This is an optimization exercise on Yosys and OpenROAD, whose aim is small area, not a production implementation. Only simulation tests tie the RTL to the original design; equivalence was not proved. The series may have gaps, and a smaller design here may also do less where the tests do not look.

==> run_1/critical_path.png <==
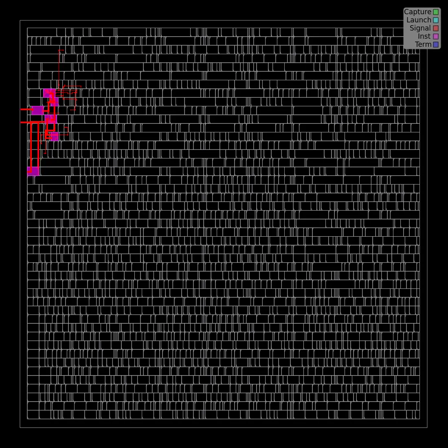
==> run_1/ff_map.png <==
The bar under the picture is 50 um long. Other sequential cells in the stronger grey, the rest of the logic in the fainter grey.
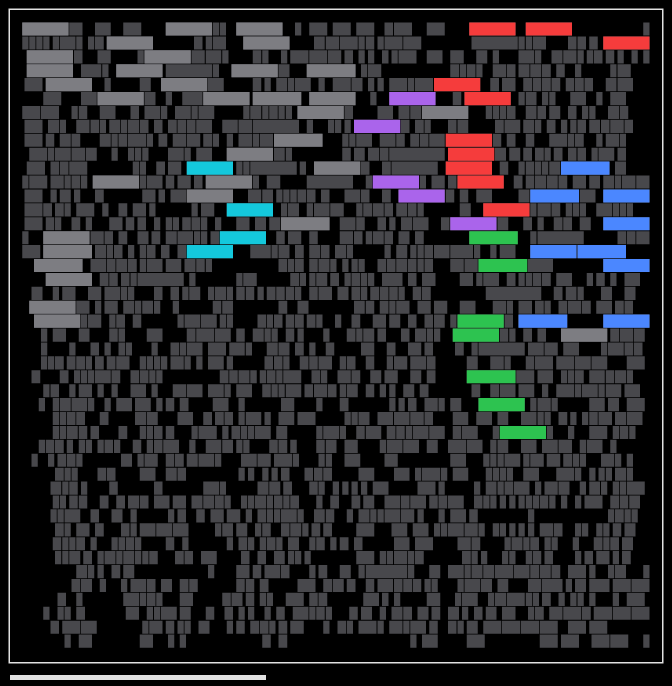
==> run_1/route_heat.png <==
The bar under the picture is 50 um long. The die is cut into 25 by 25 equal tiles; white is low, dark blue is high, scaled to the fullest tile. Values are wire area over tile area, all layers added.
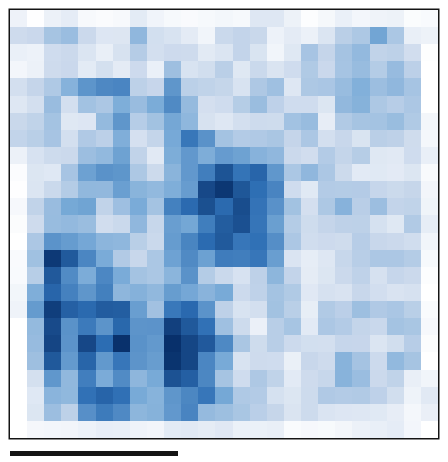
==> run_1/blocks.png <==
Other sequential cells in the stronger grey, the rest of the logic in the fainter grey.
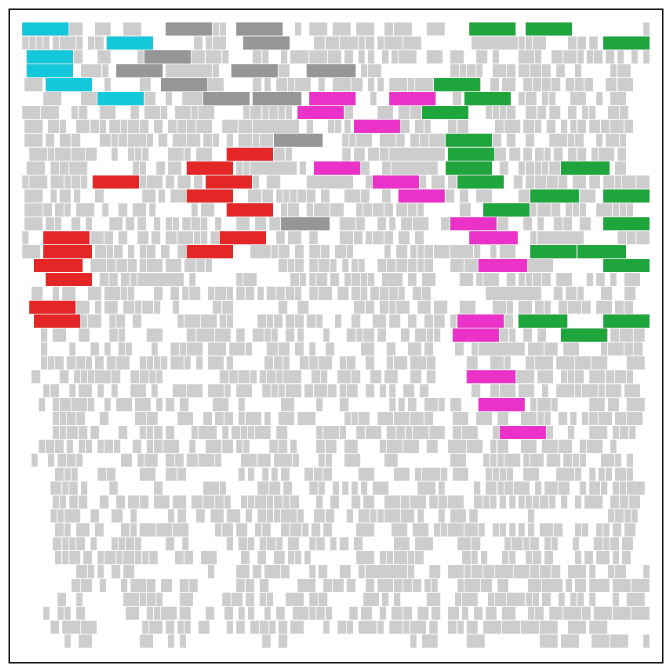
[flow/run.sh]
#!/bin/bash
# Layout flow: the standard flow (standard.sh) with two changes to its
# synthesis, both in the combinational mapping only (registers untouched):
#  - yosys extract_fa is skipped, so adders are mapped by ABC like the rest
#    of the logic instead of being forced onto fa/ha cells;
#  - the final ABC mapping uses flow/abc_area.script (area-recovery mapping
#    with &nf) instead of ORFS's abc_area.script.
# Everything else (floorplan, placement, CTS, routing, finishing) is
# standard.sh unchanged. Each tool's output goes to a log file here.
set -euo pipefail
W=$(pwd)
ABC_SCRIPT="$W/flow/abc_area.script"

# synthesis script: synth_recipe.tcl with the two overrides inserted before
# it sources ORFS's synth.tcl
{
  head -n 1 synth_recipe.tcl
  cat <<EOS
proc extract_fa {args} { puts "flow: extract_fa skipped" }
proc abc {args} {
  set i [lsearch -exact \$args -script]
  if {\$i >= 0} { set args [lreplace \$args [expr {\$i + 1}] [expr {\$i + 1}] $ABC_SCRIPT] }
  set i [lsearch -exact \$args -D]
  if {\$i >= 0} { set args [lreplace \$args \$i [expr {\$i + 1}]] }
  puts "flow: abc \$args"
  yosys abc {*}\$args
}
EOS
  tail -n +2 synth_recipe.tcl
} > flow_synth.tcl

sed "s|SYNTH_SCRIPT=[^ ]*|SYNTH_SCRIPT=$W/flow_synth.tcl|" standard.sh > flow_standard.sh
grep -q "SYNTH_SCRIPT=$W/flow_synth.tcl" flow_standard.sh

bash flow_standard.sh > flow_make.log 2>&1
[flow/abc_area.script]
strash
&get -n
&fraig -x
&put
dc2
strash
&get -n
&dch -f
&nf -R 1000
&put
[standard.sh]
#!/bin/bash
# synth_recipe.tcl (not shown) runs the flow's synth.tcl, then flattens the netlist and writes it again
# the make line also repeats each setting of config.mk as NAME=value (left out here)
make -C /OpenROAD-flow-scripts/flow DESIGN_CONFIG=/design/flow/config.mk WORK_HOME=/design/flow/orfs CLKGATE_MAP_FILE= SYNTH_SCRIPT=/design/flow/synth_recipe.tcl "${@:-finish}"
[config.mk]
export PLATFORM = sky130hd
export DESIGN_NAME = car_dashboard_top
export DESIGN_NICKNAME = car_dashboard_top
export VERILOG_FILES = /design/flow/design.v
export SDC_FILE = /design/flow/constraint.sdc
export NUM_CORES = 4
export LEC_CHECK = 0
export ABC_AREA = 1
export CAP_MARGIN = 20
export CORE_MARGIN = 2
export CORE_UTILIZATION = 60
export SLEW_MARGIN = 20
[constraint.sdc]
create_clock -name core_clock -period 120.0 [get_ports {clk_50mhz}]
set_input_delay 24.0000 -clock core_clock [delete_from_list [all_inputs] [get_ports {clk_50mhz}]]
set_output_delay 24.0000 -clock core_clock [all_outputs]
set_load 0.01 [all_outputs]
[design.v]
module car_dashboard_top (
    input  wire clk_50mhz,
    input  wire dip_sw8_reset,
    input  wire [5:0] dip_sw_gears,
    input  wire key_accel_n,
    input  wire key_brake_n,
    output wire [7:0] led_rpm,
    output wire [7:0] seg_single,
    output wire [7:0] ar_seg,
    output wire [7:0] ar_sel,
    output wire servo_ctrl,
    output wire piezo_out,
    output wire f_led1_r,
    output wire f_led1_g,
    output wire f_led1_b,
    output wire f_led2_r,
    output wire f_led2_g,
    output wire f_led2_b,
    output wire f_led3_r,
    output wire f_led3_g,
    output wire f_led3_b,
    output wire f_led4_r,
    output wire f_led4_g,
    output wire f_led4_b
);
    wire clk = clk_50mhz;
    wire rst = dip_sw8_reset;
    wire tick_1k, tick_10, sv_h0, sv_h1, sv_h19;
    wire [6:0] c_lo;
    dash_timebase u_tb (
        .clk(clk), .rst(rst), .tick_1k(tick_1k), .tick_10(tick_10), .c_lo(c_lo),
        .sv_h0(sv_h0), .sv_h1(sv_h1), .sv_h19(sv_h19)
    );
    wire a_st, b_st;
    dash_debounce u_acc (.clk(clk), .rst(rst), .tick_1k(tick_1k), .key_n(key_accel_n), .st(a_st));
    dash_debounce u_brk (.clk(clk), .rst(rst), .tick_1k(tick_1k), .key_n(key_brake_n), .st(b_st));
    reg [2:0] gear_sw;
    always @(*) begin
        casez (dip_sw_gears)
            6'b1?????: gear_sw = 3'd6;
            6'b01????: gear_sw = 3'd5;
            6'b001???: gear_sw = 3'd4;
            6'b0001??: gear_sw = 3'd3;
            6'b00001?: gear_sw = 3'd2;
            6'b000001: gear_sw = 3'd1;
            default:   gear_sw = 3'd0;
        endcase
    end
    wire [2:0] gear = rst ? 3'd0 : gear_sw;
    assign seg_single = seg7({1'b0, gear});
    wire [2:0] sp_h;
    wire [3:0] sp_t, sp_o;
    wire [2:0] g_l;
    dash_engine u_eng (
        .clk(clk), .rst(rst), .tick_10(tick_10), .thr(a_st), .brk(b_st), .gear(gear_sw),
        .sp_h(sp_h), .sp_t(sp_t), .sp_o(sp_o), .g_l(g_l)
    );
    wire [12:0] rpm;
    dash_rpm u_rpm (.g(g_l), .sp_h(sp_h), .sp_t(sp_t), .sp_o(sp_o), .rpm(rpm));
    wire [6:0] sv_r;
    wire [8:0] phi;
    wire r5500, r7000;
    dash_rpm_out u_ro (.rpm(rpm), .led(led_rpm), .r5500(r5500), .r7000(r7000), .sv_r(sv_r), .phi(phi));
    assign {f_led1_r, f_led1_g, f_led1_b} = {r5500, ~r7000, ~r5500};
    assign {f_led2_r, f_led2_g, f_led2_b} = {r5500, ~r7000, ~r5500};
    assign {f_led3_r, f_led3_g, f_led3_b} = {r5500, ~r7000, ~r5500};
    assign {f_led4_r, f_led4_g, f_led4_b} = {r5500, ~r7000, ~r5500};
    dash_display u_disp (
        .clk(clk), .rst(rst), .tick_1k(tick_1k), .sp_h(sp_h), .sp_t(sp_t), .sp_o(sp_o),
        .seg(ar_seg), .an(ar_sel)
    );
    assign servo_ctrl = sv_h0 | (sv_h1 & ge8(add8({1'b0, c_lo}, {1'b0, sv_r}, 1'b0), 8'd101)) |
                        (sv_h19 & tick_1k);
    dash_piezo u_pz (.clk(clk), .rst(rst), .phi(phi), .pz(piezo_out));
    function [7:0] add8;
        input [7:0] a;
        input [7:0] b;
        input ci;
        integer i;
        reg c;
        begin
            c = ci;
            for (i = 0; i < 8; i = i + 1) begin
                add8[i] = a[i] ^ b[i] ^ c;
                c = (a[i] & b[i]) | (c & (a[i] | b[i]));
            end
        end
    endfunction
    function ge8;
        input [7:0] a;
        input [7:0] b;
        integer i;
        reg c;
        begin
            c = 1'b1;
            for (i = 0; i < 8; i = i + 1)
                c = (a[i] & ~b[i]) | (c & (a[i] | ~b[i]));
            ge8 = c;
        end
    endfunction
    function [7:0] seg7;
        input [3:0] v;
        begin
            case (v)
                4'd0: seg7 = 8'b0011_1111;
                4'd1: seg7 = 8'b0000_0110;
                4'd2: seg7 = 8'b0101_1011;
                4'd3: seg7 = 8'b0100_1111;
                4'd4: seg7 = 8'b0110_0110;
                4'd5: seg7 = 8'b0110_1101;
                4'd6: seg7 = 8'b0111_1101;
                4'd7: seg7 = 8'b0000_0111;
                4'd8: seg7 = 8'b0111_1111;
                4'd9: seg7 = 8'b0110_1111;
                default: seg7 = 8'b1111_1111;
            endcase
        end
    endfunction
endmodule
module dash_timebase (
    input  wire clk,
    input  wire rst,
    output wire tick_1k,
    output wire tick_10,
    output reg  [6:0] c_lo,
    output wire sv_h0,
    output wire sv_h1,
    output wire sv_h19
);
    reg [4:0] k20;
    reg [2:0] k5;
    assign tick_1k = (c_lo == 7'd0);
    wire k20_last = (k20 == 5'd19);
    wire k5_last = (k5 == 3'd4);
    assign tick_10 = tick_1k & k20_last & k5_last;
    assign sv_h0 = (k20 == 5'd0);
    assign sv_h1 = (k20 == 5'd1);
    assign sv_h19 = k20_last;
    always @(posedge clk or posedge rst) begin
        if (rst) begin
            c_lo <= 7'd100;
            k20  <= 5'd0;
            k5   <= 3'd0;
        end else begin
            c_lo <= tick_1k ? 7'd99 : add7(c_lo, 7'h7f, 1'b0);
            if (tick_1k) begin
                k20 <= k20_last ? 5'd0 : add5(k20, 5'd0, 1'b1);
                if (k20_last)
                    k5 <= k5_last ? 3'd0 : add3(k5, 3'd0, 1'b1);
            end
        end
    end
    function [6:0] add7;
        input [6:0] a;
        input [6:0] b;
        input ci;
        integer i;
        reg c;
        begin
            c = ci;
            for (i = 0; i < 7; i = i + 1) begin
                add7[i] = a[i] ^ b[i] ^ c;
                c = (a[i] & b[i]) | (c & (a[i] | b[i]));
            end
        end
    endfunction
    function [4:0] add5;
        input [4:0] a;
        input [4:0] b;
        input ci;
        integer i;
        reg c;
        begin
            c = ci;
            for (i = 0; i < 5; i = i + 1) begin
                add5[i] = a[i] ^ b[i] ^ c;
                c = (a[i] & b[i]) | (c & (a[i] | b[i]));
            end
        end
    endfunction
    function [2:0] add3;
        input [2:0] a;
        input [2:0] b;
        input ci;
        integer i;
        reg c;
        begin
            c = ci;
            for (i = 0; i < 3; i = i + 1) begin
                add3[i] = a[i] ^ b[i] ^ c;
                c = (a[i] & b[i]) | (c & (a[i] | b[i]));
            end
        end
    endfunction
endmodule
module dash_debounce (
    input  wire clk,
    input  wire rst,
    input  wire tick_1k,
    input  wire key_n,
    output reg  st
);
    reg [1:0] sync;
    reg [2:0] cnt;
    always @(posedge clk or posedge rst) begin
        if (rst) begin
            sync <= 2'b00;
            st   <= 1'b0;
            cnt  <= 3'd0;
        end else begin
            sync <= {sync[0], ~key_n};
            if (tick_1k) begin
                if (sync[1] == st) begin
                    cnt <= 3'd0;
                end else if (cnt == 3'd5) begin
                    st  <= ~st;
                    cnt <= 3'd0;
                end else begin
                    cnt <= add3(cnt, 3'd0, 1'b1);
                end
            end
        end
    end
    function [2:0] add3;
        input [2:0] a;
        input [2:0] b;
        input ci;
        integer i;
        reg c;
        begin
            c = ci;
            for (i = 0; i < 3; i = i + 1) begin
                add3[i] = a[i] ^ b[i] ^ c;
                c = (a[i] & b[i]) | (c & (a[i] | b[i]));
            end
        end
    endfunction
endmodule
module dash_engine (
    input  wire clk,
    input  wire rst,
    input  wire tick_10,
    input  wire thr,
    input  wire brk,
    input  wire [2:0] gear,
    output reg  [2:0] sp_h,
    output reg  [3:0] sp_t,
    output reg  [3:0] sp_o,
    output reg  [2:0] g_l
);
    reg [4:0] d_acc, d_brk;
    reg [2:0] gm_h;
    reg [3:0] gm_t;
    always @(*) begin
        case (gear)
            3'd1: begin d_acc = 5'd2; d_brk = 5'd28; gm_h = 3'd0; gm_t = 4'd3; end
            3'd2: begin d_acc = 5'd3; d_brk = 5'd27; gm_h = 3'd0; gm_t = 4'd7; end
            3'd3: begin d_acc = 5'd4; d_brk = 5'd26; gm_h = 3'd1; gm_t = 4'd3; end
            3'd4: begin d_acc = 5'd5; d_brk = 5'd25; gm_h = 3'd2; gm_t = 4'd0; end
            3'd5: begin d_acc = 5'd6; d_brk = 5'd25; gm_h = 3'd3; gm_t = 4'd0; end
            3'd6: begin d_acc = 5'd6; d_brk = 5'd24; gm_h = 3'd4; gm_t = 4'd0; end
            default: begin d_acc = 5'd0; d_brk = 5'd24; gm_h = 3'd4; gm_t = 4'd0; end
        endcase
    end
    wire [4:0] delta = brk ? d_brk : thr ? d_acc : 5'h1f;
    wire [4:0] ox = add5({1'b0, sp_o}, delta, 1'b0);    
    wire o_neg = ox[4];
    wire o_big = ~ox[4] & ox[3] & (ox[2] | ox[1]);       
    wire [3:0] n_o = o_neg ? add4(ox[3:0], 4'd10, 1'b0) :
                     o_big ? add4(ox[3:0], 4'd6, 1'b0) : ox[3:0];
    wire t_zero = (sp_t == 4'd0);
    wire t_nine = (sp_t == 4'd9);
    wire [3:0] n_t = o_neg ? (t_zero ? 4'd9 : add4(sp_t, 4'hf, 1'b0)) :
                     o_big ? (t_nine ? 4'd0 : add4(sp_t, 4'd0, 1'b1)) : sp_t;
    wire t_bor = o_neg & t_zero;
    wire t_car = o_big & t_nine;
    wire [2:0] n_h = t_bor ? add3(sp_h, 3'h7, 1'b0) :
                     t_car ? add3(sp_h, 3'd0, 1'b1) : sp_h;
    wire below0 = t_bor & (sp_h == 3'd0);                
    wire s_lt_gm = ~ge3(sp_h, gm_h) | ((sp_h == gm_h) & ~ge4(sp_t, gm_t));
    wire [2:0] lim_h = s_lt_gm ? gm_h : 3'd4;
    wire [3:0] lim_t = s_lt_gm ? gm_t : 4'd0;
    wire n_lt_lim = ~ge3(n_h, lim_h) | ((n_h == lim_h) & ~ge4(n_t, lim_t));
    wire clamp_hi = thr & ~brk & ~n_lt_lim;
    always @(posedge clk or posedge rst) begin
        if (rst) begin
            sp_h <= 3'd0;
            sp_t <= 4'd0;
            sp_o <= 4'd0;
            g_l  <= 3'd0;
        end else if (tick_10) begin
            g_l <= gear;
            if (below0) begin
                sp_h <= 3'd0;
                sp_t <= 4'd0;
                sp_o <= 4'd0;
            end else if (clamp_hi) begin
                sp_h <= lim_h;
                sp_t <= lim_t;
                sp_o <= 4'd0;
            end else begin
                sp_h <= n_h;
                sp_t <= n_t;
                sp_o <= n_o;
            end
        end
    end
    function [4:0] add5;
        input [4:0] a;
        input [4:0] b;
        input ci;
        integer i;
        reg c;
        begin
            c = ci;
            for (i = 0; i < 5; i = i + 1) begin
                add5[i] = a[i] ^ b[i] ^ c;
                c = (a[i] & b[i]) | (c & (a[i] | b[i]));
            end
        end
    endfunction
    function [3:0] add4;
        input [3:0] a;
        input [3:0] b;
        input ci;
        integer i;
        reg c;
        begin
            c = ci;
            for (i = 0; i < 4; i = i + 1) begin
                add4[i] = a[i] ^ b[i] ^ c;
                c = (a[i] & b[i]) | (c & (a[i] | b[i]));
            end
        end
    endfunction
    function [2:0] add3;
        input [2:0] a;
        input [2:0] b;
        input ci;
        integer i;
        reg c;
        begin
            c = ci;
            for (i = 0; i < 3; i = i + 1) begin
                add3[i] = a[i] ^ b[i] ^ c;
                c = (a[i] & b[i]) | (c & (a[i] | b[i]));
            end
        end
    endfunction
    function ge4;
        input [3:0] a;
        input [3:0] b;
        integer i;
        reg c;
        begin
            c = 1'b1;
            for (i = 0; i < 4; i = i + 1)
                c = (a[i] & ~b[i]) | (c & (a[i] | ~b[i]));
            ge4 = c;
        end
    endfunction
    function ge3;
        input [2:0] a;
        input [2:0] b;
        integer i;
        reg c;
        begin
            c = 1'b1;
            for (i = 0; i < 3; i = i + 1)
                c = (a[i] & ~b[i]) | (c & (a[i] | ~b[i]));
            ge3 = c;
        end
    endfunction
endmodule
module dash_rpm (
    input  wire [2:0] g,
    input  wire [2:0] sp_h,
    input  wire [3:0] sp_t,
    input  wire [3:0] sp_o,
    output wire [12:0] rpm
);
    wire [21:0] vh = tab_h(g, {1'b0, sp_h});
    wire [21:0] vt = tab_t(g, sp_t);
    wire [18:0] vo = tab_o(g, sp_o);
    wire [10:0] fsum = add11(add11({2'd0, vh[8:0]}, {2'd0, vt[8:0]}, 1'b0), {2'd0, vo[8:0]}, 1'b0);
    wire fc1 = ge11(fsum, 11'd500);
    wire fc2 = ge11(fsum, 11'd1000);
    wire [14:0] rsum = add15(add15({2'd0, vh[21:9]}, {2'd0, vt[21:9]}, fc1), {5'd0, vo[18:9]}, fc2);
    assign rpm = ~ge15(rsum, 15'd800) ? 13'd800 :
                 ge15(rsum, 15'd8001) ? 13'd8000 : rsum[12:0];
    function [21:0] tab_h;
        input [2:0] g;
        input [3:0] d;
        begin
            case ({g, d})
                {3'd1, 4'd0}: tab_h = {13'd0, 9'd0};
                {3'd1, 4'd1}: tab_h = {13'd8001, 9'd0};
                {3'd1, 4'd2}: tab_h = {13'd8001, 9'd0};
                {3'd1, 4'd3}: tab_h = {13'd8001, 9'd0};
                {3'd1, 4'd4}: tab_h = {13'd8001, 9'd0};
                {3'd2, 4'd0}: tab_h = {13'd0, 9'd0};
                {3'd2, 4'd1}: tab_h = {13'd5387, 9'd200};
                {3'd2, 4'd2}: tab_h = {13'd8001, 9'd400};
                {3'd2, 4'd3}: tab_h = {13'd8001, 9'd100};
                {3'd2, 4'd4}: tab_h = {13'd8001, 9'd300};
                {3'd3, 4'd0}: tab_h = {13'd0, 9'd0};
                {3'd3, 4'd1}: tab_h = {13'd3468, 9'd300};
                {3'd3, 4'd2}: tab_h = {13'd6937, 9'd100};
                {3'd3, 4'd3}: tab_h = {13'd8001, 9'd400};
                {3'd3, 4'd4}: tab_h = {13'd8001, 9'd200};
                {3'd4, 4'd0}: tab_h = {13'd0, 9'd0};
                {3'd4, 4'd1}: tab_h = {13'd2460, 9'd0};
                {3'd4, 4'd2}: tab_h = {13'd4920, 9'd0};
                {3'd4, 4'd3}: tab_h = {13'd7380, 9'd0};
                {3'd4, 4'd4}: tab_h = {13'd8001, 9'd0};
                {3'd5, 4'd0}: tab_h = {13'd0, 9'd0};
                {3'd5, 4'd1}: tab_h = {13'd2041, 9'd400};
                {3'd5, 4'd2}: tab_h = {13'd4083, 9'd300};
                {3'd5, 4'd3}: tab_h = {13'd6125, 9'd200};
                {3'd5, 4'd4}: tab_h = {13'd8001, 9'd100};
                {3'd6, 4'd0}: tab_h = {13'd0, 9'd0};
                {3'd6, 4'd1}: tab_h = {13'd1771, 9'd100};
                {3'd6, 4'd2}: tab_h = {13'd3542, 9'd200};
                {3'd6, 4'd3}: tab_h = {13'd5313, 9'd300};
                {3'd6, 4'd4}: tab_h = {13'd7084, 9'd400};
                default: tab_h = 22'd0;
            endcase
        end
    endfunction
    function [21:0] tab_t;
        input [2:0] g;
        input [3:0] d;
        begin
            case ({g, d})
                {3'd1, 4'd0}: tab_t = {13'd0, 9'd0};
                {3'd1, 4'd1}: tab_t = {13'd885, 9'd300};
                {3'd1, 4'd2}: tab_t = {13'd1771, 9'd100};
                {3'd1, 4'd3}: tab_t = {13'd2656, 9'd400};
                {3'd1, 4'd4}: tab_t = {13'd3542, 9'd200};
                {3'd1, 4'd5}: tab_t = {13'd4428, 9'd0};
                {3'd1, 4'd6}: tab_t = {13'd5313, 9'd300};
                {3'd1, 4'd7}: tab_t = {13'd6199, 9'd100};
                {3'd1, 4'd8}: tab_t = {13'd7084, 9'd400};
                {3'd1, 4'd9}: tab_t = {13'd7970, 9'd200};
                {3'd2, 4'd0}: tab_t = {13'd0, 9'd0};
                {3'd2, 4'd1}: tab_t = {13'd538, 9'd370};
                {3'd2, 4'd2}: tab_t = {13'd1077, 9'd240};
                {3'd2, 4'd3}: tab_t = {13'd1616, 9'd110};
                {3'd2, 4'd4}: tab_t = {13'd2154, 9'd480};
                {3'd2, 4'd5}: tab_t = {13'd2693, 9'd350};
                {3'd2, 4'd6}: tab_t = {13'd3232, 9'd220};
                {3'd2, 4'd7}: tab_t = {13'd3771, 9'd90};
                {3'd2, 4'd8}: tab_t = {13'd4309, 9'd460};
                {3'd2, 4'd9}: tab_t = {13'd4848, 9'd330};
                {3'd3, 4'd0}: tab_t = {13'd0, 9'd0};
                {3'd3, 4'd1}: tab_t = {13'd346, 9'd430};
                {3'd3, 4'd2}: tab_t = {13'd693, 9'd360};
                {3'd3, 4'd3}: tab_t = {13'd1040, 9'd290};
                {3'd3, 4'd4}: tab_t = {13'd1387, 9'd220};
                {3'd3, 4'd5}: tab_t = {13'd1734, 9'd150};
                {3'd3, 4'd6}: tab_t = {13'd2081, 9'd80};
                {3'd3, 4'd7}: tab_t = {13'd2428, 9'd10};
                {3'd3, 4'd8}: tab_t = {13'd2774, 9'd440};
                {3'd3, 4'd9}: tab_t = {13'd3121, 9'd370};
                {3'd4, 4'd0}: tab_t = {13'd0, 9'd0};
                {3'd4, 4'd1}: tab_t = {13'd246, 9'd0};
                {3'd4, 4'd2}: tab_t = {13'd492, 9'd0};
                {3'd4, 4'd3}: tab_t = {13'd738, 9'd0};
                {3'd4, 4'd4}: tab_t = {13'd984, 9'd0};
                {3'd4, 4'd5}: tab_t = {13'd1230, 9'd0};
                {3'd4, 4'd6}: tab_t = {13'd1476, 9'd0};
                {3'd4, 4'd7}: tab_t = {13'd1722, 9'd0};
                {3'd4, 4'd8}: tab_t = {13'd1968, 9'd0};
                {3'd4, 4'd9}: tab_t = {13'd2214, 9'd0};
                {3'd5, 4'd0}: tab_t = {13'd0, 9'd0};
                {3'd5, 4'd1}: tab_t = {13'd204, 9'd90};
                {3'd5, 4'd2}: tab_t = {13'd408, 9'd180};
                {3'd5, 4'd3}: tab_t = {13'd612, 9'd270};
                {3'd5, 4'd4}: tab_t = {13'd816, 9'd360};
                {3'd5, 4'd5}: tab_t = {13'd1020, 9'd450};
                {3'd5, 4'd6}: tab_t = {13'd1225, 9'd40};
                {3'd5, 4'd7}: tab_t = {13'd1429, 9'd130};
                {3'd5, 4'd8}: tab_t = {13'd1633, 9'd220};
                {3'd5, 4'd9}: tab_t = {13'd1837, 9'd310};
                {3'd6, 4'd0}: tab_t = {13'd0, 9'd0};
                {3'd6, 4'd1}: tab_t = {13'd177, 9'd60};
                {3'd6, 4'd2}: tab_t = {13'd354, 9'd120};
                {3'd6, 4'd3}: tab_t = {13'd531, 9'd180};
                {3'd6, 4'd4}: tab_t = {13'd708, 9'd240};
                {3'd6, 4'd5}: tab_t = {13'd885, 9'd300};
                {3'd6, 4'd6}: tab_t = {13'd1062, 9'd360};
                {3'd6, 4'd7}: tab_t = {13'd1239, 9'd420};
                {3'd6, 4'd8}: tab_t = {13'd1416, 9'd480};
                {3'd6, 4'd9}: tab_t = {13'd1594, 9'd40};
                default: tab_t = 22'd0;
            endcase
        end
    endfunction
    function [18:0] tab_o;
        input [2:0] g;
        input [3:0] d;
        begin
            case ({g, d})
                {3'd1, 4'd0}: tab_o = {10'd0, 9'd0};
                {3'd1, 4'd1}: tab_o = {10'd88, 9'd280};
                {3'd1, 4'd2}: tab_o = {10'd177, 9'd60};
                {3'd1, 4'd3}: tab_o = {10'd265, 9'd340};
                {3'd1, 4'd4}: tab_o = {10'd354, 9'd120};
                {3'd1, 4'd5}: tab_o = {10'd442, 9'd400};
                {3'd1, 4'd6}: tab_o = {10'd531, 9'd180};
                {3'd1, 4'd7}: tab_o = {10'd619, 9'd460};
                {3'd1, 4'd8}: tab_o = {10'd708, 9'd240};
                {3'd1, 4'd9}: tab_o = {10'd797, 9'd20};
                {3'd2, 4'd0}: tab_o = {10'd0, 9'd0};
                {3'd2, 4'd1}: tab_o = {10'd53, 9'd437};
                {3'd2, 4'd2}: tab_o = {10'd107, 9'd374};
                {3'd2, 4'd3}: tab_o = {10'd161, 9'd311};
                {3'd2, 4'd4}: tab_o = {10'd215, 9'd248};
                {3'd2, 4'd5}: tab_o = {10'd269, 9'd185};
                {3'd2, 4'd6}: tab_o = {10'd323, 9'd122};
                {3'd2, 4'd7}: tab_o = {10'd377, 9'd59};
                {3'd2, 4'd8}: tab_o = {10'd430, 9'd496};
                {3'd2, 4'd9}: tab_o = {10'd484, 9'd433};
                {3'd3, 4'd0}: tab_o = {10'd0, 9'd0};
                {3'd3, 4'd1}: tab_o = {10'd34, 9'd343};
                {3'd3, 4'd2}: tab_o = {10'd69, 9'd186};
                {3'd3, 4'd3}: tab_o = {10'd104, 9'd29};
                {3'd3, 4'd4}: tab_o = {10'd138, 9'd372};
                {3'd3, 4'd5}: tab_o = {10'd173, 9'd215};
                {3'd3, 4'd6}: tab_o = {10'd208, 9'd58};
                {3'd3, 4'd7}: tab_o = {10'd242, 9'd401};
                {3'd3, 4'd8}: tab_o = {10'd277, 9'd244};
                {3'd3, 4'd9}: tab_o = {10'd312, 9'd87};
                {3'd4, 4'd0}: tab_o = {10'd0, 9'd0};
                {3'd4, 4'd1}: tab_o = {10'd24, 9'd300};
                {3'd4, 4'd2}: tab_o = {10'd49, 9'd100};
                {3'd4, 4'd3}: tab_o = {10'd73, 9'd400};
                {3'd4, 4'd4}: tab_o = {10'd98, 9'd200};
                {3'd4, 4'd5}: tab_o = {10'd123, 9'd0};
                {3'd4, 4'd6}: tab_o = {10'd147, 9'd300};
                {3'd4, 4'd7}: tab_o = {10'd172, 9'd100};
                {3'd4, 4'd8}: tab_o = {10'd196, 9'd400};
                {3'd4, 4'd9}: tab_o = {10'd221, 9'd200};
                {3'd5, 4'd0}: tab_o = {10'd0, 9'd0};
                {3'd5, 4'd1}: tab_o = {10'd20, 9'd209};
                {3'd5, 4'd2}: tab_o = {10'd40, 9'd418};
                {3'd5, 4'd3}: tab_o = {10'd61, 9'd127};
                {3'd5, 4'd4}: tab_o = {10'd81, 9'd336};
                {3'd5, 4'd5}: tab_o = {10'd102, 9'd45};
                {3'd5, 4'd6}: tab_o = {10'd122, 9'd254};
                {3'd5, 4'd7}: tab_o = {10'd142, 9'd463};
                {3'd5, 4'd8}: tab_o = {10'd163, 9'd172};
                {3'd5, 4'd9}: tab_o = {10'd183, 9'd381};
                {3'd6, 4'd0}: tab_o = {10'd0, 9'd0};
                {3'd6, 4'd1}: tab_o = {10'd17, 9'd356};
                {3'd6, 4'd2}: tab_o = {10'd35, 9'd212};
                {3'd6, 4'd3}: tab_o = {10'd53, 9'd68};
                {3'd6, 4'd4}: tab_o = {10'd70, 9'd424};
                {3'd6, 4'd5}: tab_o = {10'd88, 9'd280};
                {3'd6, 4'd6}: tab_o = {10'd106, 9'd136};
                {3'd6, 4'd7}: tab_o = {10'd123, 9'd492};
                {3'd6, 4'd8}: tab_o = {10'd141, 9'd348};
                {3'd6, 4'd9}: tab_o = {10'd159, 9'd204};
                default: tab_o = 19'd0;
            endcase
        end
    endfunction
    function [10:0] add11;
        input [10:0] a;
        input [10:0] b;
        input ci;
        integer i;
        reg c;
        begin
            c = ci;
            for (i = 0; i < 11; i = i + 1) begin
                add11[i] = a[i] ^ b[i] ^ c;
                c = (a[i] & b[i]) | (c & (a[i] | b[i]));
            end
        end
    endfunction
    function [14:0] add15;
        input [14:0] a;
        input [14:0] b;
        input ci;
        integer i;
        reg c;
        begin
            c = ci;
            for (i = 0; i < 15; i = i + 1) begin
                add15[i] = a[i] ^ b[i] ^ c;
                c = (a[i] & b[i]) | (c & (a[i] | b[i]));
            end
        end
    endfunction
    function ge11;
        input [10:0] a;
        input [10:0] b;
        integer i;
        reg c;
        begin
            c = 1'b1;
            for (i = 0; i < 11; i = i + 1)
                c = (a[i] & ~b[i]) | (c & (a[i] | ~b[i]));
            ge11 = c;
        end
    endfunction
    function ge15;
        input [14:0] a;
        input [14:0] b;
        integer i;
        reg c;
        begin
            c = 1'b1;
            for (i = 0; i < 15; i = i + 1)
                c = (a[i] & ~b[i]) | (c & (a[i] | ~b[i]));
            ge15 = c;
        end
    endfunction
endmodule
module dash_rpm_out (
    input  wire [12:0] rpm,
    output wire [7:0] led,
    output wire r5500,
    output wire r7000,
    output wire [6:0] sv_r,
    output wire [8:0] phi
);
    assign r5500 = ge13(rpm, 13'd5500);
    assign r7000 = ge13(rpm, 13'd7000);
    assign led = {ge13(rpm, 13'd7800), ge13(rpm, 13'd7200), ge13(rpm, 13'd6500), r5500,
                  ge13(rpm, 13'd4000), ge13(rpm, 13'd2500), ge13(rpm, 13'd1000), 1'b1};
    reg [7:0] a;
    reg [2:0] r;
    integer i;
    always @(*) begin
        r = 3'd0;
        for (i = 7; i >= 0; i = i - 1) begin
            {a[i], r} = step5({r, rpm[5 + i]});
        end
    end
    wire [7:0] b = {r, rpm[4:0]};
    wire b80 = (r == 3'd4) | (r == 3'd3) | ((r == 3'd2) & rpm[4]);
    assign sv_r = {a[5:0], b80};
    assign phi = add9(add9({a[5:0], 3'd0}, {3'd0, a[5:0]}, 1'b0), {5'd0, ninth(b)}, 1'b0);
    function [3:0] step5;
        input [3:0] v;
        begin
            case (v)
                4'd0: step5 = {1'b0, 3'd0};
                4'd1: step5 = {1'b0, 3'd1};
                4'd2: step5 = {1'b0, 3'd2};
                4'd3: step5 = {1'b0, 3'd3};
                4'd4: step5 = {1'b0, 3'd4};
                4'd5: step5 = {1'b1, 3'd0};
                4'd6: step5 = {1'b1, 3'd1};
                4'd7: step5 = {1'b1, 3'd2};
                4'd8: step5 = {1'b1, 3'd3};
                4'd9: step5 = {1'b1, 3'd4};
                default: step5 = 4'bxxxx;
            endcase
        end
    endfunction
    function [3:0] ninth;
        input [7:0] b;
        begin
            case (b)
                8'd0: ninth = 4'd0;
                8'd1: ninth = 4'd0;
                8'd2: ninth = 4'd0;
                8'd3: ninth = 4'd0;
                8'd4: ninth = 4'd0;
                8'd5: ninth = 4'd0;
                8'd6: ninth = 4'd0;
                8'd7: ninth = 4'd0;
                8'd8: ninth = 4'd0;
                8'd9: ninth = 4'd0;
                8'd10: ninth = 4'd0;
                8'd11: ninth = 4'd0;
                8'd12: ninth = 4'd0;
                8'd13: ninth = 4'd0;
                8'd14: ninth = 4'd0;
                8'd15: ninth = 4'd0;
                8'd16: ninth = 4'd0;
                8'd17: ninth = 4'd0;
                8'd18: ninth = 4'd1;
                8'd19: ninth = 4'd1;
                8'd20: ninth = 4'd1;
                8'd21: ninth = 4'd1;
                8'd22: ninth = 4'd1;
                8'd23: ninth = 4'd1;
                8'd24: ninth = 4'd1;
                8'd25: ninth = 4'd1;
                8'd26: ninth = 4'd1;
                8'd27: ninth = 4'd1;
                8'd28: ninth = 4'd1;
                8'd29: ninth = 4'd1;
                8'd30: ninth = 4'd1;
                8'd31: ninth = 4'd1;
                8'd32: ninth = 4'd1;
                8'd33: ninth = 4'd1;
                8'd34: ninth = 4'd1;
                8'd35: ninth = 4'd1;
                8'd36: ninth = 4'd2;
                8'd37: ninth = 4'd2;
                8'd38: ninth = 4'd2;
                8'd39: ninth = 4'd2;
                8'd40: ninth = 4'd2;
                8'd41: ninth = 4'd2;
                8'd42: ninth = 4'd2;
                8'd43: ninth = 4'd2;
                8'd44: ninth = 4'd2;
                8'd45: ninth = 4'd2;
                8'd46: ninth = 4'd2;
                8'd47: ninth = 4'd2;
                8'd48: ninth = 4'd2;
                8'd49: ninth = 4'd2;
                8'd50: ninth = 4'd2;
                8'd51: ninth = 4'd2;
                8'd52: ninth = 4'd2;
                8'd53: ninth = 4'd2;
                8'd54: ninth = 4'd3;
                8'd55: ninth = 4'd3;
                8'd56: ninth = 4'd3;
                8'd57: ninth = 4'd3;
                8'd58: ninth = 4'd3;
                8'd59: ninth = 4'd3;
                8'd60: ninth = 4'd3;
                8'd61: ninth = 4'd3;
                8'd62: ninth = 4'd3;
                8'd63: ninth = 4'd3;
                8'd64: ninth = 4'd3;
                8'd65: ninth = 4'd3;
                8'd66: ninth = 4'd3;
                8'd67: ninth = 4'd3;
                8'd68: ninth = 4'd3;
                8'd69: ninth = 4'd3;
                8'd70: ninth = 4'd3;
                8'd71: ninth = 4'd3;
                8'd72: ninth = 4'd4;
                8'd73: ninth = 4'd4;
                8'd74: ninth = 4'd4;
                8'd75: ninth = 4'd4;
                8'd76: ninth = 4'd4;
                8'd77: ninth = 4'd4;
                8'd78: ninth = 4'd4;
                8'd79: ninth = 4'd4;
                8'd80: ninth = 4'd4;
                8'd81: ninth = 4'd4;
                8'd82: ninth = 4'd4;
                8'd83: ninth = 4'd4;
                8'd84: ninth = 4'd4;
                8'd85: ninth = 4'd4;
                8'd86: ninth = 4'd4;
                8'd87: ninth = 4'd4;
                8'd88: ninth = 4'd4;
                8'd89: ninth = 4'd5;
                8'd90: ninth = 4'd5;
                8'd91: ninth = 4'd5;
                8'd92: ninth = 4'd5;
                8'd93: ninth = 4'd5;
                8'd94: ninth = 4'd5;
                8'd95: ninth = 4'd5;
                8'd96: ninth = 4'd5;
                8'd97: ninth = 4'd5;
                8'd98: ninth = 4'd5;
                8'd99: ninth = 4'd5;
                8'd100: ninth = 4'd5;
                8'd101: ninth = 4'd5;
                8'd102: ninth = 4'd5;
                8'd103: ninth = 4'd5;
                8'd104: ninth = 4'd5;
                8'd105: ninth = 4'd5;
                8'd106: ninth = 4'd5;
                8'd107: ninth = 4'd6;
                8'd108: ninth = 4'd6;
                8'd109: ninth = 4'd6;
                8'd110: ninth = 4'd6;
                8'd111: ninth = 4'd6;
                8'd112: ninth = 4'd6;
                8'd113: ninth = 4'd6;
                8'd114: ninth = 4'd6;
                8'd115: ninth = 4'd6;
                8'd116: ninth = 4'd6;
                8'd117: ninth = 4'd6;
                8'd118: ninth = 4'd6;
                8'd119: ninth = 4'd6;
                8'd120: ninth = 4'd6;
                8'd121: ninth = 4'd6;
                8'd122: ninth = 4'd6;
                8'd123: ninth = 4'd6;
                8'd124: ninth = 4'd6;
                8'd125: ninth = 4'd7;
                8'd126: ninth = 4'd7;
                8'd127: ninth = 4'd7;
                8'd128: ninth = 4'd7;
                8'd129: ninth = 4'd7;
                8'd130: ninth = 4'd7;
                8'd131: ninth = 4'd7;
                8'd132: ninth = 4'd7;
                8'd133: ninth = 4'd7;
                8'd134: ninth = 4'd7;
                8'd135: ninth = 4'd7;
                8'd136: ninth = 4'd7;
                8'd137: ninth = 4'd7;
                8'd138: ninth = 4'd7;
                8'd139: ninth = 4'd7;
                8'd140: ninth = 4'd7;
                8'd141: ninth = 4'd7;
                8'd142: ninth = 4'd7;
                8'd143: ninth = 4'd8;
                8'd144: ninth = 4'd8;
                8'd145: ninth = 4'd8;
                8'd146: ninth = 4'd8;
                8'd147: ninth = 4'd8;
                8'd148: ninth = 4'd8;
                8'd149: ninth = 4'd8;
                8'd150: ninth = 4'd8;
                8'd151: ninth = 4'd8;
                8'd152: ninth = 4'd8;
                8'd153: ninth = 4'd8;
                8'd154: ninth = 4'd8;
                8'd155: ninth = 4'd8;
                8'd156: ninth = 4'd8;
                8'd157: ninth = 4'd8;
                8'd158: ninth = 4'd8;
                8'd159: ninth = 4'd8;
                default: ninth = 4'd0;
            endcase
        end
    endfunction
    function [8:0] add9;
        input [8:0] a;
        input [8:0] b;
        input ci;
        integer i;
        reg c;
        begin
            c = ci;
            for (i = 0; i < 9; i = i + 1) begin
                add9[i] = a[i] ^ b[i] ^ c;
                c = (a[i] & b[i]) | (c & (a[i] | b[i]));
            end
        end
    endfunction
    function ge13;
        input [12:0] a;
        input [12:0] b;
        integer i;
        reg c;
        begin
            c = 1'b1;
            for (i = 0; i < 13; i = i + 1)
                c = (a[i] & ~b[i]) | (c & (a[i] | ~b[i]));
            ge13 = c;
        end
    endfunction
endmodule
module dash_display (
    input  wire clk,
    input  wire rst,
    input  wire tick_1k,
    input  wire [2:0] sp_h,
    input  wire [3:0] sp_t,
    input  wire [3:0] sp_o,
    output wire [7:0] seg,
    output wire [7:0] an
);
    reg [1:0] disp;
    reg [3:0] dig;
    wire [3:0] d_sel = (disp == 2'd1) ? sp_t : (disp == 2'd2) ? sp_o : {1'b0, sp_h};
    always @(posedge clk or posedge rst) begin
        if (rst) begin
            disp <= 2'd0;
            dig  <= 4'd15;
        end else if (tick_1k) begin
            disp <= (disp == 2'd3) ? 2'd1 : add2(disp, 2'd0, 1'b1);
            dig  <= d_sel;
        end
    end
    assign seg = seg7(dig);
    assign an = {disp != 2'd3, disp != 2'd2, disp != 2'd1, 5'b11111};
    function [1:0] add2;
        input [1:0] a;
        input [1:0] b;
        input ci;
        integer i;
        reg c;
        begin
            c = ci;
            for (i = 0; i < 2; i = i + 1) begin
                add2[i] = a[i] ^ b[i] ^ c;
                c = (a[i] & b[i]) | (c & (a[i] | b[i]));
            end
        end
    endfunction
    function [7:0] seg7;
        input [3:0] v;
        begin
            case (v)
                4'd0: seg7 = 8'b0011_1111;
                4'd1: seg7 = 8'b0000_0110;
                4'd2: seg7 = 8'b0101_1011;
                4'd3: seg7 = 8'b0100_1111;
                4'd4: seg7 = 8'b0110_0110;
                4'd5: seg7 = 8'b0110_1101;
                4'd6: seg7 = 8'b0111_1101;
                4'd7: seg7 = 8'b0000_0111;
                4'd8: seg7 = 8'b0111_1111;
                4'd9: seg7 = 8'b0110_1111;
                default: seg7 = 8'b1111_1111;
            endcase
        end
    endfunction
endmodule
module dash_piezo (
    input  wire clk,
    input  wire rst,
    input  wire [8:0] phi,
    output reg  pz
);
    reg [9:0] pc;
    reg [8:0] qr;
    reg       pp;
    always @(posedge clk or posedge rst) begin
        if (rst) begin
            pc <= 10'd0;
            qr <= 9'd450;
            pp <= 1'b0;
            pz <= 1'b0;
        end else begin
            pz <= pz ^ pp;
            pp <= ~pp & ~ge9(qr, phi);
            if (pp) begin
                pc <= 10'd0;
                qr <= 9'd450;
            end else begin
                pc <= add10(pc, 10'd0, 1'b1);
                qr <= add9(qr, ~{6'd0, q_step(pc)}, 1'b1);
            end
        end
    end
    function [2:0] q_step;
        input [9:0] c;
        begin
            case (c)
                10'd98: q_step = 3'd5;
                10'd99: q_step = 3'd5;
                10'd100: q_step = 3'd5;
                10'd101: q_step = 3'd5;
                10'd102: q_step = 3'd4;
                10'd103: q_step = 3'd5;
                10'd104: q_step = 3'd4;
                10'd105: q_step = 3'd5;
                10'd106: q_step = 3'd4;
                10'd107: q_step = 3'd4;
                10'd108: q_step = 3'd4;
                10'd109: q_step = 3'd4;
                10'd110: q_step = 3'd4;
                10'd111: q_step = 3'd4;
                10'd112: q_step = 3'd4;
                10'd113: q_step = 3'd3;
                10'd114: q_step = 3'd4;
                10'd115: q_step = 3'd4;
                10'd116: q_step = 3'd3;
                10'd117: q_step = 3'd4;
                10'd118: q_step = 3'd3;
                10'd119: q_step = 3'd4;
                10'd120: q_step = 3'd3;
                10'd121: q_step = 3'd3;
                10'd122: q_step = 3'd3;
                10'd123: q_step = 3'd4;
                10'd124: q_step = 3'd3;
                10'd125: q_step = 3'd3;
                10'd126: q_step = 3'd3;
                10'd127: q_step = 3'd3;
                10'd128: q_step = 3'd3;
                10'd129: q_step = 3'd3;
                10'd130: q_step = 3'd3;
                10'd131: q_step = 3'd2;
                10'd132: q_step = 3'd3;
                10'd133: q_step = 3'd3;
                10'd134: q_step = 3'd3;
                10'd135: q_step = 3'd2;
                10'd136: q_step = 3'd3;
                10'd137: q_step = 3'd2;
                10'd138: q_step = 3'd3;
                10'd139: q_step = 3'd2;
                10'd140: q_step = 3'd3;
                10'd141: q_step = 3'd2;
                10'd142: q_step = 3'd3;
                10'd143: q_step = 3'd2;
                10'd144: q_step = 3'd2;
                10'd145: q_step = 3'd3;
                10'd146: q_step = 3'd2;
                10'd147: q_step = 3'd2;
                10'd148: q_step = 3'd2;
                10'd149: q_step = 3'd3;
                10'd150: q_step = 3'd2;
                10'd151: q_step = 3'd2;
                10'd152: q_step = 3'd2;
                10'd153: q_step = 3'd2;
                10'd154: q_step = 3'd2;
                10'd155: q_step = 3'd2;
                10'd156: q_step = 3'd2;
                10'd157: q_step = 3'd2;
                10'd158: q_step = 3'd2;
                10'd159: q_step = 3'd2;
                10'd160: q_step = 3'd2;
                10'd161: q_step = 3'd2;
                10'd162: q_step = 3'd1;
                10'd163: q_step = 3'd2;
                10'd164: q_step = 3'd2;
                10'd165: q_step = 3'd2;
                10'd166: q_step = 3'd2;
                10'd167: q_step = 3'd1;
                10'd168: q_step = 3'd2;
                10'd169: q_step = 3'd2;
                10'd170: q_step = 3'd1;
                10'd171: q_step = 3'd2;
                10'd172: q_step = 3'd2;
                10'd173: q_step = 3'd1;
                10'd174: q_step = 3'd2;
                10'd175: q_step = 3'd2;
                10'd176: q_step = 3'd1;
                10'd177: q_step = 3'd2;
                10'd178: q_step = 3'd1;
                10'd179: q_step = 3'd2;
                10'd180: q_step = 3'd1;
                10'd181: q_step = 3'd2;
                10'd182: q_step = 3'd1;
                10'd183: q_step = 3'd2;
                10'd184: q_step = 3'd1;
                10'd185: q_step = 3'd2;
                10'd186: q_step = 3'd1;
                10'd187: q_step = 3'd1;
                10'd188: q_step = 3'd2;
                10'd189: q_step = 3'd1;
                10'd190: q_step = 3'd1;
                10'd191: q_step = 3'd2;
                10'd192: q_step = 3'd1;
                10'd193: q_step = 3'd1;
                10'd194: q_step = 3'd2;
                10'd195: q_step = 3'd1;
                10'd196: q_step = 3'd1;
                10'd197: q_step = 3'd1;
                10'd198: q_step = 3'd2;
                10'd199: q_step = 3'd1;
                10'd200: q_step = 3'd1;
                10'd201: q_step = 3'd1;
                10'd202: q_step = 3'd2;
                10'd203: q_step = 3'd1;
                10'd204: q_step = 3'd1;
                10'd205: q_step = 3'd1;
                10'd206: q_step = 3'd1;
                10'd207: q_step = 3'd1;
                10'd208: q_step = 3'd2;
                10'd209: q_step = 3'd1;
                10'd210: q_step = 3'd1;
                10'd211: q_step = 3'd1;
                10'd212: q_step = 3'd1;
                10'd213: q_step = 3'd1;
                10'd214: q_step = 3'd1;
                10'd215: q_step = 3'd1;
                10'd216: q_step = 3'd1;
                10'd217: q_step = 3'd1;
                10'd218: q_step = 3'd1;
                10'd219: q_step = 3'd1;
                10'd220: q_step = 3'd1;
                10'd221: q_step = 3'd1;
                10'd222: q_step = 3'd1;
                10'd223: q_step = 3'd1;
                10'd224: q_step = 3'd1;
                10'd225: q_step = 3'd1;
                10'd226: q_step = 3'd1;
                10'd227: q_step = 3'd1;
                10'd228: q_step = 3'd1;
                10'd229: q_step = 3'd1;
                10'd230: q_step = 3'd1;
                10'd231: q_step = 3'd1;
                10'd232: q_step = 3'd1;
                10'd233: q_step = 3'd1;
                10'd234: q_step = 3'd1;
                10'd236: q_step = 3'd1;
                10'd237: q_step = 3'd1;
                10'd238: q_step = 3'd1;
                10'd239: q_step = 3'd1;
                10'd240: q_step = 3'd1;
                10'd241: q_step = 3'd1;
                10'd243: q_step = 3'd1;
                10'd244: q_step = 3'd1;
                10'd245: q_step = 3'd1;
                10'd246: q_step = 3'd1;
                10'd248: q_step = 3'd1;
                10'd249: q_step = 3'd1;
                10'd250: q_step = 3'd1;
                10'd251: q_step = 3'd1;
                10'd253: q_step = 3'd1;
                10'd254: q_step = 3'd1;
                10'd255: q_step = 3'd1;
                10'd257: q_step = 3'd1;
                10'd258: q_step = 3'd1;
                10'd259: q_step = 3'd1;
                10'd261: q_step = 3'd1;
                10'd262: q_step = 3'd1;
                10'd263: q_step = 3'd1;
                10'd265: q_step = 3'd1;
                10'd266: q_step = 3'd1;
                10'd268: q_step = 3'd1;
                10'd269: q_step = 3'd1;
                10'd271: q_step = 3'd1;
                10'd272: q_step = 3'd1;
                10'd274: q_step = 3'd1;
                10'd275: q_step = 3'd1;
                10'd277: q_step = 3'd1;
                10'd278: q_step = 3'd1;
                10'd280: q_step = 3'd1;
                10'd282: q_step = 3'd1;
                10'd283: q_step = 3'd1;
                10'd285: q_step = 3'd1;
                10'd287: q_step = 3'd1;
                10'd288: q_step = 3'd1;
                10'd290: q_step = 3'd1;
                10'd292: q_step = 3'd1;
                10'd293: q_step = 3'd1;
                10'd295: q_step = 3'd1;
                10'd297: q_step = 3'd1;
                10'd299: q_step = 3'd1;
                10'd301: q_step = 3'd1;
                10'd302: q_step = 3'd1;
                10'd304: q_step = 3'd1;
                10'd306: q_step = 3'd1;
                10'd308: q_step = 3'd1;
                10'd310: q_step = 3'd1;
                10'd312: q_step = 3'd1;
                10'd314: q_step = 3'd1;
                10'd316: q_step = 3'd1;
                10'd318: q_step = 3'd1;
                10'd320: q_step = 3'd1;
                10'd322: q_step = 3'd1;
                10'd324: q_step = 3'd1;
                10'd326: q_step = 3'd1;
                10'd329: q_step = 3'd1;
                10'd331: q_step = 3'd1;
                10'd333: q_step = 3'd1;
                10'd335: q_step = 3'd1;
                10'd338: q_step = 3'd1;
                10'd340: q_step = 3'd1;
                10'd342: q_step = 3'd1;
                10'd345: q_step = 3'd1;
                10'd347: q_step = 3'd1;
                10'd350: q_step = 3'd1;
                10'd352: q_step = 3'd1;
                10'd355: q_step = 3'd1;
                10'd357: q_step = 3'd1;
                10'd360: q_step = 3'd1;
                10'd362: q_step = 3'd1;
                10'd365: q_step = 3'd1;
                10'd368: q_step = 3'd1;
                10'd371: q_step = 3'd1;
                10'd373: q_step = 3'd1;
                10'd376: q_step = 3'd1;
                10'd379: q_step = 3'd1;
                10'd382: q_step = 3'd1;
                10'd385: q_step = 3'd1;
                10'd388: q_step = 3'd1;
                10'd391: q_step = 3'd1;
                10'd394: q_step = 3'd1;
                10'd398: q_step = 3'd1;
                10'd401: q_step = 3'd1;
                10'd404: q_step = 3'd1;
                10'd407: q_step = 3'd1;
                10'd411: q_step = 3'd1;
                10'd414: q_step = 3'd1;
                10'd418: q_step = 3'd1;
                10'd421: q_step = 3'd1;
                10'd425: q_step = 3'd1;
                10'd429: q_step = 3'd1;
                10'd432: q_step = 3'd1;
                10'd436: q_step = 3'd1;
                10'd440: q_step = 3'd1;
                10'd444: q_step = 3'd1;
                10'd448: q_step = 3'd1;
                10'd452: q_step = 3'd1;
                10'd456: q_step = 3'd1;
                10'd460: q_step = 3'd1;
                10'd465: q_step = 3'd1;
                10'd469: q_step = 3'd1;
                10'd474: q_step = 3'd1;
                10'd478: q_step = 3'd1;
                10'd483: q_step = 3'd1;
                10'd488: q_step = 3'd1;
                10'd493: q_step = 3'd1;
                10'd498: q_step = 3'd1;
                10'd503: q_step = 3'd1;
                10'd508: q_step = 3'd1;
                10'd513: q_step = 3'd1;
                10'd518: q_step = 3'd1;
                10'd524: q_step = 3'd1;
                default: q_step = 3'd0;
            endcase
        end
    endfunction
    function [9:0] add10;
        input [9:0] a;
        input [9:0] b;
        input ci;
        integer i;
        reg c;
        begin
            c = ci;
            for (i = 0; i < 10; i = i + 1) begin
                add10[i] = a[i] ^ b[i] ^ c;
                c = (a[i] & b[i]) | (c & (a[i] | b[i]));
            end
        end
    endfunction
    function [8:0] add9;
        input [8:0] a;
        input [8:0] b;
        input ci;
        integer i;
        reg c;
        begin
            c = ci;
            for (i = 0; i < 9; i = i + 1) begin
                add9[i] = a[i] ^ b[i] ^ c;
                c = (a[i] & b[i]) | (c & (a[i] | b[i]));
            end
        end
    endfunction
    function ge9;
        input [8:0] a;
        input [8:0] b;
        integer i;
        reg c;
        begin
            c = 1'b1;
            for (i = 0; i < 9; i = i + 1)
                c = (a[i] & ~b[i]) | (c & (a[i] | ~b[i]));
            ge9 = c;
        end
    endfunction
endmodule
==> flow_metrics.tcl, run 1 <==
set metrics [dict create \
    core_area_um2 15000 \
    period_share_pct 42.4 \
    synth_top_cell_area_share_pct 15.6 \
    whs_ps 350 \
    antennaDiodeCount 0 \
    synth_edf_count 0 \
    yosysMostFrequentCell "nand2_1" \
    routabilityCongestion 1.02 \
    grt-ovfl-total 0 \
    start_util_pct 60.9 \
    clock_sinks 68 \
    outcome "complete, no violations" \
    synth_common_cells "nand2_1, nor2_1, a21oi_1" \
    synthArstFlopShare_pct 100 \
    synthMuxAreaShare_pct 0.697 \
    timing.setup.tns_ps 0 \
    r2r_start "u_eng.g_l[1]" \
    cts_resized 0 \
    multi_input_area_um2 7100 \
    grt_start_max_net_pins 68 \
    rsz0062_at_grt "no" \
    synth_warnings 8 \
    startpoint_type "primary input" \
    drc_errors 0 \
    cts_tree "built" \
    synthToLayoutAreaGrowth_pct 11.0 \
    max_slew_margin_pct 30.7 \
    grt_pass1_vias 10100 \
    io_pins 56 \
    crit_arrival_ps 26830 \
    synthSimpleGateAreaFrac_pct 32.4 \
    layout_commonest_cell "nand2_1" \
    dp_hpwl_um 21400 \
    timing.fmax_ghz 0.0197 \
    port_buffers 48 \
    dieArea_um2 16300 \
    largestRegisters "u_pz.pc: 10 flops, u_pz.qr: 9 flops, u_tb.c_lo: 7 flops" \
    die_y_um 127 \
    path_delay_family "buffers and inverters" \
    synth_seq_cells 68 \
    worstSetupPathType "primary input to output port" \
    startpoint "dip_sw_gears[5]" \
    timing.final.max_slew_violations 0 \
    synth_top_family_by_area "compound AO/OA/AOI/OAI gates" \
    path_clk_slew_ps 50 \
]
-- critical_path.png (at the start) --
PnR worst setup slack: 69,170 ps
Period minus WS final: 50,830 ps
fin cells: 1,680

-- ff_map.png (at the start) --
legend:
  green:
    signal: u_tb.c_lo
    sequential_cells: 7
    where: middle right
  red:
    signal: u_pz.pc
    sequential_cells: 10
    where: upper right
  blue:
    signal: u_pz.qr
    sequential_cells: 9
  purple:
    signal: u_tb.k20
    sequential_cells: 5
  cyan:
    signal: u_eng.sp_o
    sequential_cells: 4

-- route_heat.png (at the start) --
mean over tiles: 0.31
tiles over half the peak: 22%
densest ninth of the die: centre
final WL: 29,400 um
per-cell routed wire length: 17.5 um
GRT Total Usage: 35.8%
total number of vias: 11,000

-- blocks.png (at the start) --
legend:
  red:
    scope: u_eng
    sequential_cells: 14
  cyan:
    scope: u_brk
    sequential_cells: 6
    where: upper left
  magenta:
    scope: u_tb
    sequential_cells: 15
  green:
    scope: u_pz
    sequential_cells: 21

run 1: metrics by stage:
stage	worst slack, ps	util (%)	std cells
finish	69170	67.5	1680
global route	69010	67.5	1680
CTS	69210	67.5	1680
detailed placement	69220	65.4	1664
global placement	69420	65.4	1664
floorplan	69980	-	1436
run 1: layout make-up:
| cell class | instances | area share, % |
|---|---|---|
| Clock buffer | 12 | 2.43 |
| Clock inverter | 4 | 0.715 |
| Inverter | 50 | 1.85 |
| Multi-Input combinational cell | 1295 | 69.9 |
| Sequential cell | 68 | 16.9 |
| Tap cell | 188 | 2.32 |
| Timing Repair Buffer | 63 | 5.84 |
run 1: worst paths after layout:
path	to	slack, ps	cells past startpoint
setup / recovery	seg_single[1]	69170	8
hold / removal	u_acc.sync[1]	350	0
min in group asynchronous	u_eng.sp_t[2]	23990	2
max in group asynchronous	u_tb.k20[0]	94990	3
setup reg to reg	u_pz.pp	104650	62
hold reg to reg	u_acc.sync[1]	350	0
--- run 2 (diff from run 1) ---
--- a/design.v
+++ b/design.v
@@ -214,3 +214,3 @@
                     cnt <= 3'd0;
-                end else if (cnt == 3'd5) begin
+                end else if (cnt == 3'b100) begin
                     st  <= ~st;
@@ -218,3 +218,3 @@
                 end else begin
-                    cnt <= add3(cnt, 3'd0, 1'b1);
+                    cnt <= {cnt[1:0], ~cnt[2]};
                 end
@@ -223,16 +223,2 @@
     end
-    function [2:0] add3;
-        input [2:0] a;
-        input [2:0] b;
-        input ci;
-        integer i;
-        reg c;
-        begin
-            c = ci;
-            for (i = 0; i < 3; i = i + 1) begin
-                add3[i] = a[i] ^ b[i] ^ c;
-                c = (a[i] & b[i]) | (c & (a[i] | b[i]));
-            end
-        end
-    endfunction
 endmodule
@@ -381,12 +367,10 @@
 );
-    wire [21:0] vh = tab_h(g, {1'b0, sp_h});
-    wire [21:0] vt = tab_t(g, sp_t);
-    wire [18:0] vo = tab_o(g, sp_o);
-    wire [10:0] fsum = add11(add11({2'd0, vh[8:0]}, {2'd0, vt[8:0]}, 1'b0), {2'd0, vo[8:0]}, 1'b0);
-    wire fc1 = ge11(fsum, 11'd500);
-    wire fc2 = ge11(fsum, 11'd1000);
-    wire [14:0] rsum = add15(add15({2'd0, vh[21:9]}, {2'd0, vt[21:9]}, fc1), {5'd0, vo[18:9]}, fc2);
-    assign rpm = ~ge15(rsum, 15'd800) ? 13'd800 :
+    wire [17:0] vh = {2'b0, tab_h(g, {1'b0, sp_h})};
+    wire [17:0] vt = {2'b0, tab_t(g, sp_t)};
+    wire [17:0] vo = {2'b0, tab_o(g, sp_o)};
+    wire [17:0] sum = add18(add18(vh, vt, 1'b0), vo, 1'b0);
+    wire [14:0] rsum = sum[17:3];
+    assign rpm = (g == 3'd0) | ~ge15(rsum, 15'd800) ? 13'd800 :
                  ge15(rsum, 15'd8001) ? 13'd8000 : rsum[12:0];
-    function [21:0] tab_h;
+    function [15:0] tab_h;
         input [2:0] g;
@@ -395,33 +379,33 @@
             case ({g, d})
-                {3'd1, 4'd0}: tab_h = {13'd0, 9'd0};
-                {3'd1, 4'd1}: tab_h = {13'd8001, 9'd0};
-                {3'd1, 4'd2}: tab_h = {13'd8001, 9'd0};
-                {3'd1, 4'd3}: tab_h = {13'd8001, 9'd0};
-                {3'd1, 4'd4}: tab_h = {13'd8001, 9'd0};
-                {3'd2, 4'd0}: tab_h = {13'd0, 9'd0};
-                {3'd2, 4'd1}: tab_h = {13'd5387, 9'd200};
-                {3'd2, 4'd2}: tab_h = {13'd8001, 9'd400};
-                {3'd2, 4'd3}: tab_h = {13'd8001, 9'd100};
-                {3'd2, 4'd4}: tab_h = {13'd8001, 9'd300};
-                {3'd3, 4'd0}: tab_h = {13'd0, 9'd0};
-                {3'd3, 4'd1}: tab_h = {13'd3468, 9'd300};
-                {3'd3, 4'd2}: tab_h = {13'd6937, 9'd100};
-                {3'd3, 4'd3}: tab_h = {13'd8001, 9'd400};
-                {3'd3, 4'd4}: tab_h = {13'd8001, 9'd200};
-                {3'd4, 4'd0}: tab_h = {13'd0, 9'd0};
-                {3'd4, 4'd1}: tab_h = {13'd2460, 9'd0};
-                {3'd4, 4'd2}: tab_h = {13'd4920, 9'd0};
-                {3'd4, 4'd3}: tab_h = {13'd7380, 9'd0};
-                {3'd4, 4'd4}: tab_h = {13'd8001, 9'd0};
-                {3'd5, 4'd0}: tab_h = {13'd0, 9'd0};
-                {3'd5, 4'd1}: tab_h = {13'd2041, 9'd400};
-                {3'd5, 4'd2}: tab_h = {13'd4083, 9'd300};
-                {3'd5, 4'd3}: tab_h = {13'd6125, 9'd200};
-                {3'd5, 4'd4}: tab_h = {13'd8001, 9'd100};
-                {3'd6, 4'd0}: tab_h = {13'd0, 9'd0};
-                {3'd6, 4'd1}: tab_h = {13'd1771, 9'd100};
-                {3'd6, 4'd2}: tab_h = {13'd3542, 9'd200};
-                {3'd6, 4'd3}: tab_h = {13'd5313, 9'd300};
-                {3'd6, 4'd4}: tab_h = {13'd7084, 9'd400};
-                default: tab_h = 22'd0;
+                {3'd1, 4'd0}: tab_h = 16'd0;
+                {3'd1, 4'd1}: tab_h = 16'd64008;
+                {3'd1, 4'd2}: tab_h = 16'd64008;
+                {3'd1, 4'd3}: tab_h = 16'd64008;
+                {3'd1, 4'd4}: tab_h = 16'd64008;
+                {3'd2, 4'd0}: tab_h = 16'd0;
+                {3'd2, 4'd1}: tab_h = 16'd43099;
+                {3'd2, 4'd2}: tab_h = 16'd64008;
+                {3'd2, 4'd3}: tab_h = 16'd64008;
+                {3'd2, 4'd4}: tab_h = 16'd64008;
+                {3'd3, 4'd0}: tab_h = 16'd0;
+                {3'd3, 4'd1}: tab_h = 16'd27748;
+                {3'd3, 4'd2}: tab_h = 16'd55497;
+                {3'd3, 4'd3}: tab_h = 16'd64008;
+                {3'd3, 4'd4}: tab_h = 16'd64008;
+                {3'd4, 4'd0}: tab_h = 16'd0;
+                {3'd4, 4'd1}: tab_h = 16'd19680;
+                {3'd4, 4'd2}: tab_h = 16'd39360;
+                {3'd4, 4'd3}: tab_h = 16'd59040;
+                {3'd4, 4'd4}: tab_h = 16'd64008;
+                {3'd5, 4'd0}: tab_h = 16'd0;
+                {3'd5, 4'd1}: tab_h = 16'd16334;
+                {3'd5, 4'd2}: tab_h = 16'd32668;
+                {3'd5, 4'd3}: tab_h = 16'd49003;
+                {3'd5, 4'd4}: tab_h = 16'd64008;
+                {3'd6, 4'd0}: tab_h = 16'd0;
+                {3'd6, 4'd1}: tab_h = 16'd14169;
+                {3'd6, 4'd2}: tab_h = 16'd28339;
+                {3'd6, 4'd3}: tab_h = 16'd42508;
+                {3'd6, 4'd4}: tab_h = 16'd56678;
+                default: tab_h = 16'bx;
             endcase
@@ -429,3 +413,3 @@
     endfunction
-    function [21:0] tab_t;
+    function [15:0] tab_t;
         input [2:0] g;
@@ -434,63 +418,63 @@
             case ({g, d})
-                {3'd1, 4'd0}: tab_t = {13'd0, 9'd0};
-                {3'd1, 4'd1}: tab_t = {13'd885, 9'd300};
-                {3'd1, 4'd2}: tab_t = {13'd1771, 9'd100};
-                {3'd1, 4'd3}: tab_t = {13'd2656, 9'd400};
-                {3'd1, 4'd4}: tab_t = {13'd3542, 9'd200};
-                {3'd1, 4'd5}: tab_t = {13'd4428, 9'd0};
-                {3'd1, 4'd6}: tab_t = {13'd5313, 9'd300};
-                {3'd1, 4'd7}: tab_t = {13'd6199, 9'd100};
-                {3'd1, 4'd8}: tab_t = {13'd7084, 9'd400};
-                {3'd1, 4'd9}: tab_t = {13'd7970, 9'd200};
-                {3'd2, 4'd0}: tab_t = {13'd0, 9'd0};
-                {3'd2, 4'd1}: tab_t = {13'd538, 9'd370};
-                {3'd2, 4'd2}: tab_t = {13'd1077, 9'd240};
-                {3'd2, 4'd3}: tab_t = {13'd1616, 9'd110};
-                {3'd2, 4'd4}: tab_t = {13'd2154, 9'd480};
-                {3'd2, 4'd5}: tab_t = {13'd2693, 9'd350};
-                {3'd2, 4'd6}: tab_t = {13'd3232, 9'd220};
-                {3'd2, 4'd7}: tab_t = {13'd3771, 9'd90};
-                {3'd2, 4'd8}: tab_t = {13'd4309, 9'd460};
-                {3'd2, 4'd9}: tab_t = {13'd4848, 9'd330};
-                {3'd3, 4'd0}: tab_t = {13'd0, 9'd0};
-                {3'd3, 4'd1}: tab_t = {13'd346, 9'd430};
-                {3'd3, 4'd2}: tab_t = {13'd693, 9'd360};
-                {3'd3, 4'd3}: tab_t = {13'd1040, 9'd290};
-                {3'd3, 4'd4}: tab_t = {13'd1387, 9'd220};
-                {3'd3, 4'd5}: tab_t = {13'd1734, 9'd150};
-                {3'd3, 4'd6}: tab_t = {13'd2081, 9'd80};
-                {3'd3, 4'd7}: tab_t = {13'd2428, 9'd10};
-                {3'd3, 4'd8}: tab_t = {13'd2774, 9'd440};
-                {3'd3, 4'd9}: tab_t = {13'd3121, 9'd370};
-                {3'd4, 4'd0}: tab_t = {13'd0, 9'd0};
-                {3'd4, 4'd1}: tab_t = {13'd246, 9'd0};
-                {3'd4, 4'd2}: tab_t = {13'd492, 9'd0};
-                {3'd4, 4'd3}: tab_t = {13'd738, 9'd0};
-                {3'd4, 4'd4}: tab_t = {13'd984, 9'd0};
-                {3'd4, 4'd5}: tab_t = {13'd1230, 9'd0};
-                {3'd4, 4'd6}: tab_t = {13'd1476, 9'd0};
-                {3'd4, 4'd7}: tab_t = {13'd1722, 9'd0};
-                {3'd4, 4'd8}: tab_t = {13'd1968, 9'd0};
-                {3'd4, 4'd9}: tab_t = {13'd2214, 9'd0};
-                {3'd5, 4'd0}: tab_t = {13'd0, 9'd0};
-                {3'd5, 4'd1}: tab_t = {13'd204, 9'd90};
-                {3'd5, 4'd2}: tab_t = {13'd408, 9'd180};
-                {3'd5, 4'd3}: tab_t = {13'd612, 9'd270};
-                {3'd5, 4'd4}: tab_t = {13'd816, 9'd360};
-                {3'd5, 4'd5}: tab_t = {13'd1020, 9'd450};
-                {3'd5, 4'd6}: tab_t = {13'd1225, 9'd40};
-                {3'd5, 4'd7}: tab_t = {13'd1429, 9'd130};
-                {3'd5, 4'd8}: tab_t = {13'd1633, 9'd220};
-                {3'd5, 4'd9}: tab_t = {13'd1837, 9'd310};
-                {3'd6, 4'd0}: tab_t = {13'd0, 9'd0};
-                {3'd6, 4'd1}: tab_t = {13'd177, 9'd60};
-                {3'd6, 4'd2}: tab_t = {13'd354, 9'd120};
-                {3'd6, 4'd3}: tab_t = {13'd531, 9'd180};
-                {3'd6, 4'd4}: tab_t = {13'd708, 9'd240};
-                {3'd6, 4'd5}: tab_t = {13'd885, 9'd300};
-                {3'd6, 4'd6}: tab_t = {13'd1062, 9'd360};
-                {3'd6, 4'd7}: tab_t = {13'd1239, 9'd420};
-                {3'd6, 4'd8}: tab_t = {13'd1416, 9'd480};
-                {3'd6, 4'd9}: tab_t = {13'd1594, 9'd40};
-                default: tab_t = 22'd0;
+                {3'd1, 4'd0}: tab_t = 16'd0;
+                {3'd1, 4'd1}: tab_t = 16'd7084;
+                {3'd1, 4'd2}: tab_t = 16'd14169;
+                {3'd1, 4'd3}: tab_t = 16'd21254;
+                {3'd1, 4'd4}: tab_t = 16'd28339;
+                {3'd1, 4'd5}: tab_t = 16'd35424;
+                {3'd1, 4'd6}: tab_t = 16'd42508;
+                {3'd1, 4'd7}: tab_t = 16'd49593;
+                {3'd1, 4'd8}: tab_t = 16'd56678;
+                {3'd1, 4'd9}: tab_t = 16'd63763;
+                {3'd2, 4'd0}: tab_t = 16'd0;
+                {3'd2, 4'd1}: tab_t = 16'd4309;
+                {3'd2, 4'd2}: tab_t = 16'd8619;
+                {3'd2, 4'd3}: tab_t = 16'd12929;
+                {3'd2, 4'd4}: tab_t = 16'd17239;
+                {3'd2, 4'd5}: tab_t = 16'd21549;
+                {3'd2, 4'd6}: tab_t = 16'd25859;
+                {3'd2, 4'd7}: tab_t = 16'd30169;
+                {3'd2, 4'd8}: tab_t = 16'd34479;
+                {3'd2, 4'd9}: tab_t = 16'd38789;
+                {3'd3, 4'd0}: tab_t = 16'd0;
+                {3'd3, 4'd1}: tab_t = 16'd2774;
+                {3'd3, 4'd2}: tab_t = 16'd5549;
+                {3'd3, 4'd3}: tab_t = 16'd8324;
+                {3'd3, 4'd4}: tab_t = 16'd11099;
+                {3'd3, 4'd5}: tab_t = 16'd13874;
+                {3'd3, 4'd6}: tab_t = 16'd16649;
+                {3'd3, 4'd7}: tab_t = 16'd19424;
+                {3'd3, 4'd8}: tab_t = 16'd22199;
+                {3'd3, 4'd9}: tab_t = 16'd24973;
+                {3'd4, 4'd0}: tab_t = 16'd0;
+                {3'd4, 4'd1}: tab_t = 16'd1968;
+                {3'd4, 4'd2}: tab_t = 16'd3936;
+                {3'd4, 4'd3}: tab_t = 16'd5904;
+                {3'd4, 4'd4}: tab_t = 16'd7872;
+                {3'd4, 4'd5}: tab_t = 16'd9840;
+                {3'd4, 4'd6}: tab_t = 16'd11808;
+                {3'd4, 4'd7}: tab_t = 16'd13776;
+                {3'd4, 4'd8}: tab_t = 16'd15744;
+                {3'd4, 4'd9}: tab_t = 16'd17712;
+                {3'd5, 4'd0}: tab_t = 16'd0;
+                {3'd5, 4'd1}: tab_t = 16'd1633;
+                {3'd5, 4'd2}: tab_t = 16'd3266;
+                {3'd5, 4'd3}: tab_t = 16'd4900;
+                {3'd5, 4'd4}: tab_t = 16'd6533;
+                {3'd5, 4'd5}: tab_t = 16'd8167;
+                {3'd5, 4'd6}: tab_t = 16'd9800;
+                {3'd5, 4'd7}: tab_t = 16'd11434;
+                {3'd5, 4'd8}: tab_t = 16'd13067;
+                {3'd5, 4'd9}: tab_t = 16'd14700;
+                {3'd6, 4'd0}: tab_t = 16'd0;
+                {3'd6, 4'd1}: tab_t = 16'd1416;
+                {3'd6, 4'd2}: tab_t = 16'd2833;
+                {3'd6, 4'd3}: tab_t = 16'd4250;
+                {3'd6, 4'd4}: tab_t = 16'd5667;
+                {3'd6, 4'd5}: tab_t = 16'd7084;
+                {3'd6, 4'd6}: tab_t = 16'd8501;
+                {3'd6, 4'd7}: tab_t = 16'd9918;
+                {3'd6, 4'd8}: tab_t = 16'd11335;
+                {3'd6, 4'd9}: tab_t = 16'd12752;
+                default: tab_t = 16'bx;
             endcase
@@ -498,3 +482,3 @@
     endfunction
-    function [18:0] tab_o;
+    function [15:0] tab_o;
         input [2:0] g;
@@ -503,63 +487,63 @@
             case ({g, d})
-                {3'd1, 4'd0}: tab_o = {10'd0, 9'd0};
-                {3'd1, 4'd1}: tab_o = {10'd88, 9'd280};
-                {3'd1, 4'd2}: tab_o = {10'd177, 9'd60};
-                {3'd1, 4'd3}: tab_o = {10'd265, 9'd340};
-                {3'd1, 4'd4}: tab_o = {10'd354, 9'd120};
-                {3'd1, 4'd5}: tab_o = {10'd442, 9'd400};
-                {3'd1, 4'd6}: tab_o = {10'd531, 9'd180};
-                {3'd1, 4'd7}: tab_o = {10'd619, 9'd460};
-                {3'd1, 4'd8}: tab_o = {10'd708, 9'd240};
-                {3'd1, 4'd9}: tab_o = {10'd797, 9'd20};
-                {3'd2, 4'd0}: tab_o = {10'd0, 9'd0};
-                {3'd2, 4'd1}: tab_o = {10'd53, 9'd437};
-                {3'd2, 4'd2}: tab_o = {10'd107, 9'd374};
-                {3'd2, 4'd3}: tab_o = {10'd161, 9'd311};
-                {3'd2, 4'd4}: tab_o = {10'd215, 9'd248};
-                {3'd2, 4'd5}: tab_o = {10'd269, 9'd185};
-                {3'd2, 4'd6}: tab_o = {10'd323, 9'd122};
-                {3'd2, 4'd7}: tab_o = {10'd377, 9'd59};
-                {3'd2, 4'd8}: tab_o = {10'd430, 9'd496};
-                {3'd2, 4'd9}: tab_o = {10'd484, 9'd433};
-                {3'd3, 4'd0}: tab_o = {10'd0, 9'd0};
-                {3'd3, 4'd1}: tab_o = {10'd34, 9'd343};
-                {3'd3, 4'd2}: tab_o = {10'd69, 9'd186};
-                {3'd3, 4'd3}: tab_o = {10'd104, 9'd29};
-                {3'd3, 4'd4}: tab_o = {10'd138, 9'd372};
-                {3'd3, 4'd5}: tab_o = {10'd173, 9'd215};
-                {3'd3, 4'd6}: tab_o = {10'd208, 9'd58};
-                {3'd3, 4'd7}: tab_o = {10'd242, 9'd401};
-                {3'd3, 4'd8}: tab_o = {10'd277, 9'd244};
-                {3'd3, 4'd9}: tab_o = {10'd312, 9'd87};
-                {3'd4, 4'd0}: tab_o = {10'd0, 9'd0};
-                {3'd4, 4'd1}: tab_o = {10'd24, 9'd300};
-                {3'd4, 4'd2}: tab_o = {10'd49, 9'd100};
-                {3'd4, 4'd3}: tab_o = {10'd73, 9'd400};
-                {3'd4, 4'd4}: tab_o = {10'd98, 9'd200};
-                {3'd4, 4'd5}: tab_o = {10'd123, 9'd0};
-                {3'd4, 4'd6}: tab_o = {10'd147, 9'd300};
-                {3'd4, 4'd7}: tab_o = {10'd172, 9'd100};
-                {3'd4, 4'd8}: tab_o = {10'd196, 9'd400};
-                {3'd4, 4'd9}: tab_o = {10'd221, 9'd200};
-                {3'd5, 4'd0}: tab_o = {10'd0, 9'd0};
-                {3'd5, 4'd1}: tab_o = {10'd20, 9'd209};
-                {3'd5, 4'd2}: tab_o = {10'd40, 9'd418};
-                {3'd5, 4'd3}: tab_o = {10'd61, 9'd127};
-                {3'd5, 4'd4}: tab_o = {10'd81, 9'd336};
-                {3'd5, 4'd5}: tab_o = {10'd102, 9'd45};
-                {3'd5, 4'd6}: tab_o = {10'd122, 9'd254};
-                {3'd5, 4'd7}: tab_o = {10'd142, 9'd463};
-                {3'd5, 4'd8}: tab_o = {10'd163, 9'd172};
-                {3'd5, 4'd9}: tab_o = {10'd183, 9'd381};
-                {3'd6, 4'd0}: tab_o = {10'd0, 9'd0};
-                {3'd6, 4'd1}: tab_o = {10'd17, 9'd356};
-                {3'd6, 4'd2}: tab_o = {10'd35, 9'd212};
-                {3'd6, 4'd3}: tab_o = {10'd53, 9'd68};
-                {3'd6, 4'd4}: tab_o = {10'd70, 9'd424};
-                {3'd6, 4'd5}: tab_o = {10'd88, 9'd280};
-                {3'd6, 4'd6}: tab_o = {10'd106, 9'd136};
-                {3'd6, 4'd7}: tab_o = {10'd123, 9'd492};
-                {3'd6, 4'd8}: tab_o = {10'd141, 9'd348};
-                {3'd6, 4'd9}: tab_o = {10'd159, 9'd204};
-                default: tab_o = 19'd0;
+                {3'd1, 4'd0}: tab_o = 16'd0;
+                {3'd1, 4'd1}: tab_o = 16'd709;
+                {3'd1, 4'd2}: tab_o = 16'd1417;
+                {3'd1, 4'd3}: tab_o = 16'd2126;
+                {3'd1, 4'd4}: tab_o = 16'd2834;
+                {3'd1, 4'd5}: tab_o = 16'd3543;
+                {3'd1, 4'd6}: tab_o = 16'd4251;
+                {3'd1, 4'd7}: tab_o = 16'd4960;
+                {3'd1, 4'd8}: tab_o = 16'd5668;
+                {3'd1, 4'd9}: tab_o = 16'd6377;
+                {3'd2, 4'd0}: tab_o = 16'd0;
+                {3'd2, 4'd1}: tab_o = 16'd431;
+                {3'd2, 4'd2}: tab_o = 16'd862;
+                {3'd2, 4'd3}: tab_o = 16'd1293;
+                {3'd2, 4'd4}: tab_o = 16'd1724;
+                {3'd2, 4'd5}: tab_o = 16'd2155;
+                {3'd2, 4'd6}: tab_o = 16'd2586;
+                {3'd2, 4'd7}: tab_o = 16'd3017;
+                {3'd2, 4'd8}: tab_o = 16'd3448;
+                {3'd2, 4'd9}: tab_o = 16'd3879;
+                {3'd3, 4'd0}: tab_o = 16'd0;
+                {3'd3, 4'd1}: tab_o = 16'd278;
+                {3'd3, 4'd2}: tab_o = 16'd555;
+                {3'd3, 4'd3}: tab_o = 16'd833;
+                {3'd3, 4'd4}: tab_o = 16'd1110;
+                {3'd3, 4'd5}: tab_o = 16'd1388;
+                {3'd3, 4'd6}: tab_o = 16'd1665;
+                {3'd3, 4'd7}: tab_o = 16'd1943;
+                {3'd3, 4'd8}: tab_o = 16'd2220;
+                {3'd3, 4'd9}: tab_o = 16'd2498;
+                {3'd4, 4'd0}: tab_o = 16'd0;
+                {3'd4, 4'd1}: tab_o = 16'd197;
+                {3'd4, 4'd2}: tab_o = 16'd394;
+                {3'd4, 4'd3}: tab_o = 16'd591;
+                {3'd4, 4'd4}: tab_o = 16'd788;
+                {3'd4, 4'd5}: tab_o = 16'd984;
+                {3'd4, 4'd6}: tab_o = 16'd1181;
+                {3'd4, 4'd7}: tab_o = 16'd1378;
+                {3'd4, 4'd8}: tab_o = 16'd1575;
+                {3'd4, 4'd9}: tab_o = 16'd1772;
+                {3'd5, 4'd0}: tab_o = 16'd0;
+                {3'd5, 4'd1}: tab_o = 16'd164;
+                {3'd5, 4'd2}: tab_o = 16'd327;
+                {3'd5, 4'd3}: tab_o = 16'd491;
+                {3'd5, 4'd4}: tab_o = 16'd654;
+                {3'd5, 4'd5}: tab_o = 16'd817;
+                {3'd5, 4'd6}: tab_o = 16'd981;
+                {3'd5, 4'd7}: tab_o = 16'd1144;
+                {3'd5, 4'd8}: tab_o = 16'd1307;
+                {3'd5, 4'd9}: tab_o = 16'd1471;
+                {3'd6, 4'd0}: tab_o = 16'd0;
+                {3'd6, 4'd1}: tab_o = 16'd142;
+                {3'd6, 4'd2}: tab_o = 16'd284;
+                {3'd6, 4'd3}: tab_o = 16'd426;
+                {3'd6, 4'd4}: tab_o = 16'd567;
+                {3'd6, 4'd5}: tab_o = 16'd709;
+                {3'd6, 4'd6}: tab_o = 16'd851;
+                {3'd6, 4'd7}: tab_o = 16'd992;
+                {3'd6, 4'd8}: tab_o = 16'd1134;
+                {3'd6, 4'd9}: tab_o = 16'd1276;
+                default: tab_o = 16'bx;
             endcase
@@ -567,19 +551,5 @@
     endfunction
-    function [10:0] add11;
-        input [10:0] a;
-        input [10:0] b;
-        input ci;
-        integer i;
-        reg c;
-        begin
-            c = ci;
-            for (i = 0; i < 11; i = i + 1) begin
-                add11[i] = a[i] ^ b[i] ^ c;
-                c = (a[i] & b[i]) | (c & (a[i] | b[i]));
-            end
-        end
-    endfunction
-    function [14:0] add15;
-        input [14:0] a;
-        input [14:0] b;
+    function [17:0] add18;
+        input [17:0] a;
+        input [17:0] b;
         input ci;
@@ -589,4 +559,4 @@
             c = ci;
-            for (i = 0; i < 15; i = i + 1) begin
-                add15[i] = a[i] ^ b[i] ^ c;
+            for (i = 0; i < 18; i = i + 1) begin
+                add18[i] = a[i] ^ b[i] ^ c;
                 c = (a[i] & b[i]) | (c & (a[i] | b[i]));
@@ -594,14 +564,2 @@
         end
-    endfunction
-    function ge11;
-        input [10:0] a;
-        input [10:0] b;
-        integer i;
-        reg c;
-        begin
-            c = 1'b1;
-            for (i = 0; i < 11; i = i + 1)
-                c = (a[i] & ~b[i]) | (c & (a[i] | ~b[i]));
-            ge11 = c;
-        end
     endfunction
--- a/flow/run.sh
+++ b/flow/run.sh
@@ -5,4 +5,5 @@
 #    of the logic instead of being forced onto fa/ha cells;
-#  - the final ABC mapping uses flow/abc_area.script (area-recovery mapping
-#    with &nf) instead of ORFS's abc_area.script.
+#  - the final ABC mapping uses flow/abc_area.script (AIG resynthesis with
+#    &deepsyn for up to 2 minutes, then area-recovery mapping with &nf)
+#    instead of ORFS's abc_area.script.
 # Everything else (floorplan, placement, CTS, routing, finishing) is
==> flow/abc_area.script (replaced) <==
strash
&get -n
&fraig -x
&deepsyn -T 120 -S 1
&dch -f
&nf -R 1000 -p
&put
--- a/config.mk
+++ b/config.mk
@@ -11,2 +11,4 @@
 export CORE_UTILIZATION = 60
+export CTS_BUF_LIST = sky130_fd_sc_hd__clkbuf_4 sky130_fd_sc_hd__clkbuf_8
+export CTS_CLUSTER_SIZE = 20
 export SLEW_MARGIN = 20
==> flow_metrics.tcl, run 2 <==
set metrics [dict create \
    outcome "complete, no violations" \
    io_pins 56 \
    whs_ps 355 \
    cts_tree "built" \
    routabilityCongestion 1.06 \
    grt-ovfl-total 0 \
    clock_sinks 68 \
    finalSetupViolations 0 \
    hold_path_class "flip-flop to flip-flop" \
    viasPerCell 6.46 \
    synthArstFlopShare_pct 100 \
    timing.setup.tns_ps 0 \
    post_cts_buffers 0 \
    rsz0062_at_grt "no" \
    synthMuxAreaShare_pct 0.688 \
    antennaDiodeCount 0 \
    core_area_um2 12500 \
    final_util_pct 67.5 \
    routedWlPerCell_um 16.7 \
    worstSetupPathType "primary input to output port" \
    cts_resized 0 \
    crit_arrival_ps 26060 \
    timing.final.max_slew_violations 0 \
    grt_start_max_net_pins 75 \
    synthSimpleGateAreaFrac_pct 32.9 \
    yosysMostFrequentCell "nand2_1" \
    place_ws_ps 69960 \
    synth_top_family_by_area "simple AND/OR/NAND/NOR gates" \
    grt_pass1_vias 7575 \
    synth_warnings 8 \
    cp-end-kind "output port" \
    synth_common_cells "nand2_1, nor2_1, a21oi_1" \
    drive_above_1_share_pct 3.11 \
    syn_area_um2 7640 \
    timing.fmax_ghz 0.0200 \
    instances_no_fill 1331 \
    synth_seq_cells 68 \
    antenna_found_initial 0 \
    period_share_pct 41.7 \
    vias 8603 \
    wirelength_um 22300 \
    finalHoldViolCount 0 \
    finalCriticalPeriod_ps 50060 \
    setup_slack_ps 69940 \
    cpMaxStageDelayCell "clkdlybuf4s50_1" \
    grt_util_all_layers_pct 33.3 \
    start_util_pct 61.0 \
    drc_errors 0 \
    largestRegisters "u_pz.pc: 10 flops, u_pz.qr: 9 flops, u_tb.c_lo: 7 flops" \
    dp_cells 1315 \
    synthToLayoutAreaGrowth_pct 10.6 \
    layout_commonest_cell "nand2_1" \
    synth_edf_count 0 \
    synth_top_cell_area_share_pct 18.7 \
]
[run 2: metal layers]
metal | GRT usage, % | wire length, um | vias to the layer above | part of all wire (%)
li1 | - | - | 4111 | -
met1 | 45.0 | 9570 | 3929 | 43
met2 | 51.4 | 9620 | 474 | 43
met3 | 7.11 | 2150 | 89 | 9.6
met4 | 15.2 | 927 | 0 | 4.2
met5 | 0 | 0 | - | 0
[run 2: cell type report]
class                           count  area, um^2
Clock inverter                      7        83.8
Multi-Input combinational cell    990        5660
Fill cell                        1200        4070
Clock buffer                        9         124
Inverter                           30         113
Sequential cell                    68        1720
Timing Repair Buffer               55         533
Tap cell                          172         215
[run 2: worst paths after layout]
kind / startpoint / endpoint / slack (ps) / cells after the start
setup / recovery: dip_sw_gears[4] / seg_single[4] / 69940 / 7
hold / removal: u_brk.sync[0] / u_brk.sync[1] / 350 / 0
setup reg to reg: u_eng.sp_t[3] / u_pz.pp / 105220 / 60
hold reg to reg: u_brk.sync[0] / u_brk.sync[1] / 350 / 0
max in group asynchronous: dip_sw8_reset / u_pz.qr[0] / 95180 / 3
min in group asynchronous: dip_sw8_reset / u_brk.sync[0] / 24260 / 3
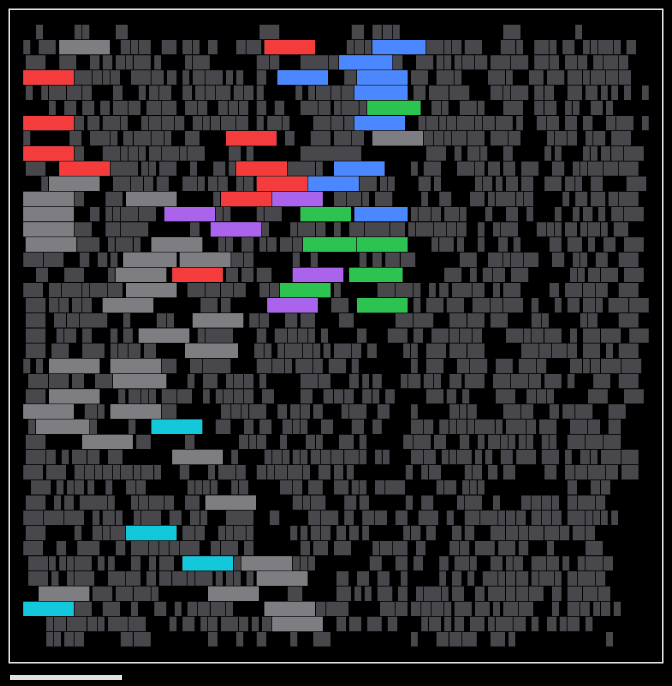
(run_2/ff_map.png)
The bar under the picture is 20 um long. Other sequential cells in the stronger grey, the rest of the logic in the fainter grey.
legend:
  blue:
    signal: u_pz.qr
    sequential_cells: 9
    where: top centre
  green:
    signal: u_tb.c_lo
    sequential_cells: 7
  cyan:
    signal: u_eng.sp_o
    sequential_cells: 4
    where: lower left
  purple:
    signal: u_tb.k20
    sequential_cells: 5
  red:
    signal: u_pz.pc
    sequential_cells: 10
Register Area: 1720 um^2

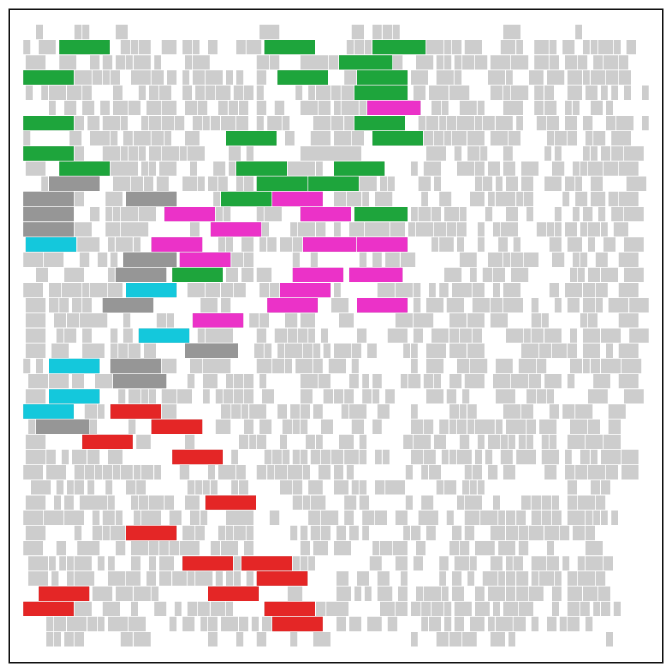
(run_2/blocks.png)
Other sequential cells in the stronger grey, the rest of the logic in the fainter grey.
legend:
  magenta:
    scope: u_tb
    sequential_cells: 15
  red:
    scope: u_eng
    sequential_cells: 14
  green:
    scope: u_pz
    sequential_cells: 21
  cyan:
    scope: u_brk
    sequential_cells: 6
    where: middle left
not coloured: 12

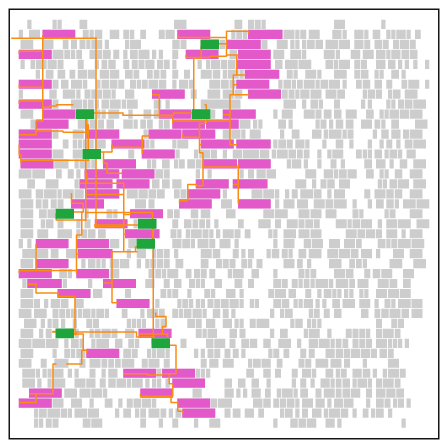
(run_2/clock_wires.png)
legend:
  magenta:
    item: flip-flops
    count: 68
  orange:
    item: clock wires
    length: 880 um
  green:
    item: clock-net drivers
    count: 9
routed clock nets: 10
worst clock skew: 12.7 ps
clk latency of the worst-skew pair: 360 ps

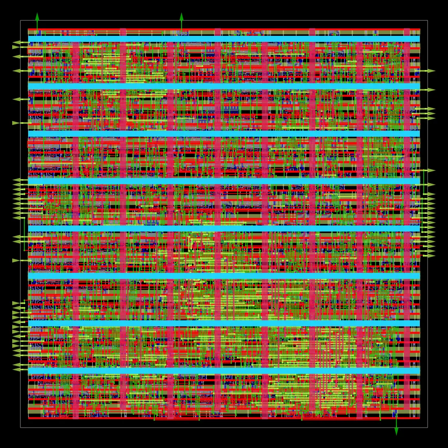
(run_2/top_view.png)
Die Y: 117 um
DIE AREA: 13,600 um^2
die width: 117 um

--- run 3 (diff from run 2) ---
--- a/flow/run.sh
+++ b/flow/run.sh
@@ -8,4 +8,5 @@
 #    instead of ORFS's abc_area.script.
-# Everything else (floorplan, placement, CTS, routing, finishing) is
-# standard.sh unchanged. Each tool's output goes to a log file here.
+# The ports are buffered as in the standard flow, with the smallest buffer
+# (buf_1) instead of the one ORFS picks. Everything else (floorplan,
+# placement, CTS, routing, finishing) is standard.sh unchanged. Each tool's output goes to a log file here.
 set -euo pipefail
@@ -32,3 +33,3 @@
 
-sed "s|SYNTH_SCRIPT=[^ ]*|SYNTH_SCRIPT=$W/flow_synth.tcl|" standard.sh > flow_standard.sh
+sed "s|SYNTH_SCRIPT=[^ ]*|SYNTH_SCRIPT=$W/flow_synth.tcl BUFFER_PORTS_ARGS='-buffer_cell sky130_fd_sc_hd__buf_1' MIN_BUF_CELL_AND_PORTS='sky130_fd_sc_hd__buf_1 A X' SYNTH_INSBUF=0|" standard.sh > flow_standard.sh
 grep -q "SYNTH_SCRIPT=$W/flow_synth.tcl" flow_standard.sh
--- a/config.mk
+++ b/config.mk
@@ -13,2 +13,3 @@
 export CTS_CLUSTER_SIZE = 20
+export GPL_TIMING_DRIVEN = 0
 export SLEW_MARGIN = 20
==> flow_metrics.tcl, run 3 <==
set metrics [dict create \
    tapCellCount 168 \
    post_cts_buffers 0 \
    largestClassByArea "multi-input combinational cells" \
    cts_resized 0 \
    timing.fmax_ghz 0.0203 \
    timing.setup.tns_ps 0 \
    inv_count 30 \
    synth_warnings 8 \
    cp-end-kind "output port" \
    period_share_pct 41.1 \
    synthSimpleGateAreaFrac_pct 33.7 \
    clock_sinks 68 \
    grt-ovfl-total 0 \
    rsz0062_at_grt "no" \
    clock_skew_ps 9.82 \
    nonClockBufferCount 49 \
    finalHoldViolCount 0 \
    whs_ps 359 \
    drc_errors 0 \
    timing.final.max_slew_violations 0 \
    multi_input_area_share_pct 69.6 \
    routabilityCongestion 1.00 \
    die_y_um 116 \
    hold_depth 0 \
    hold_path_class "flip-flop to flip-flop" \
    outcome "complete, no violations" \
    finalCriticalPeriod_ps 49340 \
    worst_r2r_path_depth 58 \
    seq_area_share_pct 21.1 \
    n_clock_buffer 13 \
    synthMuxAreaShare_pct 0.704 \
    clock_area_share_pct 2.97 \
    dieArea_um2 13300 \
    fillers 1080 \
    crit_arrival_ps 25340 \
    synth_top_family_by_area "simple AND/OR/NAND/NOR gates" \
    antenna_found_initial 0 \
    syn_area_um2 7460 \
    max_slew_margin_pct 28.8 \
    die_w_um 116 \
    synth_edf_count 0 \
    startpoint_type "primary input" \
    grt_pass1_vias 7355 \
]
run 3: cell types whose count changed after synthesis, sizes merged:
cell / delta
buf: -23
run 3: final timing paths:
path / from / end / slack, ps
setup / recovery: dip_sw_gears[4] / seg_single[4] / 70660
hold / removal: u_acc.sync[0] / u_acc.sync[1] / 360
setup reg to reg: u_eng.sp_t[0] / u_pz.pp / 104730
hold reg to reg: u_acc.sync[0] / u_acc.sync[1] / 360
max in group asynchronous: dip_sw8_reset / u_eng.g_l[2] / 95810
min in group asynchronous: dip_sw8_reset / u_eng.sp_o[0] / 23730
run 3: worst max-delay path: cells and delay by family:
family                 cells  cell delay [ps]
AND/OR/NAND/NOR            5             1030
buffers and inverters      2              310
run 3: per-stage QoR:
step	utilization (%)	setup slack, ps
floorplan	-	69810
global placement	65.3	69070
detailed placement	65.4	70680
global route	67.4	70550
finish	67.4	70660
CTS	67.4	70670
run 3: layer usage:
layer | vias up | track usage, % | wire length, um
met5 | - | 0 | 0
met4 | 0 | 12.4 | 712
met3 | 76 | 5.65 | 2070
met2 | 486 | 49.9 | 9350
met1 | 3815 | 47.7 | 9780
li1 | 4082 | - | -
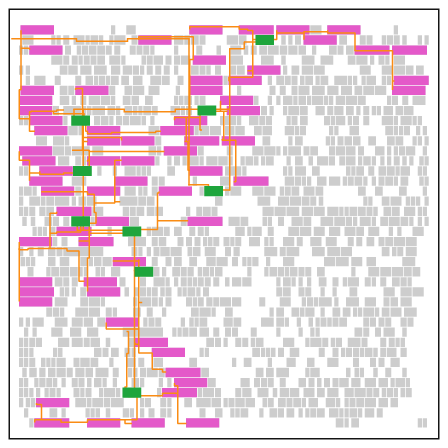
(run_3/clock_wires.png)
legend:
  green:
    item: clock-net drivers
    count: 9
  orange:
    item: clock wires
    length: 996 um
  magenta:
    item: flip-flops
    count: 68
routed clock nets: 10

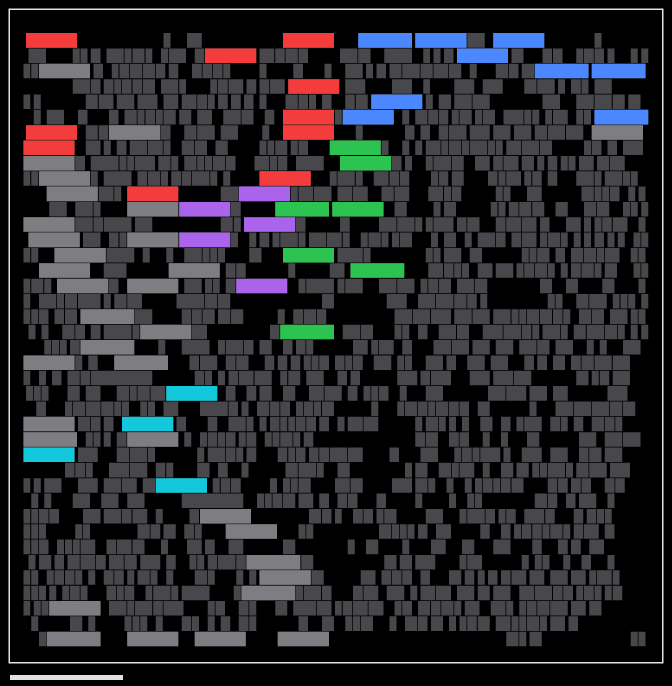
(run_3/ff_map.png)
The bar under the picture is 20 um long. Other sequential cells in the stronger grey, the rest of the logic in the fainter grey.
legend:
  red:
    signal: u_pz.pc
    sequential_cells: 10
  cyan:
    signal: u_eng.sp_o
    sequential_cells: 4
  green:
    signal: u_tb.c_lo
    sequential_cells: 7
  purple:
    signal: u_tb.k20
    sequential_cells: 5
  blue:
    signal: u_pz.qr
    sequential_cells: 9
not coloured: 33

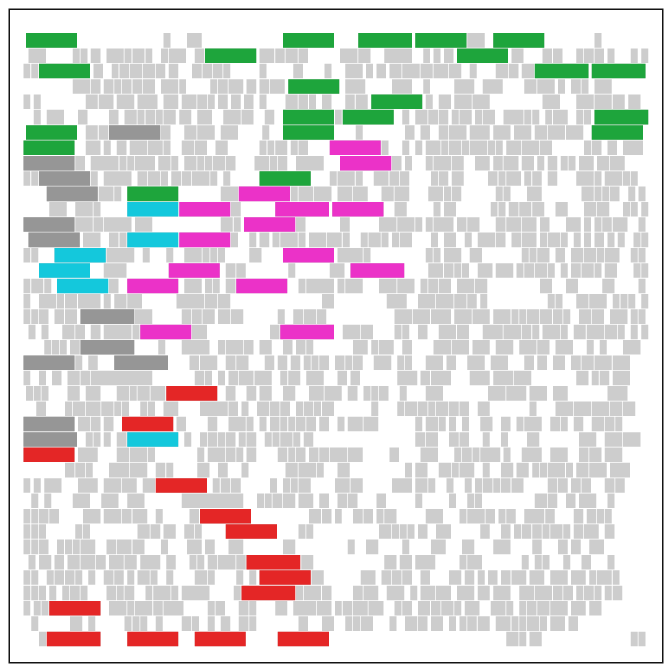
(run_3/blocks.png)
Other sequential cells in the stronger grey, the rest of the logic in the fainter grey.
legend:
  magenta:
    scope: u_tb
    sequential_cells: 15
  cyan:
    scope: u_brk
    sequential_cells: 6
    where: middle left
  green:
    scope: u_pz
    sequential_cells: 21
  red:
    scope: u_eng
    sequential_cells: 14

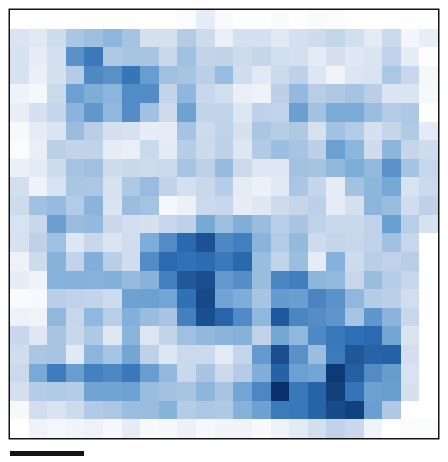
(run_3/route_heat.png)
The bar under the picture is 20 um long. The die is cut into 23 by 23 equal tiles; white is low, dark blue is high, scaled to the fullest tile. Values are wire area over tile area, all layers added.
nearly empty tiles: 6.0%
fullest tile: 0.86
tiles over half the peak: 19%
mean over tiles: 0.28
GRT Total Usage: 33.1%
per-cell routed wire length: 16.6 um
final WL: 21,900 um
total number of vias: 8,459

--- run 4 (diff from run 3) ---
--- a/flow/run.sh
+++ b/flow/run.sh
@@ -33,3 +33,3 @@
 
-sed "s|SYNTH_SCRIPT=[^ ]*|SYNTH_SCRIPT=$W/flow_synth.tcl BUFFER_PORTS_ARGS='-buffer_cell sky130_fd_sc_hd__buf_1' MIN_BUF_CELL_AND_PORTS='sky130_fd_sc_hd__buf_1 A X' SYNTH_INSBUF=0|" standard.sh > flow_standard.sh
+sed "s|SYNTH_SCRIPT=[^ ]*|SYNTH_SCRIPT=$W/flow_synth.tcl BUFFER_PORTS_ARGS='-buffer_cell sky130_fd_sc_hd__buf_1' MIN_BUF_CELL_AND_PORTS='sky130_fd_sc_hd__buf_1 A X'|" standard.sh > flow_standard.sh
 grep -q "SYNTH_SCRIPT=$W/flow_synth.tcl" flow_standard.sh
==> flow_metrics.tcl, run 4 <==
set metrics [dict create \
    outcome "complete, no violations" \
    rsz0062_at_grt "no" \
    path_delay_family "simple AND/OR/NAND/NOR gates" \
    die_w_um 116 \
    path_clk_slew_ps 80 \
    timing.fmax_ghz 0.0203 \
    hold_depth 0 \
    synth_edf_count 0 \
    period_share_pct 41.1 \
    routabilityCongestion 1.07 \
    start_util_pct 62.1 \
    cpMaxStageDelayCell "or3_1" \
    clkLatencyLatePin_ps 370 \
    port_buffers 48 \
    grt_start_max_net_pins 75 \
    largestRegisters "u_pz.pc: 10 flops, u_pz.qr: 9 flops, u_tb.c_lo: 7 flops" \
    dp_cells 1328 \
    timing.final.max_slew_violations 0 \
    finalSetupViolations 0 \
    whs_ps 359 \
    cts_resized 0 \
    cts_tree "built" \
    clock_skew_ps 15.9 \
    use_met3_pct 7.16 \
    crit_arrival_ps 25320 \
    r2r_end "u_pz.pp" \
    antenna_found_initial 0 \
    synthToLayoutAreaGrowth_pct 8.63 \
    synth_warnings 8 \
    hold_path_class "flip-flop to flip-flop" \
    grt-ovfl-total 0 \
    use_met2_pct 49.8 \
    routedWlPerCell_um 16.2 \
    grt_pass1_vias 7421 \
    finalHoldViolCount 0 \
    startpoint_type "primary input" \
    dp_hpwl_um 16000 \
    top_usage_layer "met2" \
    wirelength_um 21700 \
]
run 4: cell count changes after synthesis, sizes merged:
cell,delta
buf,+23
run 4: metrics by stage:
stage | util (%)
floorplan | -
global placement | 65.5
detailed placement | 65.6
CTS | 67.4
global route | 67.4
finish | 67.4
run 4: worst max-delay path by stage:
| stage | to | start | slack [ps] | cells after the start |
|---|---|---|---|---|
| 6_report | seg_single[4] | dip_sw_gears[4] | 70680 | 7 |
| 5_1_grt | seg_single[3] | dip_sw_gears[4] | 70530 | 7 |
| 4_1_cts | seg_single[3] | dip_sw_gears[4] | 70680 | 7 |
| 3_5_place_dp | seg_single[3] | dip_sw_gears[4] | 70690 | 7 |
| 3_3_place_gp | seg_single[1] | dip_sw8_reset | 69120 | 4 |
| 2_1_floorplan | seg_single[1] | dip_sw8_reset | 69810 | 2 |
run 4: layout make-up:
type	instances	area, um^2
Multi-Input combinational cell	990	5660
Fill cell	1140	3960
Clock buffer	9	124
Sequential cell	68	1720
Buffer	23	86.3
Tap cell	168	210
Timing Repair Buffer	49	185
Clock inverter	7	98.8
Inverter	30	118
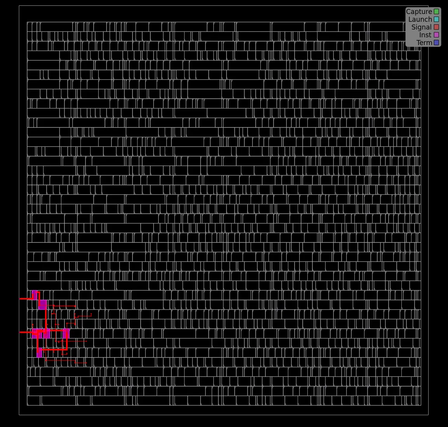
(run_4/critical_path.png)
Setup TNS: 0 ps
PnR worst setup slack: 70,680 ps
fin cells: 1,344
final core occ: 67.4%
Period minus WS final: 49,320 ps

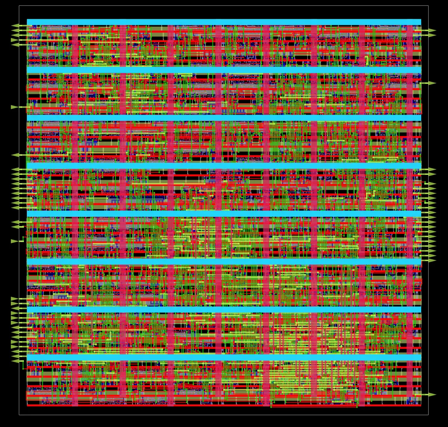
(run_4/top_view.png)
area of all placed cells without fillers: 8200 um^2
DIE AREA: 13,500 um^2
row cnt: 40
I/O Pins: 56

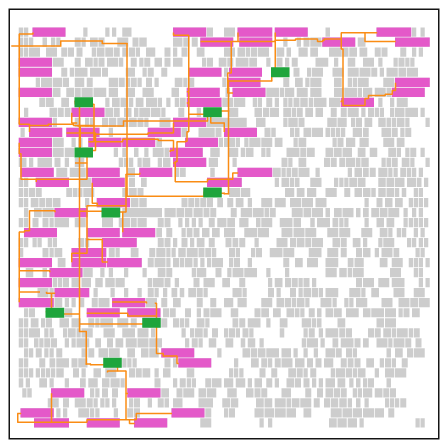
(run_4/clock_wires.png)
legend:
  orange:
    item: clock wires
    length: 965 um
  green:
    item: clock-net drivers
    count: 9
  magenta:
    item: flip-flops
    count: 68
routed clock nets: 10

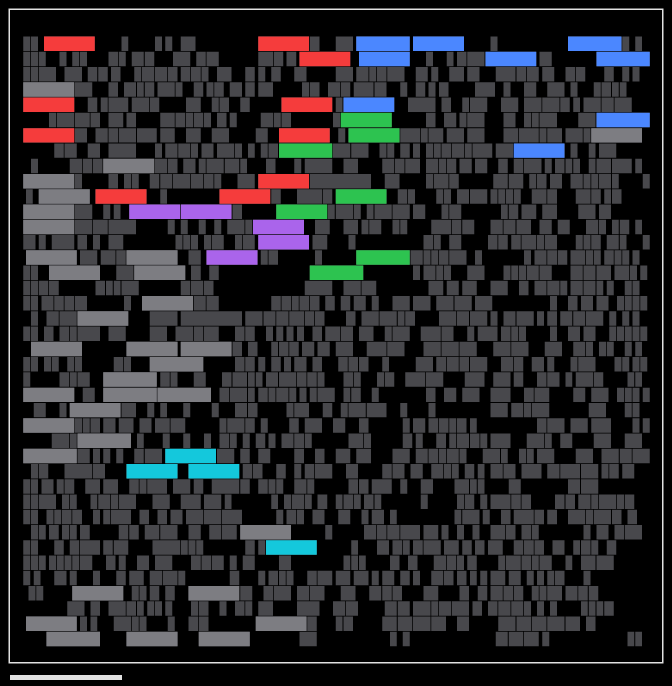
(run_4/ff_map.png)
The bar under the picture is 20 um long. Other sequential cells in the stronger grey, the rest of the logic in the fainter grey.
legend:
  purple:
    signal: u_tb.k20
    sequential_cells: 5
  cyan:
    signal: u_eng.sp_o
    sequential_cells: 4
  red:
    signal: u_pz.pc
    sequential_cells: 10
  green:
    signal: u_tb.c_lo
    sequential_cells: 7
  blue:
    signal: u_pz.qr
    sequential_cells: 9
register share of the cell area: 21.0%
Register Area: 1720 um^2

--- run 5 (diff from run 4) ---
--- a/config.mk
+++ b/config.mk
@@ -11,4 +11,5 @@
 export CORE_UTILIZATION = 60
-export CTS_BUF_LIST = sky130_fd_sc_hd__clkbuf_4 sky130_fd_sc_hd__clkbuf_8
-export CTS_CLUSTER_SIZE = 20
+export CTS_BUF_LIST = sky130_fd_sc_hd__clkbuf_8
+export CTS_CLUSTER_DIAMETER = 200
+export CTS_CLUSTER_SIZE = 30
 export GPL_TIMING_DRIVEN = 0
==> flow_metrics.tcl, run 5 <==
set metrics [dict create \
    finalHoldViolCount 0 \
    n_clock_buffer 9 \
    grt_pass1_vias 7421 \
    dieArea_um2 13500 \
    synth_top_cell_area_share_pct 18.9 \
    cts_tree "built" \
    die_w_um 116 \
    synth_warnings 8 \
    grt-ovfl-total 0 \
    num_rows 40 \
    port_buffers 48 \
    buffer_area_share_pct 3.31 \
    hold_path_class "flip-flop to flip-flop" \
    routabilityCongestion 1.07 \
    clock_skew_ps 15.9 \
    grt_util_all_layers_pct 32.7 \
    dp_hpwl_um 16000 \
    multi_input_area_share_pct 69.0 \
    final_util_pct 67.4 \
    die_y_um 116 \
    cp-end-kind "output port" \
    core_area_um2 12200 \
    num-multi-input-gates 990 \
    largestClassByArea "multi-input combinational cells" \
    rsz0062_at_grt "no" \
    synth_seq_cells 68 \
    max_slew_margin_pct 31.7 \
    antennaDiodeCount 0 \
    outcome "complete, no violations" \
    period_share_pct 41.1 \
    fillers 1140 \
    largestRegisters "u_pz.pc: 10 flops, u_pz.qr: 9 flops, u_tb.c_lo: 7 flops" \
    hold_depth 0 \
    cpMaxStageDelayCell "or3_1" \
    synth_common_cells "nand2_1, nor2_1, a21oi_1" \
    drc_errors 0 \
    grt_start_max_net_pins 75 \
    clock_area_share_pct 2.72 \
    dp_cells 1328 \
    seq_area_um2 1720 \
    multi_input_area_um2 5660 \
    synthArstFlopShare_pct 100 \
    syn_area_um2 7550 \
    worst_r2r_path_depth 60 \
    path_delay_family "simple AND/OR/NAND/NOR gates" \
]
==> run 5: cell counts in the layout (fill, tap and decap cells not counted) <==
Identical to the previous run, type by type.
==> run 5: per-layer routing <==
layer  global-route usage, %  part of all wire, %  vias up
met3                    7.16                   10       67
met2                    49.8                   43      470
li1                        -                    -     4115
met5                       0                    0        -
met1                    46.2                   44     3771
met4                    11.2                  2.9        0
==> run 5: path summary, 6_finish.rpt <==
path / startpoint / to / slack (ps)
setup / recovery: dip_sw_gears[4] / seg_single[4] / 70680
hold / removal: u_acc.sync[0] / u_acc.sync[1] / 360
setup reg to reg: u_eng.sp_t[0] / u_pz.pp / 104740
hold reg to reg: u_acc.sync[0] / u_acc.sync[1] / 360
max in group asynchronous: dip_sw8_reset / u_eng.g_l[2] / 95810
min in group asynchronous: dip_sw8_reset / u_disp.disp[1] / 23730
==> run 5: cell families after synthesis <==
group / Yosys count / share of synthesized area [%]
other: 2 / 0.0995
flip-flops: 68 / 22.7
buffers and inverters: 53 / 2.63
adder cells (fa/ha/maj): 19 / 2.52
multiplexers: 5 / 0.696
AO/OA/AOI/OAI: 340 / 28.0
AND/OR/NAND/NOR: 533 / 33.3
XOR/XNOR: 86 / 9.98
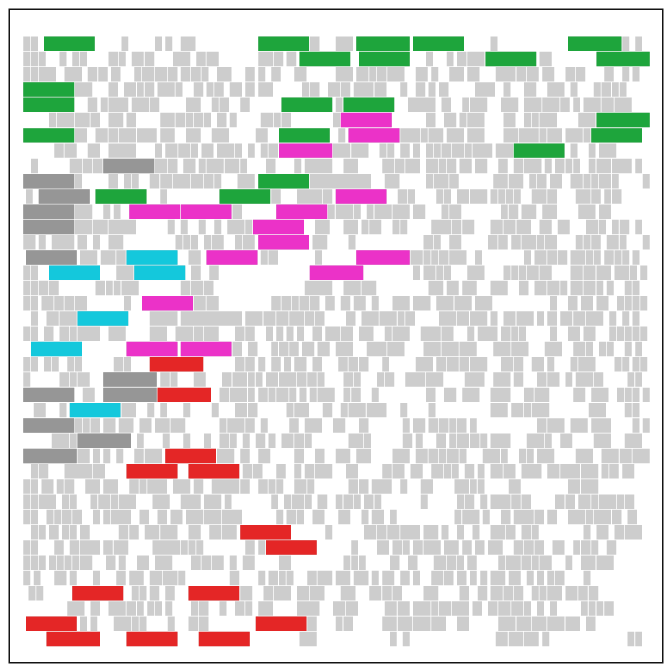
(run_5/blocks.png)
Other sequential cells in the stronger grey, the rest of the logic in the fainter grey.
legend:
  cyan:
    scope: u_brk
    sequential_cells: 6
    where: middle left
  green:
    scope: u_pz
    sequential_cells: 21
  red:
    scope: u_eng
    sequential_cells: 14
  magenta:
    scope: u_tb
    sequential_cells: 15
not coloured: 12

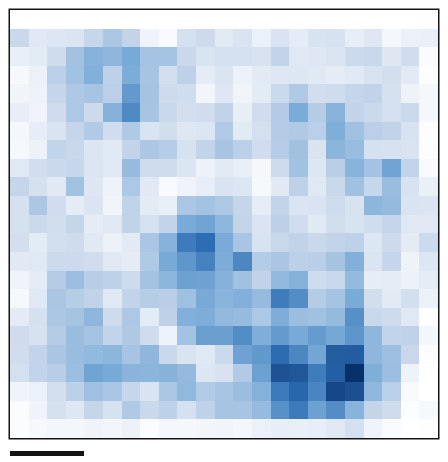
(run_5/route_heat.png)
The bar under the picture is 20 um long. The die is cut into 23 by 23 equal tiles; white is low, dark blue is high, scaled to the fullest tile. Values are wire area over tile area, all layers added.
fullest tile: 1.1
tiles over half the peak: 8.5%
nearly empty tiles: 6.6%
mean over tiles: 0.27
per-cell routed wire length: 16.2 um
total number of vias: 8,423

--- run 6 (diff from run 5) ---
--- a/flow/run.sh
+++ b/flow/run.sh
@@ -6,7 +6,10 @@
 #  - the final ABC mapping uses flow/abc_area.script (AIG resynthesis with
-#    &deepsyn for up to 2 minutes, then area-recovery mapping with &nf)
+#    &deepsyn for up to 5 minutes, then area-recovery mapping with &nf)
 #    instead of ORFS's abc_area.script.
-# The ports are buffered as in the standard flow, with the smallest buffer
-# (buf_1) instead of the one ORFS picks. Everything else (floorplan,
-# placement, CTS, routing, finishing) is standard.sh unchanged. Each tool's output goes to a log file here.
+# Every port is buffered as in the standard flow, but with the smallest
+# buffer (buf_1) instead of the one ORFS picks, and synthesis uses buf_1 for
+# the buffers it adds where one net drives several output ports.
+# Everything else (floorplan, placement, CTS, routing, finishing) is
+# standard.sh unchanged. The make output goes to flow_make.log here; ORFS
+# writes each step's log under orfs/logs/.
 set -euo pipefail
==> flow/abc_area.script (replaced) <==
strash
&get -n
&fraig -x
&deepsyn -T 300 -S 1
&dch -f
&nf -R 1000 -p
&put
--- a/config.mk
+++ b/config.mk
@@ -11,5 +11,4 @@
 export CORE_UTILIZATION = 60
-export CTS_BUF_LIST = sky130_fd_sc_hd__clkbuf_8
-export CTS_CLUSTER_DIAMETER = 200
-export CTS_CLUSTER_SIZE = 30
+export CTS_BUF_LIST = sky130_fd_sc_hd__clkbuf_4 sky130_fd_sc_hd__clkbuf_8
+export CTS_CLUSTER_SIZE = 20
 export GPL_TIMING_DRIVEN = 0
==> flow_metrics.tcl, run 6 <==
set metrics [dict create \
    path_clk_slew_ps 60 \
    whs_endpoint "u_brk.sync[1]" \
    topRoutingLayerUsed "met4" \
    top_usage_layer "met2" \
    cpMaxStageDelayCell "nor3_1" \
    finalSetupViolations 0 \
    drc_errors 0 \
    m1WireLength_um 9490 \
    startpoint_type "primary input" \
    die_y_um 116 \
    period_share_pct 41.6 \
    grt_start_max_net_pins 71 \
    synth_compound_area_share_pct 27.4 \
    grt_util_all_layers_pct 32.6 \
    viasPerCell 6.26 \
    max_slew_margin_pct 28.6 \
    layout_commonest_cell "nor2_1" \
    wirelength_um 21600 \
    wl_met3_um 1890 \
    startpoint "dip_sw_gears[4]" \
    timing.setup.tns_ps 0 \
    outcome "complete, no violations" \
    post_cts_buffers 0 \
    largestRegisters "u_pz.pc: 10 flops, u_pz.qr: 9 flops, u_tb.c_lo: 7 flops" \
    worst_r2r_path_depth 58 \
    whs_ps 355 \
    port_buffers 48 \
    synthXorXnorAreaFrac_pct 10.3 \
    met1_usage_pct 46.1 \
    start_util_pct 61.8 \
    die_w_um 116 \
]
-- run 6: cell count changes in the layout (fill, tap and decap cells not counted), sizes merged, moves of 6 or more --
| cell | change |
|---|---|
| nor2 | +26 |
| nand3 | -14 |
| a211oi | +8 |
| clkinv | +8 |
| nand2 | -7 |
| a21o | -6 |
-- run 6: cell type report --
class,instances,area [um^2],share of cell area [%]
Sequential cell,68,1720,21.2
Tap cell,168,210,2.60
Timing Repair Buffer,49,185,2.29
Multi-Input combinational cell,979,5570,68.8
Buffer,23,86.3,1.07
Inverter,39,151,1.87
Clock buffer,14,168,2.07
Clock inverter,2,10.0,0.124
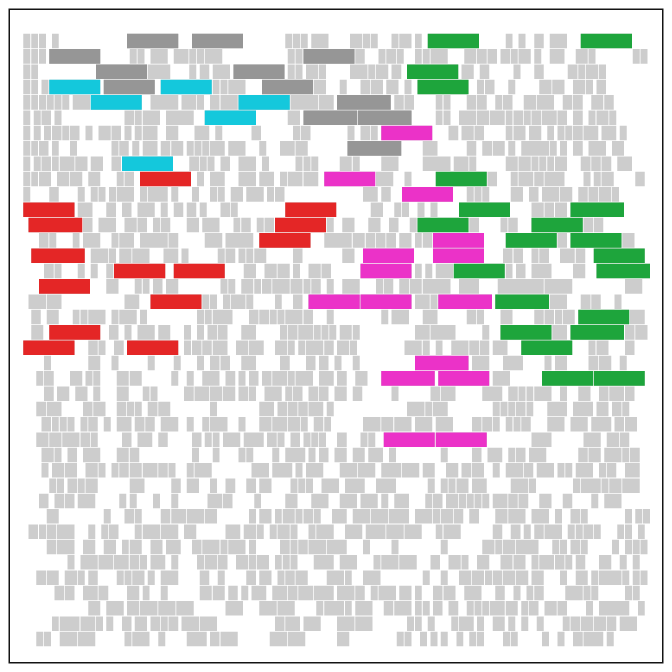
(run_6/blocks.png)
Other sequential cells in the stronger grey, the rest of the logic in the fainter grey.
legend:
  cyan:
    scope: u_brk
    sequential_cells: 6
    where: upper left
  green:
    scope: u_pz
    sequential_cells: 21
  magenta:
    scope: u_tb
    sequential_cells: 15
    where: centre
  red:
    scope: u_eng
    sequential_cells: 14
    where: middle left
final core occ: 66.8%
fin cells: 1,342
DIE AREA: 13,400 um^2

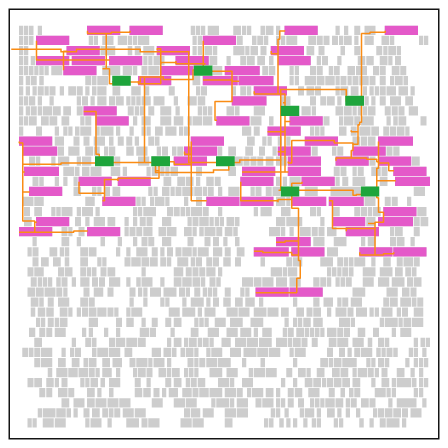
(run_6/clock_wires.png)
legend:
  green:
    item: clock-net drivers
    count: 9
  magenta:
    item: flip-flops
    count: 68
  orange:
    item: clock wires
    length: 895 um
routed clock nets: 10
clk latency of the worst-skew pair: 350 ps
worst clock skew: 5.72 ps

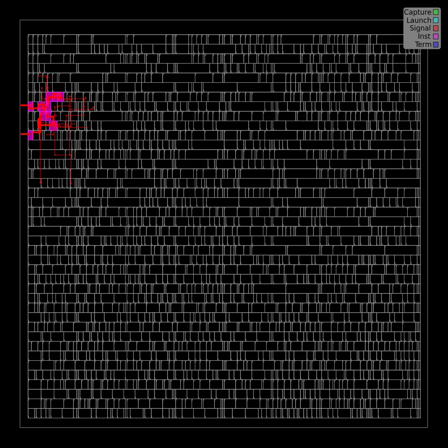
(run_6/critical_path.png)
PnR worst setup slack: 70,040 ps
Period minus WS final: 49,960 ps

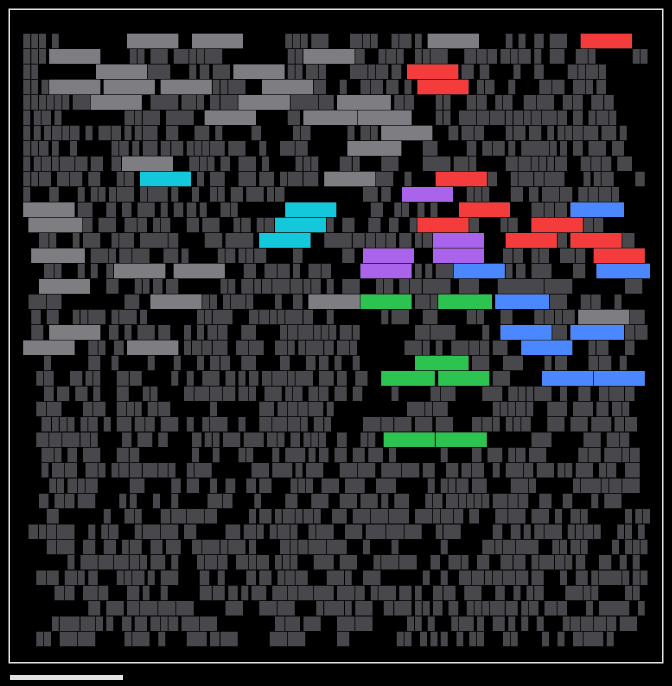
(run_6/ff_map.png)
The bar under the picture is 20 um long. Other sequential cells in the stronger grey, the rest of the logic in the fainter grey.
legend:
  cyan:
    signal: u_eng.sp_o
    sequential_cells: 4
  red:
    signal: u_pz.pc
    sequential_cells: 10
  green:
    signal: u_tb.c_lo
    sequential_cells: 7
  blue:
    signal: u_pz.qr
    sequential_cells: 9
    where: middle right
  purple:
    signal: u_tb.k20
    sequential_cells: 5
not coloured: 33
Register Area: 1720 um^2
register share of the cell area: 21.2%

--- run 7 (diff from run 6) ---
--- a/flow/run.sh
+++ b/flow/run.sh
@@ -9,4 +9,5 @@
 # Every port is buffered as in the standard flow, but with the smallest
-# buffer (buf_1) instead of the one ORFS picks, and synthesis uses buf_1 for
-# the buffers it adds where one net drives several output ports.
+# buffer (buf_1) instead of the one ORFS picks. Synthesis does not add its
+# own extra buffers where one net drives several output ports
+# (SYNTH_INSBUF=0): the port buffering already gives each port its own.
 # Everything else (floorplan, placement, CTS, routing, finishing) is
@@ -36,3 +37,3 @@
 
-sed "s|SYNTH_SCRIPT=[^ ]*|SYNTH_SCRIPT=$W/flow_synth.tcl BUFFER_PORTS_ARGS='-buffer_cell sky130_fd_sc_hd__buf_1' MIN_BUF_CELL_AND_PORTS='sky130_fd_sc_hd__buf_1 A X'|" standard.sh > flow_standard.sh
+sed "s|SYNTH_SCRIPT=[^ ]*|SYNTH_SCRIPT=$W/flow_synth.tcl BUFFER_PORTS_ARGS='-buffer_cell sky130_fd_sc_hd__buf_1' MIN_BUF_CELL_AND_PORTS='sky130_fd_sc_hd__buf_1 A X' SYNTH_INSBUF=0|" standard.sh > flow_standard.sh
 grep -q "SYNTH_SCRIPT=$W/flow_synth.tcl" flow_standard.sh
==> flow_metrics.tcl, run 7 <==
set metrics [dict create \
    multi_input_area_um2 5600 \
    port_buffers 48 \
    multi_input_area_share_pct 69.6 \
    clock_sinks 68 \
    synth_warnings 8 \
    tapCellCount 147 \
    numSequentialCells 68 \
    fillers 1120 \
    synth_compound_area_share_pct 27.9 \
    die_w_um 115 \
    grt_start_max_net_pins 71 \
    clock_area_share_pct 2.86 \
    timing.final.max_slew_violations 0 \
    finalHoldViolCount 0 \
    cts_resized 0 \
    synthArstFlopShare_pct 100 \
    buffer_area_share_pct 2.49 \
    synth_top_family_by_area "simple AND/OR/NAND/NOR gates" \
    synth_seq_cells 68 \
    grt_pass1_vias 7316 \
    synth_top_cell_area_share_pct 19.3 \
    synth_fa_ha_area_share_pct 2.30 \
    path_clk_slew_ps 70 \
    synth_common_cells "nor2_1, nand2_1, a21oi_1" \
    max_slew_margin_pct 21.4 \
    largestClassByArea "multi-input combinational cells" \
    place_ws_ps 70270 \
    crit_arrival_ps 25760 \
    syn_area_um2 7400 \
    whs_ps 356 \
    grt_util_all_layers_pct 33.4 \
    num_rows 40 \
    antennaDiodeCount 0 \
    yosysMostFrequentCell "nor2_1" \
    antenna_found_initial 0 \
    num-multi-input-gates 975 \
    n_clock_buffer 11 \
    cts_tree "built" \
    routabilityCongestion 1.05 \
    hold_path_class "flip-flop to flip-flop" \
    finalSetupViolations 0 \
    outcome "complete, no violations" \
    post_cts_buffers 0 \
    synthSimpleGateAreaFrac_pct 34.4 \
    cp-end-kind "output port" \
]
-- run 7: layer usage --
metal | global-route usage, % | part of all wire, % | vias to the layer above
met2 | 51.7 | 44 | 437
met5 | 0 | 0 | -
met1 | 45.9 | 43 | 3740
met3 | 5.85 | 8.7 | 84
met4 | 14.8 | 4.3 | 0
li1 | - | - | 4035
-- run 7: worst max-delay path, stage by stage --
cell      delay [ps]
buf_1            170
nor3_1           440
nand2b_1         140
nor2_1           140
nand2_1          120
o21a_1           170
a21oi_1          280
o21ai_0          130
buf_1            160
-- run 7: worst paths after layout --
check	endpoint	slack, ps	cells after the start	start
max	seg_single[5]	70240	9	dip_sw_gears[4]
max reg2reg	u_pz.pp	105490	60	u_eng.g_l[0]
min reg2reg	u_brk.sync[1]	360	0	u_brk.sync[0]
min	u_brk.sync[1]	360	0	u_brk.sync[0]
min in group asynchronous	u_disp.disp[0]	23740	2	dip_sw8_reset
max in group asynchronous	u_eng.g_l[2]	95800	2	dip_sw8_reset
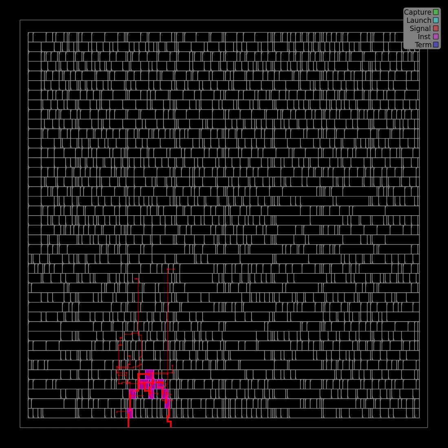
(run_7/critical_path.png)
final core occ: 67.0%
Period minus WS final: 49,760 ps

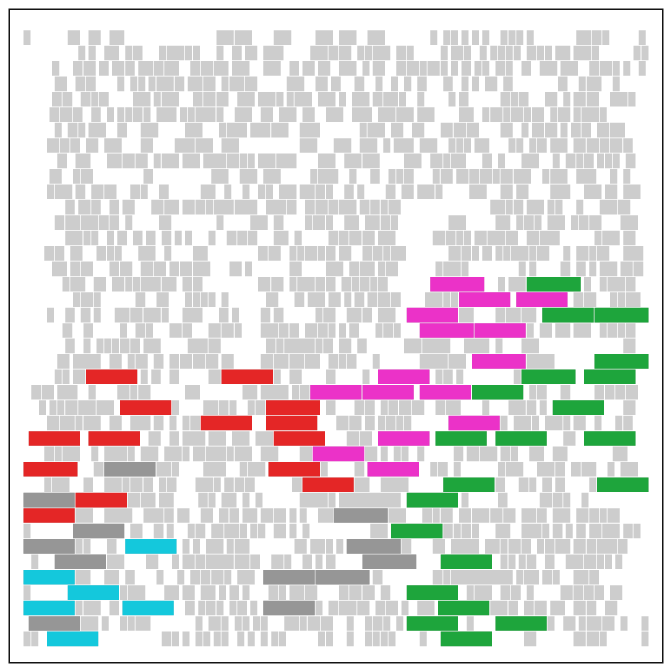
(run_7/blocks.png)
Other sequential cells in the stronger grey, the rest of the logic in the fainter grey.
legend:
  magenta:
    scope: u_tb
    sequential_cells: 15
  red:
    scope: u_eng
    sequential_cells: 14
  cyan:
    scope: u_brk
    sequential_cells: 6
    where: lower left
  green:
    scope: u_pz
    sequential_cells: 21
not coloured: 12
fin cells: 1,285
DIE AREA: 13,200 um^2

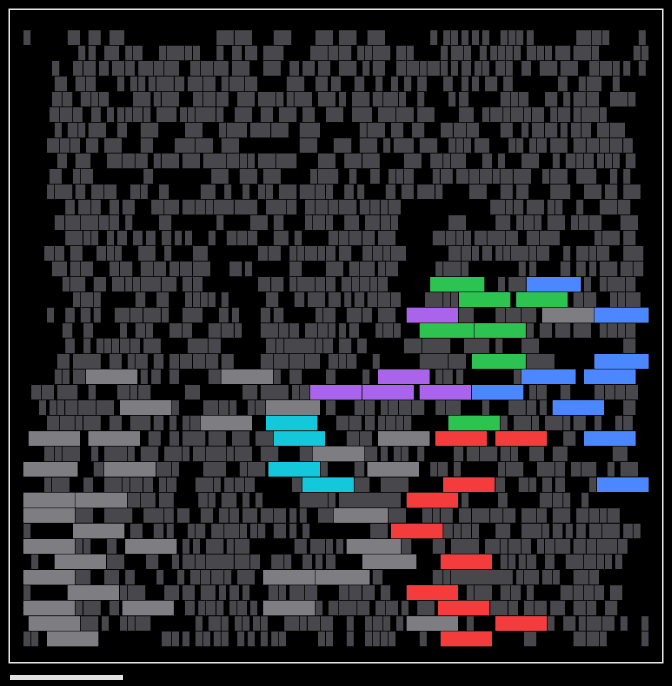
(run_7/ff_map.png)
The bar under the picture is 20 um long. Other sequential cells in the stronger grey, the rest of the logic in the fainter grey.
legend:
  cyan:
    signal: u_eng.sp_o
    sequential_cells: 4
  green:
    signal: u_tb.c_lo
    sequential_cells: 7
    where: middle right
  blue:
    signal: u_pz.qr
    sequential_cells: 9
    where: middle right
  red:
    signal: u_pz.pc
    sequential_cells: 10
  purple:
    signal: u_tb.k20
    sequential_cells: 5
    where: centre
not coloured: 33
register share of the cell area: 21.4%

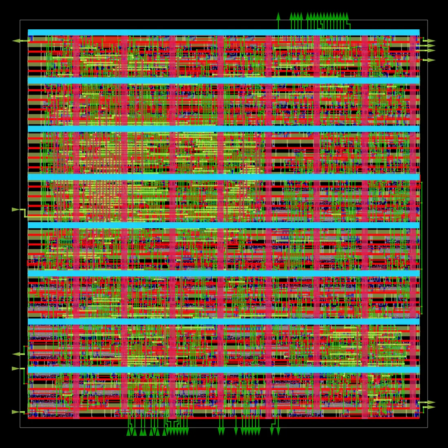
(run_7/top_view.png)
area of all placed cells without fillers: 8040 um^2
Die Y: 115 um
final WL: 22,200 um

--- run 8 (diff from run 7) ---
--- a/flow/run.sh
+++ b/flow/run.sh
@@ -6,3 +6,3 @@
 #  - the final ABC mapping uses flow/abc_area.script (AIG resynthesis with
-#    &deepsyn for up to 5 minutes, then area-recovery mapping with &nf)
+#    &deepsyn for up to 10 minutes, then area-recovery mapping with &nf)
 #    instead of ORFS's abc_area.script.
==> flow/abc_area.script (replaced) <==
strash
&get -n
&fraig -x
&deepsyn -T 600 -S 1
&dch -f
&nf -R 1000 -p
&put
==> flow_metrics.tcl, run 8 <==
set metrics [dict create \
    hold_depth 0 \
    routabilityCongestion 0.978 \
    die_w_um 114 \
    synth_seq_cells 68 \
    slowest_delay_ps 820 \
    grt-ovfl-total 0 \
    path_clk_slew_ps 80 \
    routedWlPerCell_um 16.9 \
    max_slew_margin_pct 28.6 \
    stdcell_area_um2 7870 \
    grt_util_all_layers_pct 32.7 \
    drc_errors 0 \
    startpoint "dip_sw_gears[5]" \
    synth_common_cells "nor2_1, nand2_1, a21oi_1" \
    worstHoldStart "u_acc.sync[0]" \
    r2r_setup_slack_ps 104570 \
    topRoutingLayerUsed "met4" \
    cpMaxStageDelayCell "nor4_1" \
    wl_met3_um 1750 \
    cts_resized 0 \
    hold_path_class "flip-flop to flip-flop" \
    drive_above_1_share_pct 2.87 \
    use_met2_pct 52.1 \
    rsz0062_at_grt "no" \
    m1WireLength_um 9360 \
    layout_commonest_cell "nor2_1" \
    timing.setup.tns_ps 0 \
    port_buffers 48 \
    core_area_um2 11900 \
    r2r_start "u_eng.g_l[1]" \
    synth_warnings 8 \
    outcome "complete, no violations" \
    top_usage_layer "met2" \
    finalHoldViolCount 0 \
    fillers 1081 \
    syn_area_um2 7260 \
    antennaDiodeCount 0 \
    crit_chain "buf_1 -> nor4_1 -> a21oi_1 -> o21ai_0 -> buf_1" \
    vias 8176 \
    grt_pass1_vias 7179 \
    wl_met2_um 9390 \
    synth_top_cell_area_share_pct 19.6 \
    worst_r2r_path_depth 62 \
    multi_input_area_um2 5440 \
    crit_path_end "seg_single[5]" \
]
==> run 8: cell count changes after synthesis, sizes merged, moves of 7 or more <==
| cell | change |
|---|---|
| nand3 | +7 |
| nor2b | -28 |
| nor2 | +7 |
| a21o | -9 |
| a211oi | +9 |
| o21ai | +11 |
| nor3 | -17 |
==> run 8: final cells by class <==
type / instances / share of cell area, %
Clock buffer: 9 / 1.57
Clock inverter: 7 / 1.07
Inverter: 35 / 1.73
Multi-Input combinational cell: 948 / 69.1
Sequential cell: 68 / 21.8
Tap cell: 147 / 2.34
Timing Repair Buffer: 49 / 2.35
==> run 8: kinds of logic (layout without fill, tap and decap cells) <==
kind of cell             after synthesis  after routing  synth area share [%]
flip-flops                            68             68                  23.6
buffers and inverters                 35            100                  1.81
adder cells (fa/ha/maj)               14             14                  1.93
XOR/XNOR                              88             88                  10.6
multiplexers                           4              4                 0.586
AND/OR/NAND/NOR                      479            479                  30.4
AO/OA/AOI/OAI                        356            356                  31.0
other                                  2              7                 0.103
==> run 8: critical path: cells and delay by family <==
family / cells / cell delay (ps)
and+or+nand+nor: 1 / 820
AOI/OAI and AO/OA: 2 / 390
buffers and inverters: 2 / 330
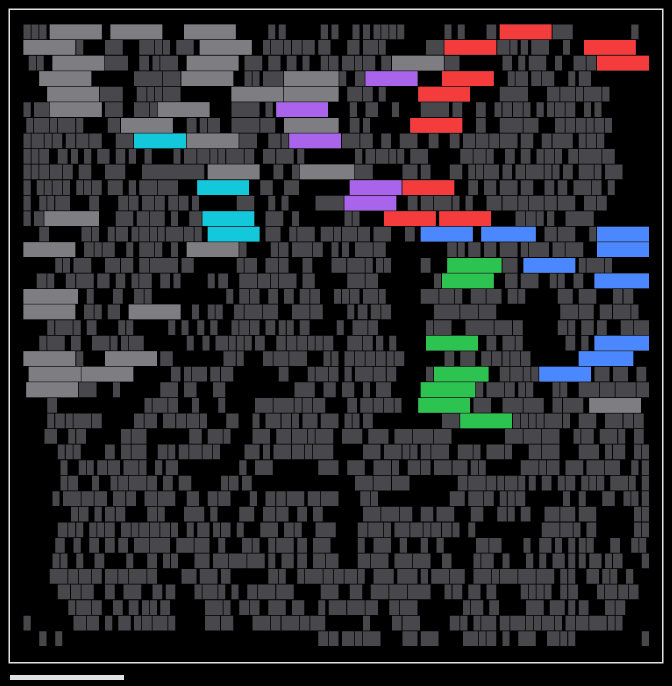
(run_8/ff_map.png)
The bar under the picture is 20 um long. Other sequential cells in the stronger grey, the rest of the logic in the fainter grey.
legend:
  green:
    signal: u_tb.c_lo
    sequential_cells: 7
  cyan:
    signal: u_eng.sp_o
    sequential_cells: 4
  blue:
    signal: u_pz.qr
    sequential_cells: 9
    where: middle right
  purple:
    signal: u_tb.k20
    sequential_cells: 5
    where: top centre
  red:
    signal: u_pz.pc
    sequential_cells: 10
not coloured: 33
register share of the cell area: 21.8%
final core occ: 66.1%

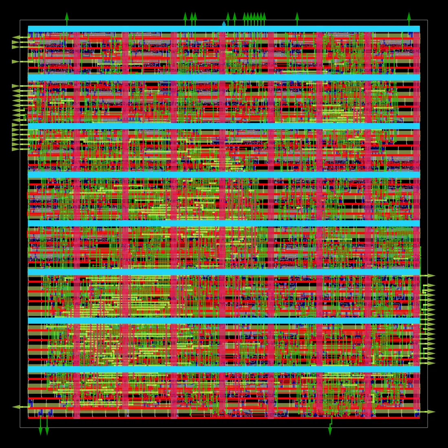
(run_8/top_view.png)
DIE AREA: 13,000 um^2
Die Y: 114 um

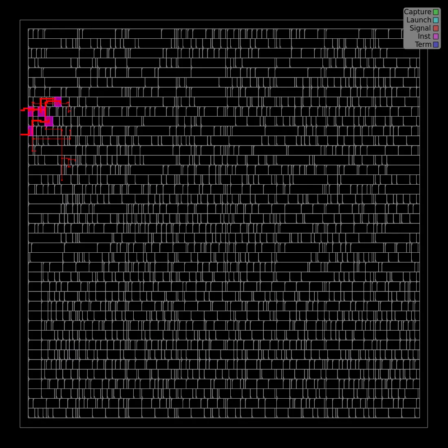
(run_8/critical_path.png)
fin cells: 1,263
Period minus WS final: 49,540 ps
PnR worst setup slack: 70,460 ps

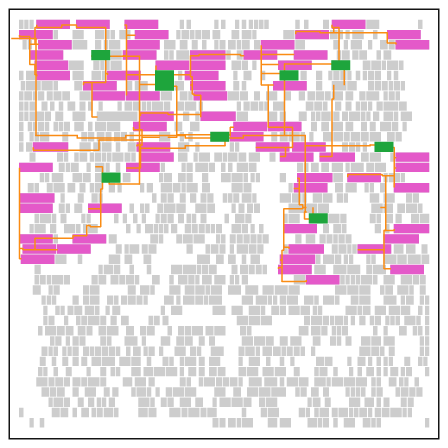
(run_8/clock_wires.png)
legend:
  orange:
    item: clock wires
    length: 879 um
  magenta:
    item: flip-flops
    count: 68
  green:
    item: clock-net drivers
    count: 9
routed clock nets: 10

--- run 9 (diff from run 8) ---
--- a/design.v
+++ b/design.v
@@ -367,7 +367,7 @@
 );
-    wire [17:0] vh = {2'b0, tab_h(g, {1'b0, sp_h})};
-    wire [17:0] vt = {2'b0, tab_t(g, sp_t)};
-    wire [17:0] vo = {2'b0, tab_o(g, sp_o)};
-    wire [17:0] sum = add18(add18(vh, vt, 1'b0), vo, 1'b0);
-    wire [14:0] rsum = sum[17:3];
+    wire [16:0] vh = {1'b0, tab_h(g, {1'b0, sp_h})};
+    wire [16:0] vt = {1'b0, tab_t(g, sp_t)};
+    wire [16:0] vo = {1'b0, tab_o(g, sp_o)};
+    wire [16:0] sum = add17(add17(vh, vt, 1'b0), vo, 1'b0);
+    wire [14:0] rsum = sum[16:2];
     assign rpm = (g == 3'd0) | ~ge15(rsum, 15'd800) ? 13'd800 :
@@ -380,31 +380,31 @@
                 {3'd1, 4'd0}: tab_h = 16'd0;
-                {3'd1, 4'd1}: tab_h = 16'd64008;
-                {3'd1, 4'd2}: tab_h = 16'd64008;
-                {3'd1, 4'd3}: tab_h = 16'd64008;
-                {3'd1, 4'd4}: tab_h = 16'd64008;
+                {3'd1, 4'd1}: tab_h = 16'd32000;
+                {3'd1, 4'd2}: tab_h = 16'd32000;
+                {3'd1, 4'd3}: tab_h = 16'd32000;
+                {3'd1, 4'd4}: tab_h = 16'd32000;
                 {3'd2, 4'd0}: tab_h = 16'd0;
-                {3'd2, 4'd1}: tab_h = 16'd43099;
-                {3'd2, 4'd2}: tab_h = 16'd64008;
-                {3'd2, 4'd3}: tab_h = 16'd64008;
-                {3'd2, 4'd4}: tab_h = 16'd64008;
+                {3'd2, 4'd1}: tab_h = 16'd21549;
+                {3'd2, 4'd2}: tab_h = 16'd32000;
+                {3'd2, 4'd3}: tab_h = 16'd32000;
+                {3'd2, 4'd4}: tab_h = 16'd32000;
                 {3'd3, 4'd0}: tab_h = 16'd0;
-                {3'd3, 4'd1}: tab_h = 16'd27748;
-                {3'd3, 4'd2}: tab_h = 16'd55497;
-                {3'd3, 4'd3}: tab_h = 16'd64008;
-                {3'd3, 4'd4}: tab_h = 16'd64008;
+                {3'd3, 4'd1}: tab_h = 16'd13874;
+                {3'd3, 4'd2}: tab_h = 16'd27748;
+                {3'd3, 4'd3}: tab_h = 16'd32000;
+                {3'd3, 4'd4}: tab_h = 16'd32000;
                 {3'd4, 4'd0}: tab_h = 16'd0;
-                {3'd4, 4'd1}: tab_h = 16'd19680;
-                {3'd4, 4'd2}: tab_h = 16'd39360;
-                {3'd4, 4'd3}: tab_h = 16'd59040;
-                {3'd4, 4'd4}: tab_h = 16'd64008;
+                {3'd4, 4'd1}: tab_h = 16'd9840;
+                {3'd4, 4'd2}: tab_h = 16'd19680;
+                {3'd4, 4'd3}: tab_h = 16'd29520;
+                {3'd4, 4'd4}: tab_h = 16'd32000;
                 {3'd5, 4'd0}: tab_h = 16'd0;
-                {3'd5, 4'd1}: tab_h = 16'd16334;
-                {3'd5, 4'd2}: tab_h = 16'd32668;
-                {3'd5, 4'd3}: tab_h = 16'd49003;
-                {3'd5, 4'd4}: tab_h = 16'd64008;
+                {3'd5, 4'd1}: tab_h = 16'd8167;
+                {3'd5, 4'd2}: tab_h = 16'd16334;
+                {3'd5, 4'd3}: tab_h = 16'd24501;
+                {3'd5, 4'd4}: tab_h = 16'd32000;
                 {3'd6, 4'd0}: tab_h = 16'd0;
-                {3'd6, 4'd1}: tab_h = 16'd14169;
-                {3'd6, 4'd2}: tab_h = 16'd28339;
-                {3'd6, 4'd3}: tab_h = 16'd42508;
-                {3'd6, 4'd4}: tab_h = 16'd56678;
+                {3'd6, 4'd1}: tab_h = 16'd7084;
+                {3'd6, 4'd2}: tab_h = 16'd14169;
+                {3'd6, 4'd3}: tab_h = 16'd21254;
+                {3'd6, 4'd4}: tab_h = 16'd28339;
                 default: tab_h = 16'bx;
@@ -419,61 +419,61 @@
                 {3'd1, 4'd0}: tab_t = 16'd0;
-                {3'd1, 4'd1}: tab_t = 16'd7084;
-                {3'd1, 4'd2}: tab_t = 16'd14169;
-                {3'd1, 4'd3}: tab_t = 16'd21254;
-                {3'd1, 4'd4}: tab_t = 16'd28339;
-                {3'd1, 4'd5}: tab_t = 16'd35424;
-                {3'd1, 4'd6}: tab_t = 16'd42508;
-                {3'd1, 4'd7}: tab_t = 16'd49593;
-                {3'd1, 4'd8}: tab_t = 16'd56678;
-                {3'd1, 4'd9}: tab_t = 16'd63763;
+                {3'd1, 4'd1}: tab_t = 16'd3542;
+                {3'd1, 4'd2}: tab_t = 16'd7084;
+                {3'd1, 4'd3}: tab_t = 16'd10627;
+                {3'd1, 4'd4}: tab_t = 16'd14169;
+                {3'd1, 4'd5}: tab_t = 16'd17712;
+                {3'd1, 4'd6}: tab_t = 16'd21254;
+                {3'd1, 4'd7}: tab_t = 16'd24796;
+                {3'd1, 4'd8}: tab_t = 16'd28339;
+                {3'd1, 4'd9}: tab_t = 16'd31881;
                 {3'd2, 4'd0}: tab_t = 16'd0;
-                {3'd2, 4'd1}: tab_t = 16'd4309;
-                {3'd2, 4'd2}: tab_t = 16'd8619;
-                {3'd2, 4'd3}: tab_t = 16'd12929;
-                {3'd2, 4'd4}: tab_t = 16'd17239;
-                {3'd2, 4'd5}: tab_t = 16'd21549;
-                {3'd2, 4'd6}: tab_t = 16'd25859;
-                {3'd2, 4'd7}: tab_t = 16'd30169;
-                {3'd2, 4'd8}: tab_t = 16'd34479;
-                {3'd2, 4'd9}: tab_t = 16'd38789;
+                {3'd2, 4'd1}: tab_t = 16'd2154;
+                {3'd2, 4'd2}: tab_t = 16'd4309;
+                {3'd2, 4'd3}: tab_t = 16'd6464;
+                {3'd2, 4'd4}: tab_t = 16'd8619;
+                {3'd2, 4'd5}: tab_t = 16'd10774;
+                {3'd2, 4'd6}: tab_t = 16'd12929;
+                {3'd2, 4'd7}: tab_t = 16'd15084;
+                {3'd2, 4'd8}: tab_t = 16'd17239;
+                {3'd2, 4'd9}: tab_t = 16'd19394;
                 {3'd3, 4'd0}: tab_t = 16'd0;
-                {3'd3, 4'd1}: tab_t = 16'd2774;
-                {3'd3, 4'd2}: tab_t = 16'd5549;
-                {3'd3, 4'd3}: tab_t = 16'd8324;
-                {3'd3, 4'd4}: tab_t = 16'd11099;
-                {3'd3, 4'd5}: tab_t = 16'd13874;
-                {3'd3, 4'd6}: tab_t = 16'd16649;
-                {3'd3, 4'd7}: tab_t = 16'd19424;
-                {3'd3, 4'd8}: tab_t = 16'd22199;
-                {3'd3, 4'd9}: tab_t = 16'd24973;
+                {3'd3, 4'd1}: tab_t = 16'd1387;
+                {3'd3, 4'd2}: tab_t = 16'd2775;
+                {3'd3, 4'd3}: tab_t = 16'd4162;
+                {3'd3, 4'd4}: tab_t = 16'd5550;
+                {3'd3, 4'd5}: tab_t = 16'd6937;
+                {3'd3, 4'd6}: tab_t = 16'd8324;
+                {3'd3, 4'd7}: tab_t = 16'd9712;
+                {3'd3, 4'd8}: tab_t = 16'd11099;
+                {3'd3, 4'd9}: tab_t = 16'd12487;
                 {3'd4, 4'd0}: tab_t = 16'd0;
-                {3'd4, 4'd1}: tab_t = 16'd1968;
-                {3'd4, 4'd2}: tab_t = 16'd3936;
-                {3'd4, 4'd3}: tab_t = 16'd5904;
-                {3'd4, 4'd4}: tab_t = 16'd7872;
-                {3'd4, 4'd5}: tab_t = 16'd9840;
-                {3'd4, 4'd6}: tab_t = 16'd11808;
-                {3'd4, 4'd7}: tab_t = 16'd13776;
-                {3'd4, 4'd8}: tab_t = 16'd15744;
-                {3'd4, 4'd9}: tab_t = 16'd17712;
+                {3'd4, 4'd1}: tab_t = 16'd984;
+                {3'd4, 4'd2}: tab_t = 16'd1968;
+                {3'd4, 4'd3}: tab_t = 16'd2952;
+                {3'd4, 4'd4}: tab_t = 16'd3936;
+                {3'd4, 4'd5}: tab_t = 16'd4920;
+                {3'd4, 4'd6}: tab_t = 16'd5904;
+                {3'd4, 4'd7}: tab_t = 16'd6888;
+                {3'd4, 4'd8}: tab_t = 16'd7872;
+                {3'd4, 4'd9}: tab_t = 16'd8856;
                 {3'd5, 4'd0}: tab_t = 16'd0;
-                {3'd5, 4'd1}: tab_t = 16'd1633;
-                {3'd5, 4'd2}: tab_t = 16'd3266;
-                {3'd5, 4'd3}: tab_t = 16'd4900;
-                {3'd5, 4'd4}: tab_t = 16'd6533;
-                {3'd5, 4'd5}: tab_t = 16'd8167;
-                {3'd5, 4'd6}: tab_t = 16'd9800;
-                {3'd5, 4'd7}: tab_t = 16'd11434;
-                {3'd5, 4'd8}: tab_t = 16'd13067;
-                {3'd5, 4'd9}: tab_t = 16'd14700;
+                {3'd5, 4'd1}: tab_t = 16'd817;
+                {3'd5, 4'd2}: tab_t = 16'd1634;
+                {3'd5, 4'd3}: tab_t = 16'd2450;
+                {3'd5, 4'd4}: tab_t = 16'd3267;
+                {3'd5, 4'd5}: tab_t = 16'd4084;
+                {3'd5, 4'd6}: tab_t = 16'd4901;
+                {3'd5, 4'd7}: tab_t = 16'd5717;
+                {3'd5, 4'd8}: tab_t = 16'd6534;
+                {3'd5, 4'd9}: tab_t = 16'd7351;
                 {3'd6, 4'd0}: tab_t = 16'd0;
-                {3'd6, 4'd1}: tab_t = 16'd1416;
-                {3'd6, 4'd2}: tab_t = 16'd2833;
-                {3'd6, 4'd3}: tab_t = 16'd4250;
-                {3'd6, 4'd4}: tab_t = 16'd5667;
-                {3'd6, 4'd5}: tab_t = 16'd7084;
-                {3'd6, 4'd6}: tab_t = 16'd8501;
-                {3'd6, 4'd7}: tab_t = 16'd9918;
-                {3'd6, 4'd8}: tab_t = 16'd11335;
-                {3'd6, 4'd9}: tab_t = 16'd12752;
+                {3'd6, 4'd1}: tab_t = 16'd708;
+                {3'd6, 4'd2}: tab_t = 16'd1417;
+                {3'd6, 4'd3}: tab_t = 16'd2125;
+                {3'd6, 4'd4}: tab_t = 16'd2834;
+                {3'd6, 4'd5}: tab_t = 16'd3542;
+                {3'd6, 4'd6}: tab_t = 16'd4251;
+                {3'd6, 4'd7}: tab_t = 16'd4959;
+                {3'd6, 4'd8}: tab_t = 16'd5667;
+                {3'd6, 4'd9}: tab_t = 16'd6376;
                 default: tab_t = 16'bx;
@@ -488,61 +488,61 @@
                 {3'd1, 4'd0}: tab_o = 16'd0;
-                {3'd1, 4'd1}: tab_o = 16'd709;
-                {3'd1, 4'd2}: tab_o = 16'd1417;
-                {3'd1, 4'd3}: tab_o = 16'd2126;
-                {3'd1, 4'd4}: tab_o = 16'd2834;
-                {3'd1, 4'd5}: tab_o = 16'd3543;
-                {3'd1, 4'd6}: tab_o = 16'd4251;
-                {3'd1, 4'd7}: tab_o = 16'd4960;
-                {3'd1, 4'd8}: tab_o = 16'd5668;
-                {3'd1, 4'd9}: tab_o = 16'd6377;
+                {3'd1, 4'd1}: tab_o = 16'd354;
+                {3'd1, 4'd2}: tab_o = 16'd708;
+                {3'd1, 4'd3}: tab_o = 16'd1062;
+                {3'd1, 4'd4}: tab_o = 16'd1416;
+                {3'd1, 4'd5}: tab_o = 16'd1771;
+                {3'd1, 4'd6}: tab_o = 16'd2125;
+                {3'd1, 4'd7}: tab_o = 16'd2479;
+                {3'd1, 4'd8}: tab_o = 16'd2833;
+                {3'd1, 4'd9}: tab_o = 16'd3188;
                 {3'd2, 4'd0}: tab_o = 16'd0;
-                {3'd2, 4'd1}: tab_o = 16'd431;
-                {3'd2, 4'd2}: tab_o = 16'd862;
-                {3'd2, 4'd3}: tab_o = 16'd1293;
-                {3'd2, 4'd4}: tab_o = 16'd1724;
-                {3'd2, 4'd5}: tab_o = 16'd2155;
-                {3'd2, 4'd6}: tab_o = 16'd2586;
-                {3'd2, 4'd7}: tab_o = 16'd3017;
-                {3'd2, 4'd8}: tab_o = 16'd3448;
-                {3'd2, 4'd9}: tab_o = 16'd3879;
+                {3'd2, 4'd1}: tab_o = 16'd216;
+                {3'd2, 4'd2}: tab_o = 16'd431;
+                {3'd2, 4'd3}: tab_o = 16'd647;
+                {3'd2, 4'd4}: tab_o = 16'd862;
+                {3'd2, 4'd5}: tab_o = 16'd1078;
+                {3'd2, 4'd6}: tab_o = 16'd1293;
+                {3'd2, 4'd7}: tab_o = 16'd1509;
+                {3'd2, 4'd8}: tab_o = 16'd1724;
+                {3'd2, 4'd9}: tab_o = 16'd1940;
                 {3'd3, 4'd0}: tab_o = 16'd0;
-                {3'd3, 4'd1}: tab_o = 16'd278;
-                {3'd3, 4'd2}: tab_o = 16'd555;
-                {3'd3, 4'd3}: tab_o = 16'd833;
-                {3'd3, 4'd4}: tab_o = 16'd1110;
-                {3'd3, 4'd5}: tab_o = 16'd1388;
-                {3'd3, 4'd6}: tab_o = 16'd1665;
-                {3'd3, 4'd7}: tab_o = 16'd1943;
-                {3'd3, 4'd8}: tab_o = 16'd2220;
-                {3'd3, 4'd9}: tab_o = 16'd2498;
+                {3'd3, 4'd1}: tab_o = 16'd138;
+                {3'd3, 4'd2}: tab_o = 16'd277;
+                {3'd3, 4'd3}: tab_o = 16'd416;
+                {3'd3, 4'd4}: tab_o = 16'd554;
+                {3'd3, 4'd5}: tab_o = 16'd693;
+                {3'd3, 4'd6}: tab_o = 16'd832;
+                {3'd3, 4'd7}: tab_o = 16'd971;
+                {3'd3, 4'd8}: tab_o = 16'd1109;
+                {3'd3, 4'd9}: tab_o = 16'd1248;
                 {3'd4, 4'd0}: tab_o = 16'd0;
-                {3'd4, 4'd1}: tab_o = 16'd197;
-                {3'd4, 4'd2}: tab_o = 16'd394;
-                {3'd4, 4'd3}: tab_o = 16'd591;
-                {3'd4, 4'd4}: tab_o = 16'd788;
-                {3'd4, 4'd5}: tab_o = 16'd984;
-                {3'd4, 4'd6}: tab_o = 16'd1181;
-                {3'd4, 4'd7}: tab_o = 16'd1378;
-                {3'd4, 4'd8}: tab_o = 16'd1575;
-                {3'd4, 4'd9}: tab_o = 16'd1772;
+                {3'd4, 4'd1}: tab_o = 16'd98;
+                {3'd4, 4'd2}: tab_o = 16'd196;
+                {3'd4, 4'd3}: tab_o = 16'd295;
+                {3'd4, 4'd4}: tab_o = 16'd393;
+                {3'd4, 4'd5}: tab_o = 16'd492;
+                {3'd4, 4'd6}: tab_o = 16'd590;
+                {3'd4, 4'd7}: tab_o = 16'd688;
+                {3'd4, 4'd8}: tab_o = 16'd787;
+                {3'd4, 4'd9}: tab_o = 16'd885;
                 {3'd5, 4'd0}: tab_o = 16'd0;
-                {3'd5, 4'd1}: tab_o = 16'd164;
-                {3'd5, 4'd2}: tab_o = 16'd327;
-                {3'd5, 4'd3}: tab_o = 16'd491;
-                {3'd5, 4'd4}: tab_o = 16'd654;
-                {3'd5, 4'd5}: tab_o = 16'd817;
-                {3'd5, 4'd6}: tab_o = 16'd981;
-                {3'd5, 4'd7}: tab_o = 16'd1144;
-                {3'd5, 4'd8}: tab_o = 16'd1307;
-                {3'd5, 4'd9}: tab_o = 16'd1471;
+                {3'd5, 4'd1}: tab_o = 16'd81;
+                {3'd5, 4'd2}: tab_o = 16'd163;
+                {3'd5, 4'd3}: tab_o = 16'd245;
+                {3'd5, 4'd4}: tab_o = 16'd326;
+                {3'd5, 4'd5}: tab_o = 16'd408;
+                {3'd5, 4'd6}: tab_o = 16'd490;
+                {3'd5, 4'd7}: tab_o = 16'd571;
+                {3'd5, 4'd8}: tab_o = 16'd653;
+                {3'd5, 4'd9}: tab_o = 16'd735;
                 {3'd6, 4'd0}: tab_o = 16'd0;
-                {3'd6, 4'd1}: tab_o = 16'd142;
-                {3'd6, 4'd2}: tab_o = 16'd284;
-                {3'd6, 4'd3}: tab_o = 16'd426;
-                {3'd6, 4'd4}: tab_o = 16'd567;
-                {3'd6, 4'd5}: tab_o = 16'd709;
-                {3'd6, 4'd6}: tab_o = 16'd851;
-                {3'd6, 4'd7}: tab_o = 16'd992;
-                {3'd6, 4'd8}: tab_o = 16'd1134;
-                {3'd6, 4'd9}: tab_o = 16'd1276;
+                {3'd6, 4'd1}: tab_o = 16'd71;
+                {3'd6, 4'd2}: tab_o = 16'd141;
+                {3'd6, 4'd3}: tab_o = 16'd212;
+                {3'd6, 4'd4}: tab_o = 16'd283;
+                {3'd6, 4'd5}: tab_o = 16'd354;
+                {3'd6, 4'd6}: tab_o = 16'd425;
+                {3'd6, 4'd7}: tab_o = 16'd496;
+                {3'd6, 4'd8}: tab_o = 16'd567;
+                {3'd6, 4'd9}: tab_o = 16'd637;
                 default: tab_o = 16'bx;
@@ -551,5 +551,5 @@
     endfunction
-    function [17:0] add18;
-        input [17:0] a;
-        input [17:0] b;
+    function [16:0] add17;
+        input [16:0] a;
+        input [16:0] b;
         input ci;
@@ -559,4 +559,4 @@
             c = ci;
-            for (i = 0; i < 18; i = i + 1) begin
-                add18[i] = a[i] ^ b[i] ^ c;
+            for (i = 0; i < 17; i = i + 1) begin
+                add17[i] = a[i] ^ b[i] ^ c;
                 c = (a[i] & b[i]) | (c & (a[i] | b[i]));
--- a/flow/run.sh
+++ b/flow/run.sh
@@ -6,3 +6,3 @@
 #  - the final ABC mapping uses flow/abc_area.script (AIG resynthesis with
-#    &deepsyn for up to 10 minutes, then area-recovery mapping with &nf)
+#    &deepsyn for up to 5 minutes, then area-recovery mapping with &nf)
 #    instead of ORFS's abc_area.script.
==> flow/abc_area.script (replaced) <==
strash
&get -n
&fraig -x
&deepsyn -T 300 -S 1
&dch -f
&nf -R 1000 -p
&put
==> flow_metrics.tcl, run 9 <==
set metrics [dict create \
    synth_warnings 8 \
    slowest_delay_ps 300 \
    outcome "complete, no violations" \
    core_area_um2 11900 \
    path_clk_slew_ps 70 \
    crit_arrival_ps 25280 \
    port_buffers 48 \
    crit_path_end "seg_single[4]" \
    cts_resized 0 \
    viasPerCell 6.43 \
    clock_skew_ps 9.39 \
    grt_util_all_layers_pct 32.3 \
    hold_depth 0 \
    routedWlPerCell_um 16.6 \
    synth_seq_cells 68 \
    synth_edf_count 0 \
    cpMaxStageDelayCell "or2_0" \
    finalSetupViolations 0 \
    vias 8118 \
    timing.setup.tns_ps 0 \
    syn_area_um2 7230 \
    synthMuxAreaShare_pct 0.623 \
    worstHoldStart "u_acc.sync[0]" \
    finalHoldViolCount 0 \
    critPathBufInv 3 \
    synthToLayoutAreaGrowth_pct 8.66 \
    rsz0062_at_grt "no" \
]
[run 9: cell types whose count changed after synthesis, moves of 7 or more]
cell and delta:
nor2_1 -24, nor2b_1 +7, a31oi_1 +12, nand2_1 +16, xnor2_1 -10, a21oi_1 -9, nand2b_1 +8, o31ai_1 -9
xor2_1 -12
[run 9: per-stage QoR]
stage          instance area (um^2)  hold slack, ps  util, %  worst slack, ps  cells
6_report                       7850             353     66.2            70720   1262
5_1_grt                        7850             360     66.2            70470   1262
4_1_cts                        7850             356     66.2            70730   1262
3_5_place_dp                   7630             340     64.3            70740   1246
3_3_place_gp                   7610             334     64.2            69060   1245
2_1_floorplan                  7250             331        -            69760   1050
[run 9: metal layers]
metal / vias up / GRT usage (%) / part of all wire [%]
met5: - / 0 / 0
met4: 0 / 11.7 / 3.4
met3: 71 / 4.78 / 7.0
met2: 344 / 49.9 / 44
met1: 3733 / 46.2 / 45
li1: 3970 / - / -
[run 9: area by class of cell]
class	count	area, um^2
multi-input cells	948	5410
fillers	1141	4010
flip-flops and latches	68	1720
repair buffers	49	185
well taps	147	184
clock buffers	12	153
inverters	34	133
clock inverters	4	72.6
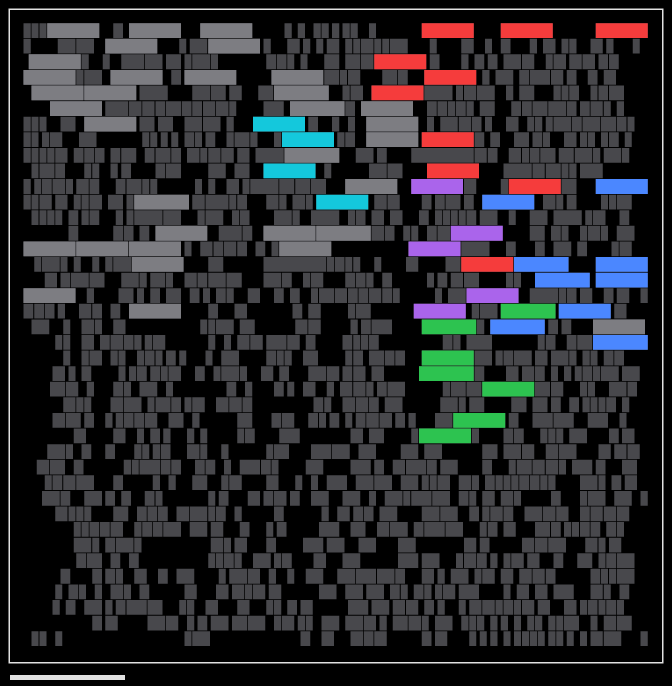
(run_9/ff_map.png)
The bar under the picture is 20 um long. Other sequential cells in the stronger grey, the rest of the logic in the fainter grey.
legend:
  cyan:
    signal: u_eng.sp_o
    sequential_cells: 4
    where: top centre
  blue:
    signal: u_pz.qr
    sequential_cells: 9
    where: middle right
  purple:
    signal: u_tb.k20
    sequential_cells: 5
  green:
    signal: u_tb.c_lo
    sequential_cells: 7
  red:
    signal: u_pz.pc
    sequential_cells: 10
not coloured: 33

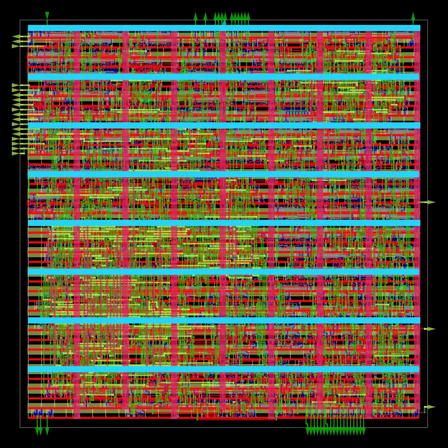
(run_9/top_view.png)
area of all placed cells without fillers: 7850 um^2
final WL: 20,900 um
DIE AREA: 12,900 um^2
fin cells: 1,262
die width: 114 um

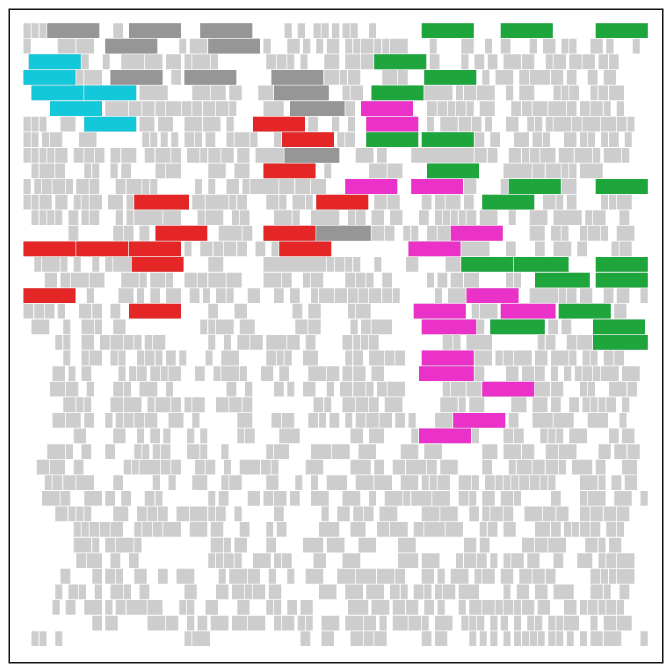
(run_9/blocks.png)
Other sequential cells in the stronger grey, the rest of the logic in the fainter grey.
legend:
  green:
    scope: u_pz
    sequential_cells: 21
  red:
    scope: u_eng
    sequential_cells: 14
  cyan:
    scope: u_brk
    sequential_cells: 6
    where: upper left
  magenta:
    scope: u_tb
    sequential_cells: 15

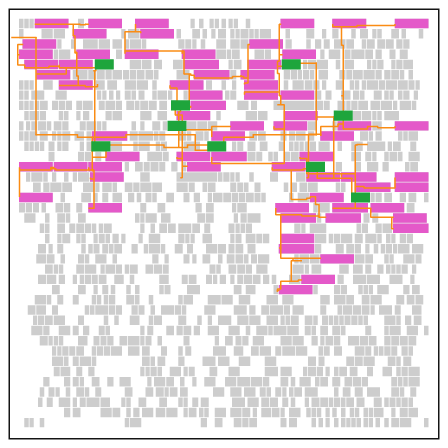
(run_9/clock_wires.png)
legend:
  orange:
    item: clock wires
    length: 871 um
  green:
    item: clock-net drivers
    count: 9
  magenta:
    item: flip-flops
    count: 68
routed clock nets: 10

--- run 10 (diff from run 9) ---
--- a/flow/run.sh
+++ b/flow/run.sh
@@ -6,3 +6,3 @@
 #  - the final ABC mapping uses flow/abc_area.script (AIG resynthesis with
-#    &deepsyn for up to 5 minutes, then area-recovery mapping with &nf)
+#    &deepsyn for up to 10 minutes, then area-recovery mapping with &nf)
 #    instead of ORFS's abc_area.script.
==> flow/abc_area.script (replaced) <==
strash
&get -n
&fraig -x
&deepsyn -T 600 -S 1
&dch -f
&nf -R 1000 -p
&put
==> flow_metrics.tcl, run 10 <==
set metrics [dict create \
    grt_start_max_net_pins 74 \
    timing.setup.tns_ps 0 \
    finalHoldViolCount 0 \
    finalSetupViolations 0 \
    synth_fa_ha_area_share_pct 1.82 \
    syn_area_um2 7150 \
    dp_cells 1239 \
    timing.final.max_slew_violations 0 \
    use_met2_pct 51.0 \
    synth_warnings 8 \
    wl_met3_um 1800 \
    max_slew_margin_pct 26.4 \
    m1WireLength_um 9160 \
    crit_arrival_ps 25710 \
    cts_tree "built" \
    slowest_delay_ps 830 \
    whs_endpoint "u_brk.sync[1]" \
    dp_hpwl_um 15400 \
    startpoint_type "primary input" \
    synthArstFlopShare_pct 100 \
    grt_pass1_vias 7035 \
    cpMostUsedCell "nand2_1" \
    core_area_um2 11500 \
    r2r_end "u_pz.pp" \
    port_buffers 48 \
    topRoutingLayerUsed "met4" \
    whs_ps 352 \
    synthXorXnorAreaFrac_pct 10.4 \
    die_w_um 113 \
    met1_usage_pct 46.9 \
    worstHoldStart "u_brk.sync[0]" \
    timing.fmax_ghz 0.0201 \
    synthMuxAreaShare_pct 0.595 \
    drive_above_1_share_pct 2.79 \
    synth_edf_count 0 \
    crit_chain "buf_1 -> nor4_1 -> nand2_1 -> nand2_1 -> nand2_1 -> a21boi_0 -> buf_1" \
    wl_met2_um 9290 \
    clock_skew_ps 9.96 \
    place_area_um2 7550 \
    largestRegisters "u_pz.pc: 10 flops, u_pz.qr: 9 flops, u_tb.c_lo: 7 flops" \
    synth_top_cell_area_share_pct 20.0 \
    setup_slack_ps 70290 \
    outcome "complete, no violations" \
    place_ws_ps 70330 \
    viasPerCell 6.45 \
    synth_seq_cells 68 \
    clock_sinks 68 \
    fillers 1076 \
    dieArea_um2 12800 \
]
run 10: cell types whose count changed after synthesis, moves of 7 or more:
cell and delta:
a21oi_1 +8, nand2b_1 -14, o22ai_1 -7, or3_1 -10, xnor2_1 +8, nor2_1 +12
and2_0 -7, xor2_1 +11, nand2_1 +16, nor3_1 -7, a31oi_1 -8, nand3_1 +9
run 10: cells by family (layout without fill, tap and decap cells):
group,Yosys count,after routing
AO/OA/AOI/OAI,341,341
XOR/XNOR,85,85
adder cells (fa/ha/maj),13,13
buffers and inverters,31,96
flip-flops,68,68
multiplexers,4,4
other,2,7
AND/OR/NAND/NOR,498,498
run 10: layout make-up:
cell class / count / area, um^2 / area share (%)
tap: 143 / 179 / 2.32
timing repair buffer: 49 / 185 / 2.40
inverter: 31 / 121 / 1.57
multi-input combinational: 948 / 5350 / 69.3
sequential: 68 / 1720 / 22.2
clock inverter: 5 / 27.5 / 0.356
clock buffer: 11 / 145 / 1.88
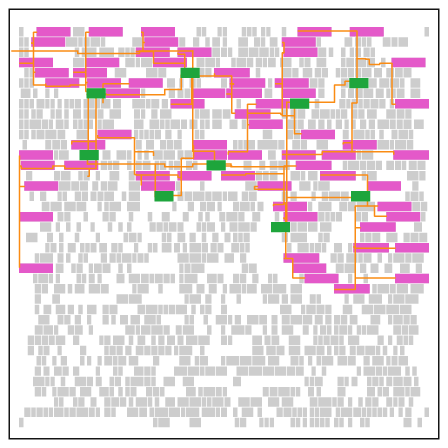
(run_10/clock_wires.png)
legend:
  orange:
    item: clock wires
    length: 899 um
  magenta:
    item: flip-flops
    count: 68
  green:
    item: clock-net drivers
    count: 9
routed clock nets: 10

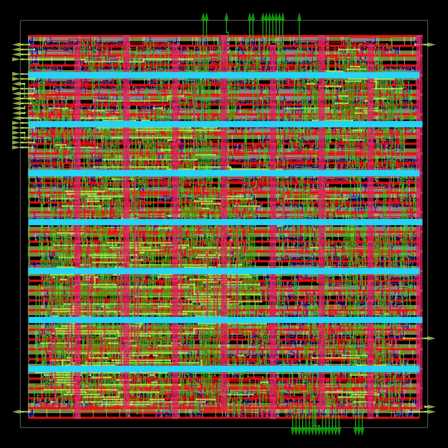
(run_10/top_view.png)
row cnt: 39
area of all placed cells without fillers: 7720 um^2
Die Y: 113 um

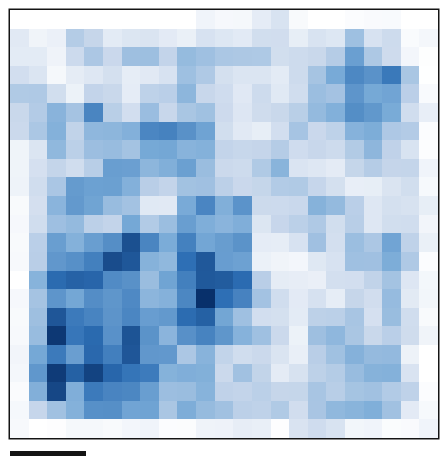
(run_10/route_heat.png)
The bar under the picture is 20 um long. The die is cut into 23 by 23 equal tiles; white is low, dark blue is high, scaled to the fullest tile. Values are wire area over tile area, all layers added.
fullest tile: 0.85
tiles over half the peak: 21%
nearly empty tiles: 5.5%
densest ninth of the die: lower left
per-cell routed wire length: 16.6 um
total number of vias: 8,101
final WL: 20,900 um
GRT Total Usage: 32.9%

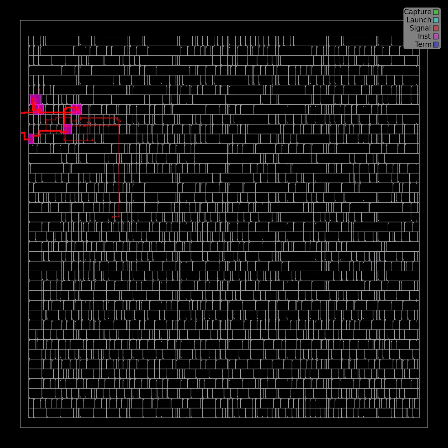
(run_10/critical_path.png)
final core occ: 67.1%
fin cells: 1,255
Period minus WS final: 49,710 ps

--- run 11 (diff from run 10) ---
--- a/flow/run.sh
+++ b/flow/run.sh
@@ -6,3 +6,3 @@
 #  - the final ABC mapping uses flow/abc_area.script (AIG resynthesis with
-#    &deepsyn for up to 10 minutes, then area-recovery mapping with &nf)
+#    &deepsyn for up to 20 minutes, then area-recovery mapping with &nf)
 #    instead of ORFS's abc_area.script.
==> flow/abc_area.script (replaced) <==
strash
&get -n
&fraig -x
&deepsyn -T 1200 -S 1
&dch -f
&nf -R 1000 -p
&put
==> flow_metrics.tcl, run 11 <==
set metrics [dict create \
    cts_tree "built" \
    r2r_setup_slack_ps 104920 \
    finalSetupViolations 0 \
    setup_slack_ps 70620 \
    place_ws_ps 70640 \
    cts_resized 0 \
    slowest_delay_ps 260 \
    synth_fa_ha_area_share_pct 1.70 \
    synth_top_cell_area_share_pct 20.1 \
    port_buffers 48 \
    post_cts_buffers 0 \
    grt-ovfl-total 0 \
    synth_edf_count 0 \
    worstHoldStart "u_brk.sync[0]" \
    crit_chain "buf_1 -> clkinv_1 -> a21oi_1 -> o21a_1 -> nor2_1 -> a21oi_1 -> nor2_1 -> o21ai_0 -> buf_1" \
    place_area_um2 7480 \
    instances_no_fill 1222 \
    crit_arrival_ps 25380 \
    synthToLayoutAreaGrowth_pct 8.04 \
    synth_seq_cells 68 \
    outcome "complete, no violations" \
    grt_start_max_net_pins 71 \
    synthSimpleGateAreaFrac_pct 33.7 \
    yosysMostFrequentCell "nor2_1" \
    dp_hpwl_um 15300 \
    path_depth 9 \
    hold_path_class "flip-flop to flip-flop" \
    worst_r2r_path_depth 67 \
    clkLatencyLatePin_ps 340 \
    synthArstFlopShare_pct 100 \
    finalCriticalPeriod_ps 49380 \
    vias 7849 \
    m1WireLength_um 9080 \
    timing.final.max_slew_violations 0 \
    drive_above_1_share_pct 2.97 \
    synthXorXnorAreaFrac_pct 9.65 \
    synth_warnings 8 \
    topRoutingLayerUsed "met4" \
    layout_commonest_cell "nor2_1" \
    r2r_start "u_eng.g_l[1]" \
    r2r_end "u_pz.pp" \
    antennaDiodeCount 0 \
    whs_ps 353 \
    wl_met2_um 9070 \
    routabilityCongestion 0.986 \
    core_area_um2 11500 \
]
[run 11: cells by family after synthesis]
| group | after synthesis |
|---|---|
| fa+ha+maj | 12 |
| flops | 68 |
| mux | 2 |
| buf+inv | 33 |
| other cells | 2 |
| compound gates | 321 |
| simple gates | 493 |
| xor+xnor | 78 |
[run 11: final cells by class]
type / count / area, um^2
Clock buffer: 11 / 139
Clock inverter: 5 / 28.8
Fill cell: 1084 / 3820
Inverter: 33 / 129
Multi-Input combinational cell: 913 / 5270
Sequential cell: 68 / 1720
Tap cell: 143 / 179
Timing Repair Buffer: 49 / 185
[run 11: layer usage]
layer,vias up,global-route usage (%)
met5,-,0
met1,3539,46.2
li1,3822,-
met3,70,4.70
met2,418,49.7
met4,0,10.9
[run 11: worst register-to-register path, delay by kind of cell, from the launching register on]
family                   cells  cell delay, ps
AND/OR/NAND/NOR             32            5320
buffers and inverters        2             840
adder cells (fa/ha/maj)      6            1920
flip-flops                   1            1070
AO/OA/AOI/OAI               20            3930
XOR/XNOR                     7            1890
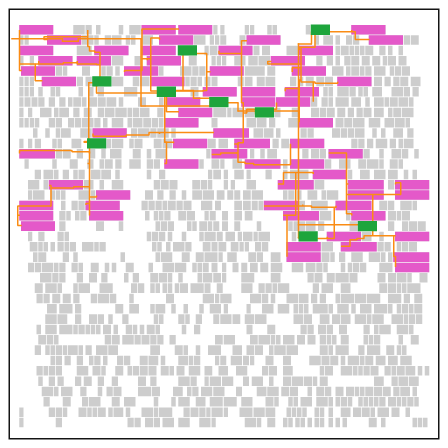
(run_11/clock_wires.png)
legend:
  green:
    item: clock-net drivers
    count: 9
  magenta:
    item: flip-flops
    count: 68
  orange:
    item: clock wires
    length: 843 um
routed clock nets: 10

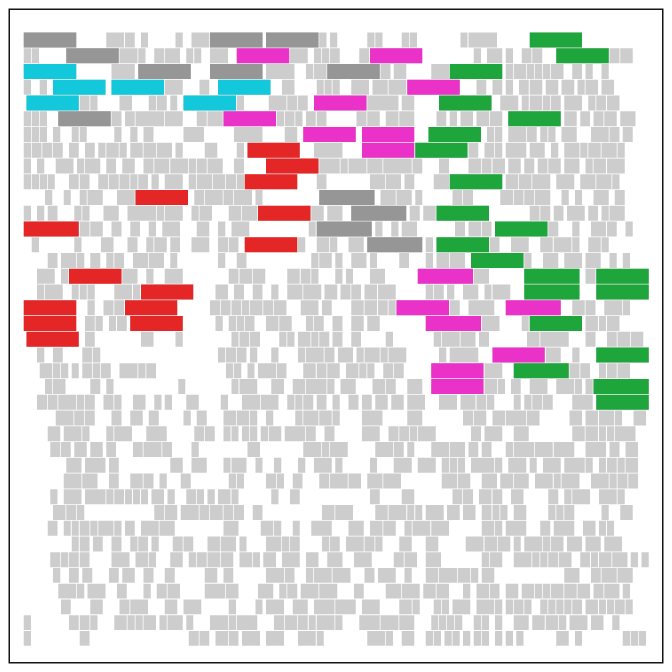
(run_11/blocks.png)
Other sequential cells in the stronger grey, the rest of the logic in the fainter grey.
legend:
  green:
    scope: u_pz
    sequential_cells: 21
  cyan:
    scope: u_brk
    sequential_cells: 6
    where: upper left
  red:
    scope: u_eng
    sequential_cells: 14
  magenta:
    scope: u_tb
    sequential_cells: 15

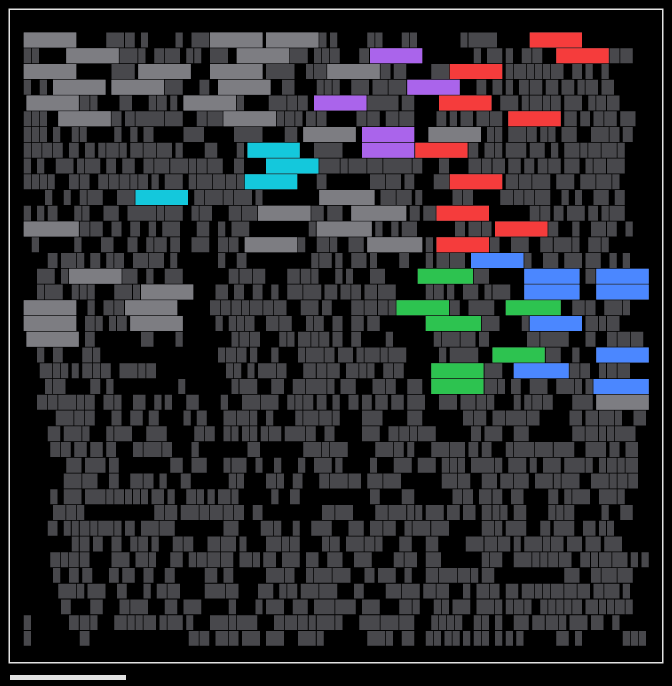
(run_11/ff_map.png)
The bar under the picture is 20 um long. Other sequential cells in the stronger grey, the rest of the logic in the fainter grey.
legend:
  red:
    signal: u_pz.pc
    sequential_cells: 10
  purple:
    signal: u_tb.k20
    sequential_cells: 5
    where: top centre
  cyan:
    signal: u_eng.sp_o
    sequential_cells: 4
    where: top centre
  green:
    signal: u_tb.c_lo
    sequential_cells: 7
  blue:
    signal: u_pz.qr
    sequential_cells: 9
    where: middle right
not coloured: 33

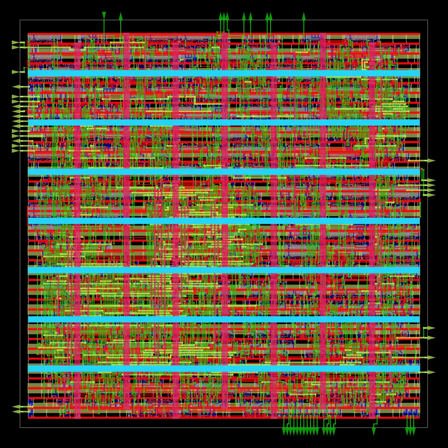
(run_11/top_view.png)
area of all placed cells without fillers: 7650 um^2
DIE AREA: 12,700 um^2
final WL: 20,500 um
die width: 113 um
final core occ: 66.7%

port drivers added, routing unchanged:
The flow's constraints put no driver on any port. The routed layouts listed below were extracted and timed again, unchanged, in two steps. Step 1 assumes that a clkbuf_16 drives the clock port and a buf_2 every other input. Step 2 also shifts input and output timing later by t, the mid clock arrival at the registers, as if the neighbouring blocks saw the same clock. a / b / c = no drivers / after step 1 / after step 2; a / b = the first two.
run	t, ns	setup slack, ns	latest minus earliest clock arrival (ns)	worst register clock-pin slew, ns
run 1	0.373	69.174 / 69.153 / 69.153	0.012 / 0.012	0.06 / 0.06
run 2	0.392	69.938 / 69.915 / 69.915	0.013 / 0.013	0.09 / 0.09
run 3	0.394	70.655 / 70.635 / 70.635	0.010 / 0.010	0.08 / 0.08
run 4	0.397	70.679 / 70.659 / 70.659	0.016 / 0.016	0.09 / 0.09
run 5	0.397	70.679 / 70.659 / 70.659	0.016 / 0.016	0.09 / 0.09
run 6	0.377	70.044 / 70.025 / 70.025	0.006 / 0.006	0.07 / 0.07
run 7	0.387	70.245 / 70.225 / 70.225	0.012 / 0.011	0.08 / 0.08
run 8	0.386	70.458 / 70.439 / 70.439	0.011 / 0.011	0.09 / 0.09
run 9	0.373	70.720 / 70.698 / 70.698	0.010 / 0.009	0.07 / 0.07
run 10	0.384	70.286 / 70.266 / 70.266	0.010 / 0.010	0.08 / 0.08
run 11	0.372	70.619 / 70.596 / 70.596	0.005 / 0.006	0.07 / 0.07
After both steps every run listed still meets setup and hold.
